Source: an optimization exercise on an open RTL-to-GDS flow (aim: a short achievable clock period and few clock cycles). Production flows keep margins and buffers that such runs may drop. RTL that was checked went through simulation tests only; none was proved equivalent to the original. Some runs may be left out. An edit can pass the tests and still lose a function that they never use. For run 9, only the layout was checked, not whether the RTL still works. Power is estimated from default activity; no workload was simulated.

==> flow/config.mk <==
export PLATFORM = sky130hd
export DESIGN_NAME = mipse
export DESIGN_NICKNAME = mipse
export VERILOG_FILES = /design/flow/design.v
export SDC_FILE = /design/flow/constraint.sdc
export NUM_CORES = 4
export LEC_CHECK = 0
export CAP_MARGIN = 20
export CORE_MARGIN = 2
export CORE_UTILIZATION = 40
export SETUP_SLACK_MARGIN = 5
export SLEW_MARGIN = 20
==> flow/constraint.sdc <==
create_clock -name core_clock -period 10.0 [get_ports {clk}]
set_input_delay 2.0000 -clock core_clock [delete_from_list [all_inputs] [get_ports {clk}]]
set_output_delay 2.0000 -clock core_clock [all_outputs]
set_load 0.01 [all_outputs]
==> flow/design.v <==
module alu (
  input [32-1:0] a, b,
  input [32-1:0] la, lb,
  input sub, slti, logic_op,
  input [2:0] lsel,            
  output [32-1:0] y);
  wire [32-1:0] sum = a + (sub ? ~b : b) + {31'b0, sub};
  reg [32-1:0] ly;
  always @* begin
    case (lsel)
      3'd0: ly = la & lb;
      3'd1: ly = la | lb;
      3'd2: ly = la ^ lb;
      3'd3: ly = ~(la | lb);
      default: ly = lb;
    endcase
  end
  assign y = logic_op ? ly : slti ? {31'b0, sum[31]} : sum;
endmodule
module mul_s1(input [31:0] a, input [31:0] b, output [166:0] cs);
  wire neg0 = b[1];
  wire one0 = b[0] ^ 1'b0;
  wire two0 = (b[1] & ~b[0] & ~1'b0) | (~b[1] & b[0] & 1'b0);
  wire pp1 = (one0 & a[0]) ^ neg0;
  wire pp2 = ((one0 & a[1]) | (two0 & a[0])) ^ neg0;
  wire pp3 = ((one0 & a[2]) | (two0 & a[1])) ^ neg0;
  wire pp4 = ((one0 & a[3]) | (two0 & a[2])) ^ neg0;
  wire pp5 = ((one0 & a[4]) | (two0 & a[3])) ^ neg0;
  wire pp6 = ((one0 & a[5]) | (two0 & a[4])) ^ neg0;
  wire pp7 = ((one0 & a[6]) | (two0 & a[5])) ^ neg0;
  wire pp8 = ((one0 & a[7]) | (two0 & a[6])) ^ neg0;
  wire pp9 = ((one0 & a[8]) | (two0 & a[7])) ^ neg0;
  wire pp10 = ((one0 & a[9]) | (two0 & a[8])) ^ neg0;
  wire pp11 = ((one0 & a[10]) | (two0 & a[9])) ^ neg0;
  wire pp12 = ((one0 & a[11]) | (two0 & a[10])) ^ neg0;
  wire pp13 = ((one0 & a[12]) | (two0 & a[11])) ^ neg0;
  wire pp14 = ((one0 & a[13]) | (two0 & a[12])) ^ neg0;
  wire pp15 = ((one0 & a[14]) | (two0 & a[13])) ^ neg0;
  wire pp16 = ((one0 & a[15]) | (two0 & a[14])) ^ neg0;
  wire pp17 = ((one0 & a[16]) | (two0 & a[15])) ^ neg0;
  wire pp18 = ((one0 & a[17]) | (two0 & a[16])) ^ neg0;
  wire pp19 = ((one0 & a[18]) | (two0 & a[17])) ^ neg0;
  wire pp20 = ((one0 & a[19]) | (two0 & a[18])) ^ neg0;
  wire pp21 = ((one0 & a[20]) | (two0 & a[19])) ^ neg0;
  wire pp22 = ((one0 & a[21]) | (two0 & a[20])) ^ neg0;
  wire pp23 = ((one0 & a[22]) | (two0 & a[21])) ^ neg0;
  wire pp24 = ((one0 & a[23]) | (two0 & a[22])) ^ neg0;
  wire pp25 = ((one0 & a[24]) | (two0 & a[23])) ^ neg0;
  wire pp26 = ((one0 & a[25]) | (two0 & a[24])) ^ neg0;
  wire pp27 = ((one0 & a[26]) | (two0 & a[25])) ^ neg0;
  wire pp28 = ((one0 & a[27]) | (two0 & a[26])) ^ neg0;
  wire pp29 = ((one0 & a[28]) | (two0 & a[27])) ^ neg0;
  wire pp30 = ((one0 & a[29]) | (two0 & a[28])) ^ neg0;
  wire pp31 = ((one0 & a[30]) | (two0 & a[29])) ^ neg0;
  wire pp32 = ((one0 & a[31]) | (two0 & a[30])) ^ neg0;
  wire neg1 = b[3];
  wire one1 = b[2] ^ b[1];
  wire two1 = (b[3] & ~b[2] & ~b[1]) | (~b[3] & b[2] & b[1]);
  wire pp33 = (one1 & a[0]) ^ neg1;
  wire pp34 = ((one1 & a[1]) | (two1 & a[0])) ^ neg1;
  wire pp35 = ((one1 & a[2]) | (two1 & a[1])) ^ neg1;
  wire pp36 = ((one1 & a[3]) | (two1 & a[2])) ^ neg1;
  wire pp37 = ((one1 & a[4]) | (two1 & a[3])) ^ neg1;
  wire pp38 = ((one1 & a[5]) | (two1 & a[4])) ^ neg1;
  wire pp39 = ((one1 & a[6]) | (two1 & a[5])) ^ neg1;
  wire pp40 = ((one1 & a[7]) | (two1 & a[6])) ^ neg1;
  wire pp41 = ((one1 & a[8]) | (two1 & a[7])) ^ neg1;
  wire pp42 = ((one1 & a[9]) | (two1 & a[8])) ^ neg1;
  wire pp43 = ((one1 & a[10]) | (two1 & a[9])) ^ neg1;
  wire pp44 = ((one1 & a[11]) | (two1 & a[10])) ^ neg1;
  wire pp45 = ((one1 & a[12]) | (two1 & a[11])) ^ neg1;
  wire pp46 = ((one1 & a[13]) | (two1 & a[12])) ^ neg1;
  wire pp47 = ((one1 & a[14]) | (two1 & a[13])) ^ neg1;
  wire pp48 = ((one1 & a[15]) | (two1 & a[14])) ^ neg1;
  wire pp49 = ((one1 & a[16]) | (two1 & a[15])) ^ neg1;
  wire pp50 = ((one1 & a[17]) | (two1 & a[16])) ^ neg1;
  wire pp51 = ((one1 & a[18]) | (two1 & a[17])) ^ neg1;
  wire pp52 = ((one1 & a[19]) | (two1 & a[18])) ^ neg1;
  wire pp53 = ((one1 & a[20]) | (two1 & a[19])) ^ neg1;
  wire pp54 = ((one1 & a[21]) | (two1 & a[20])) ^ neg1;
  wire pp55 = ((one1 & a[22]) | (two1 & a[21])) ^ neg1;
  wire pp56 = ((one1 & a[23]) | (two1 & a[22])) ^ neg1;
  wire pp57 = ((one1 & a[24]) | (two1 & a[23])) ^ neg1;
  wire pp58 = ((one1 & a[25]) | (two1 & a[24])) ^ neg1;
  wire pp59 = ((one1 & a[26]) | (two1 & a[25])) ^ neg1;
  wire pp60 = ((one1 & a[27]) | (two1 & a[26])) ^ neg1;
  wire pp61 = ((one1 & a[28]) | (two1 & a[27])) ^ neg1;
  wire pp62 = ((one1 & a[29]) | (two1 & a[28])) ^ neg1;
  wire neg2 = b[5];
  wire one2 = b[4] ^ b[3];
  wire two2 = (b[5] & ~b[4] & ~b[3]) | (~b[5] & b[4] & b[3]);
  wire pp63 = (one2 & a[0]) ^ neg2;
  wire pp64 = ((one2 & a[1]) | (two2 & a[0])) ^ neg2;
  wire pp65 = ((one2 & a[2]) | (two2 & a[1])) ^ neg2;
  wire pp66 = ((one2 & a[3]) | (two2 & a[2])) ^ neg2;
  wire pp67 = ((one2 & a[4]) | (two2 & a[3])) ^ neg2;
  wire pp68 = ((one2 & a[5]) | (two2 & a[4])) ^ neg2;
  wire pp69 = ((one2 & a[6]) | (two2 & a[5])) ^ neg2;
  wire pp70 = ((one2 & a[7]) | (two2 & a[6])) ^ neg2;
  wire pp71 = ((one2 & a[8]) | (two2 & a[7])) ^ neg2;
  wire pp72 = ((one2 & a[9]) | (two2 & a[8])) ^ neg2;
  wire pp73 = ((one2 & a[10]) | (two2 & a[9])) ^ neg2;
  wire pp74 = ((one2 & a[11]) | (two2 & a[10])) ^ neg2;
  wire pp75 = ((one2 & a[12]) | (two2 & a[11])) ^ neg2;
  wire pp76 = ((one2 & a[13]) | (two2 & a[12])) ^ neg2;
  wire pp77 = ((one2 & a[14]) | (two2 & a[13])) ^ neg2;
  wire pp78 = ((one2 & a[15]) | (two2 & a[14])) ^ neg2;
  wire pp79 = ((one2 & a[16]) | (two2 & a[15])) ^ neg2;
  wire pp80 = ((one2 & a[17]) | (two2 & a[16])) ^ neg2;
  wire pp81 = ((one2 & a[18]) | (two2 & a[17])) ^ neg2;
  wire pp82 = ((one2 & a[19]) | (two2 & a[18])) ^ neg2;
  wire pp83 = ((one2 & a[20]) | (two2 & a[19])) ^ neg2;
  wire pp84 = ((one2 & a[21]) | (two2 & a[20])) ^ neg2;
  wire pp85 = ((one2 & a[22]) | (two2 & a[21])) ^ neg2;
  wire pp86 = ((one2 & a[23]) | (two2 & a[22])) ^ neg2;
  wire pp87 = ((one2 & a[24]) | (two2 & a[23])) ^ neg2;
  wire pp88 = ((one2 & a[25]) | (two2 & a[24])) ^ neg2;
  wire pp89 = ((one2 & a[26]) | (two2 & a[25])) ^ neg2;
  wire pp90 = ((one2 & a[27]) | (two2 & a[26])) ^ neg2;
  wire neg3 = b[7];
  wire one3 = b[6] ^ b[5];
  wire two3 = (b[7] & ~b[6] & ~b[5]) | (~b[7] & b[6] & b[5]);
  wire pp91 = (one3 & a[0]) ^ neg3;
  wire pp92 = ((one3 & a[1]) | (two3 & a[0])) ^ neg3;
  wire pp93 = ((one3 & a[2]) | (two3 & a[1])) ^ neg3;
  wire pp94 = ((one3 & a[3]) | (two3 & a[2])) ^ neg3;
  wire pp95 = ((one3 & a[4]) | (two3 & a[3])) ^ neg3;
  wire pp96 = ((one3 & a[5]) | (two3 & a[4])) ^ neg3;
  wire pp97 = ((one3 & a[6]) | (two3 & a[5])) ^ neg3;
  wire pp98 = ((one3 & a[7]) | (two3 & a[6])) ^ neg3;
  wire pp99 = ((one3 & a[8]) | (two3 & a[7])) ^ neg3;
  wire pp100 = ((one3 & a[9]) | (two3 & a[8])) ^ neg3;
  wire pp101 = ((one3 & a[10]) | (two3 & a[9])) ^ neg3;
  wire pp102 = ((one3 & a[11]) | (two3 & a[10])) ^ neg3;
  wire pp103 = ((one3 & a[12]) | (two3 & a[11])) ^ neg3;
  wire pp104 = ((one3 & a[13]) | (two3 & a[12])) ^ neg3;
  wire pp105 = ((one3 & a[14]) | (two3 & a[13])) ^ neg3;
  wire pp106 = ((one3 & a[15]) | (two3 & a[14])) ^ neg3;
  wire pp107 = ((one3 & a[16]) | (two3 & a[15])) ^ neg3;
  wire pp108 = ((one3 & a[17]) | (two3 & a[16])) ^ neg3;
  wire pp109 = ((one3 & a[18]) | (two3 & a[17])) ^ neg3;
  wire pp110 = ((one3 & a[19]) | (two3 & a[18])) ^ neg3;
  wire pp111 = ((one3 & a[20]) | (two3 & a[19])) ^ neg3;
  wire pp112 = ((one3 & a[21]) | (two3 & a[20])) ^ neg3;
  wire pp113 = ((one3 & a[22]) | (two3 & a[21])) ^ neg3;
  wire pp114 = ((one3 & a[23]) | (two3 & a[22])) ^ neg3;
  wire pp115 = ((one3 & a[24]) | (two3 & a[23])) ^ neg3;
  wire pp116 = ((one3 & a[25]) | (two3 & a[24])) ^ neg3;
  wire neg4 = b[9];
  wire one4 = b[8] ^ b[7];
  wire two4 = (b[9] & ~b[8] & ~b[7]) | (~b[9] & b[8] & b[7]);
  wire pp117 = (one4 & a[0]) ^ neg4;
  wire pp118 = ((one4 & a[1]) | (two4 & a[0])) ^ neg4;
  wire pp119 = ((one4 & a[2]) | (two4 & a[1])) ^ neg4;
  wire pp120 = ((one4 & a[3]) | (two4 & a[2])) ^ neg4;
  wire pp121 = ((one4 & a[4]) | (two4 & a[3])) ^ neg4;
  wire pp122 = ((one4 & a[5]) | (two4 & a[4])) ^ neg4;
  wire pp123 = ((one4 & a[6]) | (two4 & a[5])) ^ neg4;
  wire pp124 = ((one4 & a[7]) | (two4 & a[6])) ^ neg4;
  wire pp125 = ((one4 & a[8]) | (two4 & a[7])) ^ neg4;
  wire pp126 = ((one4 & a[9]) | (two4 & a[8])) ^ neg4;
  wire pp127 = ((one4 & a[10]) | (two4 & a[9])) ^ neg4;
  wire pp128 = ((one4 & a[11]) | (two4 & a[10])) ^ neg4;
  wire pp129 = ((one4 & a[12]) | (two4 & a[11])) ^ neg4;
  wire pp130 = ((one4 & a[13]) | (two4 & a[12])) ^ neg4;
  wire pp131 = ((one4 & a[14]) | (two4 & a[13])) ^ neg4;
  wire pp132 = ((one4 & a[15]) | (two4 & a[14])) ^ neg4;
  wire pp133 = ((one4 & a[16]) | (two4 & a[15])) ^ neg4;
  wire pp134 = ((one4 & a[17]) | (two4 & a[16])) ^ neg4;
  wire pp135 = ((one4 & a[18]) | (two4 & a[17])) ^ neg4;
  wire pp136 = ((one4 & a[19]) | (two4 & a[18])) ^ neg4;
  wire pp137 = ((one4 & a[20]) | (two4 & a[19])) ^ neg4;
  wire pp138 = ((one4 & a[21]) | (two4 & a[20])) ^ neg4;
  wire pp139 = ((one4 & a[22]) | (two4 & a[21])) ^ neg4;
  wire pp140 = ((one4 & a[23]) | (two4 & a[22])) ^ neg4;
  wire neg5 = b[11];
  wire one5 = b[10] ^ b[9];
  wire two5 = (b[11] & ~b[10] & ~b[9]) | (~b[11] & b[10] & b[9]);
  wire pp141 = (one5 & a[0]) ^ neg5;
  wire pp142 = ((one5 & a[1]) | (two5 & a[0])) ^ neg5;
  wire pp143 = ((one5 & a[2]) | (two5 & a[1])) ^ neg5;
  wire pp144 = ((one5 & a[3]) | (two5 & a[2])) ^ neg5;
  wire pp145 = ((one5 & a[4]) | (two5 & a[3])) ^ neg5;
  wire pp146 = ((one5 & a[5]) | (two5 & a[4])) ^ neg5;
  wire pp147 = ((one5 & a[6]) | (two5 & a[5])) ^ neg5;
  wire pp148 = ((one5 & a[7]) | (two5 & a[6])) ^ neg5;
  wire pp149 = ((one5 & a[8]) | (two5 & a[7])) ^ neg5;
  wire pp150 = ((one5 & a[9]) | (two5 & a[8])) ^ neg5;
  wire pp151 = ((one5 & a[10]) | (two5 & a[9])) ^ neg5;
  wire pp152 = ((one5 & a[11]) | (two5 & a[10])) ^ neg5;
  wire pp153 = ((one5 & a[12]) | (two5 & a[11])) ^ neg5;
  wire pp154 = ((one5 & a[13]) | (two5 & a[12])) ^ neg5;
  wire pp155 = ((one5 & a[14]) | (two5 & a[13])) ^ neg5;
  wire pp156 = ((one5 & a[15]) | (two5 & a[14])) ^ neg5;
  wire pp157 = ((one5 & a[16]) | (two5 & a[15])) ^ neg5;
  wire pp158 = ((one5 & a[17]) | (two5 & a[16])) ^ neg5;
  wire pp159 = ((one5 & a[18]) | (two5 & a[17])) ^ neg5;
  wire pp160 = ((one5 & a[19]) | (two5 & a[18])) ^ neg5;
  wire pp161 = ((one5 & a[20]) | (two5 & a[19])) ^ neg5;
  wire pp162 = ((one5 & a[21]) | (two5 & a[20])) ^ neg5;
  wire neg6 = b[13];
  wire one6 = b[12] ^ b[11];
  wire two6 = (b[13] & ~b[12] & ~b[11]) | (~b[13] & b[12] & b[11]);
  wire pp163 = (one6 & a[0]) ^ neg6;
  wire pp164 = ((one6 & a[1]) | (two6 & a[0])) ^ neg6;
  wire pp165 = ((one6 & a[2]) | (two6 & a[1])) ^ neg6;
  wire pp166 = ((one6 & a[3]) | (two6 & a[2])) ^ neg6;
  wire pp167 = ((one6 & a[4]) | (two6 & a[3])) ^ neg6;
  wire pp168 = ((one6 & a[5]) | (two6 & a[4])) ^ neg6;
  wire pp169 = ((one6 & a[6]) | (two6 & a[5])) ^ neg6;
  wire pp170 = ((one6 & a[7]) | (two6 & a[6])) ^ neg6;
  wire pp171 = ((one6 & a[8]) | (two6 & a[7])) ^ neg6;
  wire pp172 = ((one6 & a[9]) | (two6 & a[8])) ^ neg6;
  wire pp173 = ((one6 & a[10]) | (two6 & a[9])) ^ neg6;
  wire pp174 = ((one6 & a[11]) | (two6 & a[10])) ^ neg6;
  wire pp175 = ((one6 & a[12]) | (two6 & a[11])) ^ neg6;
  wire pp176 = ((one6 & a[13]) | (two6 & a[12])) ^ neg6;
  wire pp177 = ((one6 & a[14]) | (two6 & a[13])) ^ neg6;
  wire pp178 = ((one6 & a[15]) | (two6 & a[14])) ^ neg6;
  wire pp179 = ((one6 & a[16]) | (two6 & a[15])) ^ neg6;
  wire pp180 = ((one6 & a[17]) | (two6 & a[16])) ^ neg6;
  wire pp181 = ((one6 & a[18]) | (two6 & a[17])) ^ neg6;
  wire pp182 = ((one6 & a[19]) | (two6 & a[18])) ^ neg6;
  wire neg7 = b[15];
  wire one7 = b[14] ^ b[13];
  wire two7 = (b[15] & ~b[14] & ~b[13]) | (~b[15] & b[14] & b[13]);
  wire pp183 = (one7 & a[0]) ^ neg7;
  wire pp184 = ((one7 & a[1]) | (two7 & a[0])) ^ neg7;
  wire pp185 = ((one7 & a[2]) | (two7 & a[1])) ^ neg7;
  wire pp186 = ((one7 & a[3]) | (two7 & a[2])) ^ neg7;
  wire pp187 = ((one7 & a[4]) | (two7 & a[3])) ^ neg7;
  wire pp188 = ((one7 & a[5]) | (two7 & a[4])) ^ neg7;
  wire pp189 = ((one7 & a[6]) | (two7 & a[5])) ^ neg7;
  wire pp190 = ((one7 & a[7]) | (two7 & a[6])) ^ neg7;
  wire pp191 = ((one7 & a[8]) | (two7 & a[7])) ^ neg7;
  wire pp192 = ((one7 & a[9]) | (two7 & a[8])) ^ neg7;
  wire pp193 = ((one7 & a[10]) | (two7 & a[9])) ^ neg7;
  wire pp194 = ((one7 & a[11]) | (two7 & a[10])) ^ neg7;
  wire pp195 = ((one7 & a[12]) | (two7 & a[11])) ^ neg7;
  wire pp196 = ((one7 & a[13]) | (two7 & a[12])) ^ neg7;
  wire pp197 = ((one7 & a[14]) | (two7 & a[13])) ^ neg7;
  wire pp198 = ((one7 & a[15]) | (two7 & a[14])) ^ neg7;
  wire pp199 = ((one7 & a[16]) | (two7 & a[15])) ^ neg7;
  wire pp200 = ((one7 & a[17]) | (two7 & a[16])) ^ neg7;
  wire neg8 = b[17];
  wire one8 = b[16] ^ b[15];
  wire two8 = (b[17] & ~b[16] & ~b[15]) | (~b[17] & b[16] & b[15]);
  wire pp201 = (one8 & a[0]) ^ neg8;
  wire pp202 = ((one8 & a[1]) | (two8 & a[0])) ^ neg8;
  wire pp203 = ((one8 & a[2]) | (two8 & a[1])) ^ neg8;
  wire pp204 = ((one8 & a[3]) | (two8 & a[2])) ^ neg8;
  wire pp205 = ((one8 & a[4]) | (two8 & a[3])) ^ neg8;
  wire pp206 = ((one8 & a[5]) | (two8 & a[4])) ^ neg8;
  wire pp207 = ((one8 & a[6]) | (two8 & a[5])) ^ neg8;
  wire pp208 = ((one8 & a[7]) | (two8 & a[6])) ^ neg8;
  wire pp209 = ((one8 & a[8]) | (two8 & a[7])) ^ neg8;
  wire pp210 = ((one8 & a[9]) | (two8 & a[8])) ^ neg8;
  wire pp211 = ((one8 & a[10]) | (two8 & a[9])) ^ neg8;
  wire pp212 = ((one8 & a[11]) | (two8 & a[10])) ^ neg8;
  wire pp213 = ((one8 & a[12]) | (two8 & a[11])) ^ neg8;
  wire pp214 = ((one8 & a[13]) | (two8 & a[12])) ^ neg8;
  wire pp215 = ((one8 & a[14]) | (two8 & a[13])) ^ neg8;
  wire pp216 = ((one8 & a[15]) | (two8 & a[14])) ^ neg8;
  wire neg9 = b[19];
  wire one9 = b[18] ^ b[17];
  wire two9 = (b[19] & ~b[18] & ~b[17]) | (~b[19] & b[18] & b[17]);
  wire pp217 = (one9 & a[0]) ^ neg9;
  wire pp218 = ((one9 & a[1]) | (two9 & a[0])) ^ neg9;
  wire pp219 = ((one9 & a[2]) | (two9 & a[1])) ^ neg9;
  wire pp220 = ((one9 & a[3]) | (two9 & a[2])) ^ neg9;
  wire pp221 = ((one9 & a[4]) | (two9 & a[3])) ^ neg9;
  wire pp222 = ((one9 & a[5]) | (two9 & a[4])) ^ neg9;
  wire pp223 = ((one9 & a[6]) | (two9 & a[5])) ^ neg9;
  wire pp224 = ((one9 & a[7]) | (two9 & a[6])) ^ neg9;
  wire pp225 = ((one9 & a[8]) | (two9 & a[7])) ^ neg9;
  wire pp226 = ((one9 & a[9]) | (two9 & a[8])) ^ neg9;
  wire pp227 = ((one9 & a[10]) | (two9 & a[9])) ^ neg9;
  wire pp228 = ((one9 & a[11]) | (two9 & a[10])) ^ neg9;
  wire pp229 = ((one9 & a[12]) | (two9 & a[11])) ^ neg9;
  wire pp230 = ((one9 & a[13]) | (two9 & a[12])) ^ neg9;
  wire neg10 = b[21];
  wire one10 = b[20] ^ b[19];
  wire two10 = (b[21] & ~b[20] & ~b[19]) | (~b[21] & b[20] & b[19]);
  wire pp231 = (one10 & a[0]) ^ neg10;
  wire pp232 = ((one10 & a[1]) | (two10 & a[0])) ^ neg10;
  wire pp233 = ((one10 & a[2]) | (two10 & a[1])) ^ neg10;
  wire pp234 = ((one10 & a[3]) | (two10 & a[2])) ^ neg10;
  wire pp235 = ((one10 & a[4]) | (two10 & a[3])) ^ neg10;
  wire pp236 = ((one10 & a[5]) | (two10 & a[4])) ^ neg10;
  wire pp237 = ((one10 & a[6]) | (two10 & a[5])) ^ neg10;
  wire pp238 = ((one10 & a[7]) | (two10 & a[6])) ^ neg10;
  wire pp239 = ((one10 & a[8]) | (two10 & a[7])) ^ neg10;
  wire pp240 = ((one10 & a[9]) | (two10 & a[8])) ^ neg10;
  wire pp241 = ((one10 & a[10]) | (two10 & a[9])) ^ neg10;
  wire pp242 = ((one10 & a[11]) | (two10 & a[10])) ^ neg10;
  wire neg11 = b[23];
  wire one11 = b[22] ^ b[21];
  wire two11 = (b[23] & ~b[22] & ~b[21]) | (~b[23] & b[22] & b[21]);
  wire pp243 = (one11 & a[0]) ^ neg11;
  wire pp244 = ((one11 & a[1]) | (two11 & a[0])) ^ neg11;
  wire pp245 = ((one11 & a[2]) | (two11 & a[1])) ^ neg11;
  wire pp246 = ((one11 & a[3]) | (two11 & a[2])) ^ neg11;
  wire pp247 = ((one11 & a[4]) | (two11 & a[3])) ^ neg11;
  wire pp248 = ((one11 & a[5]) | (two11 & a[4])) ^ neg11;
  wire pp249 = ((one11 & a[6]) | (two11 & a[5])) ^ neg11;
  wire pp250 = ((one11 & a[7]) | (two11 & a[6])) ^ neg11;
  wire pp251 = ((one11 & a[8]) | (two11 & a[7])) ^ neg11;
  wire pp252 = ((one11 & a[9]) | (two11 & a[8])) ^ neg11;
  wire neg12 = b[25];
  wire one12 = b[24] ^ b[23];
  wire two12 = (b[25] & ~b[24] & ~b[23]) | (~b[25] & b[24] & b[23]);
  wire pp253 = (one12 & a[0]) ^ neg12;
  wire pp254 = ((one12 & a[1]) | (two12 & a[0])) ^ neg12;
  wire pp255 = ((one12 & a[2]) | (two12 & a[1])) ^ neg12;
  wire pp256 = ((one12 & a[3]) | (two12 & a[2])) ^ neg12;
  wire pp257 = ((one12 & a[4]) | (two12 & a[3])) ^ neg12;
  wire pp258 = ((one12 & a[5]) | (two12 & a[4])) ^ neg12;
  wire pp259 = ((one12 & a[6]) | (two12 & a[5])) ^ neg12;
  wire pp260 = ((one12 & a[7]) | (two12 & a[6])) ^ neg12;
  wire neg13 = b[27];
  wire one13 = b[26] ^ b[25];
  wire two13 = (b[27] & ~b[26] & ~b[25]) | (~b[27] & b[26] & b[25]);
  wire pp261 = (one13 & a[0]) ^ neg13;
  wire pp262 = ((one13 & a[1]) | (two13 & a[0])) ^ neg13;
  wire pp263 = ((one13 & a[2]) | (two13 & a[1])) ^ neg13;
  wire pp264 = ((one13 & a[3]) | (two13 & a[2])) ^ neg13;
  wire pp265 = ((one13 & a[4]) | (two13 & a[3])) ^ neg13;
  wire pp266 = ((one13 & a[5]) | (two13 & a[4])) ^ neg13;
  wire neg14 = b[29];
  wire one14 = b[28] ^ b[27];
  wire two14 = (b[29] & ~b[28] & ~b[27]) | (~b[29] & b[28] & b[27]);
  wire pp267 = (one14 & a[0]) ^ neg14;
  wire pp268 = ((one14 & a[1]) | (two14 & a[0])) ^ neg14;
  wire pp269 = ((one14 & a[2]) | (two14 & a[1])) ^ neg14;
  wire pp270 = ((one14 & a[3]) | (two14 & a[2])) ^ neg14;
  wire neg15 = b[31];
  wire one15 = b[30] ^ b[29];
  wire two15 = (b[31] & ~b[30] & ~b[29]) | (~b[31] & b[30] & b[29]);
  wire pp271 = (one15 & a[0]) ^ neg15;
  wire pp272 = ((one15 & a[1]) | (two15 & a[0])) ^ neg15;
  wire s273 = pp25 ^ pp55;
  wire c274 = pp25 & pp55;
  wire s275 = pp26 ^ pp56;
  wire c276 = pp26 & pp56;
  wire s277 = pp27 ^ pp57 ^ pp85;
  wire c278 = (pp27 & pp57) | (pp27 & pp85) | (pp57 & pp85);
  wire s279 = pp111 ^ pp135;
  wire c280 = pp111 & pp135;
  wire s281 = pp28 ^ pp58 ^ pp86;
  wire c282 = (pp28 & pp58) | (pp28 & pp86) | (pp58 & pp86);
  wire s283 = pp112 ^ pp136;
  wire c284 = pp112 & pp136;
  wire s285 = pp29 ^ pp59 ^ pp87;
  wire c286 = (pp29 & pp59) | (pp29 & pp87) | (pp59 & pp87);
  wire s287 = pp113 ^ pp137 ^ pp159;
  wire c288 = (pp113 & pp137) | (pp113 & pp159) | (pp137 & pp159);
  wire s289 = pp179 ^ pp197;
  wire c290 = pp179 & pp197;
  wire s291 = pp30 ^ pp60 ^ pp88;
  wire c292 = (pp30 & pp60) | (pp30 & pp88) | (pp60 & pp88);
  wire s293 = pp114 ^ pp138 ^ pp160;
  wire c294 = (pp114 & pp138) | (pp114 & pp160) | (pp138 & pp160);
  wire s295 = pp180 ^ pp198;
  wire c296 = pp180 & pp198;
  wire s297 = pp31 ^ pp61 ^ pp89;
  wire c298 = (pp31 & pp61) | (pp31 & pp89) | (pp61 & pp89);
  wire s299 = pp115 ^ pp139 ^ pp161;
  wire c300 = (pp115 & pp139) | (pp115 & pp161) | (pp139 & pp161);
  wire s301 = pp181 ^ pp199 ^ pp215;
  wire c302 = (pp181 & pp199) | (pp181 & pp215) | (pp199 & pp215);
  wire s303 = pp229 ^ pp241;
  wire c304 = pp229 & pp241;
  wire s305 = pp32 ^ pp62 ^ pp90;
  wire c306 = (pp32 & pp62) | (pp32 & pp90) | (pp62 & pp90);
  wire s307 = pp116 ^ pp140 ^ pp162;
  wire c308 = (pp116 & pp140) | (pp116 & pp162) | (pp140 & pp162);
  wire s309 = pp182 ^ pp200 ^ pp216;
  wire c310 = (pp182 & pp200) | (pp182 & pp216) | (pp200 & pp216);
  wire s311 = pp230 ^ pp242;
  wire c312 = pp230 & pp242;
  wire s313 = pp17 ^ pp47;
  wire c314 = pp17 & pp47;
  wire s315 = pp18 ^ pp48;
  wire c316 = pp18 & pp48;
  wire s317 = pp19 ^ pp49 ^ pp77;
  wire c318 = (pp19 & pp49) | (pp19 & pp77) | (pp49 & pp77);
  wire s319 = pp103 ^ pp127;
  wire c320 = pp103 & pp127;
  wire s321 = pp20 ^ pp50 ^ pp78;
  wire c322 = (pp20 & pp50) | (pp20 & pp78) | (pp50 & pp78);
  wire s323 = pp104 ^ pp128;
  wire c324 = pp104 & pp128;
  wire s325 = pp21 ^ pp51 ^ pp79;
  wire c326 = (pp21 & pp51) | (pp21 & pp79) | (pp51 & pp79);
  wire s327 = pp105 ^ pp129 ^ pp151;
  wire c328 = (pp105 & pp129) | (pp105 & pp151) | (pp129 & pp151);
  wire s329 = pp171 ^ pp189;
  wire c330 = pp171 & pp189;
  wire s331 = pp22 ^ pp52 ^ pp80;
  wire c332 = (pp22 & pp52) | (pp22 & pp80) | (pp52 & pp80);
  wire s333 = pp106 ^ pp130 ^ pp152;
  wire c334 = (pp106 & pp130) | (pp106 & pp152) | (pp130 & pp152);
  wire s335 = pp172 ^ pp190;
  wire c336 = pp172 & pp190;
  wire s337 = pp23 ^ pp53 ^ pp81;
  wire c338 = (pp23 & pp53) | (pp23 & pp81) | (pp53 & pp81);
  wire s339 = pp107 ^ pp131 ^ pp153;
  wire c340 = (pp107 & pp131) | (pp107 & pp153) | (pp131 & pp153);
  wire s341 = pp173 ^ pp191 ^ pp207;
  wire c342 = (pp173 & pp191) | (pp173 & pp207) | (pp191 & pp207);
  wire s343 = pp221 ^ pp233;
  wire c344 = pp221 & pp233;
  wire s345 = pp24 ^ pp54 ^ pp82;
  wire c346 = (pp24 & pp54) | (pp24 & pp82) | (pp54 & pp82);
  wire s347 = pp108 ^ pp132 ^ pp154;
  wire c348 = (pp108 & pp132) | (pp108 & pp154) | (pp132 & pp154);
  wire s349 = pp174 ^ pp192 ^ pp208;
  wire c350 = (pp174 & pp192) | (pp174 & pp208) | (pp192 & pp208);
  wire s351 = pp222 ^ pp234;
  wire c352 = pp222 & pp234;
  wire s353 = s273 ^ pp83 ^ pp109;
  wire c354 = (s273 & pp83) | (s273 & pp109) | (pp83 & pp109);
  wire s355 = pp133 ^ pp155 ^ pp175;
  wire c356 = (pp133 & pp155) | (pp133 & pp175) | (pp155 & pp175);
  wire s357 = pp193 ^ pp209 ^ pp223;
  wire c358 = (pp193 & pp209) | (pp193 & pp223) | (pp209 & pp223);
  wire s359 = pp235 ^ pp245 ^ pp253;
  wire c360 = (pp235 & pp245) | (pp235 & pp253) | (pp245 & pp253);
  wire s361 = s275 ^ pp84 ^ pp110;
  wire c362 = (s275 & pp84) | (s275 & pp110) | (pp84 & pp110);
  wire s363 = pp134 ^ pp156 ^ pp176;
  wire c364 = (pp134 & pp156) | (pp134 & pp176) | (pp156 & pp176);
  wire s365 = pp194 ^ pp210 ^ pp224;
  wire c366 = (pp194 & pp210) | (pp194 & pp224) | (pp210 & pp224);
  wire s367 = pp236 ^ pp246 ^ pp254;
  wire c368 = (pp236 & pp246) | (pp236 & pp254) | (pp246 & pp254);
  wire s369 = s277 ^ s279 ^ pp157;
  wire c370 = (s277 & s279) | (s277 & pp157) | (s279 & pp157);
  wire s371 = pp177 ^ pp195 ^ pp211;
  wire c372 = (pp177 & pp195) | (pp177 & pp211) | (pp195 & pp211);
  wire s373 = pp225 ^ pp237 ^ pp247;
  wire c374 = (pp225 & pp237) | (pp225 & pp247) | (pp237 & pp247);
  wire s375 = pp255 ^ pp261 ^ neg13;
  wire c376 = (pp255 & pp261) | (pp255 & neg13) | (pp261 & neg13);
  wire s377 = s281 ^ s283 ^ pp158;
  wire c378 = (s281 & s283) | (s281 & pp158) | (s283 & pp158);
  wire s379 = pp178 ^ pp196 ^ pp212;
  wire c380 = (pp178 & pp196) | (pp178 & pp212) | (pp196 & pp212);
  wire s381 = pp226 ^ pp238 ^ pp248;
  wire c382 = (pp226 & pp238) | (pp226 & pp248) | (pp238 & pp248);
  wire s383 = pp256 ^ pp262 ^ c278;
  wire c384 = (pp256 & pp262) | (pp256 & c278) | (pp262 & c278);
  wire s385 = s285 ^ s287 ^ s289;
  wire c386 = (s285 & s287) | (s285 & s289) | (s287 & s289);
  wire s387 = pp213 ^ pp227 ^ pp239;
  wire c388 = (pp213 & pp227) | (pp213 & pp239) | (pp227 & pp239);
  wire s389 = pp249 ^ pp257 ^ pp263;
  wire c390 = (pp249 & pp257) | (pp249 & pp263) | (pp257 & pp263);
  wire s391 = pp267 ^ neg14 ^ c282;
  wire c392 = (pp267 & neg14) | (pp267 & c282) | (neg14 & c282);
  wire s393 = s291 ^ s293 ^ s295;
  wire c394 = (s291 & s293) | (s291 & s295) | (s293 & s295);
  wire s395 = pp214 ^ pp228 ^ pp240;
  wire c396 = (pp214 & pp228) | (pp214 & pp240) | (pp228 & pp240);
  wire s397 = pp250 ^ pp258 ^ pp264;
  wire c398 = (pp250 & pp258) | (pp250 & pp264) | (pp258 & pp264);
  wire s399 = pp268 ^ c286 ^ c288;
  wire c400 = (pp268 & c286) | (pp268 & c288) | (c286 & c288);
  wire s401 = s297 ^ s299 ^ s301;
  wire c402 = (s297 & s299) | (s297 & s301) | (s299 & s301);
  wire s403 = s303 ^ pp251 ^ pp259;
  wire c404 = (s303 & pp251) | (s303 & pp259) | (pp251 & pp259);
  wire s405 = pp265 ^ pp269 ^ pp271;
  wire c406 = (pp265 & pp269) | (pp265 & pp271) | (pp269 & pp271);
  wire s407 = neg15 ^ c292 ^ c294;
  wire c408 = (neg15 & c292) | (neg15 & c294) | (c292 & c294);
  wire s409 = s305 ^ s307 ^ s309;
  wire c410 = (s305 & s307) | (s305 & s309) | (s307 & s309);
  wire s411 = s311 ^ pp252 ^ pp260;
  wire c412 = (s311 & pp252) | (s311 & pp260) | (pp252 & pp260);
  wire s413 = pp266 ^ pp270 ^ pp272;
  wire c414 = (pp266 & pp270) | (pp266 & pp272) | (pp270 & pp272);
  wire s415 = c298 ^ c300 ^ c302;
  wire c416 = (c298 & c300) | (c298 & c302) | (c300 & c302);
  wire s417 = pp11 ^ pp41;
  wire c418 = pp11 & pp41;
  wire s419 = pp12 ^ pp42;
  wire c420 = pp12 & pp42;
  wire s421 = pp13 ^ pp43 ^ pp71;
  wire c422 = (pp13 & pp43) | (pp13 & pp71) | (pp43 & pp71);
  wire s423 = pp97 ^ pp121;
  wire c424 = pp97 & pp121;
  wire s425 = pp14 ^ pp44 ^ pp72;
  wire c426 = (pp14 & pp44) | (pp14 & pp72) | (pp44 & pp72);
  wire s427 = pp98 ^ pp122;
  wire c428 = pp98 & pp122;
  wire s429 = pp15 ^ pp45 ^ pp73;
  wire c430 = (pp15 & pp45) | (pp15 & pp73) | (pp45 & pp73);
  wire s431 = pp99 ^ pp123 ^ pp145;
  wire c432 = (pp99 & pp123) | (pp99 & pp145) | (pp123 & pp145);
  wire s433 = pp165 ^ pp183;
  wire c434 = pp165 & pp183;
  wire s435 = pp16 ^ pp46 ^ pp74;
  wire c436 = (pp16 & pp46) | (pp16 & pp74) | (pp46 & pp74);
  wire s437 = pp100 ^ pp124 ^ pp146;
  wire c438 = (pp100 & pp124) | (pp100 & pp146) | (pp124 & pp146);
  wire s439 = pp166 ^ pp184;
  wire c440 = pp166 & pp184;
  wire s441 = s313 ^ pp75 ^ pp101;
  wire c442 = (s313 & pp75) | (s313 & pp101) | (pp75 & pp101);
  wire s443 = pp125 ^ pp147 ^ pp167;
  wire c444 = (pp125 & pp147) | (pp125 & pp167) | (pp147 & pp167);
  wire s445 = pp185 ^ pp201 ^ neg8;
  wire c446 = (pp185 & pp201) | (pp185 & neg8) | (pp201 & neg8);
  wire s447 = s315 ^ pp76 ^ pp102;
  wire c448 = (s315 & pp76) | (s315 & pp102) | (pp76 & pp102);
  wire s449 = pp126 ^ pp148 ^ pp168;
  wire c450 = (pp126 & pp148) | (pp126 & pp168) | (pp148 & pp168);
  wire s451 = pp186 ^ pp202 ^ c314;
  wire c452 = (pp186 & pp202) | (pp186 & c314) | (pp202 & c314);
  wire s453 = s317 ^ s319 ^ pp149;
  wire c454 = (s317 & s319) | (s317 & pp149) | (s319 & pp149);
  wire s455 = pp169 ^ pp187 ^ pp203;
  wire c456 = (pp169 & pp187) | (pp169 & pp203) | (pp187 & pp203);
  wire s457 = pp217 ^ neg9 ^ c316;
  wire c458 = (pp217 & neg9) | (pp217 & c316) | (neg9 & c316);
  wire s459 = s321 ^ s323 ^ pp150;
  wire c460 = (s321 & s323) | (s321 & pp150) | (s323 & pp150);
  wire s461 = pp170 ^ pp188 ^ pp204;
  wire c462 = (pp170 & pp188) | (pp170 & pp204) | (pp188 & pp204);
  wire s463 = pp218 ^ c318 ^ c320;
  wire c464 = (pp218 & c318) | (pp218 & c320) | (c318 & c320);
  wire s465 = s325 ^ s327 ^ s329;
  wire c466 = (s325 & s327) | (s325 & s329) | (s327 & s329);
  wire s467 = pp205 ^ pp219 ^ pp231;
  wire c468 = (pp205 & pp219) | (pp205 & pp231) | (pp219 & pp231);
  wire s469 = neg10 ^ c322 ^ c324;
  wire c470 = (neg10 & c322) | (neg10 & c324) | (c322 & c324);
  wire s471 = s331 ^ s333 ^ s335;
  wire c472 = (s331 & s333) | (s331 & s335) | (s333 & s335);
  wire s473 = pp206 ^ pp220 ^ pp232;
  wire c474 = (pp206 & pp220) | (pp206 & pp232) | (pp220 & pp232);
  wire s475 = c326 ^ c328 ^ c330;
  wire c476 = (c326 & c328) | (c326 & c330) | (c328 & c330);
  wire s477 = s337 ^ s339 ^ s341;
  wire c478 = (s337 & s339) | (s337 & s341) | (s339 & s341);
  wire s479 = s343 ^ pp243 ^ neg11;
  wire c480 = (s343 & pp243) | (s343 & neg11) | (pp243 & neg11);
  wire s481 = c332 ^ c334 ^ c336;
  wire c482 = (c332 & c334) | (c332 & c336) | (c334 & c336);
  wire s483 = s345 ^ s347 ^ s349;
  wire c484 = (s345 & s347) | (s345 & s349) | (s347 & s349);
  wire s485 = s351 ^ pp244 ^ c338;
  wire c486 = (s351 & pp244) | (s351 & c338) | (pp244 & c338);
  wire s487 = c340 ^ c342 ^ c344;
  wire c488 = (c340 & c342) | (c340 & c344) | (c342 & c344);
  wire s489 = s353 ^ s355 ^ s357;
  wire c490 = (s353 & s355) | (s353 & s357) | (s355 & s357);
  wire s491 = s359 ^ neg12 ^ c346;
  wire c492 = (s359 & neg12) | (s359 & c346) | (neg12 & c346);
  wire s493 = c348 ^ c350 ^ c352;
  wire c494 = (c348 & c350) | (c348 & c352) | (c350 & c352);
  wire s495 = s361 ^ s363 ^ s365;
  wire c496 = (s361 & s363) | (s361 & s365) | (s363 & s365);
  wire s497 = s367 ^ c274 ^ c354;
  wire c498 = (s367 & c274) | (s367 & c354) | (c274 & c354);
  wire s499 = c356 ^ c358 ^ c360;
  wire c500 = (c356 & c358) | (c356 & c360) | (c358 & c360);
  wire s501 = s369 ^ s371 ^ s373;
  wire c502 = (s369 & s371) | (s369 & s373) | (s371 & s373);
  wire s503 = s375 ^ c276 ^ c362;
  wire c504 = (s375 & c276) | (s375 & c362) | (c276 & c362);
  wire s505 = c364 ^ c366 ^ c368;
  wire c506 = (c364 & c366) | (c364 & c368) | (c366 & c368);
  wire s507 = s377 ^ s379 ^ s381;
  wire c508 = (s377 & s379) | (s377 & s381) | (s379 & s381);
  wire s509 = s383 ^ c280 ^ c370;
  wire c510 = (s383 & c280) | (s383 & c370) | (c280 & c370);
  wire s511 = c372 ^ c374 ^ c376;
  wire c512 = (c372 & c374) | (c372 & c376) | (c374 & c376);
  wire s513 = s385 ^ s387 ^ s389;
  wire c514 = (s385 & s387) | (s385 & s389) | (s387 & s389);
  wire s515 = s391 ^ c284 ^ c378;
  wire c516 = (s391 & c284) | (s391 & c378) | (c284 & c378);
  wire s517 = c380 ^ c382 ^ c384;
  wire c518 = (c380 & c382) | (c380 & c384) | (c382 & c384);
  wire s519 = s393 ^ s395 ^ s397;
  wire c520 = (s393 & s395) | (s393 & s397) | (s395 & s397);
  wire s521 = s399 ^ c290 ^ c386;
  wire c522 = (s399 & c290) | (s399 & c386) | (c290 & c386);
  wire s523 = c388 ^ c390 ^ c392;
  wire c524 = (c388 & c390) | (c388 & c392) | (c390 & c392);
  wire s525 = s401 ^ s403 ^ s405;
  wire c526 = (s401 & s403) | (s401 & s405) | (s403 & s405);
  wire s527 = s407 ^ c296 ^ c394;
  wire c528 = (s407 & c296) | (s407 & c394) | (c296 & c394);
  wire s529 = c396 ^ c398 ^ c400;
  wire c530 = (c396 & c398) | (c396 & c400) | (c398 & c400);
  wire s531 = s409 ^ s411 ^ s413;
  wire c532 = (s409 & s411) | (s409 & s413) | (s411 & s413);
  wire s533 = s415 ^ c304 ^ c402;
  wire c534 = (s415 & c304) | (s415 & c402) | (c304 & c402);
  wire s535 = c404 ^ c406 ^ c408;
  wire c536 = (c404 & c406) | (c404 & c408) | (c406 & c408);
  assign cs = {c530, c528, c526, s535, s533, s531, c524, c522, c520, s529, s527, s525, c518, c516, c514, s523, s521, s519, c512, c510, c508, s517, s515, s513, c506, c504, c502, s511, s509, s507, c500, c498, c496, s505, s503, s501, c494, c492, c490, s499, s497, s495, c488, c486, c484, s493, s491, s489, c482, c480, c478, s487, s485, s483, c476, c474, c472, s481, s479, s477, c470, c468, c466, s475, s473, s471, c464, c462, c460, s469, s467, s465, c458, c456, c454, s463, s461, s459, c452, c450, c448, s457, s455, s453, c446, c444, c442, s451, s449, s447, c440, c438, c436, s445, s443, s441, c434, c432, c430, s439, s437, s435, c428, c426, neg7, s433, s431, s429, c424, c422, pp164, pp144, s427, s425, c420, neg6, pp163, pp143, s423, s421, c418, pp142, pp120, pp96, pp70, s419, neg5, pp141, pp119, pp95, pp69, s417, pp118, pp94, pp68, pp40, pp10, neg4, pp117, pp93, pp67, pp39, pp9, pp92, pp66, pp38, pp8, neg3, pp91, pp65, pp37, pp7, pp64, pp36, pp6, neg2, pp63, pp35, pp5, pp34, pp4, neg1, pp33, pp3, pp2, neg0, pp1};
endmodule
module mul_s2(input [166:0] cs, output [31:0] p);
  wire v0 = cs[0];
  wire v1 = cs[1];
  wire v2 = cs[2];
  wire v3 = cs[3];
  wire v4 = cs[4];
  wire v5 = cs[5];
  wire v6 = cs[6];
  wire v7 = cs[7];
  wire v8 = cs[8];
  wire v9 = cs[9];
  wire v10 = cs[10];
  wire v11 = cs[11];
  wire v12 = cs[12];
  wire v13 = cs[13];
  wire v14 = cs[14];
  wire v15 = cs[15];
  wire v16 = cs[16];
  wire v17 = cs[17];
  wire v18 = cs[18];
  wire v19 = cs[19];
  wire v20 = cs[20];
  wire v21 = cs[21];
  wire v22 = cs[22];
  wire v23 = cs[23];
  wire v24 = cs[24];
  wire v25 = cs[25];
  wire v26 = cs[26];
  wire v27 = cs[27];
  wire v28 = cs[28];
  wire v29 = cs[29];
  wire v30 = cs[30];
  wire v31 = cs[31];
  wire v32 = cs[32];
  wire v33 = cs[33];
  wire v34 = cs[34];
  wire v35 = cs[35];
  wire v36 = cs[36];
  wire v37 = cs[37];
  wire v38 = cs[38];
  wire v39 = cs[39];
  wire v40 = cs[40];
  wire v41 = cs[41];
  wire v42 = cs[42];
  wire v43 = cs[43];
  wire v44 = cs[44];
  wire v45 = cs[45];
  wire v46 = cs[46];
  wire v47 = cs[47];
  wire v48 = cs[48];
  wire v49 = cs[49];
  wire v50 = cs[50];
  wire v51 = cs[51];
  wire v52 = cs[52];
  wire v53 = cs[53];
  wire v54 = cs[54];
  wire v55 = cs[55];
  wire v56 = cs[56];
  wire v57 = cs[57];
  wire v58 = cs[58];
  wire v59 = cs[59];
  wire v60 = cs[60];
  wire v61 = cs[61];
  wire v62 = cs[62];
  wire v63 = cs[63];
  wire v64 = cs[64];
  wire v65 = cs[65];
  wire v66 = cs[66];
  wire v67 = cs[67];
  wire v68 = cs[68];
  wire v69 = cs[69];
  wire v70 = cs[70];
  wire v71 = cs[71];
  wire v72 = cs[72];
  wire v73 = cs[73];
  wire v74 = cs[74];
  wire v75 = cs[75];
  wire v76 = cs[76];
  wire v77 = cs[77];
  wire v78 = cs[78];
  wire v79 = cs[79];
  wire v80 = cs[80];
  wire v81 = cs[81];
  wire v82 = cs[82];
  wire v83 = cs[83];
  wire v84 = cs[84];
  wire v85 = cs[85];
  wire v86 = cs[86];
  wire v87 = cs[87];
  wire v88 = cs[88];
  wire v89 = cs[89];
  wire v90 = cs[90];
  wire v91 = cs[91];
  wire v92 = cs[92];
  wire v93 = cs[93];
  wire v94 = cs[94];
  wire v95 = cs[95];
  wire v96 = cs[96];
  wire v97 = cs[97];
  wire v98 = cs[98];
  wire v99 = cs[99];
  wire v100 = cs[100];
  wire v101 = cs[101];
  wire v102 = cs[102];
  wire v103 = cs[103];
  wire v104 = cs[104];
  wire v105 = cs[105];
  wire v106 = cs[106];
  wire v107 = cs[107];
  wire v108 = cs[108];
  wire v109 = cs[109];
  wire v110 = cs[110];
  wire v111 = cs[111];
  wire v112 = cs[112];
  wire v113 = cs[113];
  wire v114 = cs[114];
  wire v115 = cs[115];
  wire v116 = cs[116];
  wire v117 = cs[117];
  wire v118 = cs[118];
  wire v119 = cs[119];
  wire v120 = cs[120];
  wire v121 = cs[121];
  wire v122 = cs[122];
  wire v123 = cs[123];
  wire v124 = cs[124];
  wire v125 = cs[125];
  wire v126 = cs[126];
  wire v127 = cs[127];
  wire v128 = cs[128];
  wire v129 = cs[129];
  wire v130 = cs[130];
  wire v131 = cs[131];
  wire v132 = cs[132];
  wire v133 = cs[133];
  wire v134 = cs[134];
  wire v135 = cs[135];
  wire v136 = cs[136];
  wire v137 = cs[137];
  wire v138 = cs[138];
  wire v139 = cs[139];
  wire v140 = cs[140];
  wire v141 = cs[141];
  wire v142 = cs[142];
  wire v143 = cs[143];
  wire v144 = cs[144];
  wire v145 = cs[145];
  wire v146 = cs[146];
  wire v147 = cs[147];
  wire v148 = cs[148];
  wire v149 = cs[149];
  wire v150 = cs[150];
  wire v151 = cs[151];
  wire v152 = cs[152];
  wire v153 = cs[153];
  wire v154 = cs[154];
  wire v155 = cs[155];
  wire v156 = cs[156];
  wire v157 = cs[157];
  wire v158 = cs[158];
  wire v159 = cs[159];
  wire v160 = cs[160];
  wire v161 = cs[161];
  wire v162 = cs[162];
  wire v163 = cs[163];
  wire v164 = cs[164];
  wire v165 = cs[165];
  wire v166 = cs[166];
  wire s1 = v15 ^ v16;
  wire c2 = v15 & v16;
  wire s3 = v20 ^ v21;
  wire c4 = v20 & v21;
  wire s5 = v24 ^ v25 ^ v26;
  wire c6 = (v24 & v25) | (v24 & v26) | (v25 & v26);
  wire s7 = v27 ^ v28;
  wire c8 = v27 & v28;
  wire s9 = v30 ^ v31 ^ v32;
  wire c10 = (v30 & v31) | (v30 & v32) | (v31 & v32);
  wire s11 = v33 ^ v34;
  wire c12 = v33 & v34;
  wire s13 = v35 ^ v36 ^ v37;
  wire c14 = (v35 & v36) | (v35 & v37) | (v36 & v37);
  wire s15 = v38 ^ v39 ^ v40;
  wire c16 = (v38 & v39) | (v38 & v40) | (v39 & v40);
  wire s17 = v41 ^ v42 ^ v43;
  wire c18 = (v41 & v42) | (v41 & v43) | (v42 & v43);
  wire s19 = v44 ^ v45 ^ v46;
  wire c20 = (v44 & v45) | (v44 & v46) | (v45 & v46);
  wire s21 = v47 ^ v48 ^ v49;
  wire c22 = (v47 & v48) | (v47 & v49) | (v48 & v49);
  wire s23 = v50 ^ v51 ^ v52;
  wire c24 = (v50 & v51) | (v50 & v52) | (v51 & v52);
  wire s25 = v53 ^ v54 ^ v55;
  wire c26 = (v53 & v54) | (v53 & v55) | (v54 & v55);
  wire s27 = v56 ^ v57 ^ v58;
  wire c28 = (v56 & v57) | (v56 & v58) | (v57 & v58);
  wire s29 = v59 ^ v60 ^ v61;
  wire c30 = (v59 & v60) | (v59 & v61) | (v60 & v61);
  wire s31 = v62 ^ v63 ^ v64;
  wire c32 = (v62 & v63) | (v62 & v64) | (v63 & v64);
  wire s33 = v65 ^ v66 ^ v67;
  wire c34 = (v65 & v66) | (v65 & v67) | (v66 & v67);
  wire s35 = v68 ^ v69 ^ v70;
  wire c36 = (v68 & v69) | (v68 & v70) | (v69 & v70);
  wire s37 = v71 ^ v72 ^ v73;
  wire c38 = (v71 & v72) | (v71 & v73) | (v72 & v73);
  wire s39 = v74 ^ v75 ^ v76;
  wire c40 = (v74 & v75) | (v74 & v76) | (v75 & v76);
  wire s41 = v77 ^ v78 ^ v79;
  wire c42 = (v77 & v78) | (v77 & v79) | (v78 & v79);
  wire s43 = v80 ^ v81 ^ v82;
  wire c44 = (v80 & v81) | (v80 & v82) | (v81 & v82);
  wire s45 = v83 ^ v84 ^ v85;
  wire c46 = (v83 & v84) | (v83 & v85) | (v84 & v85);
  wire s47 = v86 ^ v87 ^ v88;
  wire c48 = (v86 & v87) | (v86 & v88) | (v87 & v88);
  wire s49 = v89 ^ v90 ^ v91;
  wire c50 = (v89 & v90) | (v89 & v91) | (v90 & v91);
  wire s51 = v92 ^ v93 ^ v94;
  wire c52 = (v92 & v93) | (v92 & v94) | (v93 & v94);
  wire s53 = v95 ^ v96 ^ v97;
  wire c54 = (v95 & v96) | (v95 & v97) | (v96 & v97);
  wire s55 = v98 ^ v99 ^ v100;
  wire c56 = (v98 & v99) | (v98 & v100) | (v99 & v100);
  wire s57 = v101 ^ v102 ^ v103;
  wire c58 = (v101 & v102) | (v101 & v103) | (v102 & v103);
  wire s59 = v104 ^ v105 ^ v106;
  wire c60 = (v104 & v105) | (v104 & v106) | (v105 & v106);
  wire s61 = v107 ^ v108 ^ v109;
  wire c62 = (v107 & v108) | (v107 & v109) | (v108 & v109);
  wire s63 = v110 ^ v111 ^ v112;
  wire c64 = (v110 & v111) | (v110 & v112) | (v111 & v112);
  wire s65 = v113 ^ v114 ^ v115;
  wire c66 = (v113 & v114) | (v113 & v115) | (v114 & v115);
  wire s67 = v116 ^ v117 ^ v118;
  wire c68 = (v116 & v117) | (v116 & v118) | (v117 & v118);
  wire s69 = v119 ^ v120 ^ v121;
  wire c70 = (v119 & v120) | (v119 & v121) | (v120 & v121);
  wire s71 = v122 ^ v123 ^ v124;
  wire c72 = (v122 & v123) | (v122 & v124) | (v123 & v124);
  wire s73 = v125 ^ v126 ^ v127;
  wire c74 = (v125 & v126) | (v125 & v127) | (v126 & v127);
  wire s75 = v128 ^ v129 ^ v130;
  wire c76 = (v128 & v129) | (v128 & v130) | (v129 & v130);
  wire s77 = v131 ^ v132 ^ v133;
  wire c78 = (v131 & v132) | (v131 & v133) | (v132 & v133);
  wire s79 = v134 ^ v135 ^ v136;
  wire c80 = (v134 & v135) | (v134 & v136) | (v135 & v136);
  wire s81 = v137 ^ v138 ^ v139;
  wire c82 = (v137 & v138) | (v137 & v139) | (v138 & v139);
  wire s83 = v140 ^ v141 ^ v142;
  wire c84 = (v140 & v141) | (v140 & v142) | (v141 & v142);
  wire s85 = v143 ^ v144 ^ v145;
  wire c86 = (v143 & v144) | (v143 & v145) | (v144 & v145);
  wire s87 = v146 ^ v147 ^ v148;
  wire c88 = (v146 & v147) | (v146 & v148) | (v147 & v148);
  wire s89 = v149 ^ v150 ^ v151;
  wire c90 = (v149 & v150) | (v149 & v151) | (v150 & v151);
  wire s91 = v152 ^ v153 ^ v154;
  wire c92 = (v152 & v153) | (v152 & v154) | (v153 & v154);
  wire s93 = v155 ^ v156 ^ v157;
  wire c94 = (v155 & v156) | (v155 & v157) | (v156 & v157);
  wire s95 = v158 ^ v159 ^ v160;
  wire c96 = (v158 & v159) | (v158 & v160) | (v159 & v160);
  wire s97 = v161 ^ v162 ^ v163;
  wire c98 = (v161 & v162) | (v161 & v163) | (v162 & v163);
  wire s99 = v164 ^ v165 ^ v166;
  wire c100 = (v164 & v165) | (v164 & v166) | (v165 & v166);
  wire s101 = v8 ^ v9;
  wire c102 = v8 & v9;
  wire s103 = v12 ^ v13;
  wire c104 = v12 & v13;
  wire s105 = s1 ^ v17 ^ v18;
  wire c106 = (s1 & v17) | (s1 & v18) | (v17 & v18);
  wire s107 = s3 ^ v22 ^ v23;
  wire c108 = (s3 & v22) | (s3 & v23) | (v22 & v23);
  wire s109 = s5 ^ s7 ^ v29;
  wire c110 = (s5 & s7) | (s5 & v29) | (s7 & v29);
  wire s111 = s9 ^ s11 ^ c6;
  wire c112 = (s9 & s11) | (s9 & c6) | (s11 & c6);
  wire s113 = s13 ^ s15 ^ c10;
  wire c114 = (s13 & s15) | (s13 & c10) | (s15 & c10);
  wire s115 = s17 ^ s19 ^ c14;
  wire c116 = (s17 & s19) | (s17 & c14) | (s19 & c14);
  wire s117 = s21 ^ s23 ^ c18;
  wire c118 = (s21 & s23) | (s21 & c18) | (s23 & c18);
  wire s119 = s25 ^ s27 ^ c22;
  wire c120 = (s25 & s27) | (s25 & c22) | (s27 & c22);
  wire s121 = s29 ^ s31 ^ c26;
  wire c122 = (s29 & s31) | (s29 & c26) | (s31 & c26);
  wire s123 = s33 ^ s35 ^ c30;
  wire c124 = (s33 & s35) | (s33 & c30) | (s35 & c30);
  wire s125 = s37 ^ s39 ^ c34;
  wire c126 = (s37 & s39) | (s37 & c34) | (s39 & c34);
  wire s127 = s41 ^ s43 ^ c38;
  wire c128 = (s41 & s43) | (s41 & c38) | (s43 & c38);
  wire s129 = s45 ^ s47 ^ c42;
  wire c130 = (s45 & s47) | (s45 & c42) | (s47 & c42);
  wire s131 = s49 ^ s51 ^ c46;
  wire c132 = (s49 & s51) | (s49 & c46) | (s51 & c46);
  wire s133 = s53 ^ s55 ^ c50;
  wire c134 = (s53 & s55) | (s53 & c50) | (s55 & c50);
  wire s135 = s57 ^ s59 ^ c54;
  wire c136 = (s57 & s59) | (s57 & c54) | (s59 & c54);
  wire s137 = s61 ^ s63 ^ c58;
  wire c138 = (s61 & s63) | (s61 & c58) | (s63 & c58);
  wire s139 = s65 ^ s67 ^ c62;
  wire c140 = (s65 & s67) | (s65 & c62) | (s67 & c62);
  wire s141 = s69 ^ s71 ^ c66;
  wire c142 = (s69 & s71) | (s69 & c66) | (s71 & c66);
  wire s143 = s73 ^ s75 ^ c70;
  wire c144 = (s73 & s75) | (s73 & c70) | (s75 & c70);
  wire s145 = s77 ^ s79 ^ c74;
  wire c146 = (s77 & s79) | (s77 & c74) | (s79 & c74);
  wire s147 = s81 ^ s83 ^ c78;
  wire c148 = (s81 & s83) | (s81 & c78) | (s83 & c78);
  wire s149 = s85 ^ s87 ^ c82;
  wire c150 = (s85 & s87) | (s85 & c82) | (s87 & c82);
  wire s151 = s89 ^ s91 ^ c86;
  wire c152 = (s89 & s91) | (s89 & c86) | (s91 & c86);
  wire s153 = s93 ^ s95 ^ c90;
  wire c154 = (s93 & s95) | (s93 & c90) | (s95 & c90);
  wire s155 = s97 ^ s99 ^ c94;
  wire c156 = (s97 & s99) | (s97 & c94) | (s99 & c94);
  wire s157 = v3 ^ v4;
  wire c158 = v3 & v4;
  wire s159 = v6 ^ v7;
  wire c160 = v6 & v7;
  wire s161 = s101 ^ v10 ^ v11;
  wire c162 = (s101 & v10) | (s101 & v11) | (v10 & v11);
  wire s163 = s103 ^ v14 ^ c102;
  wire c164 = (s103 & v14) | (s103 & c102) | (v14 & c102);
  wire s165 = s105 ^ v19 ^ c104;
  wire c166 = (s105 & v19) | (s105 & c104) | (v19 & c104);
  wire s167 = s107 ^ c2 ^ c106;
  wire c168 = (s107 & c2) | (s107 & c106) | (c2 & c106);
  wire s169 = s109 ^ c4 ^ c108;
  wire c170 = (s109 & c4) | (s109 & c108) | (c4 & c108);
  wire s171 = s111 ^ c8 ^ c110;
  wire c172 = (s111 & c8) | (s111 & c110) | (c8 & c110);
  wire s173 = s113 ^ c12 ^ c112;
  wire c174 = (s113 & c12) | (s113 & c112) | (c12 & c112);
  wire s175 = s115 ^ c16 ^ c114;
  wire c176 = (s115 & c16) | (s115 & c114) | (c16 & c114);
  wire s177 = s117 ^ c20 ^ c116;
  wire c178 = (s117 & c20) | (s117 & c116) | (c20 & c116);
  wire s179 = s119 ^ c24 ^ c118;
  wire c180 = (s119 & c24) | (s119 & c118) | (c24 & c118);
  wire s181 = s121 ^ c28 ^ c120;
  wire c182 = (s121 & c28) | (s121 & c120) | (c28 & c120);
  wire s183 = s123 ^ c32 ^ c122;
  wire c184 = (s123 & c32) | (s123 & c122) | (c32 & c122);
  wire s185 = s125 ^ c36 ^ c124;
  wire c186 = (s125 & c36) | (s125 & c124) | (c36 & c124);
  wire s187 = s127 ^ c40 ^ c126;
  wire c188 = (s127 & c40) | (s127 & c126) | (c40 & c126);
  wire s189 = s129 ^ c44 ^ c128;
  wire c190 = (s129 & c44) | (s129 & c128) | (c44 & c128);
  wire s191 = s131 ^ c48 ^ c130;
  wire c192 = (s131 & c48) | (s131 & c130) | (c48 & c130);
  wire s193 = s133 ^ c52 ^ c132;
  wire c194 = (s133 & c52) | (s133 & c132) | (c52 & c132);
  wire s195 = s135 ^ c56 ^ c134;
  wire c196 = (s135 & c56) | (s135 & c134) | (c56 & c134);
  wire s197 = s137 ^ c60 ^ c136;
  wire c198 = (s137 & c60) | (s137 & c136) | (c60 & c136);
  wire s199 = s139 ^ c64 ^ c138;
  wire c200 = (s139 & c64) | (s139 & c138) | (c64 & c138);
  wire s201 = s141 ^ c68 ^ c140;
  wire c202 = (s141 & c68) | (s141 & c140) | (c68 & c140);
  wire s203 = s143 ^ c72 ^ c142;
  wire c204 = (s143 & c72) | (s143 & c142) | (c72 & c142);
  wire s205 = s145 ^ c76 ^ c144;
  wire c206 = (s145 & c76) | (s145 & c144) | (c76 & c144);
  wire s207 = s147 ^ c80 ^ c146;
  wire c208 = (s147 & c80) | (s147 & c146) | (c80 & c146);
  wire s209 = s149 ^ c84 ^ c148;
  wire c210 = (s149 & c84) | (s149 & c148) | (c84 & c148);
  wire s211 = s151 ^ c88 ^ c150;
  wire c212 = (s151 & c88) | (s151 & c150) | (c88 & c150);
  wire s213 = s153 ^ c92 ^ c152;
  wire c214 = (s153 & c92) | (s153 & c152) | (c92 & c152);
  wire s215 = s155 ^ c96 ^ c154;
  wire c216 = (s155 & c96) | (s155 & c154) | (c96 & c154);
  wire [31:0] ra = {s215, s213, s211, s209, s207, s205, s203, s201, s199, s197, s195, s193, s191, s189, s187, s185, s183, s181, s179, s177, s175, s173, s171, s169, s167, s165, s163, s161, s159, s157, v2, v0};
  wire [31:0] rb = {c214, c212, c210, c208, c206, c204, c202, c200, c198, c196, c194, c192, c190, c188, c186, c184, c182, c180, c178, c176, c174, c172, c170, c168, c166, c164, c162, c160, c158, v5, 1'b0, v1};
  assign p = ra + rb;
endmodule
module rfile (
 input clk,
 input [5-1:0] a1, a2, a3,
 output [32-1:0] rd1, rd2,
 input [32-1:0] wd3,
 input we3);
	reg [32-1:0] rf[1:32-1];
	assign rd1 = a1 == 0 ? 0 : rf[a1];
	assign rd2 = a2 == 0 ? 0 : rf[a2];
	always @(posedge clk)
		if(we3 && a3 != 0) rf[a3] <= wd3;
endmodule
module mipse(
input clk, rst_n,
input [32-1:0] instr,
input [32-1:0] readdata,
output reg [32-1:0] pc,
output [32-1:0] aluout,
output [32-1:0] writedata,
output memwrite);
reg [32-1:0] instrD, pcplus4D;
wire stall, mispredE, predD;
wire [32-1:0] pcplus4F = pc + 4;
wire [32-1:0] targetD, redirE;
always @(posedge clk or negedge rst_n) begin
  if (!rst_n) pc <= 0;
  else if (mispredE) pc <= redirE;
  else if (!stall) pc <= predD ? targetD : pcplus4F;
end
always @(posedge clk or negedge rst_n) begin
  if (!rst_n) begin
    instrD <= 0;
    pcplus4D <= 0;
  end else if (!stall) begin
    instrD <= mispredE ? 32'b0 : instr;
    pcplus4D <= pcplus4F;
  end
end
wire [6-1:0] opD = instrD[31:26];
wire [5-1:0] rsD = instrD[25:21], rtD = instrD[20:16], rdD = instrD[15:11];
wire [5:0] fnD = instrD[5:0];
wire [16-1:0] immD = instrD[15:0];
wire rtypeD = (opD == 6'b000000);
wire r_aluD = rtypeD & (fnD[5:3] == 3'b100);
wire r_logD = r_aluD & fnD[2];
wire multD = rtypeD & (fnD == 6'b011000);
wire lwD = (opD == 6'b100011);
wire swD = (opD == 6'b101011);
wire gradeD = (opD == 6'b101100);
wire luiD = (opD == 6'b001111);
wire addiD = (opD == 6'b001000);
wire oriD = (opD == 6'b001101);
wire sltiD = (opD == 6'b001010);
wire beqD = (opD == 6'b000100);
wire bneD = (opD == 6'b000101);
wire branchD = beqD | bneD;
wire [5-1:0] dstD = rtypeD ? rdD : rtD;
wire wrD = (lwD | r_aluD | multD | luiD | addiD | oriD | sltiD) & (dstD != 0);
wire memwD = swD | gradeD;
wire subD = (r_aluD & ~fnD[2] & fnD[1]) | sltiD;
wire logicD = r_logD | oriD | luiD;
wire [2:0] lselD = r_aluD ? {1'b0, fnD[1:0]} : oriD ? 3'd1 : 3'd4;
wire [32-1:0] immxD = oriD ? {16'b0, immD} :
                           luiD ? {immD, 16'b0} :
                           {{16{immD[15]}}, immD};
wire [32-1:0] sextD = {{16{immD[15]}}, immD};
assign targetD = pcplus4D + {sextD[29:0], 2'b00};
assign predD = branchD & immD[15];
wire usesA = ~luiD;
wire usesB = rtypeD | swD | gradeD | branchD;
wire fastA = r_logD | oriD;
wire fastB = r_logD | swD;
reg wrE, memwE, lwE, multE, branchE;
reg [5-1:0] dstE;
reg wrM, memwM, lwM, multM;
reg [5-1:0] dstM;
reg wrW;
reg [5-1:0] dstW;
reg [32-1:0] resultW;
wire matchAE = usesA & wrE & (dstE == rsD);
wire matchBE = usesB & wrE & (dstE == rtD);
assign stall = (matchAE & (multE | (lwE & ~fastA))) |
               (matchBE & (multE | (lwE & ~fastB)));
wire fAM_D = matchAE & ~lwE;
wire fARD_D = matchAE & lwE;
wire fAW_D = ~matchAE & wrM & (dstM == rsD);
wire fBM_D = matchBE & ~lwE;
wire fBRD_D = matchBE & lwE;
wire fBW_D = ~matchBE & wrM & (dstM == rtD);
wire [32-1:0] rf1, rf2;
rfile rfile_1(.clk(clk), .a1(rsD), .rd1(rf1), .a2(rtD), .rd2(rf2),
    .wd3(resultW), .a3(dstW), .we3(wrW));
wire [32-1:0] rd1D = (wrW & (dstW == rsD)) ? resultW : rf1;
wire [32-1:0] rd2D = (wrW & (dstW == rtD)) ? resultW : rf2;
reg [32-1:0] rd1E, rd2E, immE, targetE;
reg subE, sltiE, logicE, useImmE, gradeE, bneE, predE;
reg [2:0] lselE;
reg fAM, fARD, fAW, fBM, fBRD, fBW;
always @(posedge clk) begin
  if (!stall) begin
    rd1E <= rd1D;
    rd2E <= rd2D;
    immE <= immxD;
    targetE <= targetD;
    subE <= subD;
    sltiE <= sltiD;
    logicE <= logicD;
    lselE <= lselD;
    useImmE <= ~rtypeD;
    gradeE <= gradeD;
    bneE <= bneD;
    predE <= predD;
    dstE <= dstD;
    fAM <= fAM_D; fARD <= fARD_D; fAW <= fAW_D;
    fBM <= fBM_D; fBRD <= fBRD_D; fBW <= fBW_D;
  end
end
always @(posedge clk or negedge rst_n) begin
  if (!rst_n) begin
    wrE <= 0; memwE <= 0; lwE <= 0; multE <= 0; branchE <= 0;
  end else if (stall) begin
    wrE <= 0; memwE <= 0; lwE <= 0; multE <= 0; branchE <= 0;
  end else begin
    wrE <= wrD; memwE <= memwD; lwE <= lwD; multE <= multD; branchE <= branchD;
  end
end
reg [32-1:0] aluoutM, writedataM;
reg [167-1:0] csM;
wire [32-1:0] srcA = fAM ? aluoutM : fAW ? resultW : rd1E;
wire [32-1:0] srcB = fBM ? aluoutM : fBW ? resultW : rd2E;
wire [32-1:0] op2 = useImmE ? immE : srcB;
wire [32-1:0] la = fARD ? readdata : srcA;
wire [32-1:0] lb = fBRD ? readdata : op2;
wire [32-1:0] aluoutE;
alu alu_1(.a(srcA), .b(op2), .la(la), .lb(lb), .sub(subE), .slti(sltiE),
    .logic_op(logicE), .lsel(lselE), .y(aluoutE));
wire [2:0] gradeoutE =
	(srcB >= 85) ? 3'd5 :
	(srcB >= 60) ? 3'd4 :
	(srcB >= 40) ? 3'd3 :
	(srcB >= 10) ? 3'd2 : 3'd1;
wire [32-1:0] wdE = gradeE ? {29'b0, gradeoutE} : fBRD ? readdata : srcB;
wire eqE = (srcA == srcB);
wire takenE = bneE ? ~eqE : eqE;
assign mispredE = branchE & (takenE ^ predE);
assign redirE = predE ? pcplus4D : targetE;
wire [167-1:0] csE;
mul_s1 mul_s1_1(.a(srcA), .b(srcB), .cs(csE));
always @(posedge clk) begin
  aluoutM <= aluoutE;
  writedataM <= wdE;
  csM <= csE;
  dstM <= dstE;
  lwM <= lwE;
  multM <= multE;
end
always @(posedge clk or negedge rst_n) begin
  if (!rst_n) begin
    wrM <= 0; memwM <= 0;
  end else begin
    wrM <= wrE; memwM <= memwE;
  end
end
assign aluout = aluoutM;
assign writedata = writedataM;
assign memwrite = memwM;
wire [32-1:0] multP;
mul_s2 mul_s2_1(.cs(csM), .p(multP));
wire [32-1:0] resultM = lwM ? readdata : multM ? multP : aluoutM;
always @(posedge clk) begin
  resultW <= resultM;
  dstW <= dstM;
end
always @(posedge clk or negedge rst_n) begin
  if (!rst_n) wrW <= 0;
  else wrW <= wrM;
end
endmodule
==> flow/run.sh <==
#!/bin/bash
# synth_recipe.tcl (not shown) runs the flow's synth.tcl, then flattens the netlist and writes it again
# the make line also repeats each setting of config.mk as NAME=value (left out here)
make -C /OpenROAD-flow-scripts/flow DESIGN_CONFIG=/design/flow/config.mk WORK_HOME=/design/flow/orfs CLKGATE_MAP_FILE= SYNTH_SCRIPT=/design/flow/synth_recipe.tcl finish
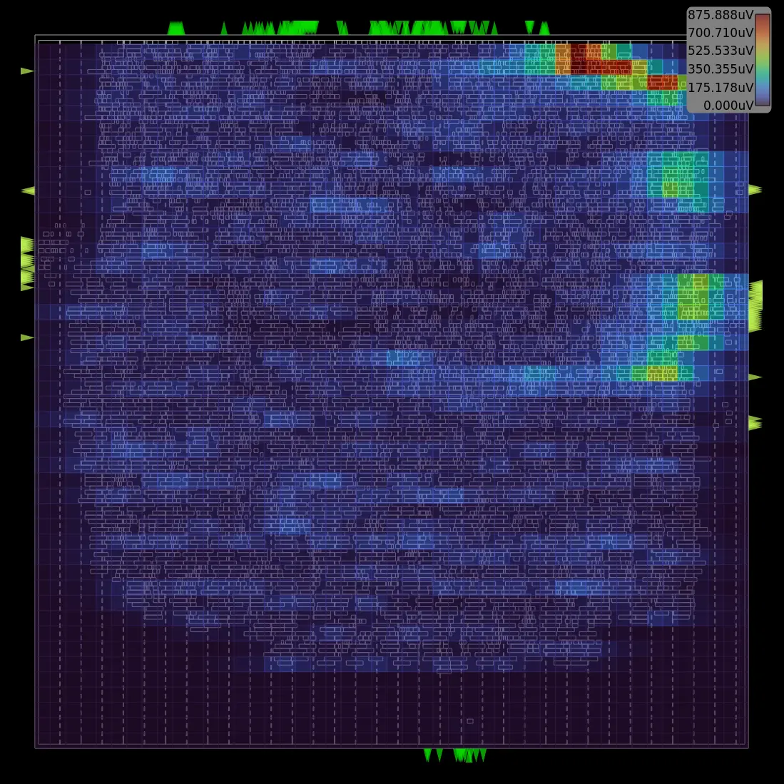
run_1/ir_map.png
Switching Power: 14,700 uW
Pwr per Cell Area: 342 nW/um^2
Int Pwr: 18,100 uW
Final Power: 32,800 uW

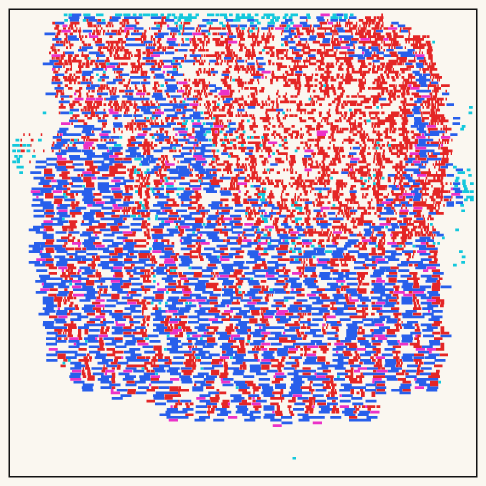
run_1/class_map.png
Drawn at 1 px/um.
colour	class	cells	share of their area
red	remaining logic cells	4,834	45%
cyan	remaining buffers and delay cells	345	3.4%
blue	registers	1,520	46%
magenta	clock drivers and dummy loads	311	5.8%

==> metrics.cfg, run 1 <==
[synthesis]
synth_top_area_share_pct=40.1
synth_fa_ha_area_share_pct=7.46
ys_seq_elements=1520
synth_most_common_cell=edfxtp_1
ys.flop_type=edfxtp_1
syn-cell-area_um2=85400
netlist_instances=6855
synth_top_family_by_area=multiplexers
async_reset_ff_share_pct=6.84
synthXorXnorAreaFrac_pct=4.83
synth_cell_types=86
yosysWarningCount=3
synth_seq_area_share_pct=49.6
synth_top_area_cell=edfxtp_1
synth-compound-area-share_pct=11.5
synthTopCellsByArea=edfxtp_1, mux4_2, dfxtp_1, mux2i_1, fa_1
synth_commonest_cells=edfxtp_1, nand2_1, mux2i_1

[clock_network]
cts_made_buffers=167
hold_buffers=0
post-cts-setup-buffer-count=12
insertion_delay_ps=840
cts.sinks=1520
path_clk_slew_ps=60
cts_tree=yes
cts_resized=22
cts_root_buffer=clkbuf_16

[grt]
met2_usage_pct=42.0
grtUsageMet1_pct=36.1
grt-busiest-layer=met2
grtUsageMet3_pct=5.36
track_usage_pct=26.8
grt_pass1_wl_mm=425
grt_overflow=0
antenna_found_initial=12
grt_max_degree=127

[critical_path]
cp-startpoint=csM[47]
start_kind=flip-flop
cp_max_fo=5
cp.depth=14
max_stage_delay_ps=700
crit_chain=inv_1, fa_1, inv_1, fa_1, fa_1, ha_1, and3_1, a221o_1, a21oi_1, a31oi_4, a21o_1, a21oi_1, xor2_2, o21ai_0
cp.required_ps=10630
critical_path_class=flip-flop to flip-flop
cp.arrival_ps=5610
r2r_start=csM[47]
crit_family=compound AO/OA/AOI/OAI gates
endpoint_kind=flip-flop
reg2reg_depth=14
worst-path-buf-inv=2
slowest_stage=o21ai_0

[power_and_ir_drop]
p_comb_uw=17900
ir_worst_vdd_uv=917
power_leader=combinational cells
clk-power_uw=6170
p_leak_uw=0.0347
p_sw_share_pct=44.8

[placed_design]
place.gp.congestion=0.971
postPlaceCellArea_um2=90200
dp.final_hpwl_mm=190
dp.cells=9504
post-place-ws_ps=3890
port_buffers=162

[cells_and_area]
fin_nets=7327
nClkBuffers=226
inverters=410
design.seq.count=1520
register_area_um2=42400
buf_share_pct=3.26
nMultiInputCombCells=4424
multi_input_area_um2=39900
largest_reg_flops=992
non_clock_buffer_count=345
instances_no_fill=9836
syn_to_final_growth_pct=12.4
clockNetworkAreaShare_pct=5.63
fin_util_pct=45.2
top_regs=rfile_1.rf (992), csM (167)
antenna_cells=5
multi_input_area_share_pct=41.6
largest-register=rfile_1.rf
seq_share_pct=44.2
fillers=18900
design_area_um2=96000

[drt]
firstDrtPassIters=7
met2WireLength_mm=136
num_vias=60600
ant_nets=0
routedWlPerCell_um=30.3
vias_per_cell=6.16
dr_wl_met3_mm=27.7

[timing]
fin_crit_ps=4980
rsz0062_at_grt=true
hold_ws_ps=361
setup_ws_ps=5020
max_freq_ghz=0.201
drv_slew=0
worst_slew_pin_slew_ps=1160
slew_headroom_pct=20.7
finClkSkew_ps=33.0

[die]
dieArea_um2=217000
coreArea_um2=212000
die_y_um=466
initial_core_util_pct=40.2
die_w_um=466

[worst_hold_path]
whs_path_depth=0
hp-start=memwE
min_path_type=flip-flop to flip-flop

[job]
maxCapViolCount=0

[status]
status=complete, no violations

Testbench counts for the RTL of run 1, summed over its fixed seeds: cycles 16,224.
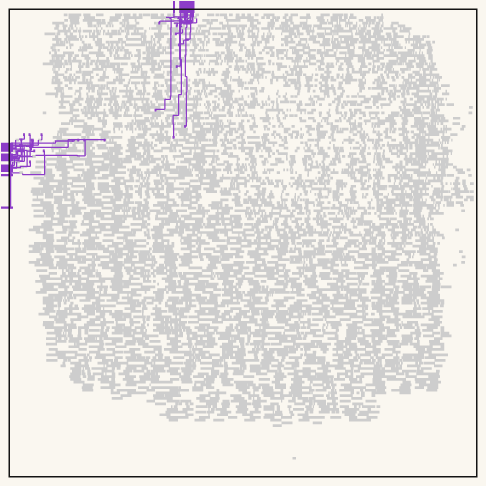
run_1/port_trees.png
Drawn at 1 px/um.
colour	port	bits	direction	edge	end cells	buffers	wire
purple	instr	32	input	18 left, 14 top	32	32	1,480 um

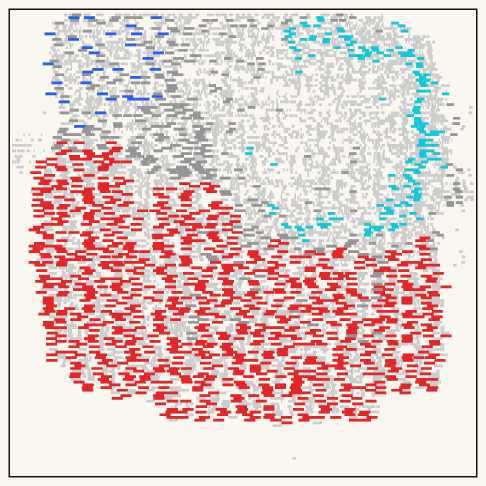
run_1/ff_map.png
Drawn at 1 px/um. Other sequential cells in the stronger grey, the rest of the logic in the fainter grey.
colour	signal	sequential cells
red	rfile_1.rf	992
blue	targetE	32
cyan	csM	167
not coloured	329

==> run 1: placed cells by master (no fill, tap or decap), types with 21 or more instances in the layout <==
cell / instances
dfxtp_1: 270
nand3_1: 40
nor3_1: 24
nor2_1: 297
clkbuf_1: 44
a32o_1: 67
clkdlybuf4s50_1: 161
mux4_2: 381
mux2_2: 47
a31oi_1: 21
a21oi_1: 252
a211oi_1: 117
nand4_1: 22
and2_1: 29
o22ai_1: 92
xor2_1: 132
xnor2_1: 334
mux2i_1: 419
nor2_4: 34
o21a_1: 69
dfrtp_1: 94
nor2b_1: 74
and3_1: 21
fa_1: 193
o21ai_0: 324
inv_1: 384
clkinv_2: 34
a22oi_1: 227
clkinv_1: 31
a21o_1: 66
edfxtp_1: 1141
nand2_1: 540
clkbuf_16: 169
o211ai_1: 52
o31ai_1: 34
a221oi_1: 50
nand2b_1: 51
ha_1: 200
buf_4: 168
==> run 1: worst paths after layout <==
check / end / slack (ps)
min: memwM / 360
min in group asynchronous: instrD[21] / 1160
max: resultW[26] / 5020
max in group asynchronous: instrD[23] / 7390
min reg2reg: memwM / 360
max reg2reg: resultW[26] / 5020
## Run 2: what changed since run 1
==> flow/flow/run.sh (new file) <==
#!/bin/bash
set -euo pipefail
cd "$(dirname "$0")/.."
MARGIN=$(cat flow/margin.txt)
bash standard.sh SETUP_SLACK_MARGIN=$MARGIN finish > make_finish.log 2>&1
==> flow/flow/margin.txt (new file) <==
6.5
==> flow/standard.sh (new file) <==
#!/bin/bash
# synth_recipe.tcl (not shown) runs the flow's synth.tcl, then flattens the netlist and writes it again
# the make line also repeats each setting of config.mk as NAME=value (left out here)
make -C /OpenROAD-flow-scripts/flow DESIGN_CONFIG=/design/flow/config.mk WORK_HOME=/design/flow/orfs CLKGATE_MAP_FILE= SYNTH_SCRIPT=/design/flow/synth_recipe.tcl "${@:-finish}"
--- a/flow/config.mk
+++ b/flow/config.mk
@@ -8,5 +8,4 @@
 export CAP_MARGIN = 20
 export CORE_MARGIN = 2
 export CORE_UTILIZATION = 40
-export SETUP_SLACK_MARGIN = 5
 export SLEW_MARGIN = 20
removed: flow/run.sh
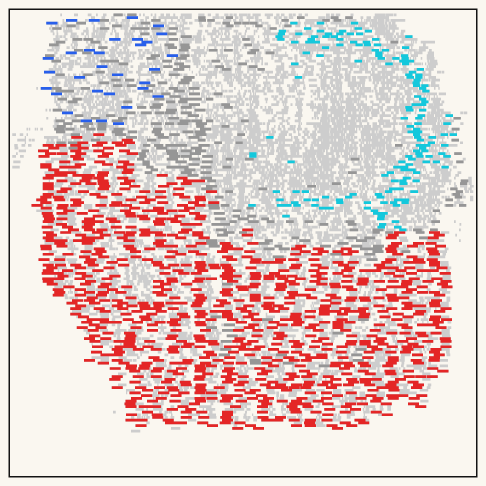
run_2/ff_map.png
Drawn at 1 px/um. Other sequential cells in the stronger grey, the rest of the logic in the fainter grey.
colour	signal	sequential cells
red	rfile_1.rf	992
cyan	csM	167
blue	targetE	32
not coloured	329

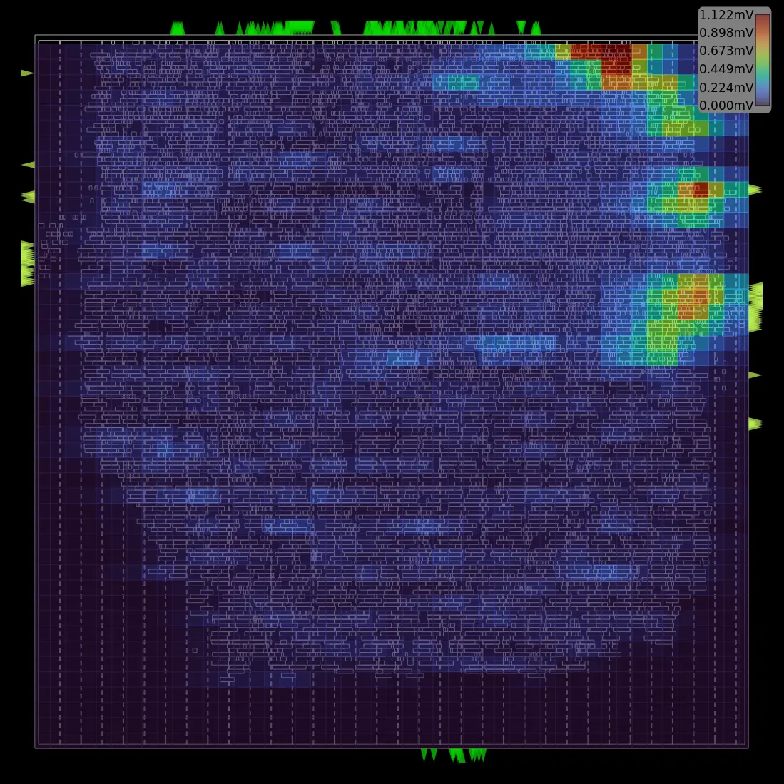
run_2/ir_map.png
Pwr per Cell Area: 392 nW/um^2
Int Pwr: 22,700 uW
Final Power: 40,800 uW
Switching Power: 18,100 uW

==> run 2 against run 1 <==
Critical path depth grew 1. Die area unchanged. Count of clock-buffer cells in the layout is 15 lower. Synthesized cell count did not move. Non-clock buffer count is 348 higher. Global-route usage grew 1.6 points. Register-to-register slack improved by 400 ps. First-iteration DRC count rose by 3.4%. Critical endpoint is now resultW[28]. Worst setup slack improved by 400 ps. Fmax up 8.7%. Via count up 4.3%. Sequential cell count unchanged.
==> metrics.cfg, run 2 <==
[synthesis]
synthTopCellsByArea=edfxtp_1, mux4_2, dfxtp_1, mux2i_1, fa_1
netlist_instances=6855  ; unchanged
yosysWarningCount=3  ; unchanged
synth_top_area_cell=edfxtp_1
syn-cell-area_um2=85400  ; unchanged
synth_fa_ha_area_share_pct=7.46  ; unchanged
synth_commonest_cells=edfxtp_1, nand2_1, mux2i_1
synth-compound-area-share_pct=11.5  ; unchanged
synth_most_common_cell=edfxtp_1
async_reset_ff_share_pct=6.84  ; unchanged
synth_top_area_share_pct=40.1  ; unchanged
synthXorXnorAreaFrac_pct=4.83  ; unchanged

[grt]
track_usage_pct=28.5  ; +1.6 points
antenna_found_initial=8  ; -4
grtUsageMet1_pct=38.0  ; +1.9 points
grt_max_degree=121  ; -4.7%
grt_overflow=0  ; unchanged
grtUsageMet3_pct=6.64  ; +1.3 points
grt-busiest-layer=met2

[status]
status=complete, no violations

[worst_hold_path]
hp-start=memwE

[timing]
max_freq_ghz=0.218  ; +8.7%
slew_headroom_pct=21.1  ; +0.43 points
rsz0062_at_grt=true
fin_crit_ps=4580  ; -398 ps
hold_ws_ps=351  ; -10.8 ps
finClkSkew_ps=46.1  ; +13.1 ps
setup_ws_ps=5420  ; +398 ps

[critical_path]
cp-startpoint=csM[41]
endpoint_kind=flip-flop
r2r_start=csM[41]
max_stage_delay_ps=530  ; -170 ps
worst-path-buf-inv=2  ; unchanged
crit_family=adder cells

[placed_design]
dp.cells=9484  ; -0.21%
dp.final_hpwl_mm=187  ; -2.0%
postPlaceCellArea_um2=90500  ; +0.34%
post-place-ws_ps=4570  ; +680 ps
port_buffers=162  ; unchanged

[power_and_ir_drop]
power_leader=combinational cells
p_comb_uw=25500  ; +42%
clk-power_uw=6440  ; +4.4%
ir_worst_vdd_uv=1800  ; +96%
p_sw_share_pct=44.4  ; -0.40 points

[cells_and_area]
multi_input_area_um2=43500  ; +8.9%
syn_to_final_growth_pct=22.0
layout_commonest_cell=edfxtp_1
fillers=18000  ; -4.9%
largest_reg_flops=992  ; unchanged
mostFrequentLayoutCells=edfxtp_1, nand2_1, mux2i_1
top_regs=rfile_1.rf (992), csM (167)

[drt]
met2WireLength_mm=140  ; +3.3%
vias_per_cell=6.19  ; +0.58%
firstDrtPassIters=7  ; unchanged
dr_wl_met3_mm=33.0  ; +19%
routedWlPerCell_um=31.0  ; +2.4%
num_vias=63200  ; +4.3%

[die]
initial_core_util_pct=40.2  ; unchanged
dieArea_um2=217000  ; unchanged
die_y_um=466  ; unchanged

[job]
maxCapViolCount=0  ; unchanged

[clock_network]
cts_root_buffer=clkbuf_16
insertion_delay_ps=840  ; about the same
path_clk_slew_ps=60  ; about the same
hold_buffers=0  ; unchanged
cts.sinks=1520  ; unchanged

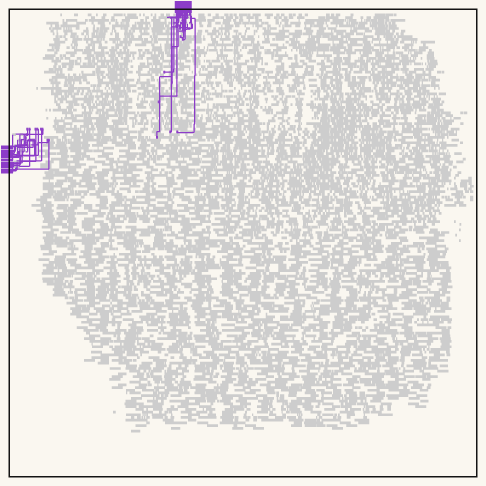
run_2/port_trees.png
Drawn at 1 px/um.
colour	port	bits	direction	edge	end cells	buffers	wire
purple	instr	32	input	16 top, 16 left	32	32	1,660 um

-- run 2: final cells by class --
class | instances | area share [%]
antenna | 4 | 0.00961
clock buffer | 211 | 4.35
clock inverter | 100 | 1.11
inverter | 407 | 1.61
multi-input combinational | 4442 | 41.7
sequential | 1520 | 40.9
tap | 2821 | 3.39
timing repair buffer | 693 | 6.86
timing repair inverter | 5 | 0.0276
-- run 2: logic make-up (layout without fill, tap and decap cells) --
logic type      after synthesis  after routing
compound gates             1479           1481
simple gates               1208           1224
fa+ha+maj                   393            393
xor+xnor                    471            471
flops                      1520           1520
mux                         873            873
other cells                   0              4
buf+inv                     911           1416
-- run 2: repair_timing --
item                                    in CTS  in global routing
gates cloned                                41                  0
endpoints found under the setup margin     545                296
resized for setup                         1074                306
endpoints found under the hold margin        0                  0
setup buffers                              289                 74
pin swaps                                  212                217
-- run 2: worst paths after layout --
| kind | endpoint | slack [ps] | cells past startpoint |
|---|---|---|---|
| max in group asynchronous | instrD[16] | 7330 | 2 |
| worst min-delay path | memwM | 350 | 0 |
| worst min register to register | memwM | 350 | 0 |
| min in group asynchronous | pcplus4D[1] | 1160 | 1 |
| worst max register to register | resultW[28] | 5420 | 15 |
| worst max-delay path | resultW[28] | 5420 | 15 |
## Run 3: what changed since run 2
--- a/flow/design.v
+++ b/flow/design.v
@@ -994,13 +994,24 @@
 endmodule
 module rfile (
  input clk,
- input [5-1:0] a1, a2, a3,
+ input [32-1:1] s1, s2,
+ input [5-1:0] a3,
  output [32-1:0] rd1, rd2,
  input [32-1:0] wd3,
  input we3);
 	reg [32-1:0] rf[1:32-1];
-	assign rd1 = a1 == 0 ? 0 : rf[a1];
-	assign rd2 = a2 == 0 ? 0 : rf[a2];
+	reg [32-1:0] r1, r2;
+	integer i;
+	always @* begin
+		r1 = 0;
+		r2 = 0;
+		for (i = 1; i < 32; i = i + 1) begin
+			r1 = r1 | ({32{s1[i]}} & rf[i]);
+			r2 = r2 | ({32{s2[i]}} & rf[i]);
+		end
+	end
+	assign rd1 = r1;
+	assign rd2 = r2;
 	always @(posedge clk)
 		if(we3 && a3 != 0) rf[a3] <= wd3;
 endmodule
@@ -1021,15 +1032,34 @@
   else if (mispredE) pc <= redirE;
   else if (!stall) pc <= predD ? targetD : pcplus4F;
 end
+reg validD;
 always @(posedge clk or negedge rst_n) begin
   if (!rst_n) begin
     instrD <= 0;
     pcplus4D <= 0;
+    validD <= 0;
   end else if (!stall) begin
-    instrD <= mispredE ? 32'b0 : instr;
+    instrD <= instr;
     pcplus4D <= pcplus4F;
+    validD <= ~mispredE;
   end
 end
+reg [32-1:1] sel1D, sel2D;
+reg byp1D, byp2D;
+wire wrM_w;
+wire [5-1:0] dstM_w;
+wire [5-1:0] rsF = instr[25:21], rtF = instr[20:16];
+wire [5-1:0] rsH = instrD[25:21], rtH = instrD[20:16];
+integer k;
+always @(posedge clk) begin
+  if (!stall)
+    for (k = 1; k < 32; k = k + 1) begin
+      sel1D[k] <= (rsF == k);
+      sel2D[k] <= (rtF == k);
+    end
+  byp1D <= wrM_w & (dstM_w == (stall ? rsH : rsF));
+  byp2D <= wrM_w & (dstM_w == (stall ? rtH : rtF));
+end
 wire [6-1:0] opD = instrD[31:26];
 wire [5-1:0] rsD = instrD[25:21], rtD = instrD[20:16], rdD = instrD[15:11];
 wire [5:0] fnD = instrD[5:0];
@@ -1049,8 +1079,8 @@
 wire bneD = (opD == 6'b000101);
 wire branchD = beqD | bneD;
 wire [5-1:0] dstD = rtypeD ? rdD : rtD;
-wire wrD = (lwD | r_aluD | multD | luiD | addiD | oriD | sltiD) & (dstD != 0);
-wire memwD = swD | gradeD;
+wire wrD = validD & (lwD | r_aluD | multD | luiD | addiD | oriD | sltiD) & (dstD != 0);
+wire memwD = validD & (swD | gradeD);
 wire subD = (r_aluD & ~fnD[2] & fnD[1]) | sltiD;
 wire logicD = r_logD | oriD | luiD;
 wire [2:0] lselD = r_aluD ? {1'b0, fnD[1:0]} : oriD ? 3'd1 : 3'd4;
@@ -1059,18 +1089,19 @@
                            {{16{immD[15]}}, immD};
 wire [32-1:0] sextD = {{16{immD[15]}}, immD};
 assign targetD = pcplus4D + {sextD[29:0], 2'b00};
-assign predD = branchD & immD[15];
+assign predD = validD & branchD & immD[15];
 wire usesA = ~luiD;
 wire usesB = rtypeD | swD | gradeD | branchD;
 wire fastA = r_logD | oriD;
 wire fastB = r_logD | swD;
 reg wrE, memwE, lwE, multE, branchE;
 reg [5-1:0] dstE;
-reg wrM, memwM, lwM, multM;
+reg wrM, memwM, lwM, multM, aluM;
 reg [5-1:0] dstM;
 reg wrW;
 reg [5-1:0] dstW;
-reg [32-1:0] resultW;
+reg [32-1:0] resultW;   
+reg [32-1:0] wdW;       
 wire matchAE = usesA & wrE & (dstE == rsD);
 wire matchBE = usesB & wrE & (dstE == rtD);
 assign stall = (matchAE & (multE | (lwE & ~fastA))) |
@@ -1082,14 +1113,14 @@
 wire fBRD_D = matchBE & lwE;
 wire fBW_D = ~matchBE & wrM & (dstM == rtD);
 wire [32-1:0] rf1, rf2;
-rfile rfile_1(.clk(clk), .a1(rsD), .rd1(rf1), .a2(rtD), .rd2(rf2),
-    .wd3(resultW), .a3(dstW), .we3(wrW));
-wire [32-1:0] rd1D = (wrW & (dstW == rsD)) ? resultW : rf1;
-wire [32-1:0] rd2D = (wrW & (dstW == rtD)) ? resultW : rf2;
+rfile rfile_1(.clk(clk), .s1(sel1D), .rd1(rf1), .s2(sel2D), .rd2(rf2),
+    .wd3(wdW), .a3(dstW), .we3(wrW));
+wire [32-1:0] rd1D = byp1D ? wdW : rf1;
+wire [32-1:0] rd2D = byp2D ? wdW : rf2;
 reg [32-1:0] rd1E, rd2E, immE, targetE;
-reg subE, sltiE, logicE, useImmE, gradeE, bneE, predE;
+reg subE, sltiE, logicE, useImmE, gradeE, kE, predE;
 reg [2:0] lselE;
-reg fAM, fARD, fAW, fBM, fBRD, fBW;
+reg fAM, fARD, fAW, fAR, fBM, fBRD, fBW, fBR;
 always @(posedge clk) begin
   if (!stall) begin
     rd1E <= rd1D;
@@ -1102,11 +1133,11 @@
     lselE <= lselD;
     useImmE <= ~rtypeD;
     gradeE <= gradeD;
-    bneE <= bneD;
+    kE <= bneD ^ predD;
     predE <= predD;
     dstE <= dstD;
-    fAM <= fAM_D; fARD <= fARD_D; fAW <= fAW_D;
-    fBM <= fBM_D; fBRD <= fBRD_D; fBW <= fBW_D;
+    fAM <= fAM_D; fARD <= fARD_D; fAW <= fAW_D; fAR <= ~fAM_D & ~fAW_D;
+    fBM <= fBM_D; fBRD <= fBRD_D; fBW <= fBW_D; fBR <= ~fBM_D & ~fBW_D;
   end
 end
 always @(posedge clk or negedge rst_n) begin
@@ -1115,13 +1146,16 @@
   end else if (stall) begin
     wrE <= 0; memwE <= 0; lwE <= 0; multE <= 0; branchE <= 0;
   end else begin
-    wrE <= wrD; memwE <= memwD; lwE <= lwD; multE <= multD; branchE <= branchD;
+    wrE <= wrD; memwE <= memwD; lwE <= validD & lwD; multE <= validD & multD;
+    branchE <= validD & branchD;
   end
 end
 reg [32-1:0] aluoutM, writedataM;
 reg [167-1:0] csM;
-wire [32-1:0] srcA = fAM ? aluoutM : fAW ? resultW : rd1E;
-wire [32-1:0] srcB = fBM ? aluoutM : fBW ? resultW : rd2E;
+wire [32-1:0] srcA = ({32{fAM}} & aluoutM) | ({32{fAW}} & resultW) |
+                          ({32{fAR}} & rd1E);
+wire [32-1:0] srcB = ({32{fBM}} & aluoutM) | ({32{fBW}} & resultW) |
+                          ({32{fBR}} & rd2E);
 wire [32-1:0] op2 = useImmE ? immE : srcB;
 wire [32-1:0] la = fARD ? readdata : srcA;
 wire [32-1:0] lb = fBRD ? readdata : op2;
@@ -1135,8 +1169,7 @@
 	(srcB >= 10) ? 3'd2 : 3'd1;
 wire [32-1:0] wdE = gradeE ? {29'b0, gradeoutE} : fBRD ? readdata : srcB;
 wire eqE = (srcA == srcB);
-wire takenE = bneE ? ~eqE : eqE;
-assign mispredE = branchE & (takenE ^ predE);
+assign mispredE = branchE & (eqE ^ kE);
 assign redirE = predE ? pcplus4D : targetE;
 wire [167-1:0] csE;
 mul_s1 mul_s1_1(.a(srcA), .b(srcB), .cs(csE));
@@ -1147,7 +1180,10 @@
   dstM <= dstE;
   lwM <= lwE;
   multM <= multE;
+  aluM <= ~lwE & ~multE;
 end
+assign wrM_w = wrM;
+assign dstM_w = dstM;
 always @(posedge clk or negedge rst_n) begin
   if (!rst_n) begin
     wrM <= 0; memwM <= 0;
@@ -1160,9 +1196,11 @@
 assign memwrite = memwM;
 wire [32-1:0] multP;
 mul_s2 mul_s2_1(.cs(csM), .p(multP));
-wire [32-1:0] resultM = lwM ? readdata : multM ? multP : aluoutM;
+wire [32-1:0] resultM = ({32{lwM}} & readdata) | ({32{multM}} & multP) |
+                             ({32{aluM}} & aluoutM);
 always @(posedge clk) begin
   resultW <= resultM;
+  if (wrM) wdW <= resultM;
   dstW <= dstM;
 end
 always @(posedge clk or negedge rst_n) begin
==> run 3 against run 2 <==
Global-route usage grew 6.9 points. Final cell count fell by 0.61%. First-iteration DRC count rose by 73%. Critical path type unchanged.
==> metrics.cfg, run 3 <==
[status]
status=complete, no violations

[synthesis]
synthXorXnorAreaFrac_pct=5.10  ; +0.27 points
synth_commonest_cells=edfxtp_1, clkbuf_1, a22oi_1
yosysWarningCount=3  ; unchanged
syn-cell-area_um2=81700  ; -4.3%
async_reset_ff_share_pct=6.48  ; -0.36 points
synth_cell_types=86
synth-compound-area-share_pct=18.5  ; +7.0 points
synth_fa_ha_area_share_pct=7.79  ; +0.33 points
synth_top_area_cell=edfxtp_1
synthMuxAreaShare_pct=1.57
synth_top_area_share_pct=45.5  ; +5.3 points
synth_most_common_cell=edfxtp_1
netlist_instances=6811  ; -0.64%
synth_area_per_cell_um2=12.0
synthTopCellsByArea=edfxtp_1, dfxtp_1, fa_1, xnor2_1, a22oi_1
synthSimpleGateAreaFrac_pct=7.35

[power_and_ir_drop]
power_density_nw_per_um2=423  ; +7.8%
power_switching_uw=18800  ; +3.9%
p_sw_share_pct=44.2  ; -0.16 points
comb_power_share_pct=63.4
p_comb_uw=27000  ; +6%
finalPower_uw=42600  ; +4.3%
power_leader=combinational cells
ir_worst_vdd_uv=980  ; -46%
power.internal_uw=23800  ; +4.6%
seqPwrFrac_pct=20.6
clk-power_uw=6810  ; +5.7%

[critical_path]
r2r_end=aluoutM[26]
cp.depth=15  ; unchanged
critical_path_class=flip-flop to flip-flop
crit_chain=buf_4, a222oi_1, buf_4, clkinv_1, ha_1, o21ai_0, nor2_1, a211oi_4, buf_4, buf_4, nor2b_1, a31o_2, a211oi_2, or4_1, o21ai_1
rrSetupSlack_ps=5430  ; about the same
endpoint_kind=flip-flop
cp-startpoint=fAR
r2r_start=fAR
reg2reg_depth=15  ; unchanged
worst-path-buf-inv=5  ; +3
crit_family=buffers and inverters
max_stage_delay_ps=730  ; +200 ps
cp.required_ps=10800
cp-endpoint=aluoutM[26]

[cells_and_area]
nMultiInputCombCells=4294  ; -3.3%
nClkBuffers=206  ; -2.4%
multi_input_area_um2=36100  ; -17%
inverters=411  ; -0.24%
largest_class=sequential cells
design.seq.count=1620  ; +6.6%
multi_input_area_share_pct=35.9  ; -5.9 points
clockNetworkAreaShare_pct=5.89  ; +0.43 points
buf_share_pct=8.06  ; +1.2 points
design_area_um2=101000
layout_commonest_cell=edfxtp_1
largest_reg_flops=992  ; unchanged
top_regs=rfile_1.rf (992), csM (167)
antenna_cells=17  ; +13
syn_to_final_growth_pct=23.3
seq_share_pct=45.2  ; +4.3 points
fillers=17300  ; -3.8%
non_clock_buffer_count=809  ; +17%
mostFrequentLayoutCells=edfxtp_1, buf_4, a22oi_1

[worst_hold_path]
min_to=memwM
hp-start=memwE
whs_path_depth=0  ; unchanged

[grt]
grtUsageMet3_pct=14.3  ; +7.6 points
grt_max_degree=97  ; -20%
track_usage_pct=35.4  ; +6.9 points
grt_pass1_vias=67300
antenna_found_initial=34  ; +26
grt-busiest-layer=met2
grtUsageMet1_pct=44.2  ; +6.3 points
grt_overflow=0  ; unchanged

[clock_network]
post-cts-setup-buffer-count=265  ; -8.3%
cts_resized=940  ; -12%
path_clk_slew_ps=70  ; about the same
cts.sinks=1620  ; +6.6%
hold_buffers=0  ; unchanged
insertion_delay_ps=870  ; +30 ps
cts_root_buffer=clkbuf_16
cts_tree=yes

[timing]
worst_slew_pin_slew_ps=1350
max_freq_ghz=0.219  ; +0.14%
drv_slew=0
setup_violations=0
rsz0062_at_grt=true
finClkSkew_ps=38.7  ; -7.39 ps
fin_crit_ps=4570  ; -6.33 ps
slew_headroom_pct=9.97  ; -11 points
fin_crit_sh_pct=45.7
hold_viol=0

[drt]
num_vias=70400  ; +11%
dr_wl_met3_mm=61.5  ; +87%
routedWlPerCell_um=37.8  ; +22%
firstDrtPassIters=22  ; +15
met2WireLength_mm=155  ; +10%
drtIter0Drc=13900
vias_per_cell=6.94  ; +12%

[placed_design]
postPlaceCellArea_um2=87200  ; -3.7%
dp.final_hpwl_mm=224  ; +20%
dp.cells=9400  ; -0.89%
port_buffers=162  ; unchanged

[die]
nWellTaps=2672  ; -5.3%
initial_core_util_pct=40.3  ; +0.089 points
die_y_um=456  ; -2.2%
fp-row-count=165
dieArea_um2=208000  ; -4.3%
pin_count=163

[job]
maxCapViolCount=0  ; unchanged

Testbench counts for the RTL of run 3, summed over its fixed seeds: cycles 16,224.
## run 3: cell types whose count changed after synthesis, moves of 71 or more
cell | previous run | this run
nand2_1 | 541 | 299
a221oi_1 | 50 | 323
o21ai_0 | 328 | 242
edfxtp_1 | 1141 | 1237
mux2i_1 | 420 | 64
a211oi_1 | 118 | 43
a22oi_1 | 227 | 416
a222oi_1 | 1 | 72
a22o_1 | 4 | 321
nand4_1 | 22 | 149
mux4_2 | 381 | 0
nand3_1 | 40 | 111
nor3_1 | 24 | 126
## run 3: per-stage QoR
| step | setup slack (ps) | hold WS, ps |
|---|---|---|
| after floorplan | 5760 | 331 |
| after global placement | 4780 | 335 |
| after detailed placement | 4560 | 339 |
| after CTS | 5410 | 352 |
| after global routing | 5280 | 377 |
| final | 5430 | 354 |
## run 3: worst reg2reg max path, cell delays in order (launching register included)
cell	delay, ps
edfxtp_1	360
buf_4	260
a222oi_1	450
buf_4	370
clkinv_1	740
ha_1	710
o21ai_0	110
nor2_1	190
a211oi_4	80
buf_4	140
buf_4	140
nor2b_1	160
a31o_2	190
a211oi_2	60
or4_1	470
o21ai_1	80
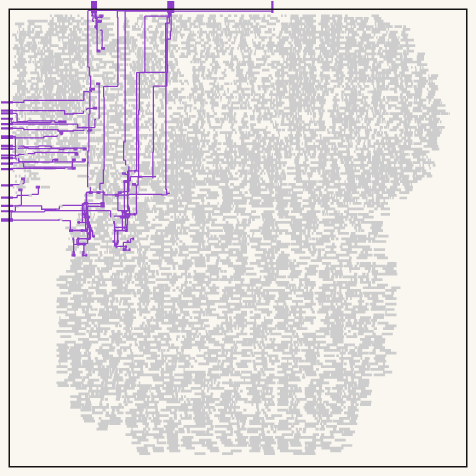
run_3/port_trees.png
Drawn at 1 px/um.
colour	port	bits	direction	edge	end cells	buffers	wire
purple	instr	32	input	20 left, 12 top	82	32	4,200 um

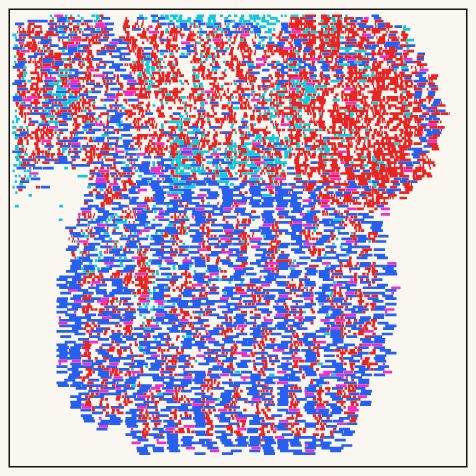
run_3/class_map.png
Drawn at 1 px/um.
colour	class	cells	share of their area
magenta	clock drivers and dummy loads	318	6.1%
red	remaining logic cells	4,705	39%
blue	registers	1,620	47%
cyan	remaining buffers and delay cells	809	8.3%

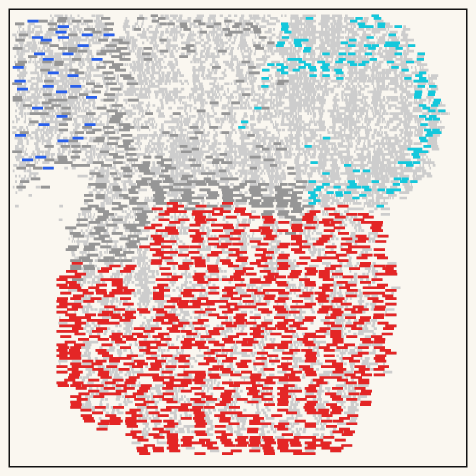
run_3/ff_map.png
Drawn at 1 px/um. Other sequential cells in the stronger grey, the rest of the logic in the fainter grey.
colour	signal	sequential cells
red	rfile_1.rf	992
cyan	csM	167
blue	targetE	32

## Run 4: what changed since run 3
--- a/flow/design.v
+++ b/flow/design.v
@@ -1096,23 +1096,28 @@
 wire fastB = r_logD | swD;
 reg wrE, memwE, lwE, multE, branchE;
 reg [5-1:0] dstE;
-reg wrM, memwM, lwM, multM, aluM;
+reg wrM, memwM, lwM, multM;
 reg [5-1:0] dstM;
 reg wrW;
 reg [5-1:0] dstW;
-reg [32-1:0] resultW;   
-reg [32-1:0] wdW;       
+reg [32-1:0] resultW, multW;
+reg mulW;
 wire matchAE = usesA & wrE & (dstE == rsD);
 wire matchBE = usesB & wrE & (dstE == rtD);
 assign stall = (matchAE & (multE | (lwE & ~fastA))) |
                (matchBE & (multE | (lwE & ~fastB)));
 wire fAM_D = matchAE & ~lwE;
 wire fARD_D = matchAE & lwE;
-wire fAW_D = ~matchAE & wrM & (dstM == rsD);
+wire mAW_D = ~matchAE & wrM & (dstM == rsD);
+wire fAW_D = mAW_D & ~multM;
+wire fAX_D = mAW_D & multM;
 wire fBM_D = matchBE & ~lwE;
 wire fBRD_D = matchBE & lwE;
-wire fBW_D = ~matchBE & wrM & (dstM == rtD);
+wire mBW_D = ~matchBE & wrM & (dstM == rtD);
+wire fBW_D = mBW_D & ~multM;
+wire fBX_D = mBW_D & multM;
 wire [32-1:0] rf1, rf2;
+wire [32-1:0] wdW = mulW ? multW : resultW;
 rfile rfile_1(.clk(clk), .s1(sel1D), .rd1(rf1), .s2(sel2D), .rd2(rf2),
     .wd3(wdW), .a3(dstW), .we3(wrW));
 wire [32-1:0] rd1D = byp1D ? wdW : rf1;
@@ -1120,7 +1125,7 @@
 reg [32-1:0] rd1E, rd2E, immE, targetE;
 reg subE, sltiE, logicE, useImmE, gradeE, kE, predE;
 reg [2:0] lselE;
-reg fAM, fARD, fAW, fAR, fBM, fBRD, fBW, fBR;
+reg fAM, fARD, fAW, fAX, fAR, fBM, fBRD, fBW, fBX, fBR;
 always @(posedge clk) begin
   if (!stall) begin
     rd1E <= rd1D;
@@ -1136,8 +1141,8 @@
     kE <= bneD ^ predD;
     predE <= predD;
     dstE <= dstD;
-    fAM <= fAM_D; fARD <= fARD_D; fAW <= fAW_D; fAR <= ~fAM_D & ~fAW_D;
-    fBM <= fBM_D; fBRD <= fBRD_D; fBW <= fBW_D; fBR <= ~fBM_D & ~fBW_D;
+    fAM <= fAM_D; fARD <= fARD_D; fAW <= fAW_D; fAX <= fAX_D; fAR <= ~fAM_D & ~mAW_D;
+    fBM <= fBM_D; fBRD <= fBRD_D; fBW <= fBW_D; fBX <= fBX_D; fBR <= ~fBM_D & ~mBW_D;
   end
 end
 always @(posedge clk or negedge rst_n) begin
@@ -1153,9 +1158,9 @@
 reg [32-1:0] aluoutM, writedataM;
 reg [167-1:0] csM;
 wire [32-1:0] srcA = ({32{fAM}} & aluoutM) | ({32{fAW}} & resultW) |
-                          ({32{fAR}} & rd1E);
+                          ({32{fAX}} & multW) | ({32{fAR}} & rd1E);
 wire [32-1:0] srcB = ({32{fBM}} & aluoutM) | ({32{fBW}} & resultW) |
-                          ({32{fBR}} & rd2E);
+                          ({32{fBX}} & multW) | ({32{fBR}} & rd2E);
 wire [32-1:0] op2 = useImmE ? immE : srcB;
 wire [32-1:0] la = fARD ? readdata : srcA;
 wire [32-1:0] lb = fBRD ? readdata : op2;
@@ -1180,7 +1185,6 @@
   dstM <= dstE;
   lwM <= lwE;
   multM <= multE;
-  aluM <= ~lwE & ~multE;
 end
 assign wrM_w = wrM;
 assign dstM_w = dstM;
@@ -1196,11 +1200,11 @@
 assign memwrite = memwM;
 wire [32-1:0] multP;
 mul_s2 mul_s2_1(.cs(csM), .p(multP));
-wire [32-1:0] resultM = ({32{lwM}} & readdata) | ({32{multM}} & multP) |
-                             ({32{aluM}} & aluoutM);
+wire [32-1:0] resultM = lwM ? readdata : aluoutM;
 always @(posedge clk) begin
   resultW <= resultM;
-  if (wrM) wdW <= resultM;
+  multW <= multP;
+  mulW <= multM;
   dstW <= dstM;
 end
 always @(posedge clk or negedge rst_n) begin
==> flow/flow/run.sh (replaced) <==
#!/bin/bash
set -euo pipefail
cd "$(dirname "$0")/.."
MARGIN=$(cat flow/margin.txt)
bash standard.sh ADDER_MAP_FILE= SETUP_SLACK_MARGIN=$MARGIN finish > make_finish.log 2>&1
==> run 4 against run 3 <==
Still clean on timing, DRC and antenna. First-iteration DRC count grew 25%. Via count grew 20%. Sequential power up 11%. Final area rose by 6.8%. Synthesized cell count grew 23%. Worst setup slack improved by 260 ps. Register-to-register slack improved by 260 ps. Critical endpoint is now aluoutM[30].
==> metrics.cfg, run 4 <==
[critical_path]
r2r_start=fBM
crit_chain=buf_12, buf_4, a22o_4, o31ai_4, xnor2_1, nand2_1, a31oi_1, o21ai_0, nor2_2, o31ai_4, a21o_4, a311oi_4, buf_4, o21ai_4, o211ai_1, a21oi_2, maj3_1, o221ai_1
max_stage_delay_ps=450  ; -280 ps
cp_max_fo=7
reg2reg_depth=18  ; +3
cp.required_ps=10770  ; -30 ps
cp-endpoint=aluoutM[30]
endpoint_kind=flip-flop
slowest_stage=edfxtp_1
critical_path_class=flip-flop to flip-flop
rrSetupSlack_ps=5680  ; +260 ps
start_kind=flip-flop
crit_family=compound AO/OA/AOI/OAI gates
cp.depth=18  ; +3
cp.arrival_ps=5090
worst-path-buf-inv=3  ; -2
r2r_end=aluoutM[30]
cp-startpoint=fBM

[cells_and_area]
layout_commonest_cell=edfxtp_1
largest-register=rfile_1.rf
instances_no_fill=11600
design_area_um2=108000  ; +6.8%
fin_nets=8665
fin_util_pct=49.0
largest_reg_flops=992  ; unchanged
top_regs=rfile_1.rf (992), csM (167)
mostFrequentLayoutCells=edfxtp_1, o21ai_0, a21oi_1
syn_to_final_growth_pct=21.8
drive_above_1_share_pct=21.0

[grt]
grt_pass1_vias=77200  ; +15%
grt_pass1_wl_mm=583
grtUsageMet1_pct=45.0  ; +0.82 points
antenna_found_initial=24  ; -29%
grt-busiest-layer=met2
track_usage_pct=36.4  ; +0.98 points
grt_overflow=0  ; unchanged
grtUsageMet3_pct=15.3  ; +1.0 points
grt_max_degree=96  ; -1.0%
met2_usage_pct=50.7

[drt]
num_vias=84300  ; +20%
routed_wirelength_mm=430
highest_layer=met5
vias_per_cell=7.25  ; +4.5%
wl_met1_mm=147
routedWlPerCell_um=37.0  ; -2.2%
ant_nets=0
met2WireLength_mm=171  ; +11%
drtIter0Drc=17400  ; +25%
firstDrtPassIters=12  ; -45%
drcViolationCount=0
dr_wl_met3_mm=71.1  ; +16%

[synthesis]
synth_top_area_cell=edfxtp_1
ys.flop_type=edfxtp_1
synth_top_area_share_pct=41.0  ; -4.4 points
synthTopCellsByArea=edfxtp_1, dfxtp_1, xnor2_1, a221oi_1, a22oi_1
synth_cell_types=103  ; +20%
synth_top_family_by_area=compound AO/OA/AOI/OAI gates
synthXorXnorAreaFrac_pct=7.83  ; +2.7 points
synthSimpleGateAreaFrac_pct=9.25  ; +1.9 points
synth_fa_ha_area_share_pct=1.84  ; -5.9 points
async_reset_ff_share_pct=6.47  ; -0.0080 points
ys_seq_elements=1622
synth-compound-area-share_pct=24.0  ; +5.5 points
yosysWarningCount=3  ; unchanged
netlist_instances=8368  ; +23%
syn-cell-area_um2=88300  ; +8.1%
synthMuxAreaShare_pct=2.23  ; +0.66 points
synth_edf_count=1207
synth_area_per_cell_um2=10.6  ; -12%
synth_commonest_cells=edfxtp_1, clkbuf_1, o21ai_0
synth_seq_area_share_pct=51.0
synth_most_common_cell=edfxtp_1

[timing]
setup_ws_ps=5680  ; +257 ps
fin_crit_sh_pct=43.2  ; -2.6 points
setup_violations=0  ; unchanged
drv_slew=0  ; unchanged
rsz0062_at_grt=true
finClkSkew_ps=70.1  ; +31.4 ps
max_freq_ghz=0.232  ; +5.9%
worst_slew_pin_slew_ps=1370  ; +21.2 ps
hold_ws_ps=392  ; +38.0 ps
tns_ps=0
slew_headroom_pct=5.94  ; -4.0 points
fin_crit_ps=4320  ; -257 ps
hold_viol=0  ; unchanged

[clock_network]
cts_made_buffers=174
cts_tree=yes
cts.sinks=1622  ; +0.12%
hold_buffers=0  ; unchanged
cts_max_level=4
path_clk_slew_ps=60  ; about the same
insertion_delay_ps=870  ; about the same
cts_resized=1013  ; +7.8%
cts_root_buffer=clkbuf_16
cts_buffer_depth=3
post-cts-setup-buffer-count=206  ; -22%

[status]
status=complete, no violations

[die]
die_w_um=474
initial_core_util_pct=40.2  ; -0.11 points
die_y_um=474  ; +3.9%
dieArea_um2=225000  ; +8.0%
coreArea_um2=220000
pin_count=163  ; unchanged
fp-row-count=172  ; +4.2%

[placed_design]
place.gp.congestion=1.01
dp.cells=10900  ; +16%
post-place-ws_ps=4730  ; +172 ps
port_buffers=162  ; unchanged
dp.final_hpwl_mm=244  ; +8.7%
postPlaceCellArea_um2=93200  ; +7.0%

[worst_hold_path]
min_path_type=flip-flop to flip-flop

[power_and_ir_drop]
ir_worst_vdd_uv=1180  ; +21%
p_leak_uw=0.0370

[job]
maxCapViolCount=0  ; unchanged

Testbench counts for the RTL of run 4, summed over its fixed seeds: cycles 16,224.
-- run 4: layout make-up --
cell class | count | area [um^2]
Multi-Input combinational cell | 5869 | 43800
Inverter | 115 | 515
Tap cell | 2871 | 3590
Antenna cell | 18 | 45.0
Timing Repair inverter | 3 | 26.3
Fill cell | 19500 | 112000
Timing Repair Buffer | 814 | 8470
Clock inverter | 94 | 1250
Clock buffer | 225 | 4680
Sequential cell | 1622 | 45200
-- run 4: worst min-delay path by stage --
| stage | from | depth (start not counted) | slack [ps] | endpoint |
|---|---|---|---|---|
| 2_1_floorplan | memwE | 0 | 330 | memwM |
| 3_3_place_gp | multE | 0 | 380 | multM |
| 3_5_place_dp | multM | 0 | 390 | mulW |
| 4_1_cts | multM | 0 | 390 | mulW |
| 5_1_grt | multM | 0 | 400 | mulW |
| 6_report | multM | 0 | 390 | mulW |
-- run 4: report_power, final --
| group | internal [uW] | leakage (uW) | switching (uW) | total, uW |
|---|---|---|---|---|
| Sequential | 8820 | 0.0152 | 980 | 9800 |
| Clock | 3850 | 0.00286 | 2920 | 6780 |
| Combinational | 10000 | 0.0189 | 14800 | 24800 |
| Total | 22700 | 0.0370 | 18700 | 41400 |
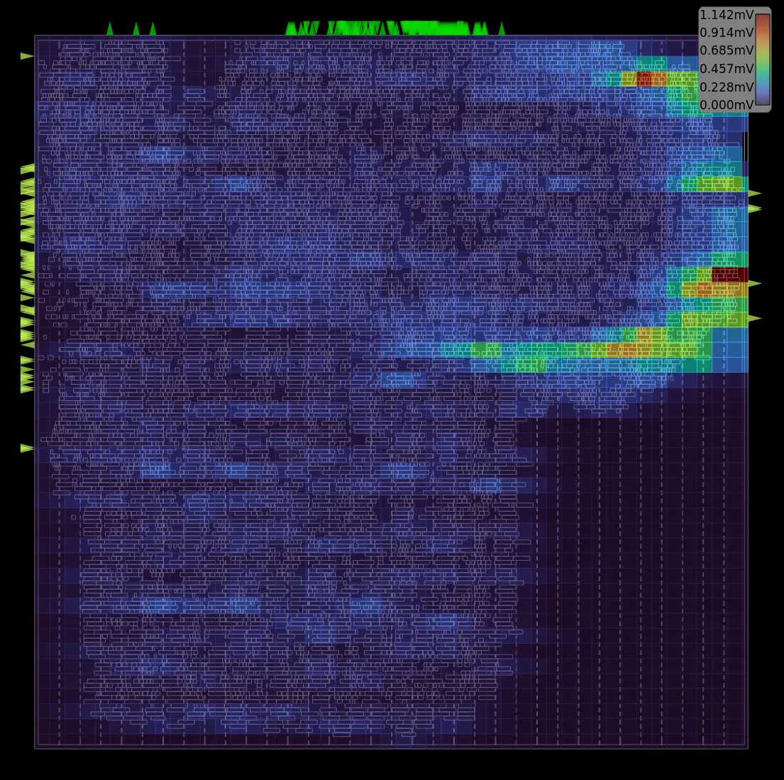
run_4/ir_map.png
Switching Power: 18,700 uW
Pwr per Cell Area: 385 nW/um^2
Final Power: 41,400 uW
Int Pwr: 22,700 uW

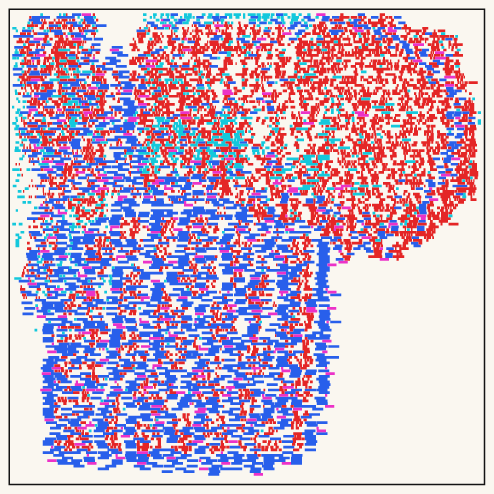
run_4/class_map.png
Drawn at 1 px/um.
colour	class	cells	share of their area
magenta	clock drivers and dummy loads	319	5.7%
cyan	remaining buffers and delay cells	814	8.2%
blue	registers	1,622	44%
red	remaining logic cells	5,987	43%

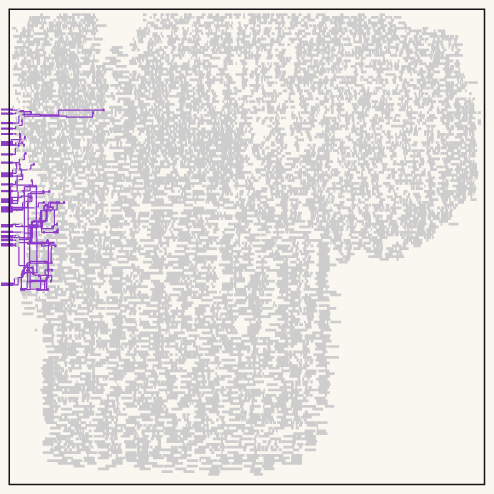
run_4/port_trees.png
Drawn at 1 px/um.
colour	port	bits	direction	edge	end cells	buffers	wire
purple	instr	32	input	left	82	32	2,020 um

## Run 5: what changed since run 4
--- a/flow/design.v
+++ b/flow/design.v
@@ -4,7 +4,7 @@
   input sub, slti, logic_op,
   input [2:0] lsel,            
   output [32-1:0] y);
-  wire [32-1:0] sum = a + (sub ? ~b : b) + {31'b0, sub};
+  wire [32-1:0] sum = a + b + {31'b0, sub};
   reg [32-1:0] ly;
   always @* begin
     case (lsel)
@@ -17,7 +17,22 @@
   end
   assign y = logic_op ? ly : slti ? {31'b0, sum[31]} : sum;
 endmodule
-module mul_s1(input [31:0] a, input [31:0] b, output [166:0] cs);
+module add32 (
+  input [32-1:0] a, b,
+  output [32-1:0] y);
+  assign y = a + b;
+endmodule
+module inc4 (
+  input [32-1:0] a,
+  output [32-1:0] y);
+  assign y = a + 4;
+endmodule
+module eq32 (
+  input [32-1:0] a, b,
+  output y);
+  assign y = (a == b);
+endmodule
+module mul_s1(input [31:0] a, input [31:0] b, output [118:0] cs);
   wire neg0 = b[1];
   wire one0 = b[0] ^ 1'b0;
   wire two0 = (b[1] & ~b[0] & ~1'b0) | (~b[1] & b[0] & 1'b0);
@@ -602,9 +617,109 @@
   wire c534 = (s415 & c304) | (s415 & c402) | (c304 & c402);
   wire s535 = c404 ^ c406 ^ c408;
   wire c536 = (c404 & c406) | (c404 & c408) | (c406 & c408);
-  assign cs = {c530, c528, c526, s535, s533, s531, c524, c522, c520, s529, s527, s525, c518, c516, c514, s523, s521, s519, c512, c510, c508, s517, s515, s513, c506, c504, c502, s511, s509, s507, c500, c498, c496, s505, s503, s501, c494, c492, c490, s499, s497, s495, c488, c486, c484, s493, s491, s489, c482, c480, c478, s487, s485, s483, c476, c474, c472, s481, s479, s477, c470, c468, c466, s475, s473, s471, c464, c462, c460, s469, s467, s465, c458, c456, c454, s463, s461, s459, c452, c450, c448, s457, s455, s453, c446, c444, c442, s451, s449, s447, c440, c438, c436, s445, s443, s441, c434, c432, c430, s439, s437, s435, c428, c426, neg7, s433, s431, s429, c424, c422, pp164, pp144, s427, s425, c420, neg6, pp163, pp143, s423, s421, c418, pp142, pp120, pp96, pp70, s419, neg5, pp141, pp119, pp95, pp69, s417, pp118, pp94, pp68, pp40, pp10, neg4, pp117, pp93, pp67, pp39, pp9, pp92, pp66, pp38, pp8, neg3, pp91, pp65, pp37, pp7, pp64, pp36, pp6, neg2, pp63, pp35, pp5, pp34, pp4, neg1, pp33, pp3, pp2, neg0, pp1};
+  wire s537 = pp7 ^ pp37;
+  wire c538 = pp7 & pp37;
+  wire s539 = pp8 ^ pp38;
+  wire c540 = pp8 & pp38;
+  wire s541 = pp9 ^ pp39 ^ pp67;
+  wire c542 = (pp9 & pp39) | (pp9 & pp67) | (pp39 & pp67);
+  wire s543 = pp93 ^ pp117;
+  wire c544 = pp93 & pp117;
+  wire s545 = pp10 ^ pp40 ^ pp68;
+  wire c546 = (pp10 & pp40) | (pp10 & pp68) | (pp40 & pp68);
+  wire s547 = pp94 ^ pp118;
+  wire c548 = pp94 & pp118;
+  wire s549 = s417 ^ pp69 ^ pp95;
+  wire c550 = (s417 & pp69) | (s417 & pp95) | (pp69 & pp95);
+  wire s551 = pp119 ^ pp141 ^ neg5;
+  wire c552 = (pp119 & pp141) | (pp119 & neg5) | (pp141 & neg5);
+  wire s553 = s419 ^ pp70 ^ pp96;
+  wire c554 = (s419 & pp70) | (s419 & pp96) | (pp70 & pp96);
+  wire s555 = pp120 ^ pp142 ^ c418;
+  wire c556 = (pp120 & pp142) | (pp120 & c418) | (pp142 & c418);
+  wire s557 = s421 ^ s423 ^ pp143;
+  wire c558 = (s421 & s423) | (s421 & pp143) | (s423 & pp143);
+  wire s559 = pp163 ^ neg6 ^ c420;
+  wire c560 = (pp163 & neg6) | (pp163 & c420) | (neg6 & c420);
+  wire s561 = s425 ^ s427 ^ pp144;
+  wire c562 = (s425 & s427) | (s425 & pp144) | (s427 & pp144);
+  wire s563 = pp164 ^ c422 ^ c424;
+  wire c564 = (pp164 & c422) | (pp164 & c424) | (c422 & c424);
+  wire s565 = s429 ^ s431 ^ s433;
+  wire c566 = (s429 & s431) | (s429 & s433) | (s431 & s433);
+  wire s567 = neg7 ^ c426 ^ c428;
+  wire c568 = (neg7 & c426) | (neg7 & c428) | (c426 & c428);
+  wire s569 = s435 ^ s437 ^ s439;
+  wire c570 = (s435 & s437) | (s435 & s439) | (s437 & s439);
+  wire s571 = c430 ^ c432 ^ c434;
+  wire c572 = (c430 & c432) | (c430 & c434) | (c432 & c434);
+  wire s573 = s441 ^ s443 ^ s445;
+  wire c574 = (s441 & s443) | (s441 & s445) | (s443 & s445);
+  wire s575 = c436 ^ c438 ^ c440;
+  wire c576 = (c436 & c438) | (c436 & c440) | (c438 & c440);
+  wire s577 = s447 ^ s449 ^ s451;
+  wire c578 = (s447 & s449) | (s447 & s451) | (s449 & s451);
+  wire s579 = c442 ^ c444 ^ c446;
+  wire c580 = (c442 & c444) | (c442 & c446) | (c444 & c446);
+  wire s581 = s453 ^ s455 ^ s457;
+  wire c582 = (s453 & s455) | (s453 & s457) | (s455 & s457);
+  wire s583 = c448 ^ c450 ^ c452;
+  wire c584 = (c448 & c450) | (c448 & c452) | (c450 & c452);
+  wire s585 = s459 ^ s461 ^ s463;
+  wire c586 = (s459 & s461) | (s459 & s463) | (s461 & s463);
+  wire s587 = c454 ^ c456 ^ c458;
+  wire c588 = (c454 & c456) | (c454 & c458) | (c456 & c458);
+  wire s589 = s465 ^ s467 ^ s469;
+  wire c590 = (s465 & s467) | (s465 & s469) | (s467 & s469);
+  wire s591 = c460 ^ c462 ^ c464;
+  wire c592 = (c460 & c462) | (c460 & c464) | (c462 & c464);
+  wire s593 = s471 ^ s473 ^ s475;
+  wire c594 = (s471 & s473) | (s471 & s475) | (s473 & s475);
+  wire s595 = c466 ^ c468 ^ c470;
+  wire c596 = (c466 & c468) | (c466 & c470) | (c468 & c470);
+  wire s597 = s477 ^ s479 ^ s481;
+  wire c598 = (s477 & s479) | (s477 & s481) | (s479 & s481);
+  wire s599 = c472 ^ c474 ^ c476;
+  wire c600 = (c472 & c474) | (c472 & c476) | (c474 & c476);
+  wire s601 = s483 ^ s485 ^ s487;
+  wire c602 = (s483 & s485) | (s483 & s487) | (s485 & s487);
+  wire s603 = c478 ^ c480 ^ c482;
+  wire c604 = (c478 & c480) | (c478 & c482) | (c480 & c482);
+  wire s605 = s489 ^ s491 ^ s493;
+  wire c606 = (s489 & s491) | (s489 & s493) | (s491 & s493);
+  wire s607 = c484 ^ c486 ^ c488;
+  wire c608 = (c484 & c486) | (c484 & c488) | (c486 & c488);
+  wire s609 = s495 ^ s497 ^ s499;
+  wire c610 = (s495 & s497) | (s495 & s499) | (s497 & s499);
+  wire s611 = c490 ^ c492 ^ c494;
+  wire c612 = (c490 & c492) | (c490 & c494) | (c492 & c494);
+  wire s613 = s501 ^ s503 ^ s505;
+  wire c614 = (s501 & s503) | (s501 & s505) | (s503 & s505);
+  wire s615 = c496 ^ c498 ^ c500;
+  wire c616 = (c496 & c498) | (c496 & c500) | (c498 & c500);
+  wire s617 = s507 ^ s509 ^ s511;
+  wire c618 = (s507 & s509) | (s507 & s511) | (s509 & s511);
+  wire s619 = c502 ^ c504 ^ c506;
+  wire c620 = (c502 & c504) | (c502 & c506) | (c504 & c506);
+  wire s621 = s513 ^ s515 ^ s517;
+  wire c622 = (s513 & s515) | (s513 & s517) | (s515 & s517);
+  wire s623 = c508 ^ c510 ^ c512;
+  wire c624 = (c508 & c510) | (c508 & c512) | (c510 & c512);
+  wire s625 = s519 ^ s521 ^ s523;
+  wire c626 = (s519 & s521) | (s519 & s523) | (s521 & s523);
+  wire s627 = c514 ^ c516 ^ c518;
+  wire c628 = (c514 & c516) | (c514 & c518) | (c516 & c518);
+  wire s629 = s525 ^ s527 ^ s529;
+  wire c630 = (s525 & s527) | (s525 & s529) | (s527 & s529);
+  wire s631 = c520 ^ c522 ^ c524;
+  wire c632 = (c520 & c522) | (c520 & c524) | (c522 & c524);
+  wire s633 = s531 ^ s533 ^ s535;
+  wire c634 = (s531 & s533) | (s531 & s535) | (s533 & s535);
+  wire s635 = c526 ^ c528 ^ c530;
+  wire c636 = (c526 & c528) | (c526 & c530) | (c528 & c530);
+  assign cs = {c632, c630, s635, s633, c628, c626, s631, s629, c624, c622, s627, s625, c620, c618, s623, s621, c616, c614, s619, s617, c612, c610, s615, s613, c608, c606, s611, s609, c604, c602, s607, s605, c600, c598, s603, s601, c596, c594, s599, s597, c592, c590, s595, s593, c588, c586, s591, s589, c584, c582, s587, s585, c580, c578, s583, s581, c576, c574, s579, s577, c572, c570, s575, s573, c568, c566, s571, s569, c564, c562, s567, s565, c560, c558, s563, s561, c556, c554, s559, s557, c552, c550, s555, s553, c548, c546, s551, s549, c544, c542, s547, s545, c540, neg4, s543, s541, c538, pp92, pp66, s539, neg3, pp91, pp65, s537, pp64, pp36, pp6, neg2, pp63, pp35, pp5, pp34, pp4, neg1, pp33, pp3, pp2, neg0, pp1};
 endmodule
-module mul_s2(input [166:0] cs, output [31:0] p);
+module mul_s2(input [118:0] cs, output [31:0] p);
   wire v0 = cs[0];
   wire v1 = cs[1];
   wire v2 = cs[2];
@@ -724,272 +839,124 @@
   wire v116 = cs[116];
   wire v117 = cs[117];
   wire v118 = cs[118];
-  wire v119 = cs[119];
-  wire v120 = cs[120];
-  wire v121 = cs[121];
-  wire v122 = cs[122];
-  wire v123 = cs[123];
-  wire v124 = cs[124];
-  wire v125 = cs[125];
-  wire v126 = cs[126];
-  wire v127 = cs[127];
-  wire v128 = cs[128];
-  wire v129 = cs[129];
-  wire v130 = cs[130];
-  wire v131 = cs[131];
-  wire v132 = cs[132];
-  wire v133 = cs[133];
-  wire v134 = cs[134];
-  wire v135 = cs[135];
-  wire v136 = cs[136];
-  wire v137 = cs[137];
-  wire v138 = cs[138];
-  wire v139 = cs[139];
-  wire v140 = cs[140];
-  wire v141 = cs[141];
-  wire v142 = cs[142];
-  wire v143 = cs[143];
-  wire v144 = cs[144];
-  wire v145 = cs[145];
-  wire v146 = cs[146];
-  wire v147 = cs[147];
-  wire v148 = cs[148];
-  wire v149 = cs[149];
-  wire v150 = cs[150];
-  wire v151 = cs[151];
-  wire v152 = cs[152];
-  wire v153 = cs[153];
-  wire v154 = cs[154];
-  wire v155 = cs[155];
-  wire v156 = cs[156];
-  wire v157 = cs[157];
-  wire v158 = cs[158];
-  wire v159 = cs[159];
-  wire v160 = cs[160];
-  wire v161 = cs[161];
-  wire v162 = cs[162];
-  wire v163 = cs[163];
-  wire v164 = cs[164];
-  wire v165 = cs[165];
-  wire v166 = cs[166];
-  wire s1 = v15 ^ v16;
-  wire c2 = v15 & v16;
-  wire s3 = v20 ^ v21;
-  wire c4 = v20 & v21;
-  wire s5 = v24 ^ v25 ^ v26;
-  wire c6 = (v24 & v25) | (v24 & v26) | (v25 & v26);
-  wire s7 = v27 ^ v28;
-  wire c8 = v27 & v28;
-  wire s9 = v30 ^ v31 ^ v32;
-  wire c10 = (v30 & v31) | (v30 & v32) | (v31 & v32);
-  wire s11 = v33 ^ v34;
-  wire c12 = v33 & v34;
-  wire s13 = v35 ^ v36 ^ v37;
-  wire c14 = (v35 & v36) | (v35 & v37) | (v36 & v37);
-  wire s15 = v38 ^ v39 ^ v40;
-  wire c16 = (v38 & v39) | (v38 & v40) | (v39 & v40);
-  wire s17 = v41 ^ v42 ^ v43;
-  wire c18 = (v41 & v42) | (v41 & v43) | (v42 & v43);
-  wire s19 = v44 ^ v45 ^ v46;
-  wire c20 = (v44 & v45) | (v44 & v46) | (v45 & v46);
+  wire s1 = v8 ^ v9;
+  wire c2 = v8 & v9;
+  wire s3 = v12 ^ v13;
+  wire c4 = v12 & v13;
+  wire s5 = v15 ^ v16 ^ v17;
+  wire c6 = (v15 & v16) | (v15 & v17) | (v16 & v17);
+  wire s7 = v19 ^ v20 ^ v21;
+  wire c8 = (v19 & v20) | (v19 & v21) | (v20 & v21);
+  wire s9 = v23 ^ v24 ^ v25;
+  wire c10 = (v23 & v24) | (v23 & v25) | (v24 & v25);
+  wire s11 = v27 ^ v28 ^ v29;
+  wire c12 = (v27 & v28) | (v27 & v29) | (v28 & v29);
+  wire s13 = v31 ^ v32 ^ v33;
+  wire c14 = (v31 & v32) | (v31 & v33) | (v32 & v33);
+  wire s15 = v35 ^ v36 ^ v37;
+  wire c16 = (v35 & v36) | (v35 & v37) | (v36 & v37);
+  wire s17 = v39 ^ v40 ^ v41;
+  wire c18 = (v39 & v40) | (v39 & v41) | (v40 & v41);
+  wire s19 = v43 ^ v44 ^ v45;
+  wire c20 = (v43 & v44) | (v43 & v45) | (v44 & v45);
   wire s21 = v47 ^ v48 ^ v49;
   wire c22 = (v47 & v48) | (v47 & v49) | (v48 & v49);
-  wire s23 = v50 ^ v51 ^ v52;
-  wire c24 = (v50 & v51) | (v50 & v52) | (v51 & v52);
-  wire s25 = v53 ^ v54 ^ v55;
-  wire c26 = (v53 & v54) | (v53 & v55) | (v54 & v55);
-  wire s27 = v56 ^ v57 ^ v58;
-  wire c28 = (v56 & v57) | (v56 & v58) | (v57 & v58);
-  wire s29 = v59 ^ v60 ^ v61;
-  wire c30 = (v59 & v60) | (v59 & v61) | (v60 & v61);
-  wire s31 = v62 ^ v63 ^ v64;
-  wire c32 = (v62 & v63) | (v62 & v64) | (v63 & v64);
-  wire s33 = v65 ^ v66 ^ v67;
-  wire c34 = (v65 & v66) | (v65 & v67) | (v66 & v67);
-  wire s35 = v68 ^ v69 ^ v70;
-  wire c36 = (v68 & v69) | (v68 & v70) | (v69 & v70);
-  wire s37 = v71 ^ v72 ^ v73;
-  wire c38 = (v71 & v72) | (v71 & v73) | (v72 & v73);
-  wire s39 = v74 ^ v75 ^ v76;
-  wire c40 = (v74 & v75) | (v74 & v76) | (v75 & v76);
-  wire s41 = v77 ^ v78 ^ v79;
-  wire c42 = (v77 & v78) | (v77 & v79) | (v78 & v79);
-  wire s43 = v80 ^ v81 ^ v82;
-  wire c44 = (v80 & v81) | (v80 & v82) | (v81 & v82);
-  wire s45 = v83 ^ v84 ^ v85;
-  wire c46 = (v83 & v84) | (v83 & v85) | (v84 & v85);
-  wire s47 = v86 ^ v87 ^ v88;
-  wire c48 = (v86 & v87) | (v86 & v88) | (v87 & v88);
-  wire s49 = v89 ^ v90 ^ v91;
-  wire c50 = (v89 & v90) | (v89 & v91) | (v90 & v91);
-  wire s51 = v92 ^ v93 ^ v94;
-  wire c52 = (v92 & v93) | (v92 & v94) | (v93 & v94);
-  wire s53 = v95 ^ v96 ^ v97;
-  wire c54 = (v95 & v96) | (v95 & v97) | (v96 & v97);
-  wire s55 = v98 ^ v99 ^ v100;
-  wire c56 = (v98 & v99) | (v98 & v100) | (v99 & v100);
-  wire s57 = v101 ^ v102 ^ v103;
-  wire c58 = (v101 & v102) | (v101 & v103) | (v102 & v103);
-  wire s59 = v104 ^ v105 ^ v106;
-  wire c60 = (v104 & v105) | (v104 & v106) | (v105 & v106);
-  wire s61 = v107 ^ v108 ^ v109;
-  wire c62 = (v107 & v108) | (v107 & v109) | (v108 & v109);
-  wire s63 = v110 ^ v111 ^ v112;
-  wire c64 = (v110 & v111) | (v110 & v112) | (v111 & v112);
-  wire s65 = v113 ^ v114 ^ v115;
-  wire c66 = (v113 & v114) | (v113 & v115) | (v114 & v115);
-  wire s67 = v116 ^ v117 ^ v118;
-  wire c68 = (v116 & v117) | (v116 & v118) | (v117 & v118);
-  wire s69 = v119 ^ v120 ^ v121;
-  wire c70 = (v119 & v120) | (v119 & v121) | (v120 & v121);
-  wire s71 = v122 ^ v123 ^ v124;
-  wire c72 = (v122 & v123) | (v122 & v124) | (v123 & v124);
-  wire s73 = v125 ^ v126 ^ v127;
-  wire c74 = (v125 & v126) | (v125 & v127) | (v126 & v127);
-  wire s75 = v128 ^ v129 ^ v130;
-  wire c76 = (v128 & v129) | (v128 & v130) | (v129 & v130);
-  wire s77 = v131 ^ v132 ^ v133;
-  wire c78 = (v131 & v132) | (v131 & v133) | (v132 & v133);
-  wire s79 = v134 ^ v135 ^ v136;
-  wire c80 = (v134 & v135) | (v134 & v136) | (v135 & v136);
-  wire s81 = v137 ^ v138 ^ v139;
-  wire c82 = (v137 & v138) | (v137 & v139) | (v138 & v139);
-  wire s83 = v140 ^ v141 ^ v142;
-  wire c84 = (v140 & v141) | (v140 & v142) | (v141 & v142);
-  wire s85 = v143 ^ v144 ^ v145;
-  wire c86 = (v143 & v144) | (v143 & v145) | (v144 & v145);
-  wire s87 = v146 ^ v147 ^ v148;
-  wire c88 = (v146 & v147) | (v146 & v148) | (v147 & v148);
-  wire s89 = v149 ^ v150 ^ v151;
-  wire c90 = (v149 & v150) | (v149 & v151) | (v150 & v151);
-  wire s91 = v152 ^ v153 ^ v154;
-  wire c92 = (v152 & v153) | (v152 & v154) | (v153 & v154);
-  wire s93 = v155 ^ v156 ^ v157;
-  wire c94 = (v155 & v156) | (v155 & v157) | (v156 & v157);
-  wire s95 = v158 ^ v159 ^ v160;
-  wire c96 = (v158 & v159) | (v158 & v160) | (v159 & v160);
-  wire s97 = v161 ^ v162 ^ v163;
-  wire c98 = (v161 & v162) | (v161 & v163) | (v162 & v163);
-  wire s99 = v164 ^ v165 ^ v166;
-  wire c100 = (v164 & v165) | (v164 & v166) | (v165 & v166);
-  wire s101 = v8 ^ v9;
-  wire c102 = v8 & v9;
-  wire s103 = v12 ^ v13;
-  wire c104 = v12 & v13;
-  wire s105 = s1 ^ v17 ^ v18;
-  wire c106 = (s1 & v17) | (s1 & v18) | (v17 & v18);
-  wire s107 = s3 ^ v22 ^ v23;
-  wire c108 = (s3 & v22) | (s3 & v23) | (v22 & v23);
-  wire s109 = s5 ^ s7 ^ v29;
-  wire c110 = (s5 & s7) | (s5 & v29) | (s7 & v29);
-  wire s111 = s9 ^ s11 ^ c6;
-  wire c112 = (s9 & s11) | (s9 & c6) | (s11 & c6);
-  wire s113 = s13 ^ s15 ^ c10;
-  wire c114 = (s13 & s15) | (s13 & c10) | (s15 & c10);
-  wire s115 = s17 ^ s19 ^ c14;
-  wire c116 = (s17 & s19) | (s17 & c14) | (s19 & c14);
-  wire s117 = s21 ^ s23 ^ c18;
-  wire c118 = (s21 & s23) | (s21 & c18) | (s23 & c18);
-  wire s119 = s25 ^ s27 ^ c22;
-  wire c120 = (s25 & s27) | (s25 & c22) | (s27 & c22);
-  wire s121 = s29 ^ s31 ^ c26;
-  wire c122 = (s29 & s31) | (s29 & c26) | (s31 & c26);
-  wire s123 = s33 ^ s35 ^ c30;
-  wire c124 = (s33 & s35) | (s33 & c30) | (s35 & c30);
-  wire s125 = s37 ^ s39 ^ c34;
-  wire c126 = (s37 & s39) | (s37 & c34) | (s39 & c34);
-  wire s127 = s41 ^ s43 ^ c38;
-  wire c128 = (s41 & s43) | (s41 & c38) | (s43 & c38);
-  wire s129 = s45 ^ s47 ^ c42;
-  wire c130 = (s45 & s47) | (s45 & c42) | (s47 & c42);
-  wire s131 = s49 ^ s51 ^ c46;
-  wire c132 = (s49 & s51) | (s49 & c46) | (s51 & c46);
-  wire s133 = s53 ^ s55 ^ c50;
-  wire c134 = (s53 & s55) | (s53 & c50) | (s55 & c50);
-  wire s135 = s57 ^ s59 ^ c54;
-  wire c136 = (s57 & s59) | (s57 & c54) | (s59 & c54);
-  wire s137 = s61 ^ s63 ^ c58;
-  wire c138 = (s61 & s63) | (s61 & c58) | (s63 & c58);
-  wire s139 = s65 ^ s67 ^ c62;
-  wire c140 = (s65 & s67) | (s65 & c62) | (s67 & c62);
-  wire s141 = s69 ^ s71 ^ c66;
-  wire c142 = (s69 & s71) | (s69 & c66) | (s71 & c66);
-  wire s143 = s73 ^ s75 ^ c70;
-  wire c144 = (s73 & s75) | (s73 & c70) | (s75 & c70);
-  wire s145 = s77 ^ s79 ^ c74;
-  wire c146 = (s77 & s79) | (s77 & c74) | (s79 & c74);
-  wire s147 = s81 ^ s83 ^ c78;
-  wire c148 = (s81 & s83) | (s81 & c78) | (s83 & c78);
-  wire s149 = s85 ^ s87 ^ c82;
-  wire c150 = (s85 & s87) | (s85 & c82) | (s87 & c82);
-  wire s151 = s89 ^ s91 ^ c86;
-  wire c152 = (s89 & s91) | (s89 & c86) | (s91 & c86);
-  wire s153 = s93 ^ s95 ^ c90;
-  wire c154 = (s93 & s95) | (s93 & c90) | (s95 & c90);
-  wire s155 = s97 ^ s99 ^ c94;
-  wire c156 = (s97 & s99) | (s97 & c94) | (s99 & c94);
-  wire s157 = v3 ^ v4;
-  wire c158 = v3 & v4;
-  wire s159 = v6 ^ v7;
-  wire c160 = v6 & v7;
-  wire s161 = s101 ^ v10 ^ v11;
-  wire c162 = (s101 & v10) | (s101 & v11) | (v10 & v11);
-  wire s163 = s103 ^ v14 ^ c102;
-  wire c164 = (s103 & v14) | (s103 & c102) | (v14 & c102);
-  wire s165 = s105 ^ v19 ^ c104;
-  wire c166 = (s105 & v19) | (s105 & c104) | (v19 & c104);
-  wire s167 = s107 ^ c2 ^ c106;
-  wire c168 = (s107 & c2) | (s107 & c106) | (c2 & c106);
-  wire s169 = s109 ^ c4 ^ c108;
-  wire c170 = (s109 & c4) | (s109 & c108) | (c4 & c108);
-  wire s171 = s111 ^ c8 ^ c110;
-  wire c172 = (s111 & c8) | (s111 & c110) | (c8 & c110);
-  wire s173 = s113 ^ c12 ^ c112;
-  wire c174 = (s113 & c12) | (s113 & c112) | (c12 & c112);
-  wire s175 = s115 ^ c16 ^ c114;
-  wire c176 = (s115 & c16) | (s115 & c114) | (c16 & c114);
-  wire s177 = s117 ^ c20 ^ c116;
-  wire c178 = (s117 & c20) | (s117 & c116) | (c20 & c116);
-  wire s179 = s119 ^ c24 ^ c118;
-  wire c180 = (s119 & c24) | (s119 & c118) | (c24 & c118);
-  wire s181 = s121 ^ c28 ^ c120;
-  wire c182 = (s121 & c28) | (s121 & c120) | (c28 & c120);
-  wire s183 = s123 ^ c32 ^ c122;
-  wire c184 = (s123 & c32) | (s123 & c122) | (c32 & c122);
-  wire s185 = s125 ^ c36 ^ c124;
-  wire c186 = (s125 & c36) | (s125 & c124) | (c36 & c124);
-  wire s187 = s127 ^ c40 ^ c126;
-  wire c188 = (s127 & c40) | (s127 & c126) | (c40 & c126);
-  wire s189 = s129 ^ c44 ^ c128;
-  wire c190 = (s129 & c44) | (s129 & c128) | (c44 & c128);
-  wire s191 = s131 ^ c48 ^ c130;
-  wire c192 = (s131 & c48) | (s131 & c130) | (c48 & c130);
-  wire s193 = s133 ^ c52 ^ c132;
-  wire c194 = (s133 & c52) | (s133 & c132) | (c52 & c132);
-  wire s195 = s135 ^ c56 ^ c134;
-  wire c196 = (s135 & c56) | (s135 & c134) | (c56 & c134);
-  wire s197 = s137 ^ c60 ^ c136;
-  wire c198 = (s137 & c60) | (s137 & c136) | (c60 & c136);
-  wire s199 = s139 ^ c64 ^ c138;
-  wire c200 = (s139 & c64) | (s139 & c138) | (c64 & c138);
-  wire s201 = s141 ^ c68 ^ c140;
-  wire c202 = (s141 & c68) | (s141 & c140) | (c68 & c140);
-  wire s203 = s143 ^ c72 ^ c142;
-  wire c204 = (s143 & c72) | (s143 & c142) | (c72 & c142);
-  wire s205 = s145 ^ c76 ^ c144;
-  wire c206 = (s145 & c76) | (s145 & c144) | (c76 & c144);
-  wire s207 = s147 ^ c80 ^ c146;
-  wire c208 = (s147 & c80) | (s147 & c146) | (c80 & c146);
-  wire s209 = s149 ^ c84 ^ c148;
-  wire c210 = (s149 & c84) | (s149 & c148) | (c84 & c148);
-  wire s211 = s151 ^ c88 ^ c150;
-  wire c212 = (s151 & c88) | (s151 & c150) | (c88 & c150);
-  wire s213 = s153 ^ c92 ^ c152;
-  wire c214 = (s153 & c92) | (s153 & c152) | (c92 & c152);
-  wire s215 = s155 ^ c96 ^ c154;
-  wire c216 = (s155 & c96) | (s155 & c154) | (c96 & c154);
-  wire [31:0] ra = {s215, s213, s211, s209, s207, s205, s203, s201, s199, s197, s195, s193, s191, s189, s187, s185, s183, s181, s179, s177, s175, s173, s171, s169, s167, s165, s163, s161, s159, s157, v2, v0};
-  wire [31:0] rb = {c214, c212, c210, c208, c206, c204, c202, c200, c198, c196, c194, c192, c190, c188, c186, c184, c182, c180, c178, c176, c174, c172, c170, c168, c166, c164, c162, c160, c158, v5, 1'b0, v1};
+  wire s23 = v51 ^ v52 ^ v53;
+  wire c24 = (v51 & v52) | (v51 & v53) | (v52 & v53);
+  wire s25 = v55 ^ v56 ^ v57;
+  wire c26 = (v55 & v56) | (v55 & v57) | (v56 & v57);
+  wire s27 = v59 ^ v60 ^ v61;
+  wire c28 = (v59 & v60) | (v59 & v61) | (v60 & v61);
+  wire s29 = v63 ^ v64 ^ v65;
+  wire c30 = (v63 & v64) | (v63 & v65) | (v64 & v65);
+  wire s31 = v67 ^ v68 ^ v69;
+  wire c32 = (v67 & v68) | (v67 & v69) | (v68 & v69);
+  wire s33 = v71 ^ v72 ^ v73;
+  wire c34 = (v71 & v72) | (v71 & v73) | (v72 & v73);
+  wire s35 = v75 ^ v76 ^ v77;
+  wire c36 = (v75 & v76) | (v75 & v77) | (v76 & v77);
+  wire s37 = v79 ^ v80 ^ v81;
+  wire c38 = (v79 & v80) | (v79 & v81) | (v80 & v81);
+  wire s39 = v83 ^ v84 ^ v85;
+  wire c40 = (v83 & v84) | (v83 & v85) | (v84 & v85);
+  wire s41 = v87 ^ v88 ^ v89;
+  wire c42 = (v87 & v88) | (v87 & v89) | (v88 & v89);
+  wire s43 = v91 ^ v92 ^ v93;
+  wire c44 = (v91 & v92) | (v91 & v93) | (v92 & v93);
+  wire s45 = v95 ^ v96 ^ v97;
+  wire c46 = (v95 & v96) | (v95 & v97) | (v96 & v97);
+  wire s47 = v99 ^ v100 ^ v101;
+  wire c48 = (v99 & v100) | (v99 & v101) | (v100 & v101);
+  wire s49 = v103 ^ v104 ^ v105;
+  wire c50 = (v103 & v104) | (v103 & v105) | (v104 & v105);
+  wire s51 = v107 ^ v108 ^ v109;
+  wire c52 = (v107 & v108) | (v107 & v109) | (v108 & v109);
+  wire s53 = v111 ^ v112 ^ v113;
+  wire c54 = (v111 & v112) | (v111 & v113) | (v112 & v113);
+  wire s55 = v115 ^ v116 ^ v117;
+  wire c56 = (v115 & v116) | (v115 & v117) | (v116 & v117);
+  wire s57 = v3 ^ v4;
+  wire c58 = v3 & v4;
+  wire s59 = v6 ^ v7;
+  wire c60 = v6 & v7;
+  wire s61 = s1 ^ v10 ^ v11;
+  wire c62 = (s1 & v10) | (s1 & v11) | (v10 & v11);
+  wire s63 = s3 ^ v14 ^ c2;
+  wire c64 = (s3 & v14) | (s3 & c2) | (v14 & c2);
+  wire s65 = s5 ^ v18 ^ c4;
+  wire c66 = (s5 & v18) | (s5 & c4) | (v18 & c4);
+  wire s67 = s7 ^ v22 ^ c6;
+  wire c68 = (s7 & v22) | (s7 & c6) | (v22 & c6);
+  wire s69 = s9 ^ v26 ^ c8;
+  wire c70 = (s9 & v26) | (s9 & c8) | (v26 & c8);
+  wire s71 = s11 ^ v30 ^ c10;
+  wire c72 = (s11 & v30) | (s11 & c10) | (v30 & c10);
+  wire s73 = s13 ^ v34 ^ c12;
+  wire c74 = (s13 & v34) | (s13 & c12) | (v34 & c12);
+  wire s75 = s15 ^ v38 ^ c14;
+  wire c76 = (s15 & v38) | (s15 & c14) | (v38 & c14);
+  wire s77 = s17 ^ v42 ^ c16;
+  wire c78 = (s17 & v42) | (s17 & c16) | (v42 & c16);
+  wire s79 = s19 ^ v46 ^ c18;
+  wire c80 = (s19 & v46) | (s19 & c18) | (v46 & c18);
+  wire s81 = s21 ^ v50 ^ c20;
+  wire c82 = (s21 & v50) | (s21 & c20) | (v50 & c20);
+  wire s83 = s23 ^ v54 ^ c22;
+  wire c84 = (s23 & v54) | (s23 & c22) | (v54 & c22);
+  wire s85 = s25 ^ v58 ^ c24;
+  wire c86 = (s25 & v58) | (s25 & c24) | (v58 & c24);
+  wire s87 = s27 ^ v62 ^ c26;
+  wire c88 = (s27 & v62) | (s27 & c26) | (v62 & c26);
+  wire s89 = s29 ^ v66 ^ c28;
+  wire c90 = (s29 & v66) | (s29 & c28) | (v66 & c28);
+  wire s91 = s31 ^ v70 ^ c30;
+  wire c92 = (s31 & v70) | (s31 & c30) | (v70 & c30);
+  wire s93 = s33 ^ v74 ^ c32;
+  wire c94 = (s33 & v74) | (s33 & c32) | (v74 & c32);
+  wire s95 = s35 ^ v78 ^ c34;
+  wire c96 = (s35 & v78) | (s35 & c34) | (v78 & c34);
+  wire s97 = s37 ^ v82 ^ c36;
+  wire c98 = (s37 & v82) | (s37 & c36) | (v82 & c36);
+  wire s99 = s39 ^ v86 ^ c38;
+  wire c100 = (s39 & v86) | (s39 & c38) | (v86 & c38);
+  wire s101 = s41 ^ v90 ^ c40;
+  wire c102 = (s41 & v90) | (s41 & c40) | (v90 & c40);
+  wire s103 = s43 ^ v94 ^ c42;
+  wire c104 = (s43 & v94) | (s43 & c42) | (v94 & c42);
+  wire s105 = s45 ^ v98 ^ c44;
+  wire c106 = (s45 & v98) | (s45 & c44) | (v98 & c44);
+  wire s107 = s47 ^ v102 ^ c46;
+  wire c108 = (s47 & v102) | (s47 & c46) | (v102 & c46);
+  wire s109 = s49 ^ v106 ^ c48;
+  wire c110 = (s49 & v106) | (s49 & c48) | (v106 & c48);
+  wire s111 = s51 ^ v110 ^ c50;
+  wire c112 = (s51 & v110) | (s51 & c50) | (v110 & c50);
+  wire s113 = s53 ^ v114 ^ c52;
+  wire c114 = (s53 & v114) | (s53 & c52) | (v114 & c52);
+  wire s115 = s55 ^ v118 ^ c54;
+  wire c116 = (s55 & v118) | (s55 & c54) | (v118 & c54);
+  wire [31:0] ra = {s115, s113, s111, s109, s107, s105, s103, s101, s99, s97, s95, s93, s91, s89, s87, s85, s83, s81, s79, s77, s75, s73, s71, s69, s67, s65, s63, s61, s59, s57, v2, v0};
+  wire [31:0] rb = {c114, c112, c110, c108, c106, c104, c102, c100, c98, c96, c94, c92, c90, c88, c86, c84, c82, c80, c78, c76, c74, c72, c70, c68, c66, c64, c62, c60, c58, v5, 1'b0, v1};
   assign p = ra + rb;
 endmodule
 module rfile (
@@ -1025,7 +992,8 @@
 output memwrite);
 reg [32-1:0] instrD, pcplus4D;
 wire stall, mispredE, predD;
-wire [32-1:0] pcplus4F = pc + 4;
+wire [32-1:0] pcplus4F;
+inc4 inc4_1(.a(pc), .y(pcplus4F));
 wire [32-1:0] targetD, redirE;
 always @(posedge clk or negedge rst_n) begin
   if (!rst_n) pc <= 0;
@@ -1088,7 +1056,9 @@
                            luiD ? {immD, 16'b0} :
                            {{16{immD[15]}}, immD};
 wire [32-1:0] sextD = {{16{immD[15]}}, immD};
-assign targetD = pcplus4D + {sextD[29:0], 2'b00};
+wire [32-1:0] immaD = sltiD ? ~sextD : immxD;
+wire subRD = r_aluD & ~fnD[2] & fnD[1];
+add32 add32_1(.a(pcplus4D), .b({sextD[29:0], 2'b00}), .y(targetD));
 assign predD = validD & branchD & immD[15];
 wire usesA = ~luiD;
 wire usesB = rtypeD | swD | gradeD | branchD;
@@ -1104,8 +1074,11 @@
 reg mulW;
 wire matchAE = usesA & wrE & (dstE == rsD);
 wire matchBE = usesB & wrE & (dstE == rtD);
+wire matchAM = usesA & ~matchAE & wrM & (dstM == rsD);
+wire matchBM = usesB & ~matchBE & wrM & (dstM == rtD);
 assign stall = (matchAE & (multE | (lwE & ~fastA))) |
-               (matchBE & (multE | (lwE & ~fastB)));
+               (matchBE & (multE | (lwE & ~fastB))) |
+               (branchD & multM & (matchAM | matchBM));
 wire fAM_D = matchAE & ~lwE;
 wire fARD_D = matchAE & lwE;
 wire mAW_D = ~matchAE & wrM & (dstM == rsD);
@@ -1122,27 +1095,47 @@
     .wd3(wdW), .a3(dstW), .we3(wrW));
 wire [32-1:0] rd1D = byp1D ? wdW : rf1;
 wire [32-1:0] rd2D = byp2D ? wdW : rf2;
-reg [32-1:0] rd1E, rd2E, immE, targetE;
-reg subE, sltiE, logicE, useImmE, gradeE, kE, predE;
+wire [32-1:0] aluoutE, resultM;
+wire [32-1:0] opA_D = ({32{fAM_D}} & aluoutE) | ({32{fAW_D}} & resultM) |
+                           ({32{~fAM_D & ~fAW_D}} & rd1D);
+wire [32-1:0] opB_D = ({32{fBM_D}} & aluoutE) | ({32{fBW_D}} & resultM) |
+                           ({32{~fBM_D & ~fBW_D}} & rd2D);
+wire selRB_D = ~fBM_D & ~fBW_D;
+wire hE = rtypeD & fBM_D & ~subRD, hEn = rtypeD & fBM_D & subRD;
+wire hM = rtypeD & fBW_D & ~subRD, hMn = rtypeD & fBW_D & subRD;
+wire hR = rtypeD & selRB_D & ~subRD, hRn = rtypeD & selRB_D & subRD;
+wire [32-1:0] op2_D =
+  ({32{hE}} & aluoutE) | ({32{hEn}} & ~aluoutE) |
+  ({32{hM}} & resultM) | ({32{hMn}} & ~resultM) |
+  ({32{hR}} & rd2D)    | ({32{hRn}} & ~rd2D) |
+  ({32{~rtypeD}} & immaD);
+reg [32-1:0] opA_E, opB_E, op2_E, targetE;
+reg subE, sltiE, logicE, gradeE, kE, predE;
 reg [2:0] lselE;
-reg fAM, fARD, fAW, fAX, fAR, fBM, fBRD, fBW, fBX, fBR;
+reg fARD, fAX, fBRD, fBX, gX, gXn;
+reg fAXm, fBXm;
+always @(posedge clk) begin
+  opA_E <= opA_D;
+  opB_E <= opB_D;
+  op2_E <= op2_D;
+end
 always @(posedge clk) begin
   if (!stall) begin
-    rd1E <= rd1D;
-    rd2E <= rd2D;
-    immE <= immxD;
     targetE <= targetD;
     subE <= subD;
     sltiE <= sltiD;
     logicE <= logicD;
     lselE <= lselD;
-    useImmE <= ~rtypeD;
     gradeE <= gradeD;
     kE <= bneD ^ predD;
     predE <= predD;
     dstE <= dstD;
-    fAM <= fAM_D; fARD <= fARD_D; fAW <= fAW_D; fAX <= fAX_D; fAR <= ~fAM_D & ~mAW_D;
-    fBM <= fBM_D; fBRD <= fBRD_D; fBW <= fBW_D; fBX <= fBX_D; fBR <= ~fBM_D & ~mBW_D;
+    fARD <= fARD_D; fAX <= fAX_D & ~multD;
+    fBRD <= fBRD_D; fBX <= fBX_D & ~multD;
+    fAXm <= fAX_D & multD;
+    fBXm <= fBX_D & multD;
+    gX <= rtypeD & ~subRD & fBX_D;
+    gXn <= rtypeD & subRD & fBX_D;
   end
 end
 always @(posedge clk or negedge rst_n) begin
@@ -1156,16 +1149,13 @@
   end
 end
 reg [32-1:0] aluoutM, writedataM;
-reg [167-1:0] csM;
-wire [32-1:0] srcA = ({32{fAM}} & aluoutM) | ({32{fAW}} & resultW) |
-                          ({32{fAX}} & multW) | ({32{fAR}} & rd1E);
-wire [32-1:0] srcB = ({32{fBM}} & aluoutM) | ({32{fBW}} & resultW) |
-                          ({32{fBX}} & multW) | ({32{fBR}} & rd2E);
-wire [32-1:0] op2 = useImmE ? immE : srcB;
+reg [119-1:0] csM;
+wire [32-1:0] srcA = fAX ? multW : opA_E;
+wire [32-1:0] srcB = fBX ? multW : opB_E;
+wire [32-1:0] op2x = gX ? multW : gXn ? ~multW : op2_E;
 wire [32-1:0] la = fARD ? readdata : srcA;
-wire [32-1:0] lb = fBRD ? readdata : op2;
-wire [32-1:0] aluoutE;
-alu alu_1(.a(srcA), .b(op2), .la(la), .lb(lb), .sub(subE), .slti(sltiE),
+wire [32-1:0] lb = fBRD ? readdata : op2x;
+alu alu_1(.a(srcA), .b(op2x), .la(la), .lb(lb), .sub(subE), .slti(sltiE),
     .logic_op(logicE), .lsel(lselE), .y(aluoutE));
 wire [2:0] gradeoutE =
 	(srcB >= 85) ? 3'd5 :
@@ -1173,11 +1163,14 @@
 	(srcB >= 40) ? 3'd3 :
 	(srcB >= 10) ? 3'd2 : 3'd1;
 wire [32-1:0] wdE = gradeE ? {29'b0, gradeoutE} : fBRD ? readdata : srcB;
-wire eqE = (srcA == srcB);
+wire eqE;
+eq32 eq32_1(.a(opA_E), .b(opB_E), .y(eqE));
 assign mispredE = branchE & (eqE ^ kE);
 assign redirE = predE ? pcplus4D : targetE;
-wire [167-1:0] csE;
-mul_s1 mul_s1_1(.a(srcA), .b(srcB), .cs(csE));
+wire [119-1:0] csE;
+wire [32-1:0] srcAm = fAXm ? multW : opA_E;
+wire [32-1:0] srcBm = fBXm ? multW : opB_E;
+mul_s1 mul_s1_1(.a(srcAm), .b(srcBm), .cs(csE));
 always @(posedge clk) begin
   aluoutM <= aluoutE;
   writedataM <= wdE;
@@ -1200,7 +1193,7 @@
 assign memwrite = memwM;
 wire [32-1:0] multP;
 mul_s2 mul_s2_1(.cs(csM), .p(multP));
-wire [32-1:0] resultM = lwM ? readdata : aluoutM;
+assign resultM = lwM ? readdata : aluoutM;
 always @(posedge clk) begin
   resultW <= resultM;
   multW <= multP;
==> flow/flow/run.sh (replaced) <==
#!/bin/bash
# The standard layout (standard.sh: the standard flow's synthesis script, so the
# same registers with the same names), with these changes to how the layout
# is made:
#  - synthesis: ADDER_MAP_FILE empty, so adders and the multiplier's
#    compressor trees are mapped by ABC like the rest of the logic instead of
#    to fa/ha cells; and ABC may not use the slow 4-input OR/NOR and the
#    non-inverting AND-OR / OR-AND cells listed in flow/synth_dont_use.txt
#    (on top of the platform's own don't-use list);
set -euo pipefail
cd "$(dirname "$0")/.."
MARGIN=$(cat flow/margin.txt)
# the platform's own don't-use list (make's command line replaces it):
# the sky130_fd_sc_hd__ cells of DONT_USE_CELLS in platforms/sky130hd/config.mk
# (the lines of that assignment: it continues while a line ends in a backslash)
PLAT=$(awk '/^export DONT_USE_CELLS \+= / {on=1} on {print; if ($0 !~ /\\$/) exit}' \
  "$FLOW_HOME/platforms/sky130hd/config.mk" | grep -o 'sky130_fd_sc_hd__[a-z0-9_]*' | tr '\n' ' ')
EXTRA=""
for c in $(cat flow/synth_dont_use.txt); do
  for s in 0 1 2 4; do EXTRA="$EXTRA sky130_fd_sc_hd__${c}_$s"; done
done
echo "synthesis don't-use list: $PLAT $EXTRA" > synth_dont_use.log
bash standard.sh ADDER_MAP_FILE= "DONT_USE_CELLS=$PLAT $EXTRA" synth > make_synth.log 2>&1
bash standard.sh SETUP_SLACK_MARGIN=$MARGIN finish > make_finish.log 2>&1
==> flow/flow/synth_dont_use.txt (new file) <==
or4 or4b or4bb nor4 nor4b nor4bb or3 or3b a21o a21bo a22o a2bb2o a211o a221o a2111o a31o a32o a311o a41o o21a o21ba o22a o2bb2a o211a o221a o2111a o31a o32a o311a o41a and4 and4b and4bb
--- a/flow/config.mk
+++ b/flow/config.mk
@@ -7,5 +7,7 @@
 export LEC_CHECK = 0
 export CAP_MARGIN = 20
 export CORE_MARGIN = 2
-export CORE_UTILIZATION = 40
+export CORE_UTILIZATION = 55
+export PLACE_DENSITY = 0.72
 export SLEW_MARGIN = 20
+export SYNTH_HIERARCHICAL = 1
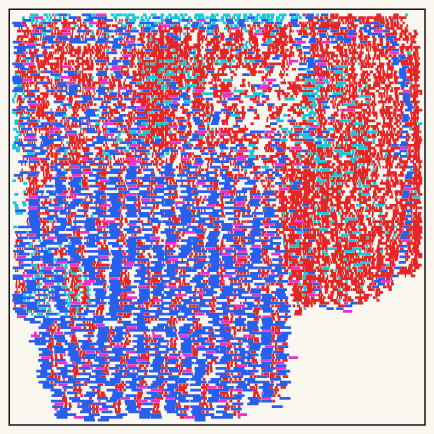
run_5/class_map.png
Drawn at 1 px/um.
colour	class	cells	share of their area
red	remaining logic cells	6,960	47%
cyan	remaining buffers and delay cells	698	6.7%
blue	registers	1,571	41%
magenta	clock drivers and dummy loads	305	5.3%

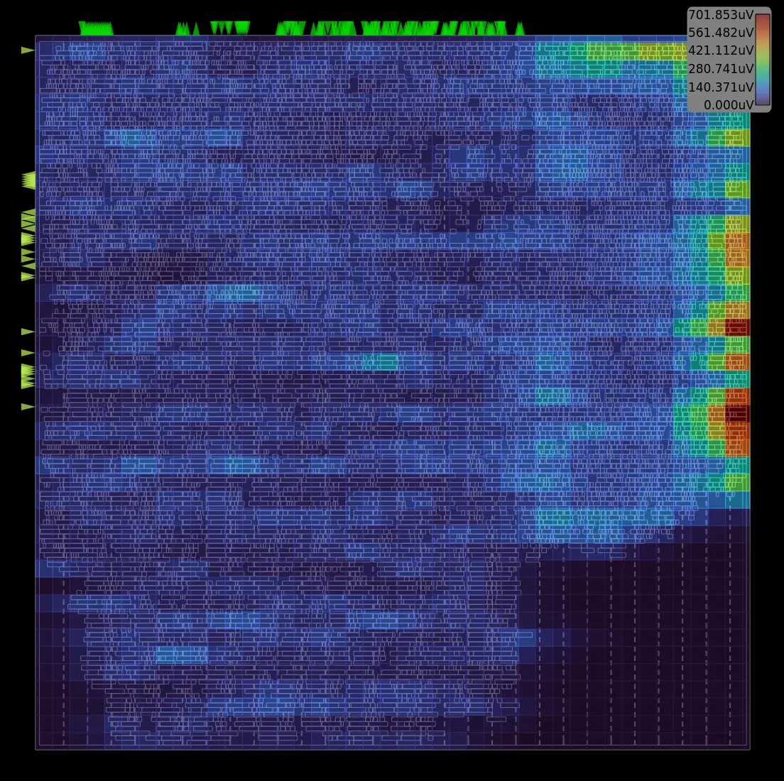
run_5/ir_map.png
Final Power: 34,500 uW
Int Pwr: 19,700 uW
Pwr per Cell Area: 320 nW/um^2

==> run 5 against run 4 <==
First-iteration DRC count is 23% lower. Critical path type unchanged. Non-clock buffer count is 116 lower. Area after synthesis is 4.8% higher. Fmax is 6.1% higher. Register-to-register slack better by 250 ps. Highest routed layer unchanged. Die area is 24% lower. Critical path depth is 2 higher. Total power is 17% lower. Combinational power is 25% lower. Final area is 0.27% higher.
==> metrics.cfg, run 5 <==
[critical_path]
cp-startpoint=gXn
cp.required_ps=10740  ; -30 ps
endpoint_kind=flip-flop
r2r_end=op2_E[12]
rrSetupSlack_ps=5930  ; +250 ps
crit_family=compound AO/OA/AOI/OAI gates
critical_path_class=flip-flop to flip-flop
r2r_start=gXn
reg2reg_depth=20  ; +2
crit_chain=buf_6, buf_12, buf_16, nand2b_4, o211ai_1, buf_4, xor2_1, and2_4, buf_4, nand2_4, o21ai_4, a21oi_4, o31ai_4, maj3_2, maj3_2, xnor2_2, o22ai_4, nor2_1, a221oi_1, nand3_1
worst-path-buf-inv=5  ; +2
slowest_stage=edfxtp_1
start_kind=flip-flop
cp.arrival_ps=4810  ; -280 ps
max_stage_delay_ps=410  ; -40 ps
cp_max_fo=7  ; unchanged

[placed_design]
dp.cells=11000  ; +1.2%
dp.final_hpwl_mm=206  ; -16%
post-place-ws_ps=5390  ; +657 ps
place.gp.congestion=1.03  ; +1.7%
port_buffers=162  ; unchanged
postPlaceCellArea_um2=94400  ; +1.2%

[drt]
firstDrtPassIters=13  ; +1
num_vias=83700  ; -0.69%
ant_nets=0  ; unchanged
drtIter0Drc=13400  ; -23%
vias_per_cell=7.13  ; -1.7%
routedWlPerCell_um=30.8  ; -17%
drcViolationCount=0  ; unchanged
routed_wirelength_mm=362  ; -16%

[power_and_ir_drop]
clk-power_uw=6360  ; -6.2%
seqPwrFrac_pct=27.9  ; +4.2 points
comb_power_share_pct=53.7  ; -6.2 points
powerSeq_uw=9600  ; -2.0%
p_leak_uw=0.0374  ; +1.1%
ir_worst_vdd_uv=349  ; -70%
p_comb_uw=18500  ; -25%
pwr-share-clk_pct=18.4  ; +2.0 points
power_leader=combinational cells
p_sw_share_pct=42.8  ; -2.4 points
power_switching_uw=14800  ; -21%

[status]
status=complete, no violations

[synthesis]
async_reset_ff_share_pct=6.68  ; +0.21 points
synth_fa_ha_area_share_pct=2.90  ; +1.1 points
synth_seq_area_share_pct=46.5  ; -4.5 points
synth_top_family_by_area=compound AO/OA/AOI/OAI gates
synthTopCellsByArea=edfxtp_1, a22oi_1, dfxtp_1, xnor2_1, nand2_1
netlist_instances=9350  ; +12%
synthSimpleGateAreaFrac_pct=12.8  ; +3.6 points
ys.flop_type=edfxtp_1
synth_commonest_cells=edfxtp_1, a22oi_1, nand2_1
syn-cell-area_um2=92500  ; +4.8%
synth_edf_count=1108  ; -8.2%
ys_seq_elements=1571  ; -3.1%
synth_top_area_share_pct=36.0  ; -5.1 points
synthXorXnorAreaFrac_pct=7.81  ; -0.027 points
synth_most_common_cell=edfxtp_1
synthMuxAreaShare_pct=3.43  ; +1.2 points
yosysWarningCount=9  ; +6
synth_cell_types=107  ; +3.9%
synth_top_area_cell=edfxtp_1
synth-compound-area-share_pct=21.0  ; -3.0 points
synth_area_per_cell_um2=9.90  ; -6.2%

[timing]
hold_ws_ps=352  ; -39.7 ps
slew_headroom_pct=8.30  ; +2.4 points
setup_ws_ps=5930  ; +248 ps
rsz0062_at_grt=true
hold_viol=0  ; unchanged
max_freq_ghz=0.246  ; +6.1%
drv_slew=0  ; unchanged
finClkSkew_ps=53.3  ; -16.8 ps
setup_violations=0  ; unchanged
fin_crit_sh_pct=40.7  ; -2.5 points
worst_slew_pin_slew_ps=1360  ; -10.6 ps
fin_crit_ps=4070  ; -248 ps
tns_ps=0  ; unchanged

[clock_network]
post-cts-setup-buffer-count=154  ; -25%
insertion_delay_ps=870  ; about the same
hold_buffers=0  ; unchanged
cts_buffer_depth=3  ; unchanged
cts_made_buffers=166  ; -4.6%
cts_max_level=4  ; unchanged
path_clk_slew_ps=60  ; about the same
cts.sinks=1571  ; -3.1%
cts_resized=641  ; -37%
cts_root_buffer=clkbuf_16
cts_tree=yes

[cells_and_area]
mostFrequentLayoutCells=edfxtp_1, a22oi_1, nand2_1
design_area_um2=108000  ; +0.27%
fin_nets=9463  ; +9.2%
largest_reg_flops=992  ; unchanged
drive_above_1_share_pct=18.9  ; -2.1 points
top_regs=rfile_1.rf (992), csM (119)
largest-register=rfile_1.rf
syn_to_final_growth_pct=16.5
layout_commonest_cell=edfxtp_1
fin_util_pct=64.5  ; +15 points
instances_no_fill=11700  ; +0.99%

[worst_hold_path]
min_path_type=flip-flop to flip-flop
min_to=memwM
whs_path_depth=0  ; unchanged
hp-start=memwE

[die]
coreArea_um2=167000  ; -24%
fp-row-count=150  ; -13%
dieArea_um2=172000  ; -24%
die_w_um=414  ; -13%
die_y_um=414  ; -13%
initial_core_util_pct=55.3  ; +15 points
pin_count=163  ; unchanged

[grt]
grt_overflow=0  ; unchanged
grt_pass1_vias=77500  ; +0.38%
grt_max_degree=100  ; +4.2%
grt_pass1_wl_mm=503  ; -14%
antenna_found_initial=13  ; -46%
track_usage_pct=39.0  ; +2.7 points

[job]
maxCapViolCount=0  ; unchanged

Testbench counts for the RTL of run 5, summed over its fixed seeds: cycles 16,224.
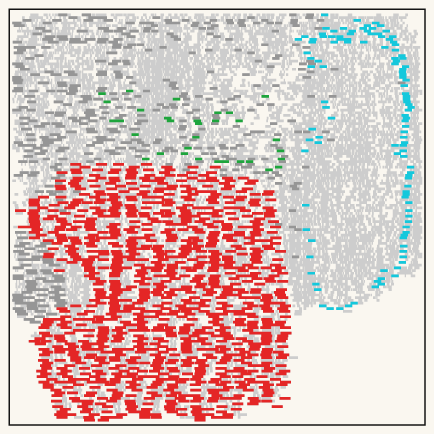
run_5/ff_map.png
Drawn at 1 px/um. Other sequential cells in the stronger grey, the rest of the logic in the fainter grey.
colour	signal	sequential cells
red	rfile_1.rf	992
cyan	csM	119
green	opA_E	32
not coloured	428

## run 5: cell type report
class	count	area (um^2)
Tap cell	2204	2760
Multi-Input combinational cell	6760	48500
Sequential cell	1571	43200
Clock buffer	205	4480
Timing Repair inverter	1	7.51
Timing Repair Buffer	698	7040
Fill cell	12700	59400
Antenna cell	8	20.0
Clock inverter	100	1130
Inverter	199	783
## run 5: metal layers
metal  wire [um]  track usage, %  up-vias
met5          40               0        -
met3       51600            12.4     1959
met2      155000            59.2     6960
met1      121000            46.8    39700
li1            -               -    35100
met4       34300            28.4        6
## run 5: how the worst max path moves through the flow
| stage | cells after the start | slack (ps) | to |
|---|---|---|---|
| after global routing | 21 | 5820 | op2_E[0] |
| after detailed placement | 11 | 5390 | csM[101] |
| final | 20 | 5930 | op2_E[12] |
| after global placement | 11 | 5530 | csM[101] |
| after CTS | 19 | 6240 | op2_E[31] |
| after floorplan | 7 | 6370 | dstE[0] |
## run 5: per-module statistics from Yosys (local to each module, per instance)
module  area, um^2  times used  flip-flops and latches
mul_s2        3850           1                       0
rfile        40400           1                     992
mipse        24700           1                     579
eq32           368           1                       0
inc4           606           1                       0
mul_s1       16900           1                       0
alu           3860           1                       0
add32         1910           1                       0
run_5/port_trees.png
Drawn at 1 px/um.
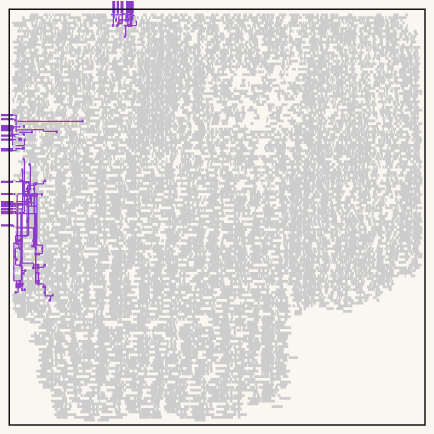

## Run 6: what changed since run 5
--- a/flow/config.mk
+++ b/flow/config.mk
@@ -7,7 +7,7 @@
 export LEC_CHECK = 0
 export CAP_MARGIN = 20
 export CORE_MARGIN = 2
-export CORE_UTILIZATION = 55
-export PLACE_DENSITY = 0.72
+export CORE_UTILIZATION = 45
+export PLACE_DENSITY = 0.65
 export SLEW_MARGIN = 20
 export SYNTH_HIERARCHICAL = 1
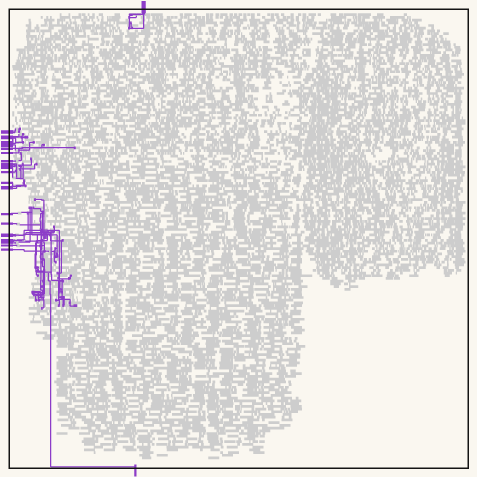
run_6/port_trees.png
Drawn at 1 px/um.
colour	port	bits	direction	edge	end cells	buffers	wire
purple	instr	32	input	28 left, 3 top, 1 bottom	87	32	2,120 um

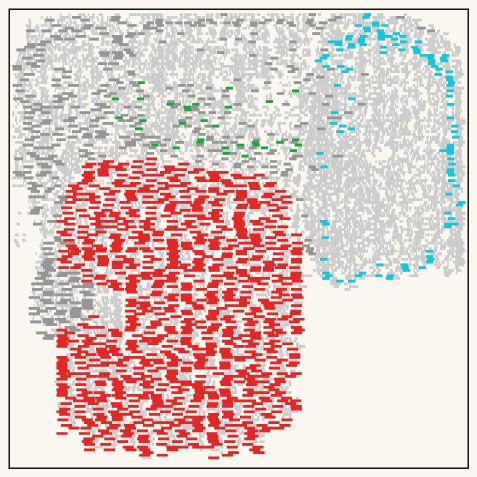
run_6/ff_map.png
Drawn at 1 px/um. Other sequential cells in the stronger grey, the rest of the logic in the fainter grey.
colour	signal	sequential cells
green	opA_E	32
red	rfile_1.rf	992
cyan	csM	119
not coloured	428

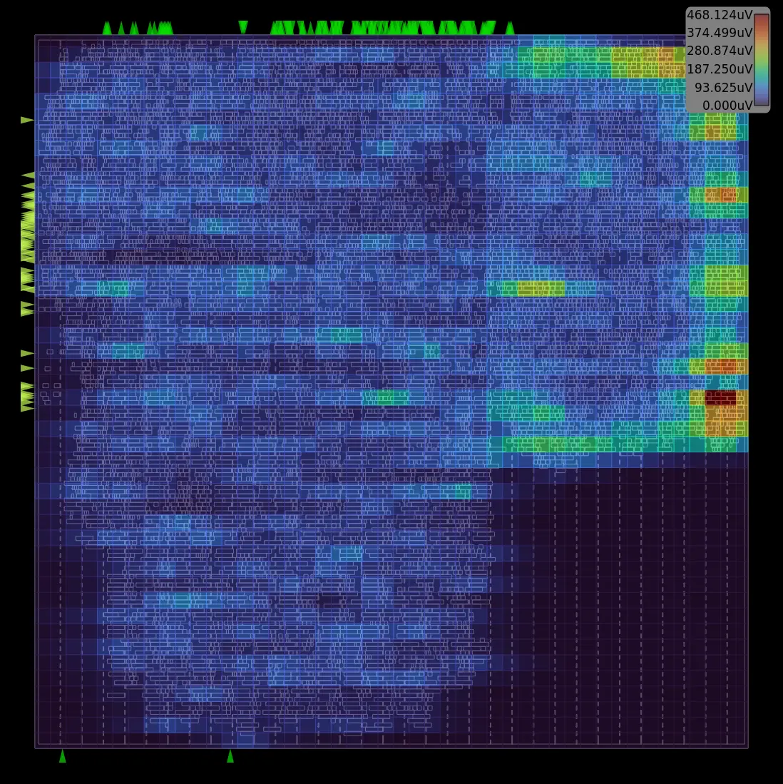
run_6/ir_map.png
Final Power: 34,300 uW
Switching Power: 14,700 uW
Pwr per Cell Area: 322 nW/um^2

==> run 6 against run 5 <==
Still clean. Wire length is 0.69% higher. Fmax is 1.8% higher. Utilization is 12 points lower. First-iteration DRC count is 3.7% lower. Critical path depth is 1 lower. Combinational power hardly changed. Largest cell class unchanged. Largest power group unchanged.
==> metrics.cfg, run 6 <==
[status]
status=complete, no violations

[timing]
hold_viol=0  ; unchanged
tns_ps=0  ; unchanged
fin_crit_sh_pct=40.0  ; -0.71 points
setup_ws_ps=6000  ; +70.5 ps
finClkSkew_ps=74.9  ; +21.6 ps
setup_violations=0  ; unchanged
worst_slew_pin_slew_ps=1210  ; -153 ps
drv_slew=0  ; unchanged
hold_ws_ps=355  ; +3.10 ps
fin_crit_ps=4000  ; -70.5 ps
slew_headroom_pct=19.2  ; +11 points

[drt]
num_vias=82100  ; -2.0%
met2WireLength_mm=158  ; +1.6%
firstDrtPassIters=12  ; -1
ant_nets=0  ; unchanged
wl_met1_mm=129  ; +6.5%
routed_wirelength_mm=364  ; +0.69%
highest_layer=met5
drcViolationCount=0  ; unchanged

[synthesis]
synth_commonest_cells=edfxtp_1, a22oi_1, nand2_1
synth_top_area_cell=edfxtp_1
ys.flop_type=edfxtp_1
synthSimpleGateAreaFrac_pct=12.8  ; unchanged
netlist_instances=9350  ; unchanged
synth_fa_ha_area_share_pct=2.90  ; unchanged
synth_cell_types=107  ; unchanged
syn-cell-area_um2=92500  ; unchanged
yosysWarningCount=9  ; unchanged
synth_edf_count=1108  ; unchanged
synthMuxAreaShare_pct=3.43  ; unchanged
synth_seq_area_share_pct=46.5  ; unchanged
ys_seq_elements=1571  ; unchanged
synth_area_per_cell_um2=9.90  ; unchanged
synthXorXnorAreaFrac_pct=7.81  ; unchanged
synth-compound-area-share_pct=21.0  ; unchanged
synth_most_common_cell=edfxtp_1

[cells_and_area]
register_area_um2=43200  ; about the same
inverters=201  ; +0.50%
seq_share_pct=40.5  ; +0.47 points
mostFrequentLayoutCells=edfxtp_1, a22oi_1, nand2_1
largest_reg_flops=992  ; unchanged
top_regs=rfile_1.rf (992), csM (119)
nClkBuffers=226  ; +10%
fin_util_pct=52.1  ; -12 points
drive_above_1_share_pct=17.0  ; -1.9 points
non_clock_buffer_count=624  ; -11%
fin_nets=9391  ; -0.76%
largest-register=rfile_1.rf
clockNetworkAreaShare_pct=5.11  ; -0.087 points
layout_commonest_cell=edfxtp_1
design_area_um2=107000  ; -1.1%
design.seq.count=1571  ; unchanged
instances_no_fill=12200  ; +3.5%
nMultiInputCombCells=6760  ; unchanged

[die]
nWellTaps=2688  ; +22%
die_w_um=457  ; +10%
fp-row-count=166  ; +11%
initial_core_util_pct=45.2  ; -10 points
dieArea_um2=209000  ; +22%
pin_count=163  ; unchanged
die_y_um=457  ; +10%

[power_and_ir_drop]
p_comb_uw=18400  ; about the same
comb_power_share_pct=53.7  ; about the same
power.internal_uw=19600  ; -0.69%

[critical_path]
r2r_start=gX
max_stage_delay_ps=410  ; about the same
cp.arrival_ps=4700  ; -110 ps
endpoint_kind=flip-flop
slowest_stage=edfxtp_1
cp-startpoint=gX
crit_chain=buf_6, buf_12, nand2b_4, o211ai_1, buf_4, a21oi_2, o221ai_2, nand2_1, a211oi_2, o211ai_1, buf_4, o21ai_4, a21oi_2, a211oi_2, xnor2_2, o22ai_2, buf_4, a22oi_2, o21ai_1
r2r_end=opA_E[31]
crit_family=compound AO/OA/AOI/OAI gates

[clock_network]
cts_tree=yes
insertion_delay_ps=850  ; -20 ps
hold_buffers=0  ; unchanged
path_clk_slew_ps=70  ; about the same
cts_root_buffer=clkbuf_16
cts.sinks=1571  ; unchanged
cts_made_buffers=167  ; +0.60%

[grt]
grt_max_degree=96  ; -4.0%
grtUsageMet1_pct=40.0  ; -6.9 points
grt_overflow=0  ; unchanged
grt_pass1_vias=76500  ; -1.3%
grt_pass1_wl_mm=507  ; +0.95%
grt-busiest-layer=met2

[worst_hold_path]
whs_path_depth=0  ; unchanged
min_to=memwM
min_path_type=flip-flop to flip-flop

[placed_design]
dp.cells=11500  ; +4.4%
postPlaceCellArea_um2=95000  ; +0.64%
port_buffers=162  ; unchanged
place.gp.congestion=1.03  ; +0.33%

==> run 6: cell count changes in the layout (fill, tap and decap cells not counted), sizes merged, moves of 3 or more <==
cell / delta
buf: -72
clkbuf: +17
clkinv: -11
dlygate4sd2: +9
inv: -7
bufinv: -6
clkdlybuf4s15: -5
diode: +4
bufbuf: -3
==> run 6: how the worst max path moves through the flow <==
stage                           end  slack [ps]  cells after the start
after CTS                  op2_E[0]        6190                     18
after global placement      csM[83]        5290                     11
after detailed placement    csM[83]        5150                     11
final                     opA_E[31]        6000                     19
after floorplan             dstE[0]        6370                      7
after global routing      op2_E[31]        5870                     19
==> run 6: modules after synthesis, one instance, submodules excluded <==
module | cell area (um^2) | flops+latches | cells inside | times used
add32 | 1910 | 0 | 278 | 1
alu | 3860 | 0 | 624 | 1
eq32 | 368 | 0 | 46 | 1
inc4 | 606 | 0 | 87 | 1
mipse | 24700 | 579 | 2549 | 1
mul_s1 | 16900 | 0 | 2600 | 1
mul_s2 | 3850 | 0 | 527 | 1
rfile | 40400 | 992 | 2639 | 1
==> run 6: timing repair <==
action,CTS,global route
endpoints found under the hold margin,0,0
buffers inserted,151,115
cloned,30,24
pin swaps,110,162
setup endpoints to repair,520,199
gates resized for setup,589,350
## Run 7: what changed since run 6
--- a/flow/design.v
+++ b/flow/design.v
@@ -32,7 +32,7 @@
   output y);
   assign y = (a == b);
 endmodule
-module mul_s1(input [31:0] a, input [31:0] b, output [118:0] cs);
+module mul_s1(input [31:0] a, input [31:0] b, output [91:0] cs);
   wire neg0 = b[1];
   wire one0 = b[0] ^ 1'b0;
   wire two0 = (b[1] & ~b[0] & ~1'b0) | (~b[1] & b[0] & 1'b0);
@@ -717,9 +717,65 @@
   wire c634 = (s531 & s533) | (s531 & s535) | (s533 & s535);
   wire s635 = c526 ^ c528 ^ c530;
   wire c636 = (c526 & c528) | (c526 & c530) | (c528 & c530);
-  assign cs = {c632, c630, s635, s633, c628, c626, s631, s629, c624, c622, s627, s625, c620, c618, s623, s621, c616, c614, s619, s617, c612, c610, s615, s613, c608, c606, s611, s609, c604, c602, s607, s605, c600, c598, s603, s601, c596, c594, s599, s597, c592, c590, s595, s593, c588, c586, s591, s589, c584, c582, s587, s585, c580, c578, s583, s581, c576, c574, s579, s577, c572, c570, s575, s573, c568, c566, s571, s569, c564, c562, s567, s565, c560, c558, s563, s561, c556, c554, s559, s557, c552, c550, s555, s553, c548, c546, s551, s549, c544, c542, s547, s545, c540, neg4, s543, s541, c538, pp92, pp66, s539, neg3, pp91, pp65, s537, pp64, pp36, pp6, neg2, pp63, pp35, pp5, pp34, pp4, neg1, pp33, pp3, pp2, neg0, pp1};
+  wire s637 = pp5 ^ pp35;
+  wire c638 = pp5 & pp35;
+  wire s639 = pp6 ^ pp36;
+  wire c640 = pp6 & pp36;
+  wire s641 = s537 ^ pp65 ^ pp91;
+  wire c642 = (s537 & pp65) | (s537 & pp91) | (pp65 & pp91);
+  wire s643 = s539 ^ pp66 ^ pp92;
+  wire c644 = (s539 & pp66) | (s539 & pp92) | (pp66 & pp92);
+  wire s645 = s541 ^ s543 ^ neg4;
+  wire c646 = (s541 & s543) | (s541 & neg4) | (s543 & neg4);
+  wire s647 = s545 ^ s547 ^ c542;
+  wire c648 = (s545 & s547) | (s545 & c542) | (s547 & c542);
+  wire s649 = s549 ^ s551 ^ c546;
+  wire c650 = (s549 & s551) | (s549 & c546) | (s551 & c546);
+  wire s651 = s553 ^ s555 ^ c550;
+  wire c652 = (s553 & s555) | (s553 & c550) | (s555 & c550);
+  wire s653 = s557 ^ s559 ^ c554;
+  wire c654 = (s557 & s559) | (s557 & c554) | (s559 & c554);
+  wire s655 = s561 ^ s563 ^ c558;
+  wire c656 = (s561 & s563) | (s561 & c558) | (s563 & c558);
+  wire s657 = s565 ^ s567 ^ c562;
+  wire c658 = (s565 & s567) | (s565 & c562) | (s567 & c562);
+  wire s659 = s569 ^ s571 ^ c566;
+  wire c660 = (s569 & s571) | (s569 & c566) | (s571 & c566);
+  wire s661 = s573 ^ s575 ^ c570;
+  wire c662 = (s573 & s575) | (s573 & c570) | (s575 & c570);
+  wire s663 = s577 ^ s579 ^ c574;
+  wire c664 = (s577 & s579) | (s577 & c574) | (s579 & c574);
+  wire s665 = s581 ^ s583 ^ c578;
+  wire c666 = (s581 & s583) | (s581 & c578) | (s583 & c578);
+  wire s667 = s585 ^ s587 ^ c582;
+  wire c668 = (s585 & s587) | (s585 & c582) | (s587 & c582);
+  wire s669 = s589 ^ s591 ^ c586;
+  wire c670 = (s589 & s591) | (s589 & c586) | (s591 & c586);
+  wire s671 = s593 ^ s595 ^ c590;
+  wire c672 = (s593 & s595) | (s593 & c590) | (s595 & c590);
+  wire s673 = s597 ^ s599 ^ c594;
+  wire c674 = (s597 & s599) | (s597 & c594) | (s599 & c594);
+  wire s675 = s601 ^ s603 ^ c598;
+  wire c676 = (s601 & s603) | (s601 & c598) | (s603 & c598);
+  wire s677 = s605 ^ s607 ^ c602;
+  wire c678 = (s605 & s607) | (s605 & c602) | (s607 & c602);
+  wire s679 = s609 ^ s611 ^ c606;
+  wire c680 = (s609 & s611) | (s609 & c606) | (s611 & c606);
+  wire s681 = s613 ^ s615 ^ c610;
+  wire c682 = (s613 & s615) | (s613 & c610) | (s615 & c610);
+  wire s683 = s617 ^ s619 ^ c614;
+  wire c684 = (s617 & s619) | (s617 & c614) | (s619 & c614);
+  wire s685 = s621 ^ s623 ^ c618;
+  wire c686 = (s621 & s623) | (s621 & c618) | (s623 & c618);
+  wire s687 = s625 ^ s627 ^ c622;
+  wire c688 = (s625 & s627) | (s625 & c622) | (s627 & c622);
+  wire s689 = s629 ^ s631 ^ c626;
+  wire c690 = (s629 & s631) | (s629 & c626) | (s631 & c626);
+  wire s691 = s633 ^ s635 ^ c630;
+  wire c692 = (s633 & s635) | (s633 & c630) | (s635 & c630);
+  assign cs = {c690, c632, s691, c688, c628, s689, c686, c624, s687, c684, c620, s685, c682, c616, s683, c680, c612, s681, c678, c608, s679, c676, c604, s677, c674, c600, s675, c672, c596, s673, c670, c592, s671, c668, c588, s669, c666, c584, s667, c664, c580, s665, c662, c576, s663, c660, c572, s661, c658, c568, s659, c656, c564, s657, c654, c560, s655, c652, c556, s653, c650, c552, s651, c648, c548, s649, c646, c544, s647, c644, c540, s645, c642, c538, s643, c640, neg3, s641, c638, pp64, s639, neg2, pp63, s637, pp34, pp4, neg1, pp33, pp3, pp2, neg0, pp1};
 endmodule
-module mul_s2(input [118:0] cs, output [31:0] p);
+module mul_s2(input [91:0] cs, output [31:0] p);
   wire v0 = cs[0];
   wire v1 = cs[1];
   wire v2 = cs[2];
@@ -812,151 +868,68 @@
   wire v89 = cs[89];
   wire v90 = cs[90];
   wire v91 = cs[91];
-  wire v92 = cs[92];
-  wire v93 = cs[93];
-  wire v94 = cs[94];
-  wire v95 = cs[95];
-  wire v96 = cs[96];
-  wire v97 = cs[97];
-  wire v98 = cs[98];
-  wire v99 = cs[99];
-  wire v100 = cs[100];
-  wire v101 = cs[101];
-  wire v102 = cs[102];
-  wire v103 = cs[103];
-  wire v104 = cs[104];
-  wire v105 = cs[105];
-  wire v106 = cs[106];
-  wire v107 = cs[107];
-  wire v108 = cs[108];
-  wire v109 = cs[109];
-  wire v110 = cs[110];
-  wire v111 = cs[111];
-  wire v112 = cs[112];
-  wire v113 = cs[113];
-  wire v114 = cs[114];
-  wire v115 = cs[115];
-  wire v116 = cs[116];
-  wire v117 = cs[117];
-  wire v118 = cs[118];
-  wire s1 = v8 ^ v9;
-  wire c2 = v8 & v9;
-  wire s3 = v12 ^ v13;
-  wire c4 = v12 & v13;
-  wire s5 = v15 ^ v16 ^ v17;
-  wire c6 = (v15 & v16) | (v15 & v17) | (v16 & v17);
-  wire s7 = v19 ^ v20 ^ v21;
-  wire c8 = (v19 & v20) | (v19 & v21) | (v20 & v21);
-  wire s9 = v23 ^ v24 ^ v25;
-  wire c10 = (v23 & v24) | (v23 & v25) | (v24 & v25);
-  wire s11 = v27 ^ v28 ^ v29;
-  wire c12 = (v27 & v28) | (v27 & v29) | (v28 & v29);
-  wire s13 = v31 ^ v32 ^ v33;
-  wire c14 = (v31 & v32) | (v31 & v33) | (v32 & v33);
-  wire s15 = v35 ^ v36 ^ v37;
-  wire c16 = (v35 & v36) | (v35 & v37) | (v36 & v37);
-  wire s17 = v39 ^ v40 ^ v41;
-  wire c18 = (v39 & v40) | (v39 & v41) | (v40 & v41);
-  wire s19 = v43 ^ v44 ^ v45;
-  wire c20 = (v43 & v44) | (v43 & v45) | (v44 & v45);
-  wire s21 = v47 ^ v48 ^ v49;
-  wire c22 = (v47 & v48) | (v47 & v49) | (v48 & v49);
-  wire s23 = v51 ^ v52 ^ v53;
-  wire c24 = (v51 & v52) | (v51 & v53) | (v52 & v53);
-  wire s25 = v55 ^ v56 ^ v57;
-  wire c26 = (v55 & v56) | (v55 & v57) | (v56 & v57);
-  wire s27 = v59 ^ v60 ^ v61;
-  wire c28 = (v59 & v60) | (v59 & v61) | (v60 & v61);
-  wire s29 = v63 ^ v64 ^ v65;
-  wire c30 = (v63 & v64) | (v63 & v65) | (v64 & v65);
-  wire s31 = v67 ^ v68 ^ v69;
-  wire c32 = (v67 & v68) | (v67 & v69) | (v68 & v69);
-  wire s33 = v71 ^ v72 ^ v73;
-  wire c34 = (v71 & v72) | (v71 & v73) | (v72 & v73);
-  wire s35 = v75 ^ v76 ^ v77;
-  wire c36 = (v75 & v76) | (v75 & v77) | (v76 & v77);
-  wire s37 = v79 ^ v80 ^ v81;
-  wire c38 = (v79 & v80) | (v79 & v81) | (v80 & v81);
-  wire s39 = v83 ^ v84 ^ v85;
-  wire c40 = (v83 & v84) | (v83 & v85) | (v84 & v85);
-  wire s41 = v87 ^ v88 ^ v89;
-  wire c42 = (v87 & v88) | (v87 & v89) | (v88 & v89);
-  wire s43 = v91 ^ v92 ^ v93;
-  wire c44 = (v91 & v92) | (v91 & v93) | (v92 & v93);
-  wire s45 = v95 ^ v96 ^ v97;
-  wire c46 = (v95 & v96) | (v95 & v97) | (v96 & v97);
-  wire s47 = v99 ^ v100 ^ v101;
-  wire c48 = (v99 & v100) | (v99 & v101) | (v100 & v101);
-  wire s49 = v103 ^ v104 ^ v105;
-  wire c50 = (v103 & v104) | (v103 & v105) | (v104 & v105);
-  wire s51 = v107 ^ v108 ^ v109;
-  wire c52 = (v107 & v108) | (v107 & v109) | (v108 & v109);
-  wire s53 = v111 ^ v112 ^ v113;
-  wire c54 = (v111 & v112) | (v111 & v113) | (v112 & v113);
-  wire s55 = v115 ^ v116 ^ v117;
-  wire c56 = (v115 & v116) | (v115 & v117) | (v116 & v117);
-  wire s57 = v3 ^ v4;
-  wire c58 = v3 & v4;
-  wire s59 = v6 ^ v7;
-  wire c60 = v6 & v7;
-  wire s61 = s1 ^ v10 ^ v11;
-  wire c62 = (s1 & v10) | (s1 & v11) | (v10 & v11);
-  wire s63 = s3 ^ v14 ^ c2;
-  wire c64 = (s3 & v14) | (s3 & c2) | (v14 & c2);
-  wire s65 = s5 ^ v18 ^ c4;
-  wire c66 = (s5 & v18) | (s5 & c4) | (v18 & c4);
-  wire s67 = s7 ^ v22 ^ c6;
-  wire c68 = (s7 & v22) | (s7 & c6) | (v22 & c6);
-  wire s69 = s9 ^ v26 ^ c8;
-  wire c70 = (s9 & v26) | (s9 & c8) | (v26 & c8);
-  wire s71 = s11 ^ v30 ^ c10;
-  wire c72 = (s11 & v30) | (s11 & c10) | (v30 & c10);
-  wire s73 = s13 ^ v34 ^ c12;
-  wire c74 = (s13 & v34) | (s13 & c12) | (v34 & c12);
-  wire s75 = s15 ^ v38 ^ c14;
-  wire c76 = (s15 & v38) | (s15 & c14) | (v38 & c14);
-  wire s77 = s17 ^ v42 ^ c16;
-  wire c78 = (s17 & v42) | (s17 & c16) | (v42 & c16);
-  wire s79 = s19 ^ v46 ^ c18;
-  wire c80 = (s19 & v46) | (s19 & c18) | (v46 & c18);
-  wire s81 = s21 ^ v50 ^ c20;
-  wire c82 = (s21 & v50) | (s21 & c20) | (v50 & c20);
-  wire s83 = s23 ^ v54 ^ c22;
-  wire c84 = (s23 & v54) | (s23 & c22) | (v54 & c22);
-  wire s85 = s25 ^ v58 ^ c24;
-  wire c86 = (s25 & v58) | (s25 & c24) | (v58 & c24);
-  wire s87 = s27 ^ v62 ^ c26;
-  wire c88 = (s27 & v62) | (s27 & c26) | (v62 & c26);
-  wire s89 = s29 ^ v66 ^ c28;
-  wire c90 = (s29 & v66) | (s29 & c28) | (v66 & c28);
-  wire s91 = s31 ^ v70 ^ c30;
-  wire c92 = (s31 & v70) | (s31 & c30) | (v70 & c30);
-  wire s93 = s33 ^ v74 ^ c32;
-  wire c94 = (s33 & v74) | (s33 & c32) | (v74 & c32);
-  wire s95 = s35 ^ v78 ^ c34;
-  wire c96 = (s35 & v78) | (s35 & c34) | (v78 & c34);
-  wire s97 = s37 ^ v82 ^ c36;
-  wire c98 = (s37 & v82) | (s37 & c36) | (v82 & c36);
-  wire s99 = s39 ^ v86 ^ c38;
-  wire c100 = (s39 & v86) | (s39 & c38) | (v86 & c38);
-  wire s101 = s41 ^ v90 ^ c40;
-  wire c102 = (s41 & v90) | (s41 & c40) | (v90 & c40);
-  wire s103 = s43 ^ v94 ^ c42;
-  wire c104 = (s43 & v94) | (s43 & c42) | (v94 & c42);
-  wire s105 = s45 ^ v98 ^ c44;
-  wire c106 = (s45 & v98) | (s45 & c44) | (v98 & c44);
-  wire s107 = s47 ^ v102 ^ c46;
-  wire c108 = (s47 & v102) | (s47 & c46) | (v102 & c46);
-  wire s109 = s49 ^ v106 ^ c48;
-  wire c110 = (s49 & v106) | (s49 & c48) | (v106 & c48);
-  wire s111 = s51 ^ v110 ^ c50;
-  wire c112 = (s51 & v110) | (s51 & c50) | (v110 & c50);
-  wire s113 = s53 ^ v114 ^ c52;
-  wire c114 = (s53 & v114) | (s53 & c52) | (v114 & c52);
-  wire s115 = s55 ^ v118 ^ c54;
-  wire c116 = (s55 & v118) | (s55 & c54) | (v118 & c54);
-  wire [31:0] ra = {s115, s113, s111, s109, s107, s105, s103, s101, s99, s97, s95, s93, s91, s89, s87, s85, s83, s81, s79, s77, s75, s73, s71, s69, s67, s65, s63, s61, s59, s57, v2, v0};
-  wire [31:0] rb = {c114, c112, c110, c108, c106, c104, c102, c100, c98, c96, c94, c92, c90, c88, c86, c84, c82, c80, c78, c76, c74, c72, c70, c68, c66, c64, c62, c60, c58, v5, 1'b0, v1};
+  wire s1 = v3 ^ v4;
+  wire c2 = v3 & v4;
+  wire s3 = v6 ^ v7;
+  wire c4 = v6 & v7;
+  wire s5 = v8 ^ v9 ^ v10;
+  wire c6 = (v8 & v9) | (v8 & v10) | (v9 & v10);
+  wire s7 = v11 ^ v12 ^ v13;
+  wire c8 = (v11 & v12) | (v11 & v13) | (v12 & v13);
+  wire s9 = v14 ^ v15 ^ v16;
+  wire c10 = (v14 & v15) | (v14 & v16) | (v15 & v16);
+  wire s11 = v17 ^ v18 ^ v19;
+  wire c12 = (v17 & v18) | (v17 & v19) | (v18 & v19);
+  wire s13 = v20 ^ v21 ^ v22;
+  wire c14 = (v20 & v21) | (v20 & v22) | (v21 & v22);
+  wire s15 = v23 ^ v24 ^ v25;
+  wire c16 = (v23 & v24) | (v23 & v25) | (v24 & v25);
+  wire s17 = v26 ^ v27 ^ v28;
+  wire c18 = (v26 & v27) | (v26 & v28) | (v27 & v28);
+  wire s19 = v29 ^ v30 ^ v31;
+  wire c20 = (v29 & v30) | (v29 & v31) | (v30 & v31);
+  wire s21 = v32 ^ v33 ^ v34;
+  wire c22 = (v32 & v33) | (v32 & v34) | (v33 & v34);
+  wire s23 = v35 ^ v36 ^ v37;
+  wire c24 = (v35 & v36) | (v35 & v37) | (v36 & v37);
+  wire s25 = v38 ^ v39 ^ v40;
+  wire c26 = (v38 & v39) | (v38 & v40) | (v39 & v40);
+  wire s27 = v41 ^ v42 ^ v43;
+  wire c28 = (v41 & v42) | (v41 & v43) | (v42 & v43);
+  wire s29 = v44 ^ v45 ^ v46;
+  wire c30 = (v44 & v45) | (v44 & v46) | (v45 & v46);
+  wire s31 = v47 ^ v48 ^ v49;
+  wire c32 = (v47 & v48) | (v47 & v49) | (v48 & v49);
+  wire s33 = v50 ^ v51 ^ v52;
+  wire c34 = (v50 & v51) | (v50 & v52) | (v51 & v52);
+  wire s35 = v53 ^ v54 ^ v55;
+  wire c36 = (v53 & v54) | (v53 & v55) | (v54 & v55);
+  wire s37 = v56 ^ v57 ^ v58;
+  wire c38 = (v56 & v57) | (v56 & v58) | (v57 & v58);
+  wire s39 = v59 ^ v60 ^ v61;
+  wire c40 = (v59 & v60) | (v59 & v61) | (v60 & v61);
+  wire s41 = v62 ^ v63 ^ v64;
+  wire c42 = (v62 & v63) | (v62 & v64) | (v63 & v64);
+  wire s43 = v65 ^ v66 ^ v67;
+  wire c44 = (v65 & v66) | (v65 & v67) | (v66 & v67);
+  wire s45 = v68 ^ v69 ^ v70;
+  wire c46 = (v68 & v69) | (v68 & v70) | (v69 & v70);
+  wire s47 = v71 ^ v72 ^ v73;
+  wire c48 = (v71 & v72) | (v71 & v73) | (v72 & v73);
+  wire s49 = v74 ^ v75 ^ v76;
+  wire c50 = (v74 & v75) | (v74 & v76) | (v75 & v76);
+  wire s51 = v77 ^ v78 ^ v79;
+  wire c52 = (v77 & v78) | (v77 & v79) | (v78 & v79);
+  wire s53 = v80 ^ v81 ^ v82;
+  wire c54 = (v80 & v81) | (v80 & v82) | (v81 & v82);
+  wire s55 = v83 ^ v84 ^ v85;
+  wire c56 = (v83 & v84) | (v83 & v85) | (v84 & v85);
+  wire s57 = v86 ^ v87 ^ v88;
+  wire c58 = (v86 & v87) | (v86 & v88) | (v87 & v88);
+  wire s59 = v89 ^ v90 ^ v91;
+  wire c60 = (v89 & v90) | (v89 & v91) | (v90 & v91);
+  wire [31:0] ra = {s59, s57, s55, s53, s51, s49, s47, s45, s43, s41, s39, s37, s35, s33, s31, s29, s27, s25, s23, s21, s19, s17, s15, s13, s11, s9, s7, s5, s3, s1, v2, v0};
+  wire [31:0] rb = {c58, c56, c54, c52, c50, c48, c46, c44, c42, c40, c38, c36, c34, c32, c30, c28, c26, c24, c22, c20, c18, c16, c14, c12, c10, c8, c6, c4, c2, v5, 1'b0, v1};
   assign p = ra + rb;
 endmodule
 module rfile (
@@ -1095,25 +1068,27 @@
     .wd3(wdW), .a3(dstW), .we3(wrW));
 wire [32-1:0] rd1D = byp1D ? wdW : rf1;
 wire [32-1:0] rd2D = byp2D ? wdW : rf2;
-wire [32-1:0] aluoutE, resultM;
+wire [32-1:0] aluoutE, resultM, multP;
+wire selRA_D = ~fAM_D & ~mAW_D;
+wire selRB_D = ~fBM_D & ~mBW_D;
 wire [32-1:0] opA_D = ({32{fAM_D}} & aluoutE) | ({32{fAW_D}} & resultM) |
-                           ({32{~fAM_D & ~fAW_D}} & rd1D);
+                           ({32{fAX_D}} & multP) | ({32{selRA_D}} & rd1D);
 wire [32-1:0] opB_D = ({32{fBM_D}} & aluoutE) | ({32{fBW_D}} & resultM) |
-                           ({32{~fBM_D & ~fBW_D}} & rd2D);
-wire selRB_D = ~fBM_D & ~fBW_D;
+                           ({32{fBX_D}} & multP) | ({32{selRB_D}} & rd2D);
 wire hE = rtypeD & fBM_D & ~subRD, hEn = rtypeD & fBM_D & subRD;
 wire hM = rtypeD & fBW_D & ~subRD, hMn = rtypeD & fBW_D & subRD;
+wire hX = rtypeD & fBX_D & ~subRD, hXn = rtypeD & fBX_D & subRD;
 wire hR = rtypeD & selRB_D & ~subRD, hRn = rtypeD & selRB_D & subRD;
 wire [32-1:0] op2_D =
   ({32{hE}} & aluoutE) | ({32{hEn}} & ~aluoutE) |
   ({32{hM}} & resultM) | ({32{hMn}} & ~resultM) |
+  ({32{hX}} & multP)   | ({32{hXn}} & ~multP) |
   ({32{hR}} & rd2D)    | ({32{hRn}} & ~rd2D) |
   ({32{~rtypeD}} & immaD);
 reg [32-1:0] opA_E, opB_E, op2_E, targetE;
 reg subE, sltiE, logicE, gradeE, kE, predE;
 reg [2:0] lselE;
-reg fARD, fAX, fBRD, fBX, gX, gXn;
-reg fAXm, fBXm;
+reg fARD, fBRD;
 always @(posedge clk) begin
   opA_E <= opA_D;
   opB_E <= opB_D;
@@ -1130,12 +1105,8 @@
     kE <= bneD ^ predD;
     predE <= predD;
     dstE <= dstD;
-    fARD <= fARD_D; fAX <= fAX_D & ~multD;
-    fBRD <= fBRD_D; fBX <= fBX_D & ~multD;
-    fAXm <= fAX_D & multD;
-    fBXm <= fBX_D & multD;
-    gX <= rtypeD & ~subRD & fBX_D;
-    gXn <= rtypeD & subRD & fBX_D;
+    fARD <= fARD_D;
+    fBRD <= fBRD_D;
   end
 end
 always @(posedge clk or negedge rst_n) begin
@@ -1149,10 +1120,10 @@
   end
 end
 reg [32-1:0] aluoutM, writedataM;
-reg [119-1:0] csM;
-wire [32-1:0] srcA = fAX ? multW : opA_E;
-wire [32-1:0] srcB = fBX ? multW : opB_E;
-wire [32-1:0] op2x = gX ? multW : gXn ? ~multW : op2_E;
+reg [92-1:0] csM;
+wire [32-1:0] srcA = opA_E;
+wire [32-1:0] srcB = opB_E;
+wire [32-1:0] op2x = op2_E;
 wire [32-1:0] la = fARD ? readdata : srcA;
 wire [32-1:0] lb = fBRD ? readdata : op2x;
 alu alu_1(.a(srcA), .b(op2x), .la(la), .lb(lb), .sub(subE), .slti(sltiE),
@@ -1167,10 +1138,8 @@
 eq32 eq32_1(.a(opA_E), .b(opB_E), .y(eqE));
 assign mispredE = branchE & (eqE ^ kE);
 assign redirE = predE ? pcplus4D : targetE;
-wire [119-1:0] csE;
-wire [32-1:0] srcAm = fAXm ? multW : opA_E;
-wire [32-1:0] srcBm = fBXm ? multW : opB_E;
-mul_s1 mul_s1_1(.a(srcAm), .b(srcBm), .cs(csE));
+wire [92-1:0] csE;
+mul_s1 mul_s1_1(.a(opA_E), .b(opB_E), .cs(csE));
 always @(posedge clk) begin
   aluoutM <= aluoutE;
   writedataM <= wdE;
@@ -1191,7 +1160,6 @@
 assign aluout = aluoutM;
 assign writedata = writedataM;
 assign memwrite = memwM;
-wire [32-1:0] multP;
 mul_s2 mul_s2_1(.cs(csM), .p(multP));
 assign resultM = lwM ? readdata : aluoutM;
 always @(posedge clk) begin
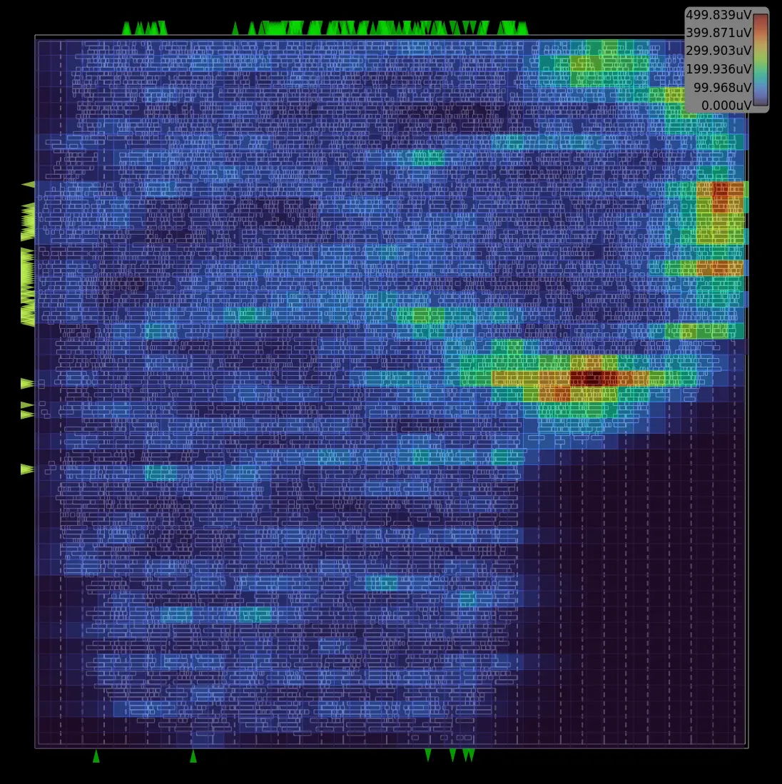
run_7/ir_map.png
Final Power: 34,000 uW
Pwr per Cell Area: 327 nW/um^2
Switching Power: 14,400 uW
Int Pwr: 19,600 uW

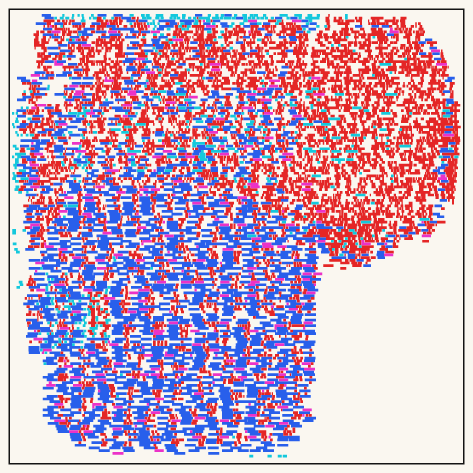
run_7/class_map.png
Drawn at 1 px/um.
colour	class	cells	share of their area
red	remaining logic cells	6,710	47%
magenta	clock drivers and dummy loads	310	5.5%
blue	registers	1,538	42%
cyan	remaining buffers and delay cells	546	5.5%

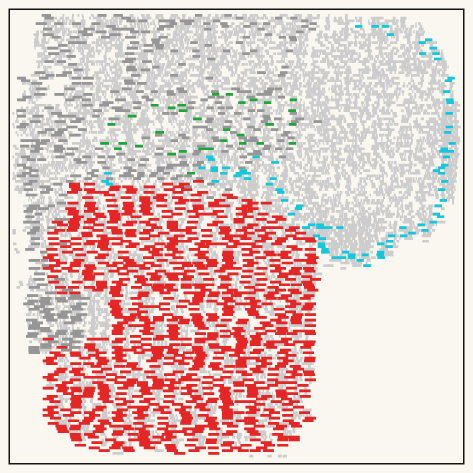
run_7/ff_map.png
Drawn at 1 px/um. Other sequential cells in the stronger grey, the rest of the logic in the fainter grey.
colour	signal	sequential cells
cyan	csM	92
red	rfile_1.rf	992
green	opA_E	32
not coloured	422

==> run 7 against run 6 <==
Total power fell by 0.95%. Final cell count decreased by 3.2%. First-iteration DRC count up 2.4%. Area after synthesis shrank 2.0%. Critical path depth down 3. Via count shrank 3.8%. Worst setup slack better by 350 ps. Sequential cell count is 33 lower. Clock skew fell by 40 ps. Global-route usage is 0.25 points lower. Clock power increased by 1%. Synthesized cell count fell by 3.1%. Critical endpoint is now op2_E[29].
==> metrics.cfg, run 7 <==
[critical_path]
crit_chain=maj3_2, maj3_2, a211oi_4, maj3_4, o311ai_4, buf_12, nand3_4, a31oi_4, a311oi_4, buf_6, o211ai_1, buf_4, nand2_1, o21ai_1, a21oi_2, o221ai_1
cpMostUsedCell=maj3_2
r2r_end=op2_E[29]
cp.arrival_ps=4310  ; -390 ps
reg2reg_depth=16
r2r_start=csM[13]
cp-endpoint=op2_E[29]
start_kind=flip-flop
worst-path-buf-inv=3
slowest_stage=a311oi_4
cp-startpoint=csM[13]
rrSetupSlack_ps=6360
cp.required_ps=10660
crit_family=compound AO/OA/AOI/OAI gates
cp.depth=16  ; -3
cp_max_fo=4
endpoint_kind=flip-flop
max_stage_delay_ps=350  ; -60 ps
critical_path_class=flip-flop to flip-flop

[power_and_ir_drop]
powerSeq_uw=9040
clk-power_uw=6330
ir_worst_vdd_uv=487
p_comb_uw=18600  ; about the same
seqPwrFrac_pct=26.6
pwr-share-clk_pct=18.6
p_leak_uw=0.0356
comb_power_share_pct=54.8  ; +1.1 points
p_sw_share_pct=42.3
power_leader=combinational cells

[synthesis]
synthXorXnorAreaFrac_pct=8.33  ; +0.52 points
synth_most_common_cell=edfxtp_1
synthTopCellsByArea=edfxtp_1, a22oi_1, dfxtp_1, xnor2_1, a21oi_1
netlist_instances=9056  ; -3.1%
synthSimpleGateAreaFrac_pct=12.6  ; -0.28 points
synthMuxAreaShare_pct=2.85  ; -0.58 points
ys.flop_type=edfxtp_1
yosysWarningCount=9  ; unchanged
synth-compound-area-share_pct=21.2  ; +0.16 points
synth_top_family_by_area=compound AO/OA/AOI/OAI gates
synth_fa_ha_area_share_pct=2.92  ; +0.022 points
synth_top_area_share_pct=36.5
synth_seq_area_share_pct=46.7  ; +0.16 points
synth_edf_count=1102  ; -0.54%
synth_cell_types=110  ; +2.8%
synth_commonest_cells=edfxtp_1, a22oi_1, nand2_1
ys_seq_elements=1538  ; -2.1%
async_reset_ff_share_pct=6.83
synth_area_per_cell_um2=10.0  ; +1.2%
syn-cell-area_um2=90700  ; -2.0%
synth_top_area_cell=edfxtp_1

[status]
status=complete, no violations

[drt]
num_vias=79000  ; -3.8%
drtIter0Drc=13200
firstDrtPassIters=10  ; -2
ant_nets=0  ; unchanged
vias_per_cell=6.71
drcViolationCount=0  ; unchanged
routed_wirelength_mm=350  ; -3.9%
routedWlPerCell_um=29.8

[cells_and_area]
drive_above_1_share_pct=15.6  ; -1.4 points
top_regs=rfile_1.rf (992), csM (92)
mostFrequentLayoutCells=edfxtp_1, a22oi_1, nand2_1
multi_input_area_um2=45900
fillers=17500
largest_reg_flops=992  ; unchanged
syn_to_final_growth_pct=14.4
largest-register=rfile_1.rf
layout_commonest_cell=edfxtp_1
register_area_um2=42600  ; -1.4%
fin_nets=9029  ; -3.9%
instances_no_fill=11800  ; -3.2%

[timing]
setup_violations=0  ; unchanged
hold_viol=0  ; unchanged
max_freq_ghz=0.274
tns_ps=0  ; unchanged
slew_headroom_pct=17.7  ; -1.5 points
drv_slew=0  ; unchanged
fin_crit_ps=3640  ; -354 ps
setup_ws_ps=6360  ; +354 ps
rsz0062_at_grt=true
fin_crit_sh_pct=36.4  ; -3.5 points
finClkSkew_ps=35.4  ; -39.6 ps
worst_slew_pin_slew_ps=1230  ; +25.7 ps

[clock_network]
cts.sinks=1538  ; -2.1%
cts_tree=yes
cts_resized=531  ; -9.8%
insertion_delay_ps=840  ; about the same
path_clk_slew_ps=60  ; about the same
cts_root_buffer=clkbuf_16
cts_made_buffers=167  ; unchanged
cts_buffer_depth=3
hold_buffers=0  ; unchanged
cts_max_level=4
post-cts-setup-buffer-count=86  ; -43%

[grt]
track_usage_pct=32.2
grt_overflow=0  ; unchanged
antenna_found_initial=21
grt_pass1_vias=73400  ; -4.0%
grt_pass1_wl_mm=491  ; -3.2%
grt_max_degree=139  ; +45%

[placed_design]
port_buffers=162  ; unchanged
dp.cells=11300  ; -2.3%
post-place-ws_ps=5440
dp.final_hpwl_mm=206
place.gp.congestion=0.960  ; -7.1%

[die]
pin_count=163  ; unchanged
die_y_um=453  ; -1.0%
coreArea_um2=200000
initial_core_util_pct=45.3  ; +0.093 points
die_w_um=453  ; -1.0%
dieArea_um2=205000  ; -2.0%
fp-row-count=164  ; -1.2%

[worst_hold_path]
min_to=memwM
hp-start=memwE
min_path_type=flip-flop to flip-flop
whs_path_depth=0  ; unchanged

[job]
maxCapViolCount=0

Testbench counts for the RTL of run 7, summed over its fixed seeds: cycles 16,224.
## run 7: worst register-to-register path, stage by stage, from the launching register on
cell      delay (ps)
dfxtp_2          340
maj3_2           330
maj3_2           340
a211oi_4         340
maj3_4           270
o311ai_4         110
buf_12           170
nand3_4           70
a31oi_4          160
a311oi_4         350
buf_6            170
o211ai_1         100
buf_4            220
nand2_1           90
o21ai_1           90
a21oi_2          220
o221ai_1         130
## run 7: per-layer routing
layer / routed length, um / track usage [%] / up-vias
li1: - / - / 33900
met1: 129000 / 42.5 / 38300
met2: 150000 / 47.8 / 5661
met3: 47500 / 8.22 / 1141
met4: 23700 / 19.1 / 14
met5: 99 / 0 / -
## run 7: cell type report
cell class              instances  area share [%]
inverters                     228           0.852
flip-flops and latches       1538            41.0
well taps                    2656            3.20
clock buffers                 217            4.33
multi-input cells            6482            44.2
repair buffers                546            5.36
diodes                          5          0.0121
clock inverters                93            1.03
## run 7: through the flow
stage                     hold WS (ps)  utilization (%)  cell area [um^2]
after CTS                          352             50.6            101000
final                              351             51.9            104000
after detailed placement           344             46.8             93600
after global placement             339             46.8             93600
after global routing               369             51.9            104000
after floorplan                    329                -             90900
## Run 8: what changed since run 7
--- a/flow/design.v
+++ b/flow/design.v
@@ -1031,6 +1031,7 @@
 wire [32-1:0] sextD = {{16{immD[15]}}, immD};
 wire [32-1:0] immaD = sltiD ? ~sextD : immxD;
 wire subRD = r_aluD & ~fnD[2] & fnD[1];
+wire addRD = r_aluD & ~fnD[2] & ~fnD[1];
 add32 add32_1(.a(pcplus4D), .b({sextD[29:0], 2'b00}), .y(targetD));
 assign predD = validD & branchD & immD[15];
 wire usesA = ~luiD;
@@ -1051,7 +1052,8 @@
 wire matchBM = usesB & ~matchBE & wrM & (dstM == rtD);
 assign stall = (matchAE & (multE | (lwE & ~fastA))) |
                (matchBE & (multE | (lwE & ~fastB))) |
-               (branchD & multM & (matchAM | matchBM));
+               (branchD & multM & (matchAM | matchBM)) |
+               (multM & matchAM) | (multM & matchBM & ~addRD);
 wire fAM_D = matchAE & ~lwE;
 wire fARD_D = matchAE & lwE;
 wire mAW_D = ~matchAE & wrM & (dstM == rsD);
@@ -1072,17 +1074,17 @@
 wire selRA_D = ~fAM_D & ~mAW_D;
 wire selRB_D = ~fBM_D & ~mBW_D;
 wire [32-1:0] opA_D = ({32{fAM_D}} & aluoutE) | ({32{fAW_D}} & resultM) |
-                           ({32{fAX_D}} & multP) | ({32{selRA_D}} & rd1D);
+                           ({32{selRA_D}} & rd1D);
 wire [32-1:0] opB_D = ({32{fBM_D}} & aluoutE) | ({32{fBW_D}} & resultM) |
-                           ({32{fBX_D}} & multP) | ({32{selRB_D}} & rd2D);
+                           ({32{selRB_D}} & rd2D);
 wire hE = rtypeD & fBM_D & ~subRD, hEn = rtypeD & fBM_D & subRD;
 wire hM = rtypeD & fBW_D & ~subRD, hMn = rtypeD & fBW_D & subRD;
-wire hX = rtypeD & fBX_D & ~subRD, hXn = rtypeD & fBX_D & subRD;
+wire hX = addRD & fBX_D;
 wire hR = rtypeD & selRB_D & ~subRD, hRn = rtypeD & selRB_D & subRD;
 wire [32-1:0] op2_D =
   ({32{hE}} & aluoutE) | ({32{hEn}} & ~aluoutE) |
   ({32{hM}} & resultM) | ({32{hMn}} & ~resultM) |
-  ({32{hX}} & multP)   | ({32{hXn}} & ~multP) |
+  ({32{hX}} & multP)   |
   ({32{hR}} & rd2D)    | ({32{hRn}} & ~rd2D) |
   ({32{~rtypeD}} & immaD);
 reg [32-1:0] opA_E, opB_E, op2_E, targetE;
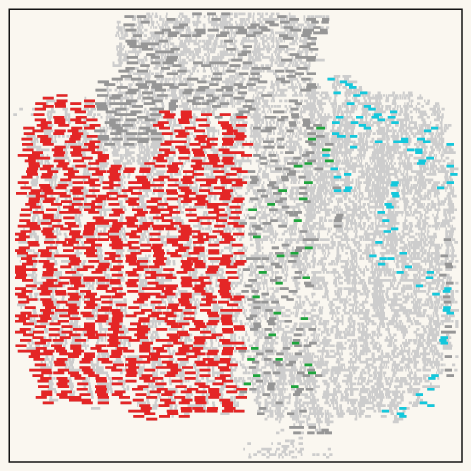
run_8/ff_map.png
Drawn at 1 px/um. Other sequential cells in the stronger grey, the rest of the logic in the fainter grey.
colour	signal	sequential cells
cyan	csM	92
red	rfile_1.rf	992
green	opA_E	32
not coloured	422

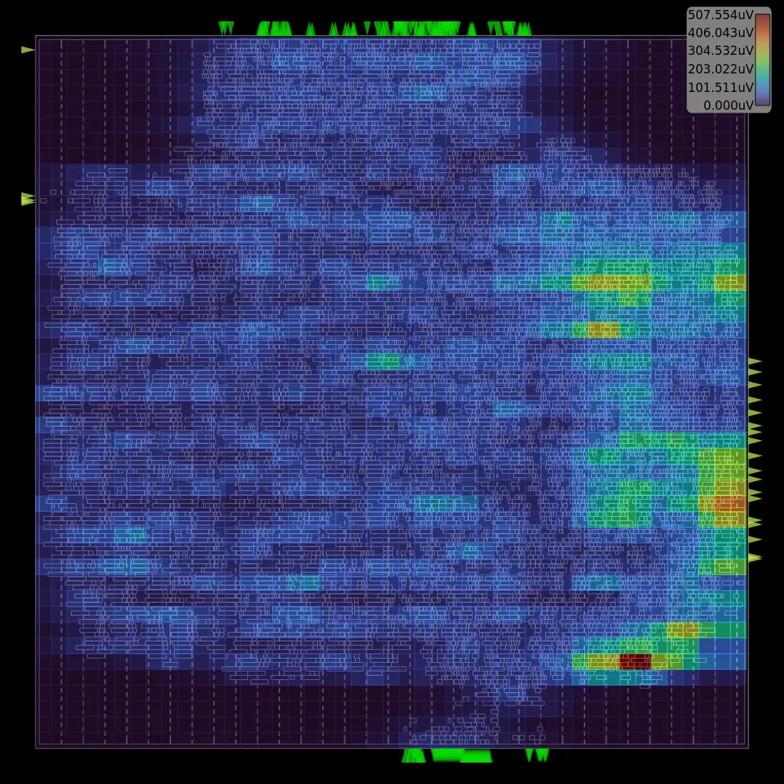
run_8/ir_map.png
Pwr per Cell Area: 313 nW/um^2
Switching Power: 13,300 uW

==> run 8 against run 7 <==
Global-route usage fell by 0.19 points. Total power fell by 5.5%. Final cell count fell by 1.1%. Die area fell by 0.70%. Synthesized cell count fell by 1.4%. Clock skew rose by 22 ps. Final area fell by 1.2%. Utilization fell by 0.41 points. Via count fell by 0.95%. Non-clock buffer count fell by 15. Highest routed layer unchanged. Count of clock-buffer cells in the layout fell by 3. Register-to-register slack improved by 20 ps.
==> metrics.cfg, run 8 <==
[critical_path]
crit_family=compound AO/OA/AOI/OAI gates
cpMostUsedCell=buf_4
rrSetupSlack_ps=6370  ; +20 ps
cp_max_fo=5  ; +1
crit_chain=xnor3_2, buf_4, xnor2_4, o2111ai_2, a311oi_2, o21bai_2, a31oi_4, a311oi_4, buf_4, buf_6, o311ai_4, a22oi_2, o211ai_1, nand3b_1
cp.required_ps=10760  ; +100 ps
r2r_start=csM[37]
start_kind=flip-flop
critical_path_class=flip-flop to flip-flop
endpoint_kind=flip-flop

[grt]
antenna_found_initial=21  ; unchanged
met2_usage_pct=49.7  ; +2.0 points

[power_and_ir_drop]
p_leak_uw=0.0347  ; -2.7%
seqPwrFrac_pct=28.5  ; +1.9 points
power.internal_uw=18800  ; -3.9%
p_comb_uw=16700  ; -10%
comb_power_share_pct=51.9  ; -2.9 points

[cells_and_area]
drive_above_1_share_pct=15.2  ; -0.40 points
fin_util_pct=51.5  ; -0.41 points
largest_reg_flops=992  ; unchanged
fillers=17400  ; -0.96%
layout_commonest_cell=edfxtp_1
largest-register=rfile_1.rf

[die]
fp-row-count=164  ; unchanged
dieArea_um2=204000  ; -0.70%
die_y_um=451  ; -0.35%
die_w_um=451  ; -0.35%
pin_count=163  ; unchanged

[clock_network]
hold_buffers=0  ; unchanged
cts_resized=510  ; -4.0%
cts_tree=yes
cts_root_buffer=clkbuf_16
path_clk_slew_ps=60  ; about the same
insertion_delay_ps=840  ; about the same
cts_made_buffers=167  ; unchanged

[drt]
num_vias=78200  ; -0.95%
routed_wirelength_mm=350  ; about the same
dr_wl_met3_mm=42.7  ; -10%
ant_nets=0  ; unchanged
vias_per_cell=6.73  ; +0.20%

[synthesis]
synthTopCellsByArea=edfxtp_1, a22oi_1, dfxtp_1, xnor2_1, a21oi_1
synthMuxAreaShare_pct=2.62  ; -0.23 points
synth_commonest_cells=edfxtp_1, a22oi_1, nor2_1
synth_edf_count=1102  ; unchanged
synthXorXnorAreaFrac_pct=8.34  ; +0.010 points
ys_seq_elements=1538  ; unchanged
synth_cell_types=114  ; +3.6%
synth_area_per_cell_um2=10.1  ; +0.74%
syn-cell-area_um2=90100  ; -0.70%
yosysWarningCount=9  ; unchanged
synth-compound-area-share_pct=21.6  ; +0.37 points
netlist_instances=8926  ; -1.4%
synthSimpleGateAreaFrac_pct=12.1  ; -0.43 points
synth_fa_ha_area_share_pct=2.94  ; +0.021 points

[placed_design]
dp.final_hpwl_mm=208  ; +0.90%
place.gp.congestion=0.942  ; -1.9%

[timing]
fin_crit_ps=3630  ; -19.1 ps
setup_violations=0  ; unchanged
tns_ps=0  ; unchanged
rsz0062_at_grt=true
drv_slew=0  ; unchanged
hold_viol=0  ; unchanged

[status]
status=complete, no violations

[worst_hold_path]
min_path_type=flip-flop to flip-flop
hp-start=memwE

[job]
maxCapViolCount=0  ; unchanged

Testbench counts for the RTL of run 8, summed over its fixed seeds: cycles 16,224.
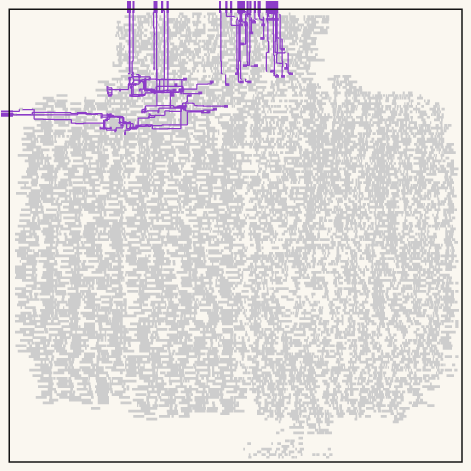
run_8/port_trees.png
Drawn at 1 px/um.
colour	port	bits	direction	edge	end cells	buffers	wire
purple	instr	32	input	29 top, 3 left	91	34	3,160 um

[run 8: area by class of cell]
class | instances | area [um^2] | area share (%)
Timing Repair inverter | 1 | 5.00 | 0.00488
Multi-Input combinational cell | 6376 | 44900 | 43.8
Clock buffer | 214 | 4560 | 4.45
Timing Repair Buffer | 531 | 5420 | 5.29
Antenna cell | 12 | 30.0 | 0.0293
Clock inverter | 90 | 951 | 0.927
Sequential cell | 1538 | 42600 | 41.5
Inverter | 212 | 808 | 0.788
Tap cell | 2656 | 3320 | 3.24
[run 8: metrics by stage]
step	total power [uW]	instances	cell area [um^2]	hold slack (ps)	setup slack, ps
after floorplan	21300	8931	90300	329	6390
final	32100	11600	103000	346	6370
after global routing	33300	11600	103000	355	6300
after CTS	30600	11500	100000	348	6360
after detailed placement	23600	11100	93000	343	5380
after global placement	23300	11100	93000	339	5220
[run 8: path summary, 6_finish.rpt]
kind / cells after the start / endpoint
setup / recovery: 14 / op2_E[31]
hold / removal: 0 / memwM
setup reg to reg: 14 / op2_E[31]
hold reg to reg: 0 / memwM
max in group asynchronous: 2 / pc[26]
min in group asynchronous: 1 / instrD[11]
## Run 9: files that changed since run 8, shown whole
removed: flow/flow/run.sh
removed: flow/flow/margin.txt
removed: flow/flow/synth_dont_use.txt
removed: flow/standard.sh
==> flow/design.v <==
module alu (
  input [32-1:0] a, b, 
  input [6-1:0] s,
  output [32-1:0] y,
  output zero );
  assign y = s==6'b100000 ? a+b:
	  s==6'b100010 ? a-b:
	  s==6'b100100 ? a & b:
	  s==6'b100101 ? a | b:
	  s==6'b100110 ? a ^ b:
	  s==6'b100111 ? ~ (a | b):
	  b;
  assign zero = (y == 32'b0);
endmodule
module rfile (
 input clk,
 input [5-1:0] a1, a2, a3,
 output [32-1:0] rd1, rd2,
 input [32-1:0] wd3,
 input we3);
	reg [32-1:0] rf[0:32-1];
	assign rd1 = |a1 == 0 ? 0 : rf[a1];
	assign rd2 = |a2 == 0 ? 0 : rf[a2];
	always @(negedge clk) 
		if(we3) rf[a3] <= wd3;
endmodule
module mipse(
input clk, rst_n,
input [32-1:0] instr,
input [32-1:0] readdata,
output reg [32-1:0] pc,
output [32-1:0] aluout,
output [32-1:0] writedata,
output memwrite);
reg [32-1:0] pcplus4D ;
wire [32-1:0] pcplus4F ;
wire [32-1:0] pcbranchD ;
reg [32-1:0] instrD ;
wire stall;
wire btakenD;
assign pcplus4F = pc + 4;
always @(posedge clk or negedge rst_n)
begin 
   if(!rst_n) instrD <= 0;
   else if(!stall) instrD <= instr;
end
always @(posedge clk or negedge rst_n)
begin 
   if(!rst_n) pcplus4D <= 0;
   else if(!stall) pcplus4D <= pcplus4F;
end
always @(posedge clk or negedge rst_n)
begin 
   if(!rst_n) pc <= 0;
   else if(!stall & btakenD)
     pc <= pcbranchD;
   else if(!stall)
     pc <= pcplus4F;
end
wire [5-1:0] rsD, rdD, rtD, cadrW;
wire [6-1:0] opcodeD;
wire [5-1:0] shamtD;
wire [6-1:0] funcD;
wire sw_opD, addi_opD, lw_opD, alu_opD;
wire lui_opD, ori_opD, beq_opD, bne_opD, branchD;
wire grade_opD;
wire regwriteD, memtoregD;
wire [6-1:0] alucomD;
wire [16-1:0] immD;
reg [5-1:0] writeregW;
wire [32-1:0] rd1D, rd2D, rd1fD, rd2fD;
wire memwriteD;
wire slti_opD;
reg [5-1:0] rsE, rtE, rdE;
wire [32-1:0] signimmD;
reg [32-1:0] signimmE, rd1E, rd2E;
wire [32-1:0] resultW;
reg [6-1:0] alucomE;
reg regwriteE, memtoregE, alusrcE, regdstE;
reg memtoregM;
reg memwriteE;
reg regwriteW;
reg [5-1:0] writeregM;
reg regwriteM;
reg [32-1:0] aluoutM;
wire mult_opD;
reg mult_opE;
wire [32-1:0] multoutE;
reg grade_opE;
wire [2:0] gradeoutE;
reg slti_opE;
wire [5-1:0] writeregE;
wire lwstall, branchstall;
assign {opcodeD, rsD, rtD, rdD, shamtD, funcD} = instrD;
assign immD = instrD[16-1:0];
assign sw_opD = (opcodeD == 6'b101011);
assign lw_opD = (opcodeD == 6'b100011);
assign alu_opD = (opcodeD == 6'b000000) & (
		(funcD[5:3] == 3'b100)|(funcD == 6'b011000) );
assign mult_opD = (opcodeD == 6'b000000) & (funcD == 6'b011000);
assign addi_opD = (opcodeD == 6'b001000);
assign ori_opD = (opcodeD == 6'b001101);
assign lui_opD = (opcodeD == 6'b001111);
assign grade_opD = (opcodeD == 6'b101100);
assign slti_opD = (opcodeD == 6'b001010);
assign beq_opD = (opcodeD == 6'b000100);
assign bne_opD = (opcodeD == 6'b000101);
assign branchD = beq_opD | bne_opD;
assign memwriteD = sw_opD | grade_opD;
rfile rfile_1(.clk(clk), .rd1(rd1D), .a1(rsD), .rd2(rd2D), .a2(rtD),
    .wd3(resultW), .a3(writeregW), .we3(regwriteW));
assign alucomD = (addi_opD|lw_opD|sw_opD|grade_opD) ?
		6'b100000: ori_opD ? 6'b100101:
		(lui_opD) ? 6'b000001: (slti_opD) ? 6'b100010: funcD;
assign regwriteD = lw_opD | alu_opD | lui_opD | addi_opD | ori_opD | slti_opD ;
assign memtoregD = lw_opD ;
assign lwstall = ( (rsD == rtE) | (rtD == rtE) ) & memtoregE ;
assign branchstall = (branchD & regwriteE & (writeregE == rsD | writeregE == rtD)) |
				(branchD & memtoregM & (writeregM == rsD | writeregM == rtD)) ;
assign stall = lwstall | branchstall;
assign rd1fD = (rsD !=0) & (rsD == writeregM) & regwriteM  ? aluoutM: rd1D ;
assign rd2fD = (rtD !=0) & (rtD == writeregM) & regwriteM  ? aluoutM: rd2D ;
assign btakenD = beq_opD & (rd1fD == rd2fD) | bne_opD & (rd1fD != rd2fD);
assign signimmD = ori_opD ?  {16'b0,immD} :
				lui_opD ? {immD, 16'b0} :
				{{16{immD[15]}},immD} ;
assign pcbranchD = pcplus4D + {signimmD[29:0],2'b00};
always @(posedge clk) begin
  if(!stall) begin
	slti_opE <= slti_opD;
	grade_opE <= grade_opD;
	mult_opE <= mult_opD;
	rd1E <= rd1fD;
	rd2E <= rd2fD;
	signimmE <= signimmD;
	alucomE <= alucomD;
	alusrcE <= ~alu_opD;
	regdstE <= alu_opD;  end
end
always @(posedge clk or negedge rst_n) begin
	if(!rst_n) begin
		rsE <= 0;
		rtE <= 0;
		rdE <= 0;
		memtoregE <= 0;
		regwriteE <= 0;
		memwriteE <= 0; end
	else if(stall) begin
		rsE <= 0;
		rtE <= 0;
		rdE <= 0;
		memtoregE <= 0;
		regwriteE <= 0;
		memwriteE <= 0; end
	else begin
		rsE <= rsD;
		rtE <= rtD;
		rdE <= rdD;
		memtoregE <= memtoregD;
		regwriteE <= regwriteD;
		memwriteE <= memwriteD; end
end
wire [32-1:0] srcaE, writedataE, srcbE, aluoutE;
reg [32-1:0] writedataM;
reg memwriteM;
assign srcaE = regwriteM & rsE!=0 & writeregM == rsE  ? aluoutM :
				regwriteW & rsE!=0 & writeregW == rsE ? resultW : rd1E;
assign writedataE = regwriteM & rtE!=0 & writeregM == rtE ? aluoutM :
				regwriteW & rtE!=0 & writeregW == rtE ? resultW : rd2E;
assign srcbE = alusrcE ? signimmE : writedataE;
assign writeregE = regdstE ? rdE: rtE;
assign multoutE = srcaE * srcbE;
assign gradeoutE =
	(writedataE >= 85) ? 5:
	(writedataE < 85 && writedataE >= 60) ? 4:
	(writedataE < 60 && writedataE >= 40) ? 3:
	(writedataE < 40 && writedataE >= 10) ? 2:
	1;
alu alu_1(.a(srcaE), .b(srcbE), .s(alucomE), .y(aluoutE));
always @(posedge clk) begin
	if(slti_opE) aluoutM <= {31'b0,aluoutE[31]};
	else if(mult_opE) aluoutM <= multoutE;
	else aluoutM <= aluoutE;
		memtoregM <= memtoregE;
	if(grade_opE) writedataM <= {{(32-3){1'b0}}, gradeoutE};
	else writedataM <= writedataE;
		writeregM <= writeregE;
end
always @(posedge clk or negedge rst_n) begin
	if(!rst_n) begin
		regwriteM <= 0;
		memwriteM <= 0; end
	else begin
		regwriteM <= regwriteE;
		memwriteM <= memwriteE; end
end
reg [32-1:0] readdataW, aluoutW;
reg memtoregW;
assign aluout = aluoutM;
assign writedata = writedataM;
assign memwrite = memwriteM;
always @(posedge clk) begin
	readdataW <= readdata;
	aluoutW <= aluoutM;
	memtoregW <= memtoregM;
	writeregW <= writeregM;
end
always @(posedge clk or negedge rst_n) begin
	if(!rst_n) 
		regwriteW <= 0;
	else 
		regwriteW <= regwriteM;
end
assign resultW = memtoregW ? readdataW: aluoutW;
endmodule
==> flow/run.sh <==
#!/bin/bash
# synth_recipe.tcl (not shown) runs the flow's synth.tcl, then flattens the netlist and writes it again
# the make line also repeats each setting of config.mk as NAME=value (left out here)
make -C /OpenROAD-flow-scripts/flow DESIGN_CONFIG=/design/flow/config.mk WORK_HOME=/design/flow/orfs CLKGATE_MAP_FILE= SYNTH_SCRIPT=/design/flow/synth_recipe.tcl finish
==> flow/config.mk <==
export PLATFORM = sky130hd
export DESIGN_NAME = mipse
export DESIGN_NICKNAME = mipse
export VERILOG_FILES = /design/flow/design.v
export SDC_FILE = /design/flow/constraint.sdc
export NUM_CORES = 4
export LEC_CHECK = 0
export CAP_MARGIN = 20
export CORE_MARGIN = 2
export CORE_UTILIZATION = 40
export SLEW_MARGIN = 20
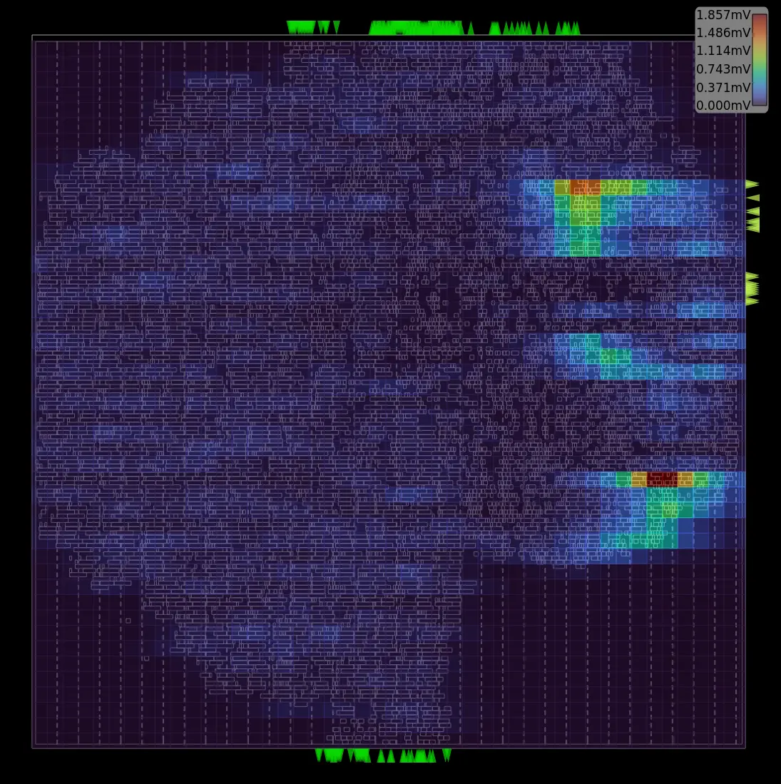
run_9/ir_map.png
Pwr per Cell Area: 392 nW/um^2
Switching Power: 18,300 uW
Final Power: 39,500 uW
Int Pwr: 21,100 uW

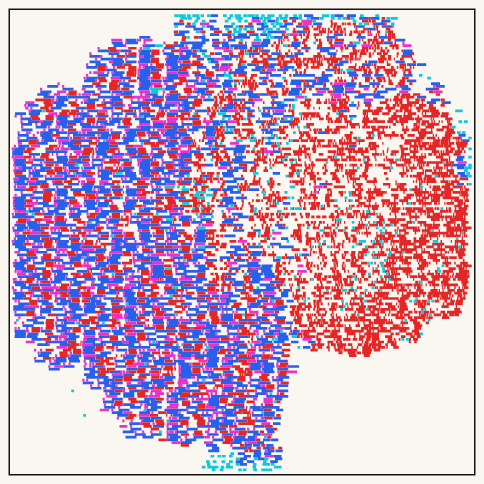
run_9/class_map.png
Drawn at 1 px/um.
colour	class	cells	share of their area
blue	registers	1,388	41%
cyan	remaining buffers and delay cells	493	4.5%
red	remaining logic cells	4,510	45%
magenta	clock drivers and dummy loads	1,315	9.8%

==> run 9 against run 8 <==
Final cell count shrank 9.5%. Area after synthesis shrank 6.0%. Hold slack gained 8.0 ps. Critical path depth is the same. Non-clock buffer count shrank 38. Combinational power grew 48%. Synthesized cell count shrank 30%. Wire length shrank 15%. Sequential power shrank 24%. Global-route usage shrank 4.6 points. Largest power group unchanged. Register-to-register slack lost 6200 ps. Still clean on timing, DRC and antenna.
==> metrics.cfg, run 9 <==
[synthesis]
synth_cell_types=93  ; -18%
synthSimpleGateAreaFrac_pct=6.99  ; -5.1 points
netlist_instances=6290  ; -30%
synth_fa_ha_area_share_pct=13.4  ; +10 points
ys_seq_elements=1388  ; -9.8%
synth_top_family_by_area=multiplexers
synth-compound-area-share_pct=6.66  ; -15 points
synthMuxAreaShare_pct=19.0  ; +16 points
synth_edf_count=1131  ; +2.6%
synth_commonest_cells=edfxtp_1, mux4_2, inv_1
ys.flop_type=edfxtp_1
synthXorXnorAreaFrac_pct=2.53  ; -5.8 points
synth_area_per_cell_um2=13.5  ; +33%
yosysWarningCount=2  ; -7
syn-cell-area_um2=84600  ; -6.0%

[critical_path]
cp.required_ps=10670  ; -90 ps
rrSetupSlack_ps=210  ; -6170 ps
cp_max_fo=11  ; +6
endpoint_kind=flip-flop
reg2reg_depth=14  ; unchanged
r2r_end=pc[1]
critical_path_class=flip-flop to flip-flop
start_kind=flip-flop
r2r_start=rfile_1.rf[31][26]

[timing]
drv_slew=0  ; unchanged
rsz0062_at_grt=false
tns_ps=0  ; unchanged
setup_ws_ps=207  ; -6170 ps
hold_ws_ps=354  ; +8.03 ps
finClkSkew_ps=84.6
setup_violations=0  ; unchanged
hold_viol=0  ; unchanged

[drt]
routed_wirelength_mm=299  ; -15%
routedWlPerCell_um=28.4
vias_per_cell=5.82  ; -13%
num_vias=61200  ; -22%
ant_nets=0  ; unchanged

[clock_network]
hold_buffers=0  ; unchanged
cts_resized=0  ; -100%
cts_tree=yes
cts_root_buffer=clkbuf_16
insertion_delay_ps=830  ; about the same
path_clk_slew_ps=60  ; about the same
cts_made_buffers=159  ; -4.8%

[die]
die_y_um=464  ; +2.8%
dieArea_um2=215000  ; +5.7%
pin_count=163  ; unchanged
fp-row-count=168  ; +2.4%

[cells_and_area]
layout_commonest_cell=inv_1
fillers=18500  ; +6.7%
largest-register=rfile_1.rf
largest_reg_flops=1024  ; +3.2%
fin_util_pct=48.0  ; -3.5 points
instances_no_fill=10500  ; -9.5%
design_area_um2=101000  ; -1.7%

[worst_hold_path]
whs_path_depth=0  ; unchanged
min_to=memtoregW
min_path_type=flip-flop to flip-flop
hp-start=memtoregM

[placed_design]
postPlaceCellArea_um2=91200  ; -1.9%
place.gp.congestion=0.990  ; +5.1%
dp.final_hpwl_mm=204  ; -1.9%

[grt]
met2_usage_pct=44.0  ; -5.7 points
antenna_found_initial=14  ; -33%

[job]
maxCapViolCount=0  ; unchanged

[status]
status=complete, no violations

[power_and_ir_drop]
p_leak_uw=0.0415  ; +20%

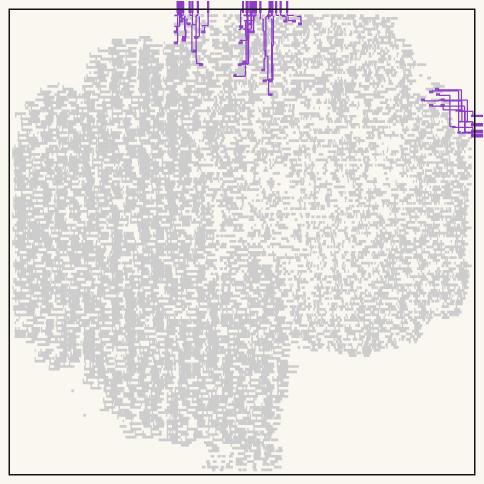
run_9/port_trees.png
Drawn at 1 px/um.
colour	port	bits	direction	edge	end cells	buffers	wire
purple	instr	32	input	25 top, 7 right	32	32	1,540 um

## run 9: critical path, cell delays in order, from the launching register on
cell      delay (ps)
edfxtp_1         390
mux4_2           520
mux4_2           530
nand2_1           80
o21ai_0          230
a22o_1           320
xor2_1           170
nor4_1           550
nand4_1          170
nor2_1           350
buf_4            210
xnor2_1           90
nor2b_4          420
nand2_1          270
mux2_2           380
## run 9: worst max path at each step
| stage | to | slack [ps] |
|---|---|---|
| final | pc[1] | 210 |
| after global routing | aluoutM[28] | 8 |
| after CTS | pc[1] | 330 |
| after detailed placement | aluoutM[28] | 290 |
| after global placement | aluoutM[28] | 220 |
| after floorplan | aluoutM[31] | 970 |
## run 9: layout make-up
cell class / count / area, um^2 / share of cell area (%)
multi-input cells: 3922 / 41400 / 41.1
flip-flops and latches: 1388 / 39700 / 39.4
clock inverters: 1136 / 5330 / 5.29
repair buffers: 493 / 4400 / 4.37
clock buffers: 179 / 4160 / 4.12
well taps: 2805 / 3510 / 3.48
inverters: 588 / 2210 / 2.20
diodes: 10 / 25.0 / 0.0248
## run 9: power by group
part           switching (uW)  leakage [uW]  internal [uW]
clock network            3640       0.00821           4230
registers                 292        0.0130           6660
logic                   14400        0.0204          10300
total                   18300        0.0415          21100

==> re-timing with driven ports <==
How much do the figures lean on ideal ports? The routed layouts below were timed once more, with nothing changed but the port constraints.
Step 1 sets driving cells, clkbuf_16 on the clock port and buf_2 on the other inputs (assumed; they add their load-dependent delay and slew).
Step 2, shift: input delay + t, output delay - t, t = (earliest + latest rising clock arrival at the registers) / 2. This alone moves slack from input paths to output paths.
Slacks: ideal ports / drivers / drivers and shift; pairs: ideal ports / drivers.
run | t (ns) | slack for setup (ns) | clock arrival spread, ns | slew at the worst register clock pin (ns) | cell pins on the clock port's net
run 1 | 0.916 | 5.022 / 5.022 / 5.022 | 0.034 / 0.034 | 0.07 / 0.07 | 1
run 2 | 0.909 | 5.419 / 5.419 / 5.419 | 0.048 / 0.049 | 0.07 / 0.07 | 1
run 3 | 0.945 | 5.426 / 5.426 / 5.426 | 0.052 / 0.051 | 0.07 / 0.07 | 1
run 4 | 0.936 | 5.682 / 5.682 / 5.091 | 0.076 / 0.076 | 0.07 / 0.07 | 1
run 5 | 0.927 | 5.930 / 5.930 / 5.450 | 0.055 / 0.055 | 0.07 / 0.07 | 1
run 6 | 0.899 | 6.001 / 6.001 / 5.417 | 0.077 / 0.077 | 0.07 / 0.07 | 1
run 7 | 0.926 | 6.355 / 6.355 / 5.563 | 0.037 / 0.036 | 0.07 / 0.07 | 1
run 8 | 0.909 | 6.374 / 6.374 / 5.597 | 0.057 / 0.057 | 0.06 / 0.06 | 1
After both steps setup and hold are still met in every run listed. For run 7, which loses most, drivers alone change the setup slack by 0.000 ns; drivers and shift together by -0.792 ns.
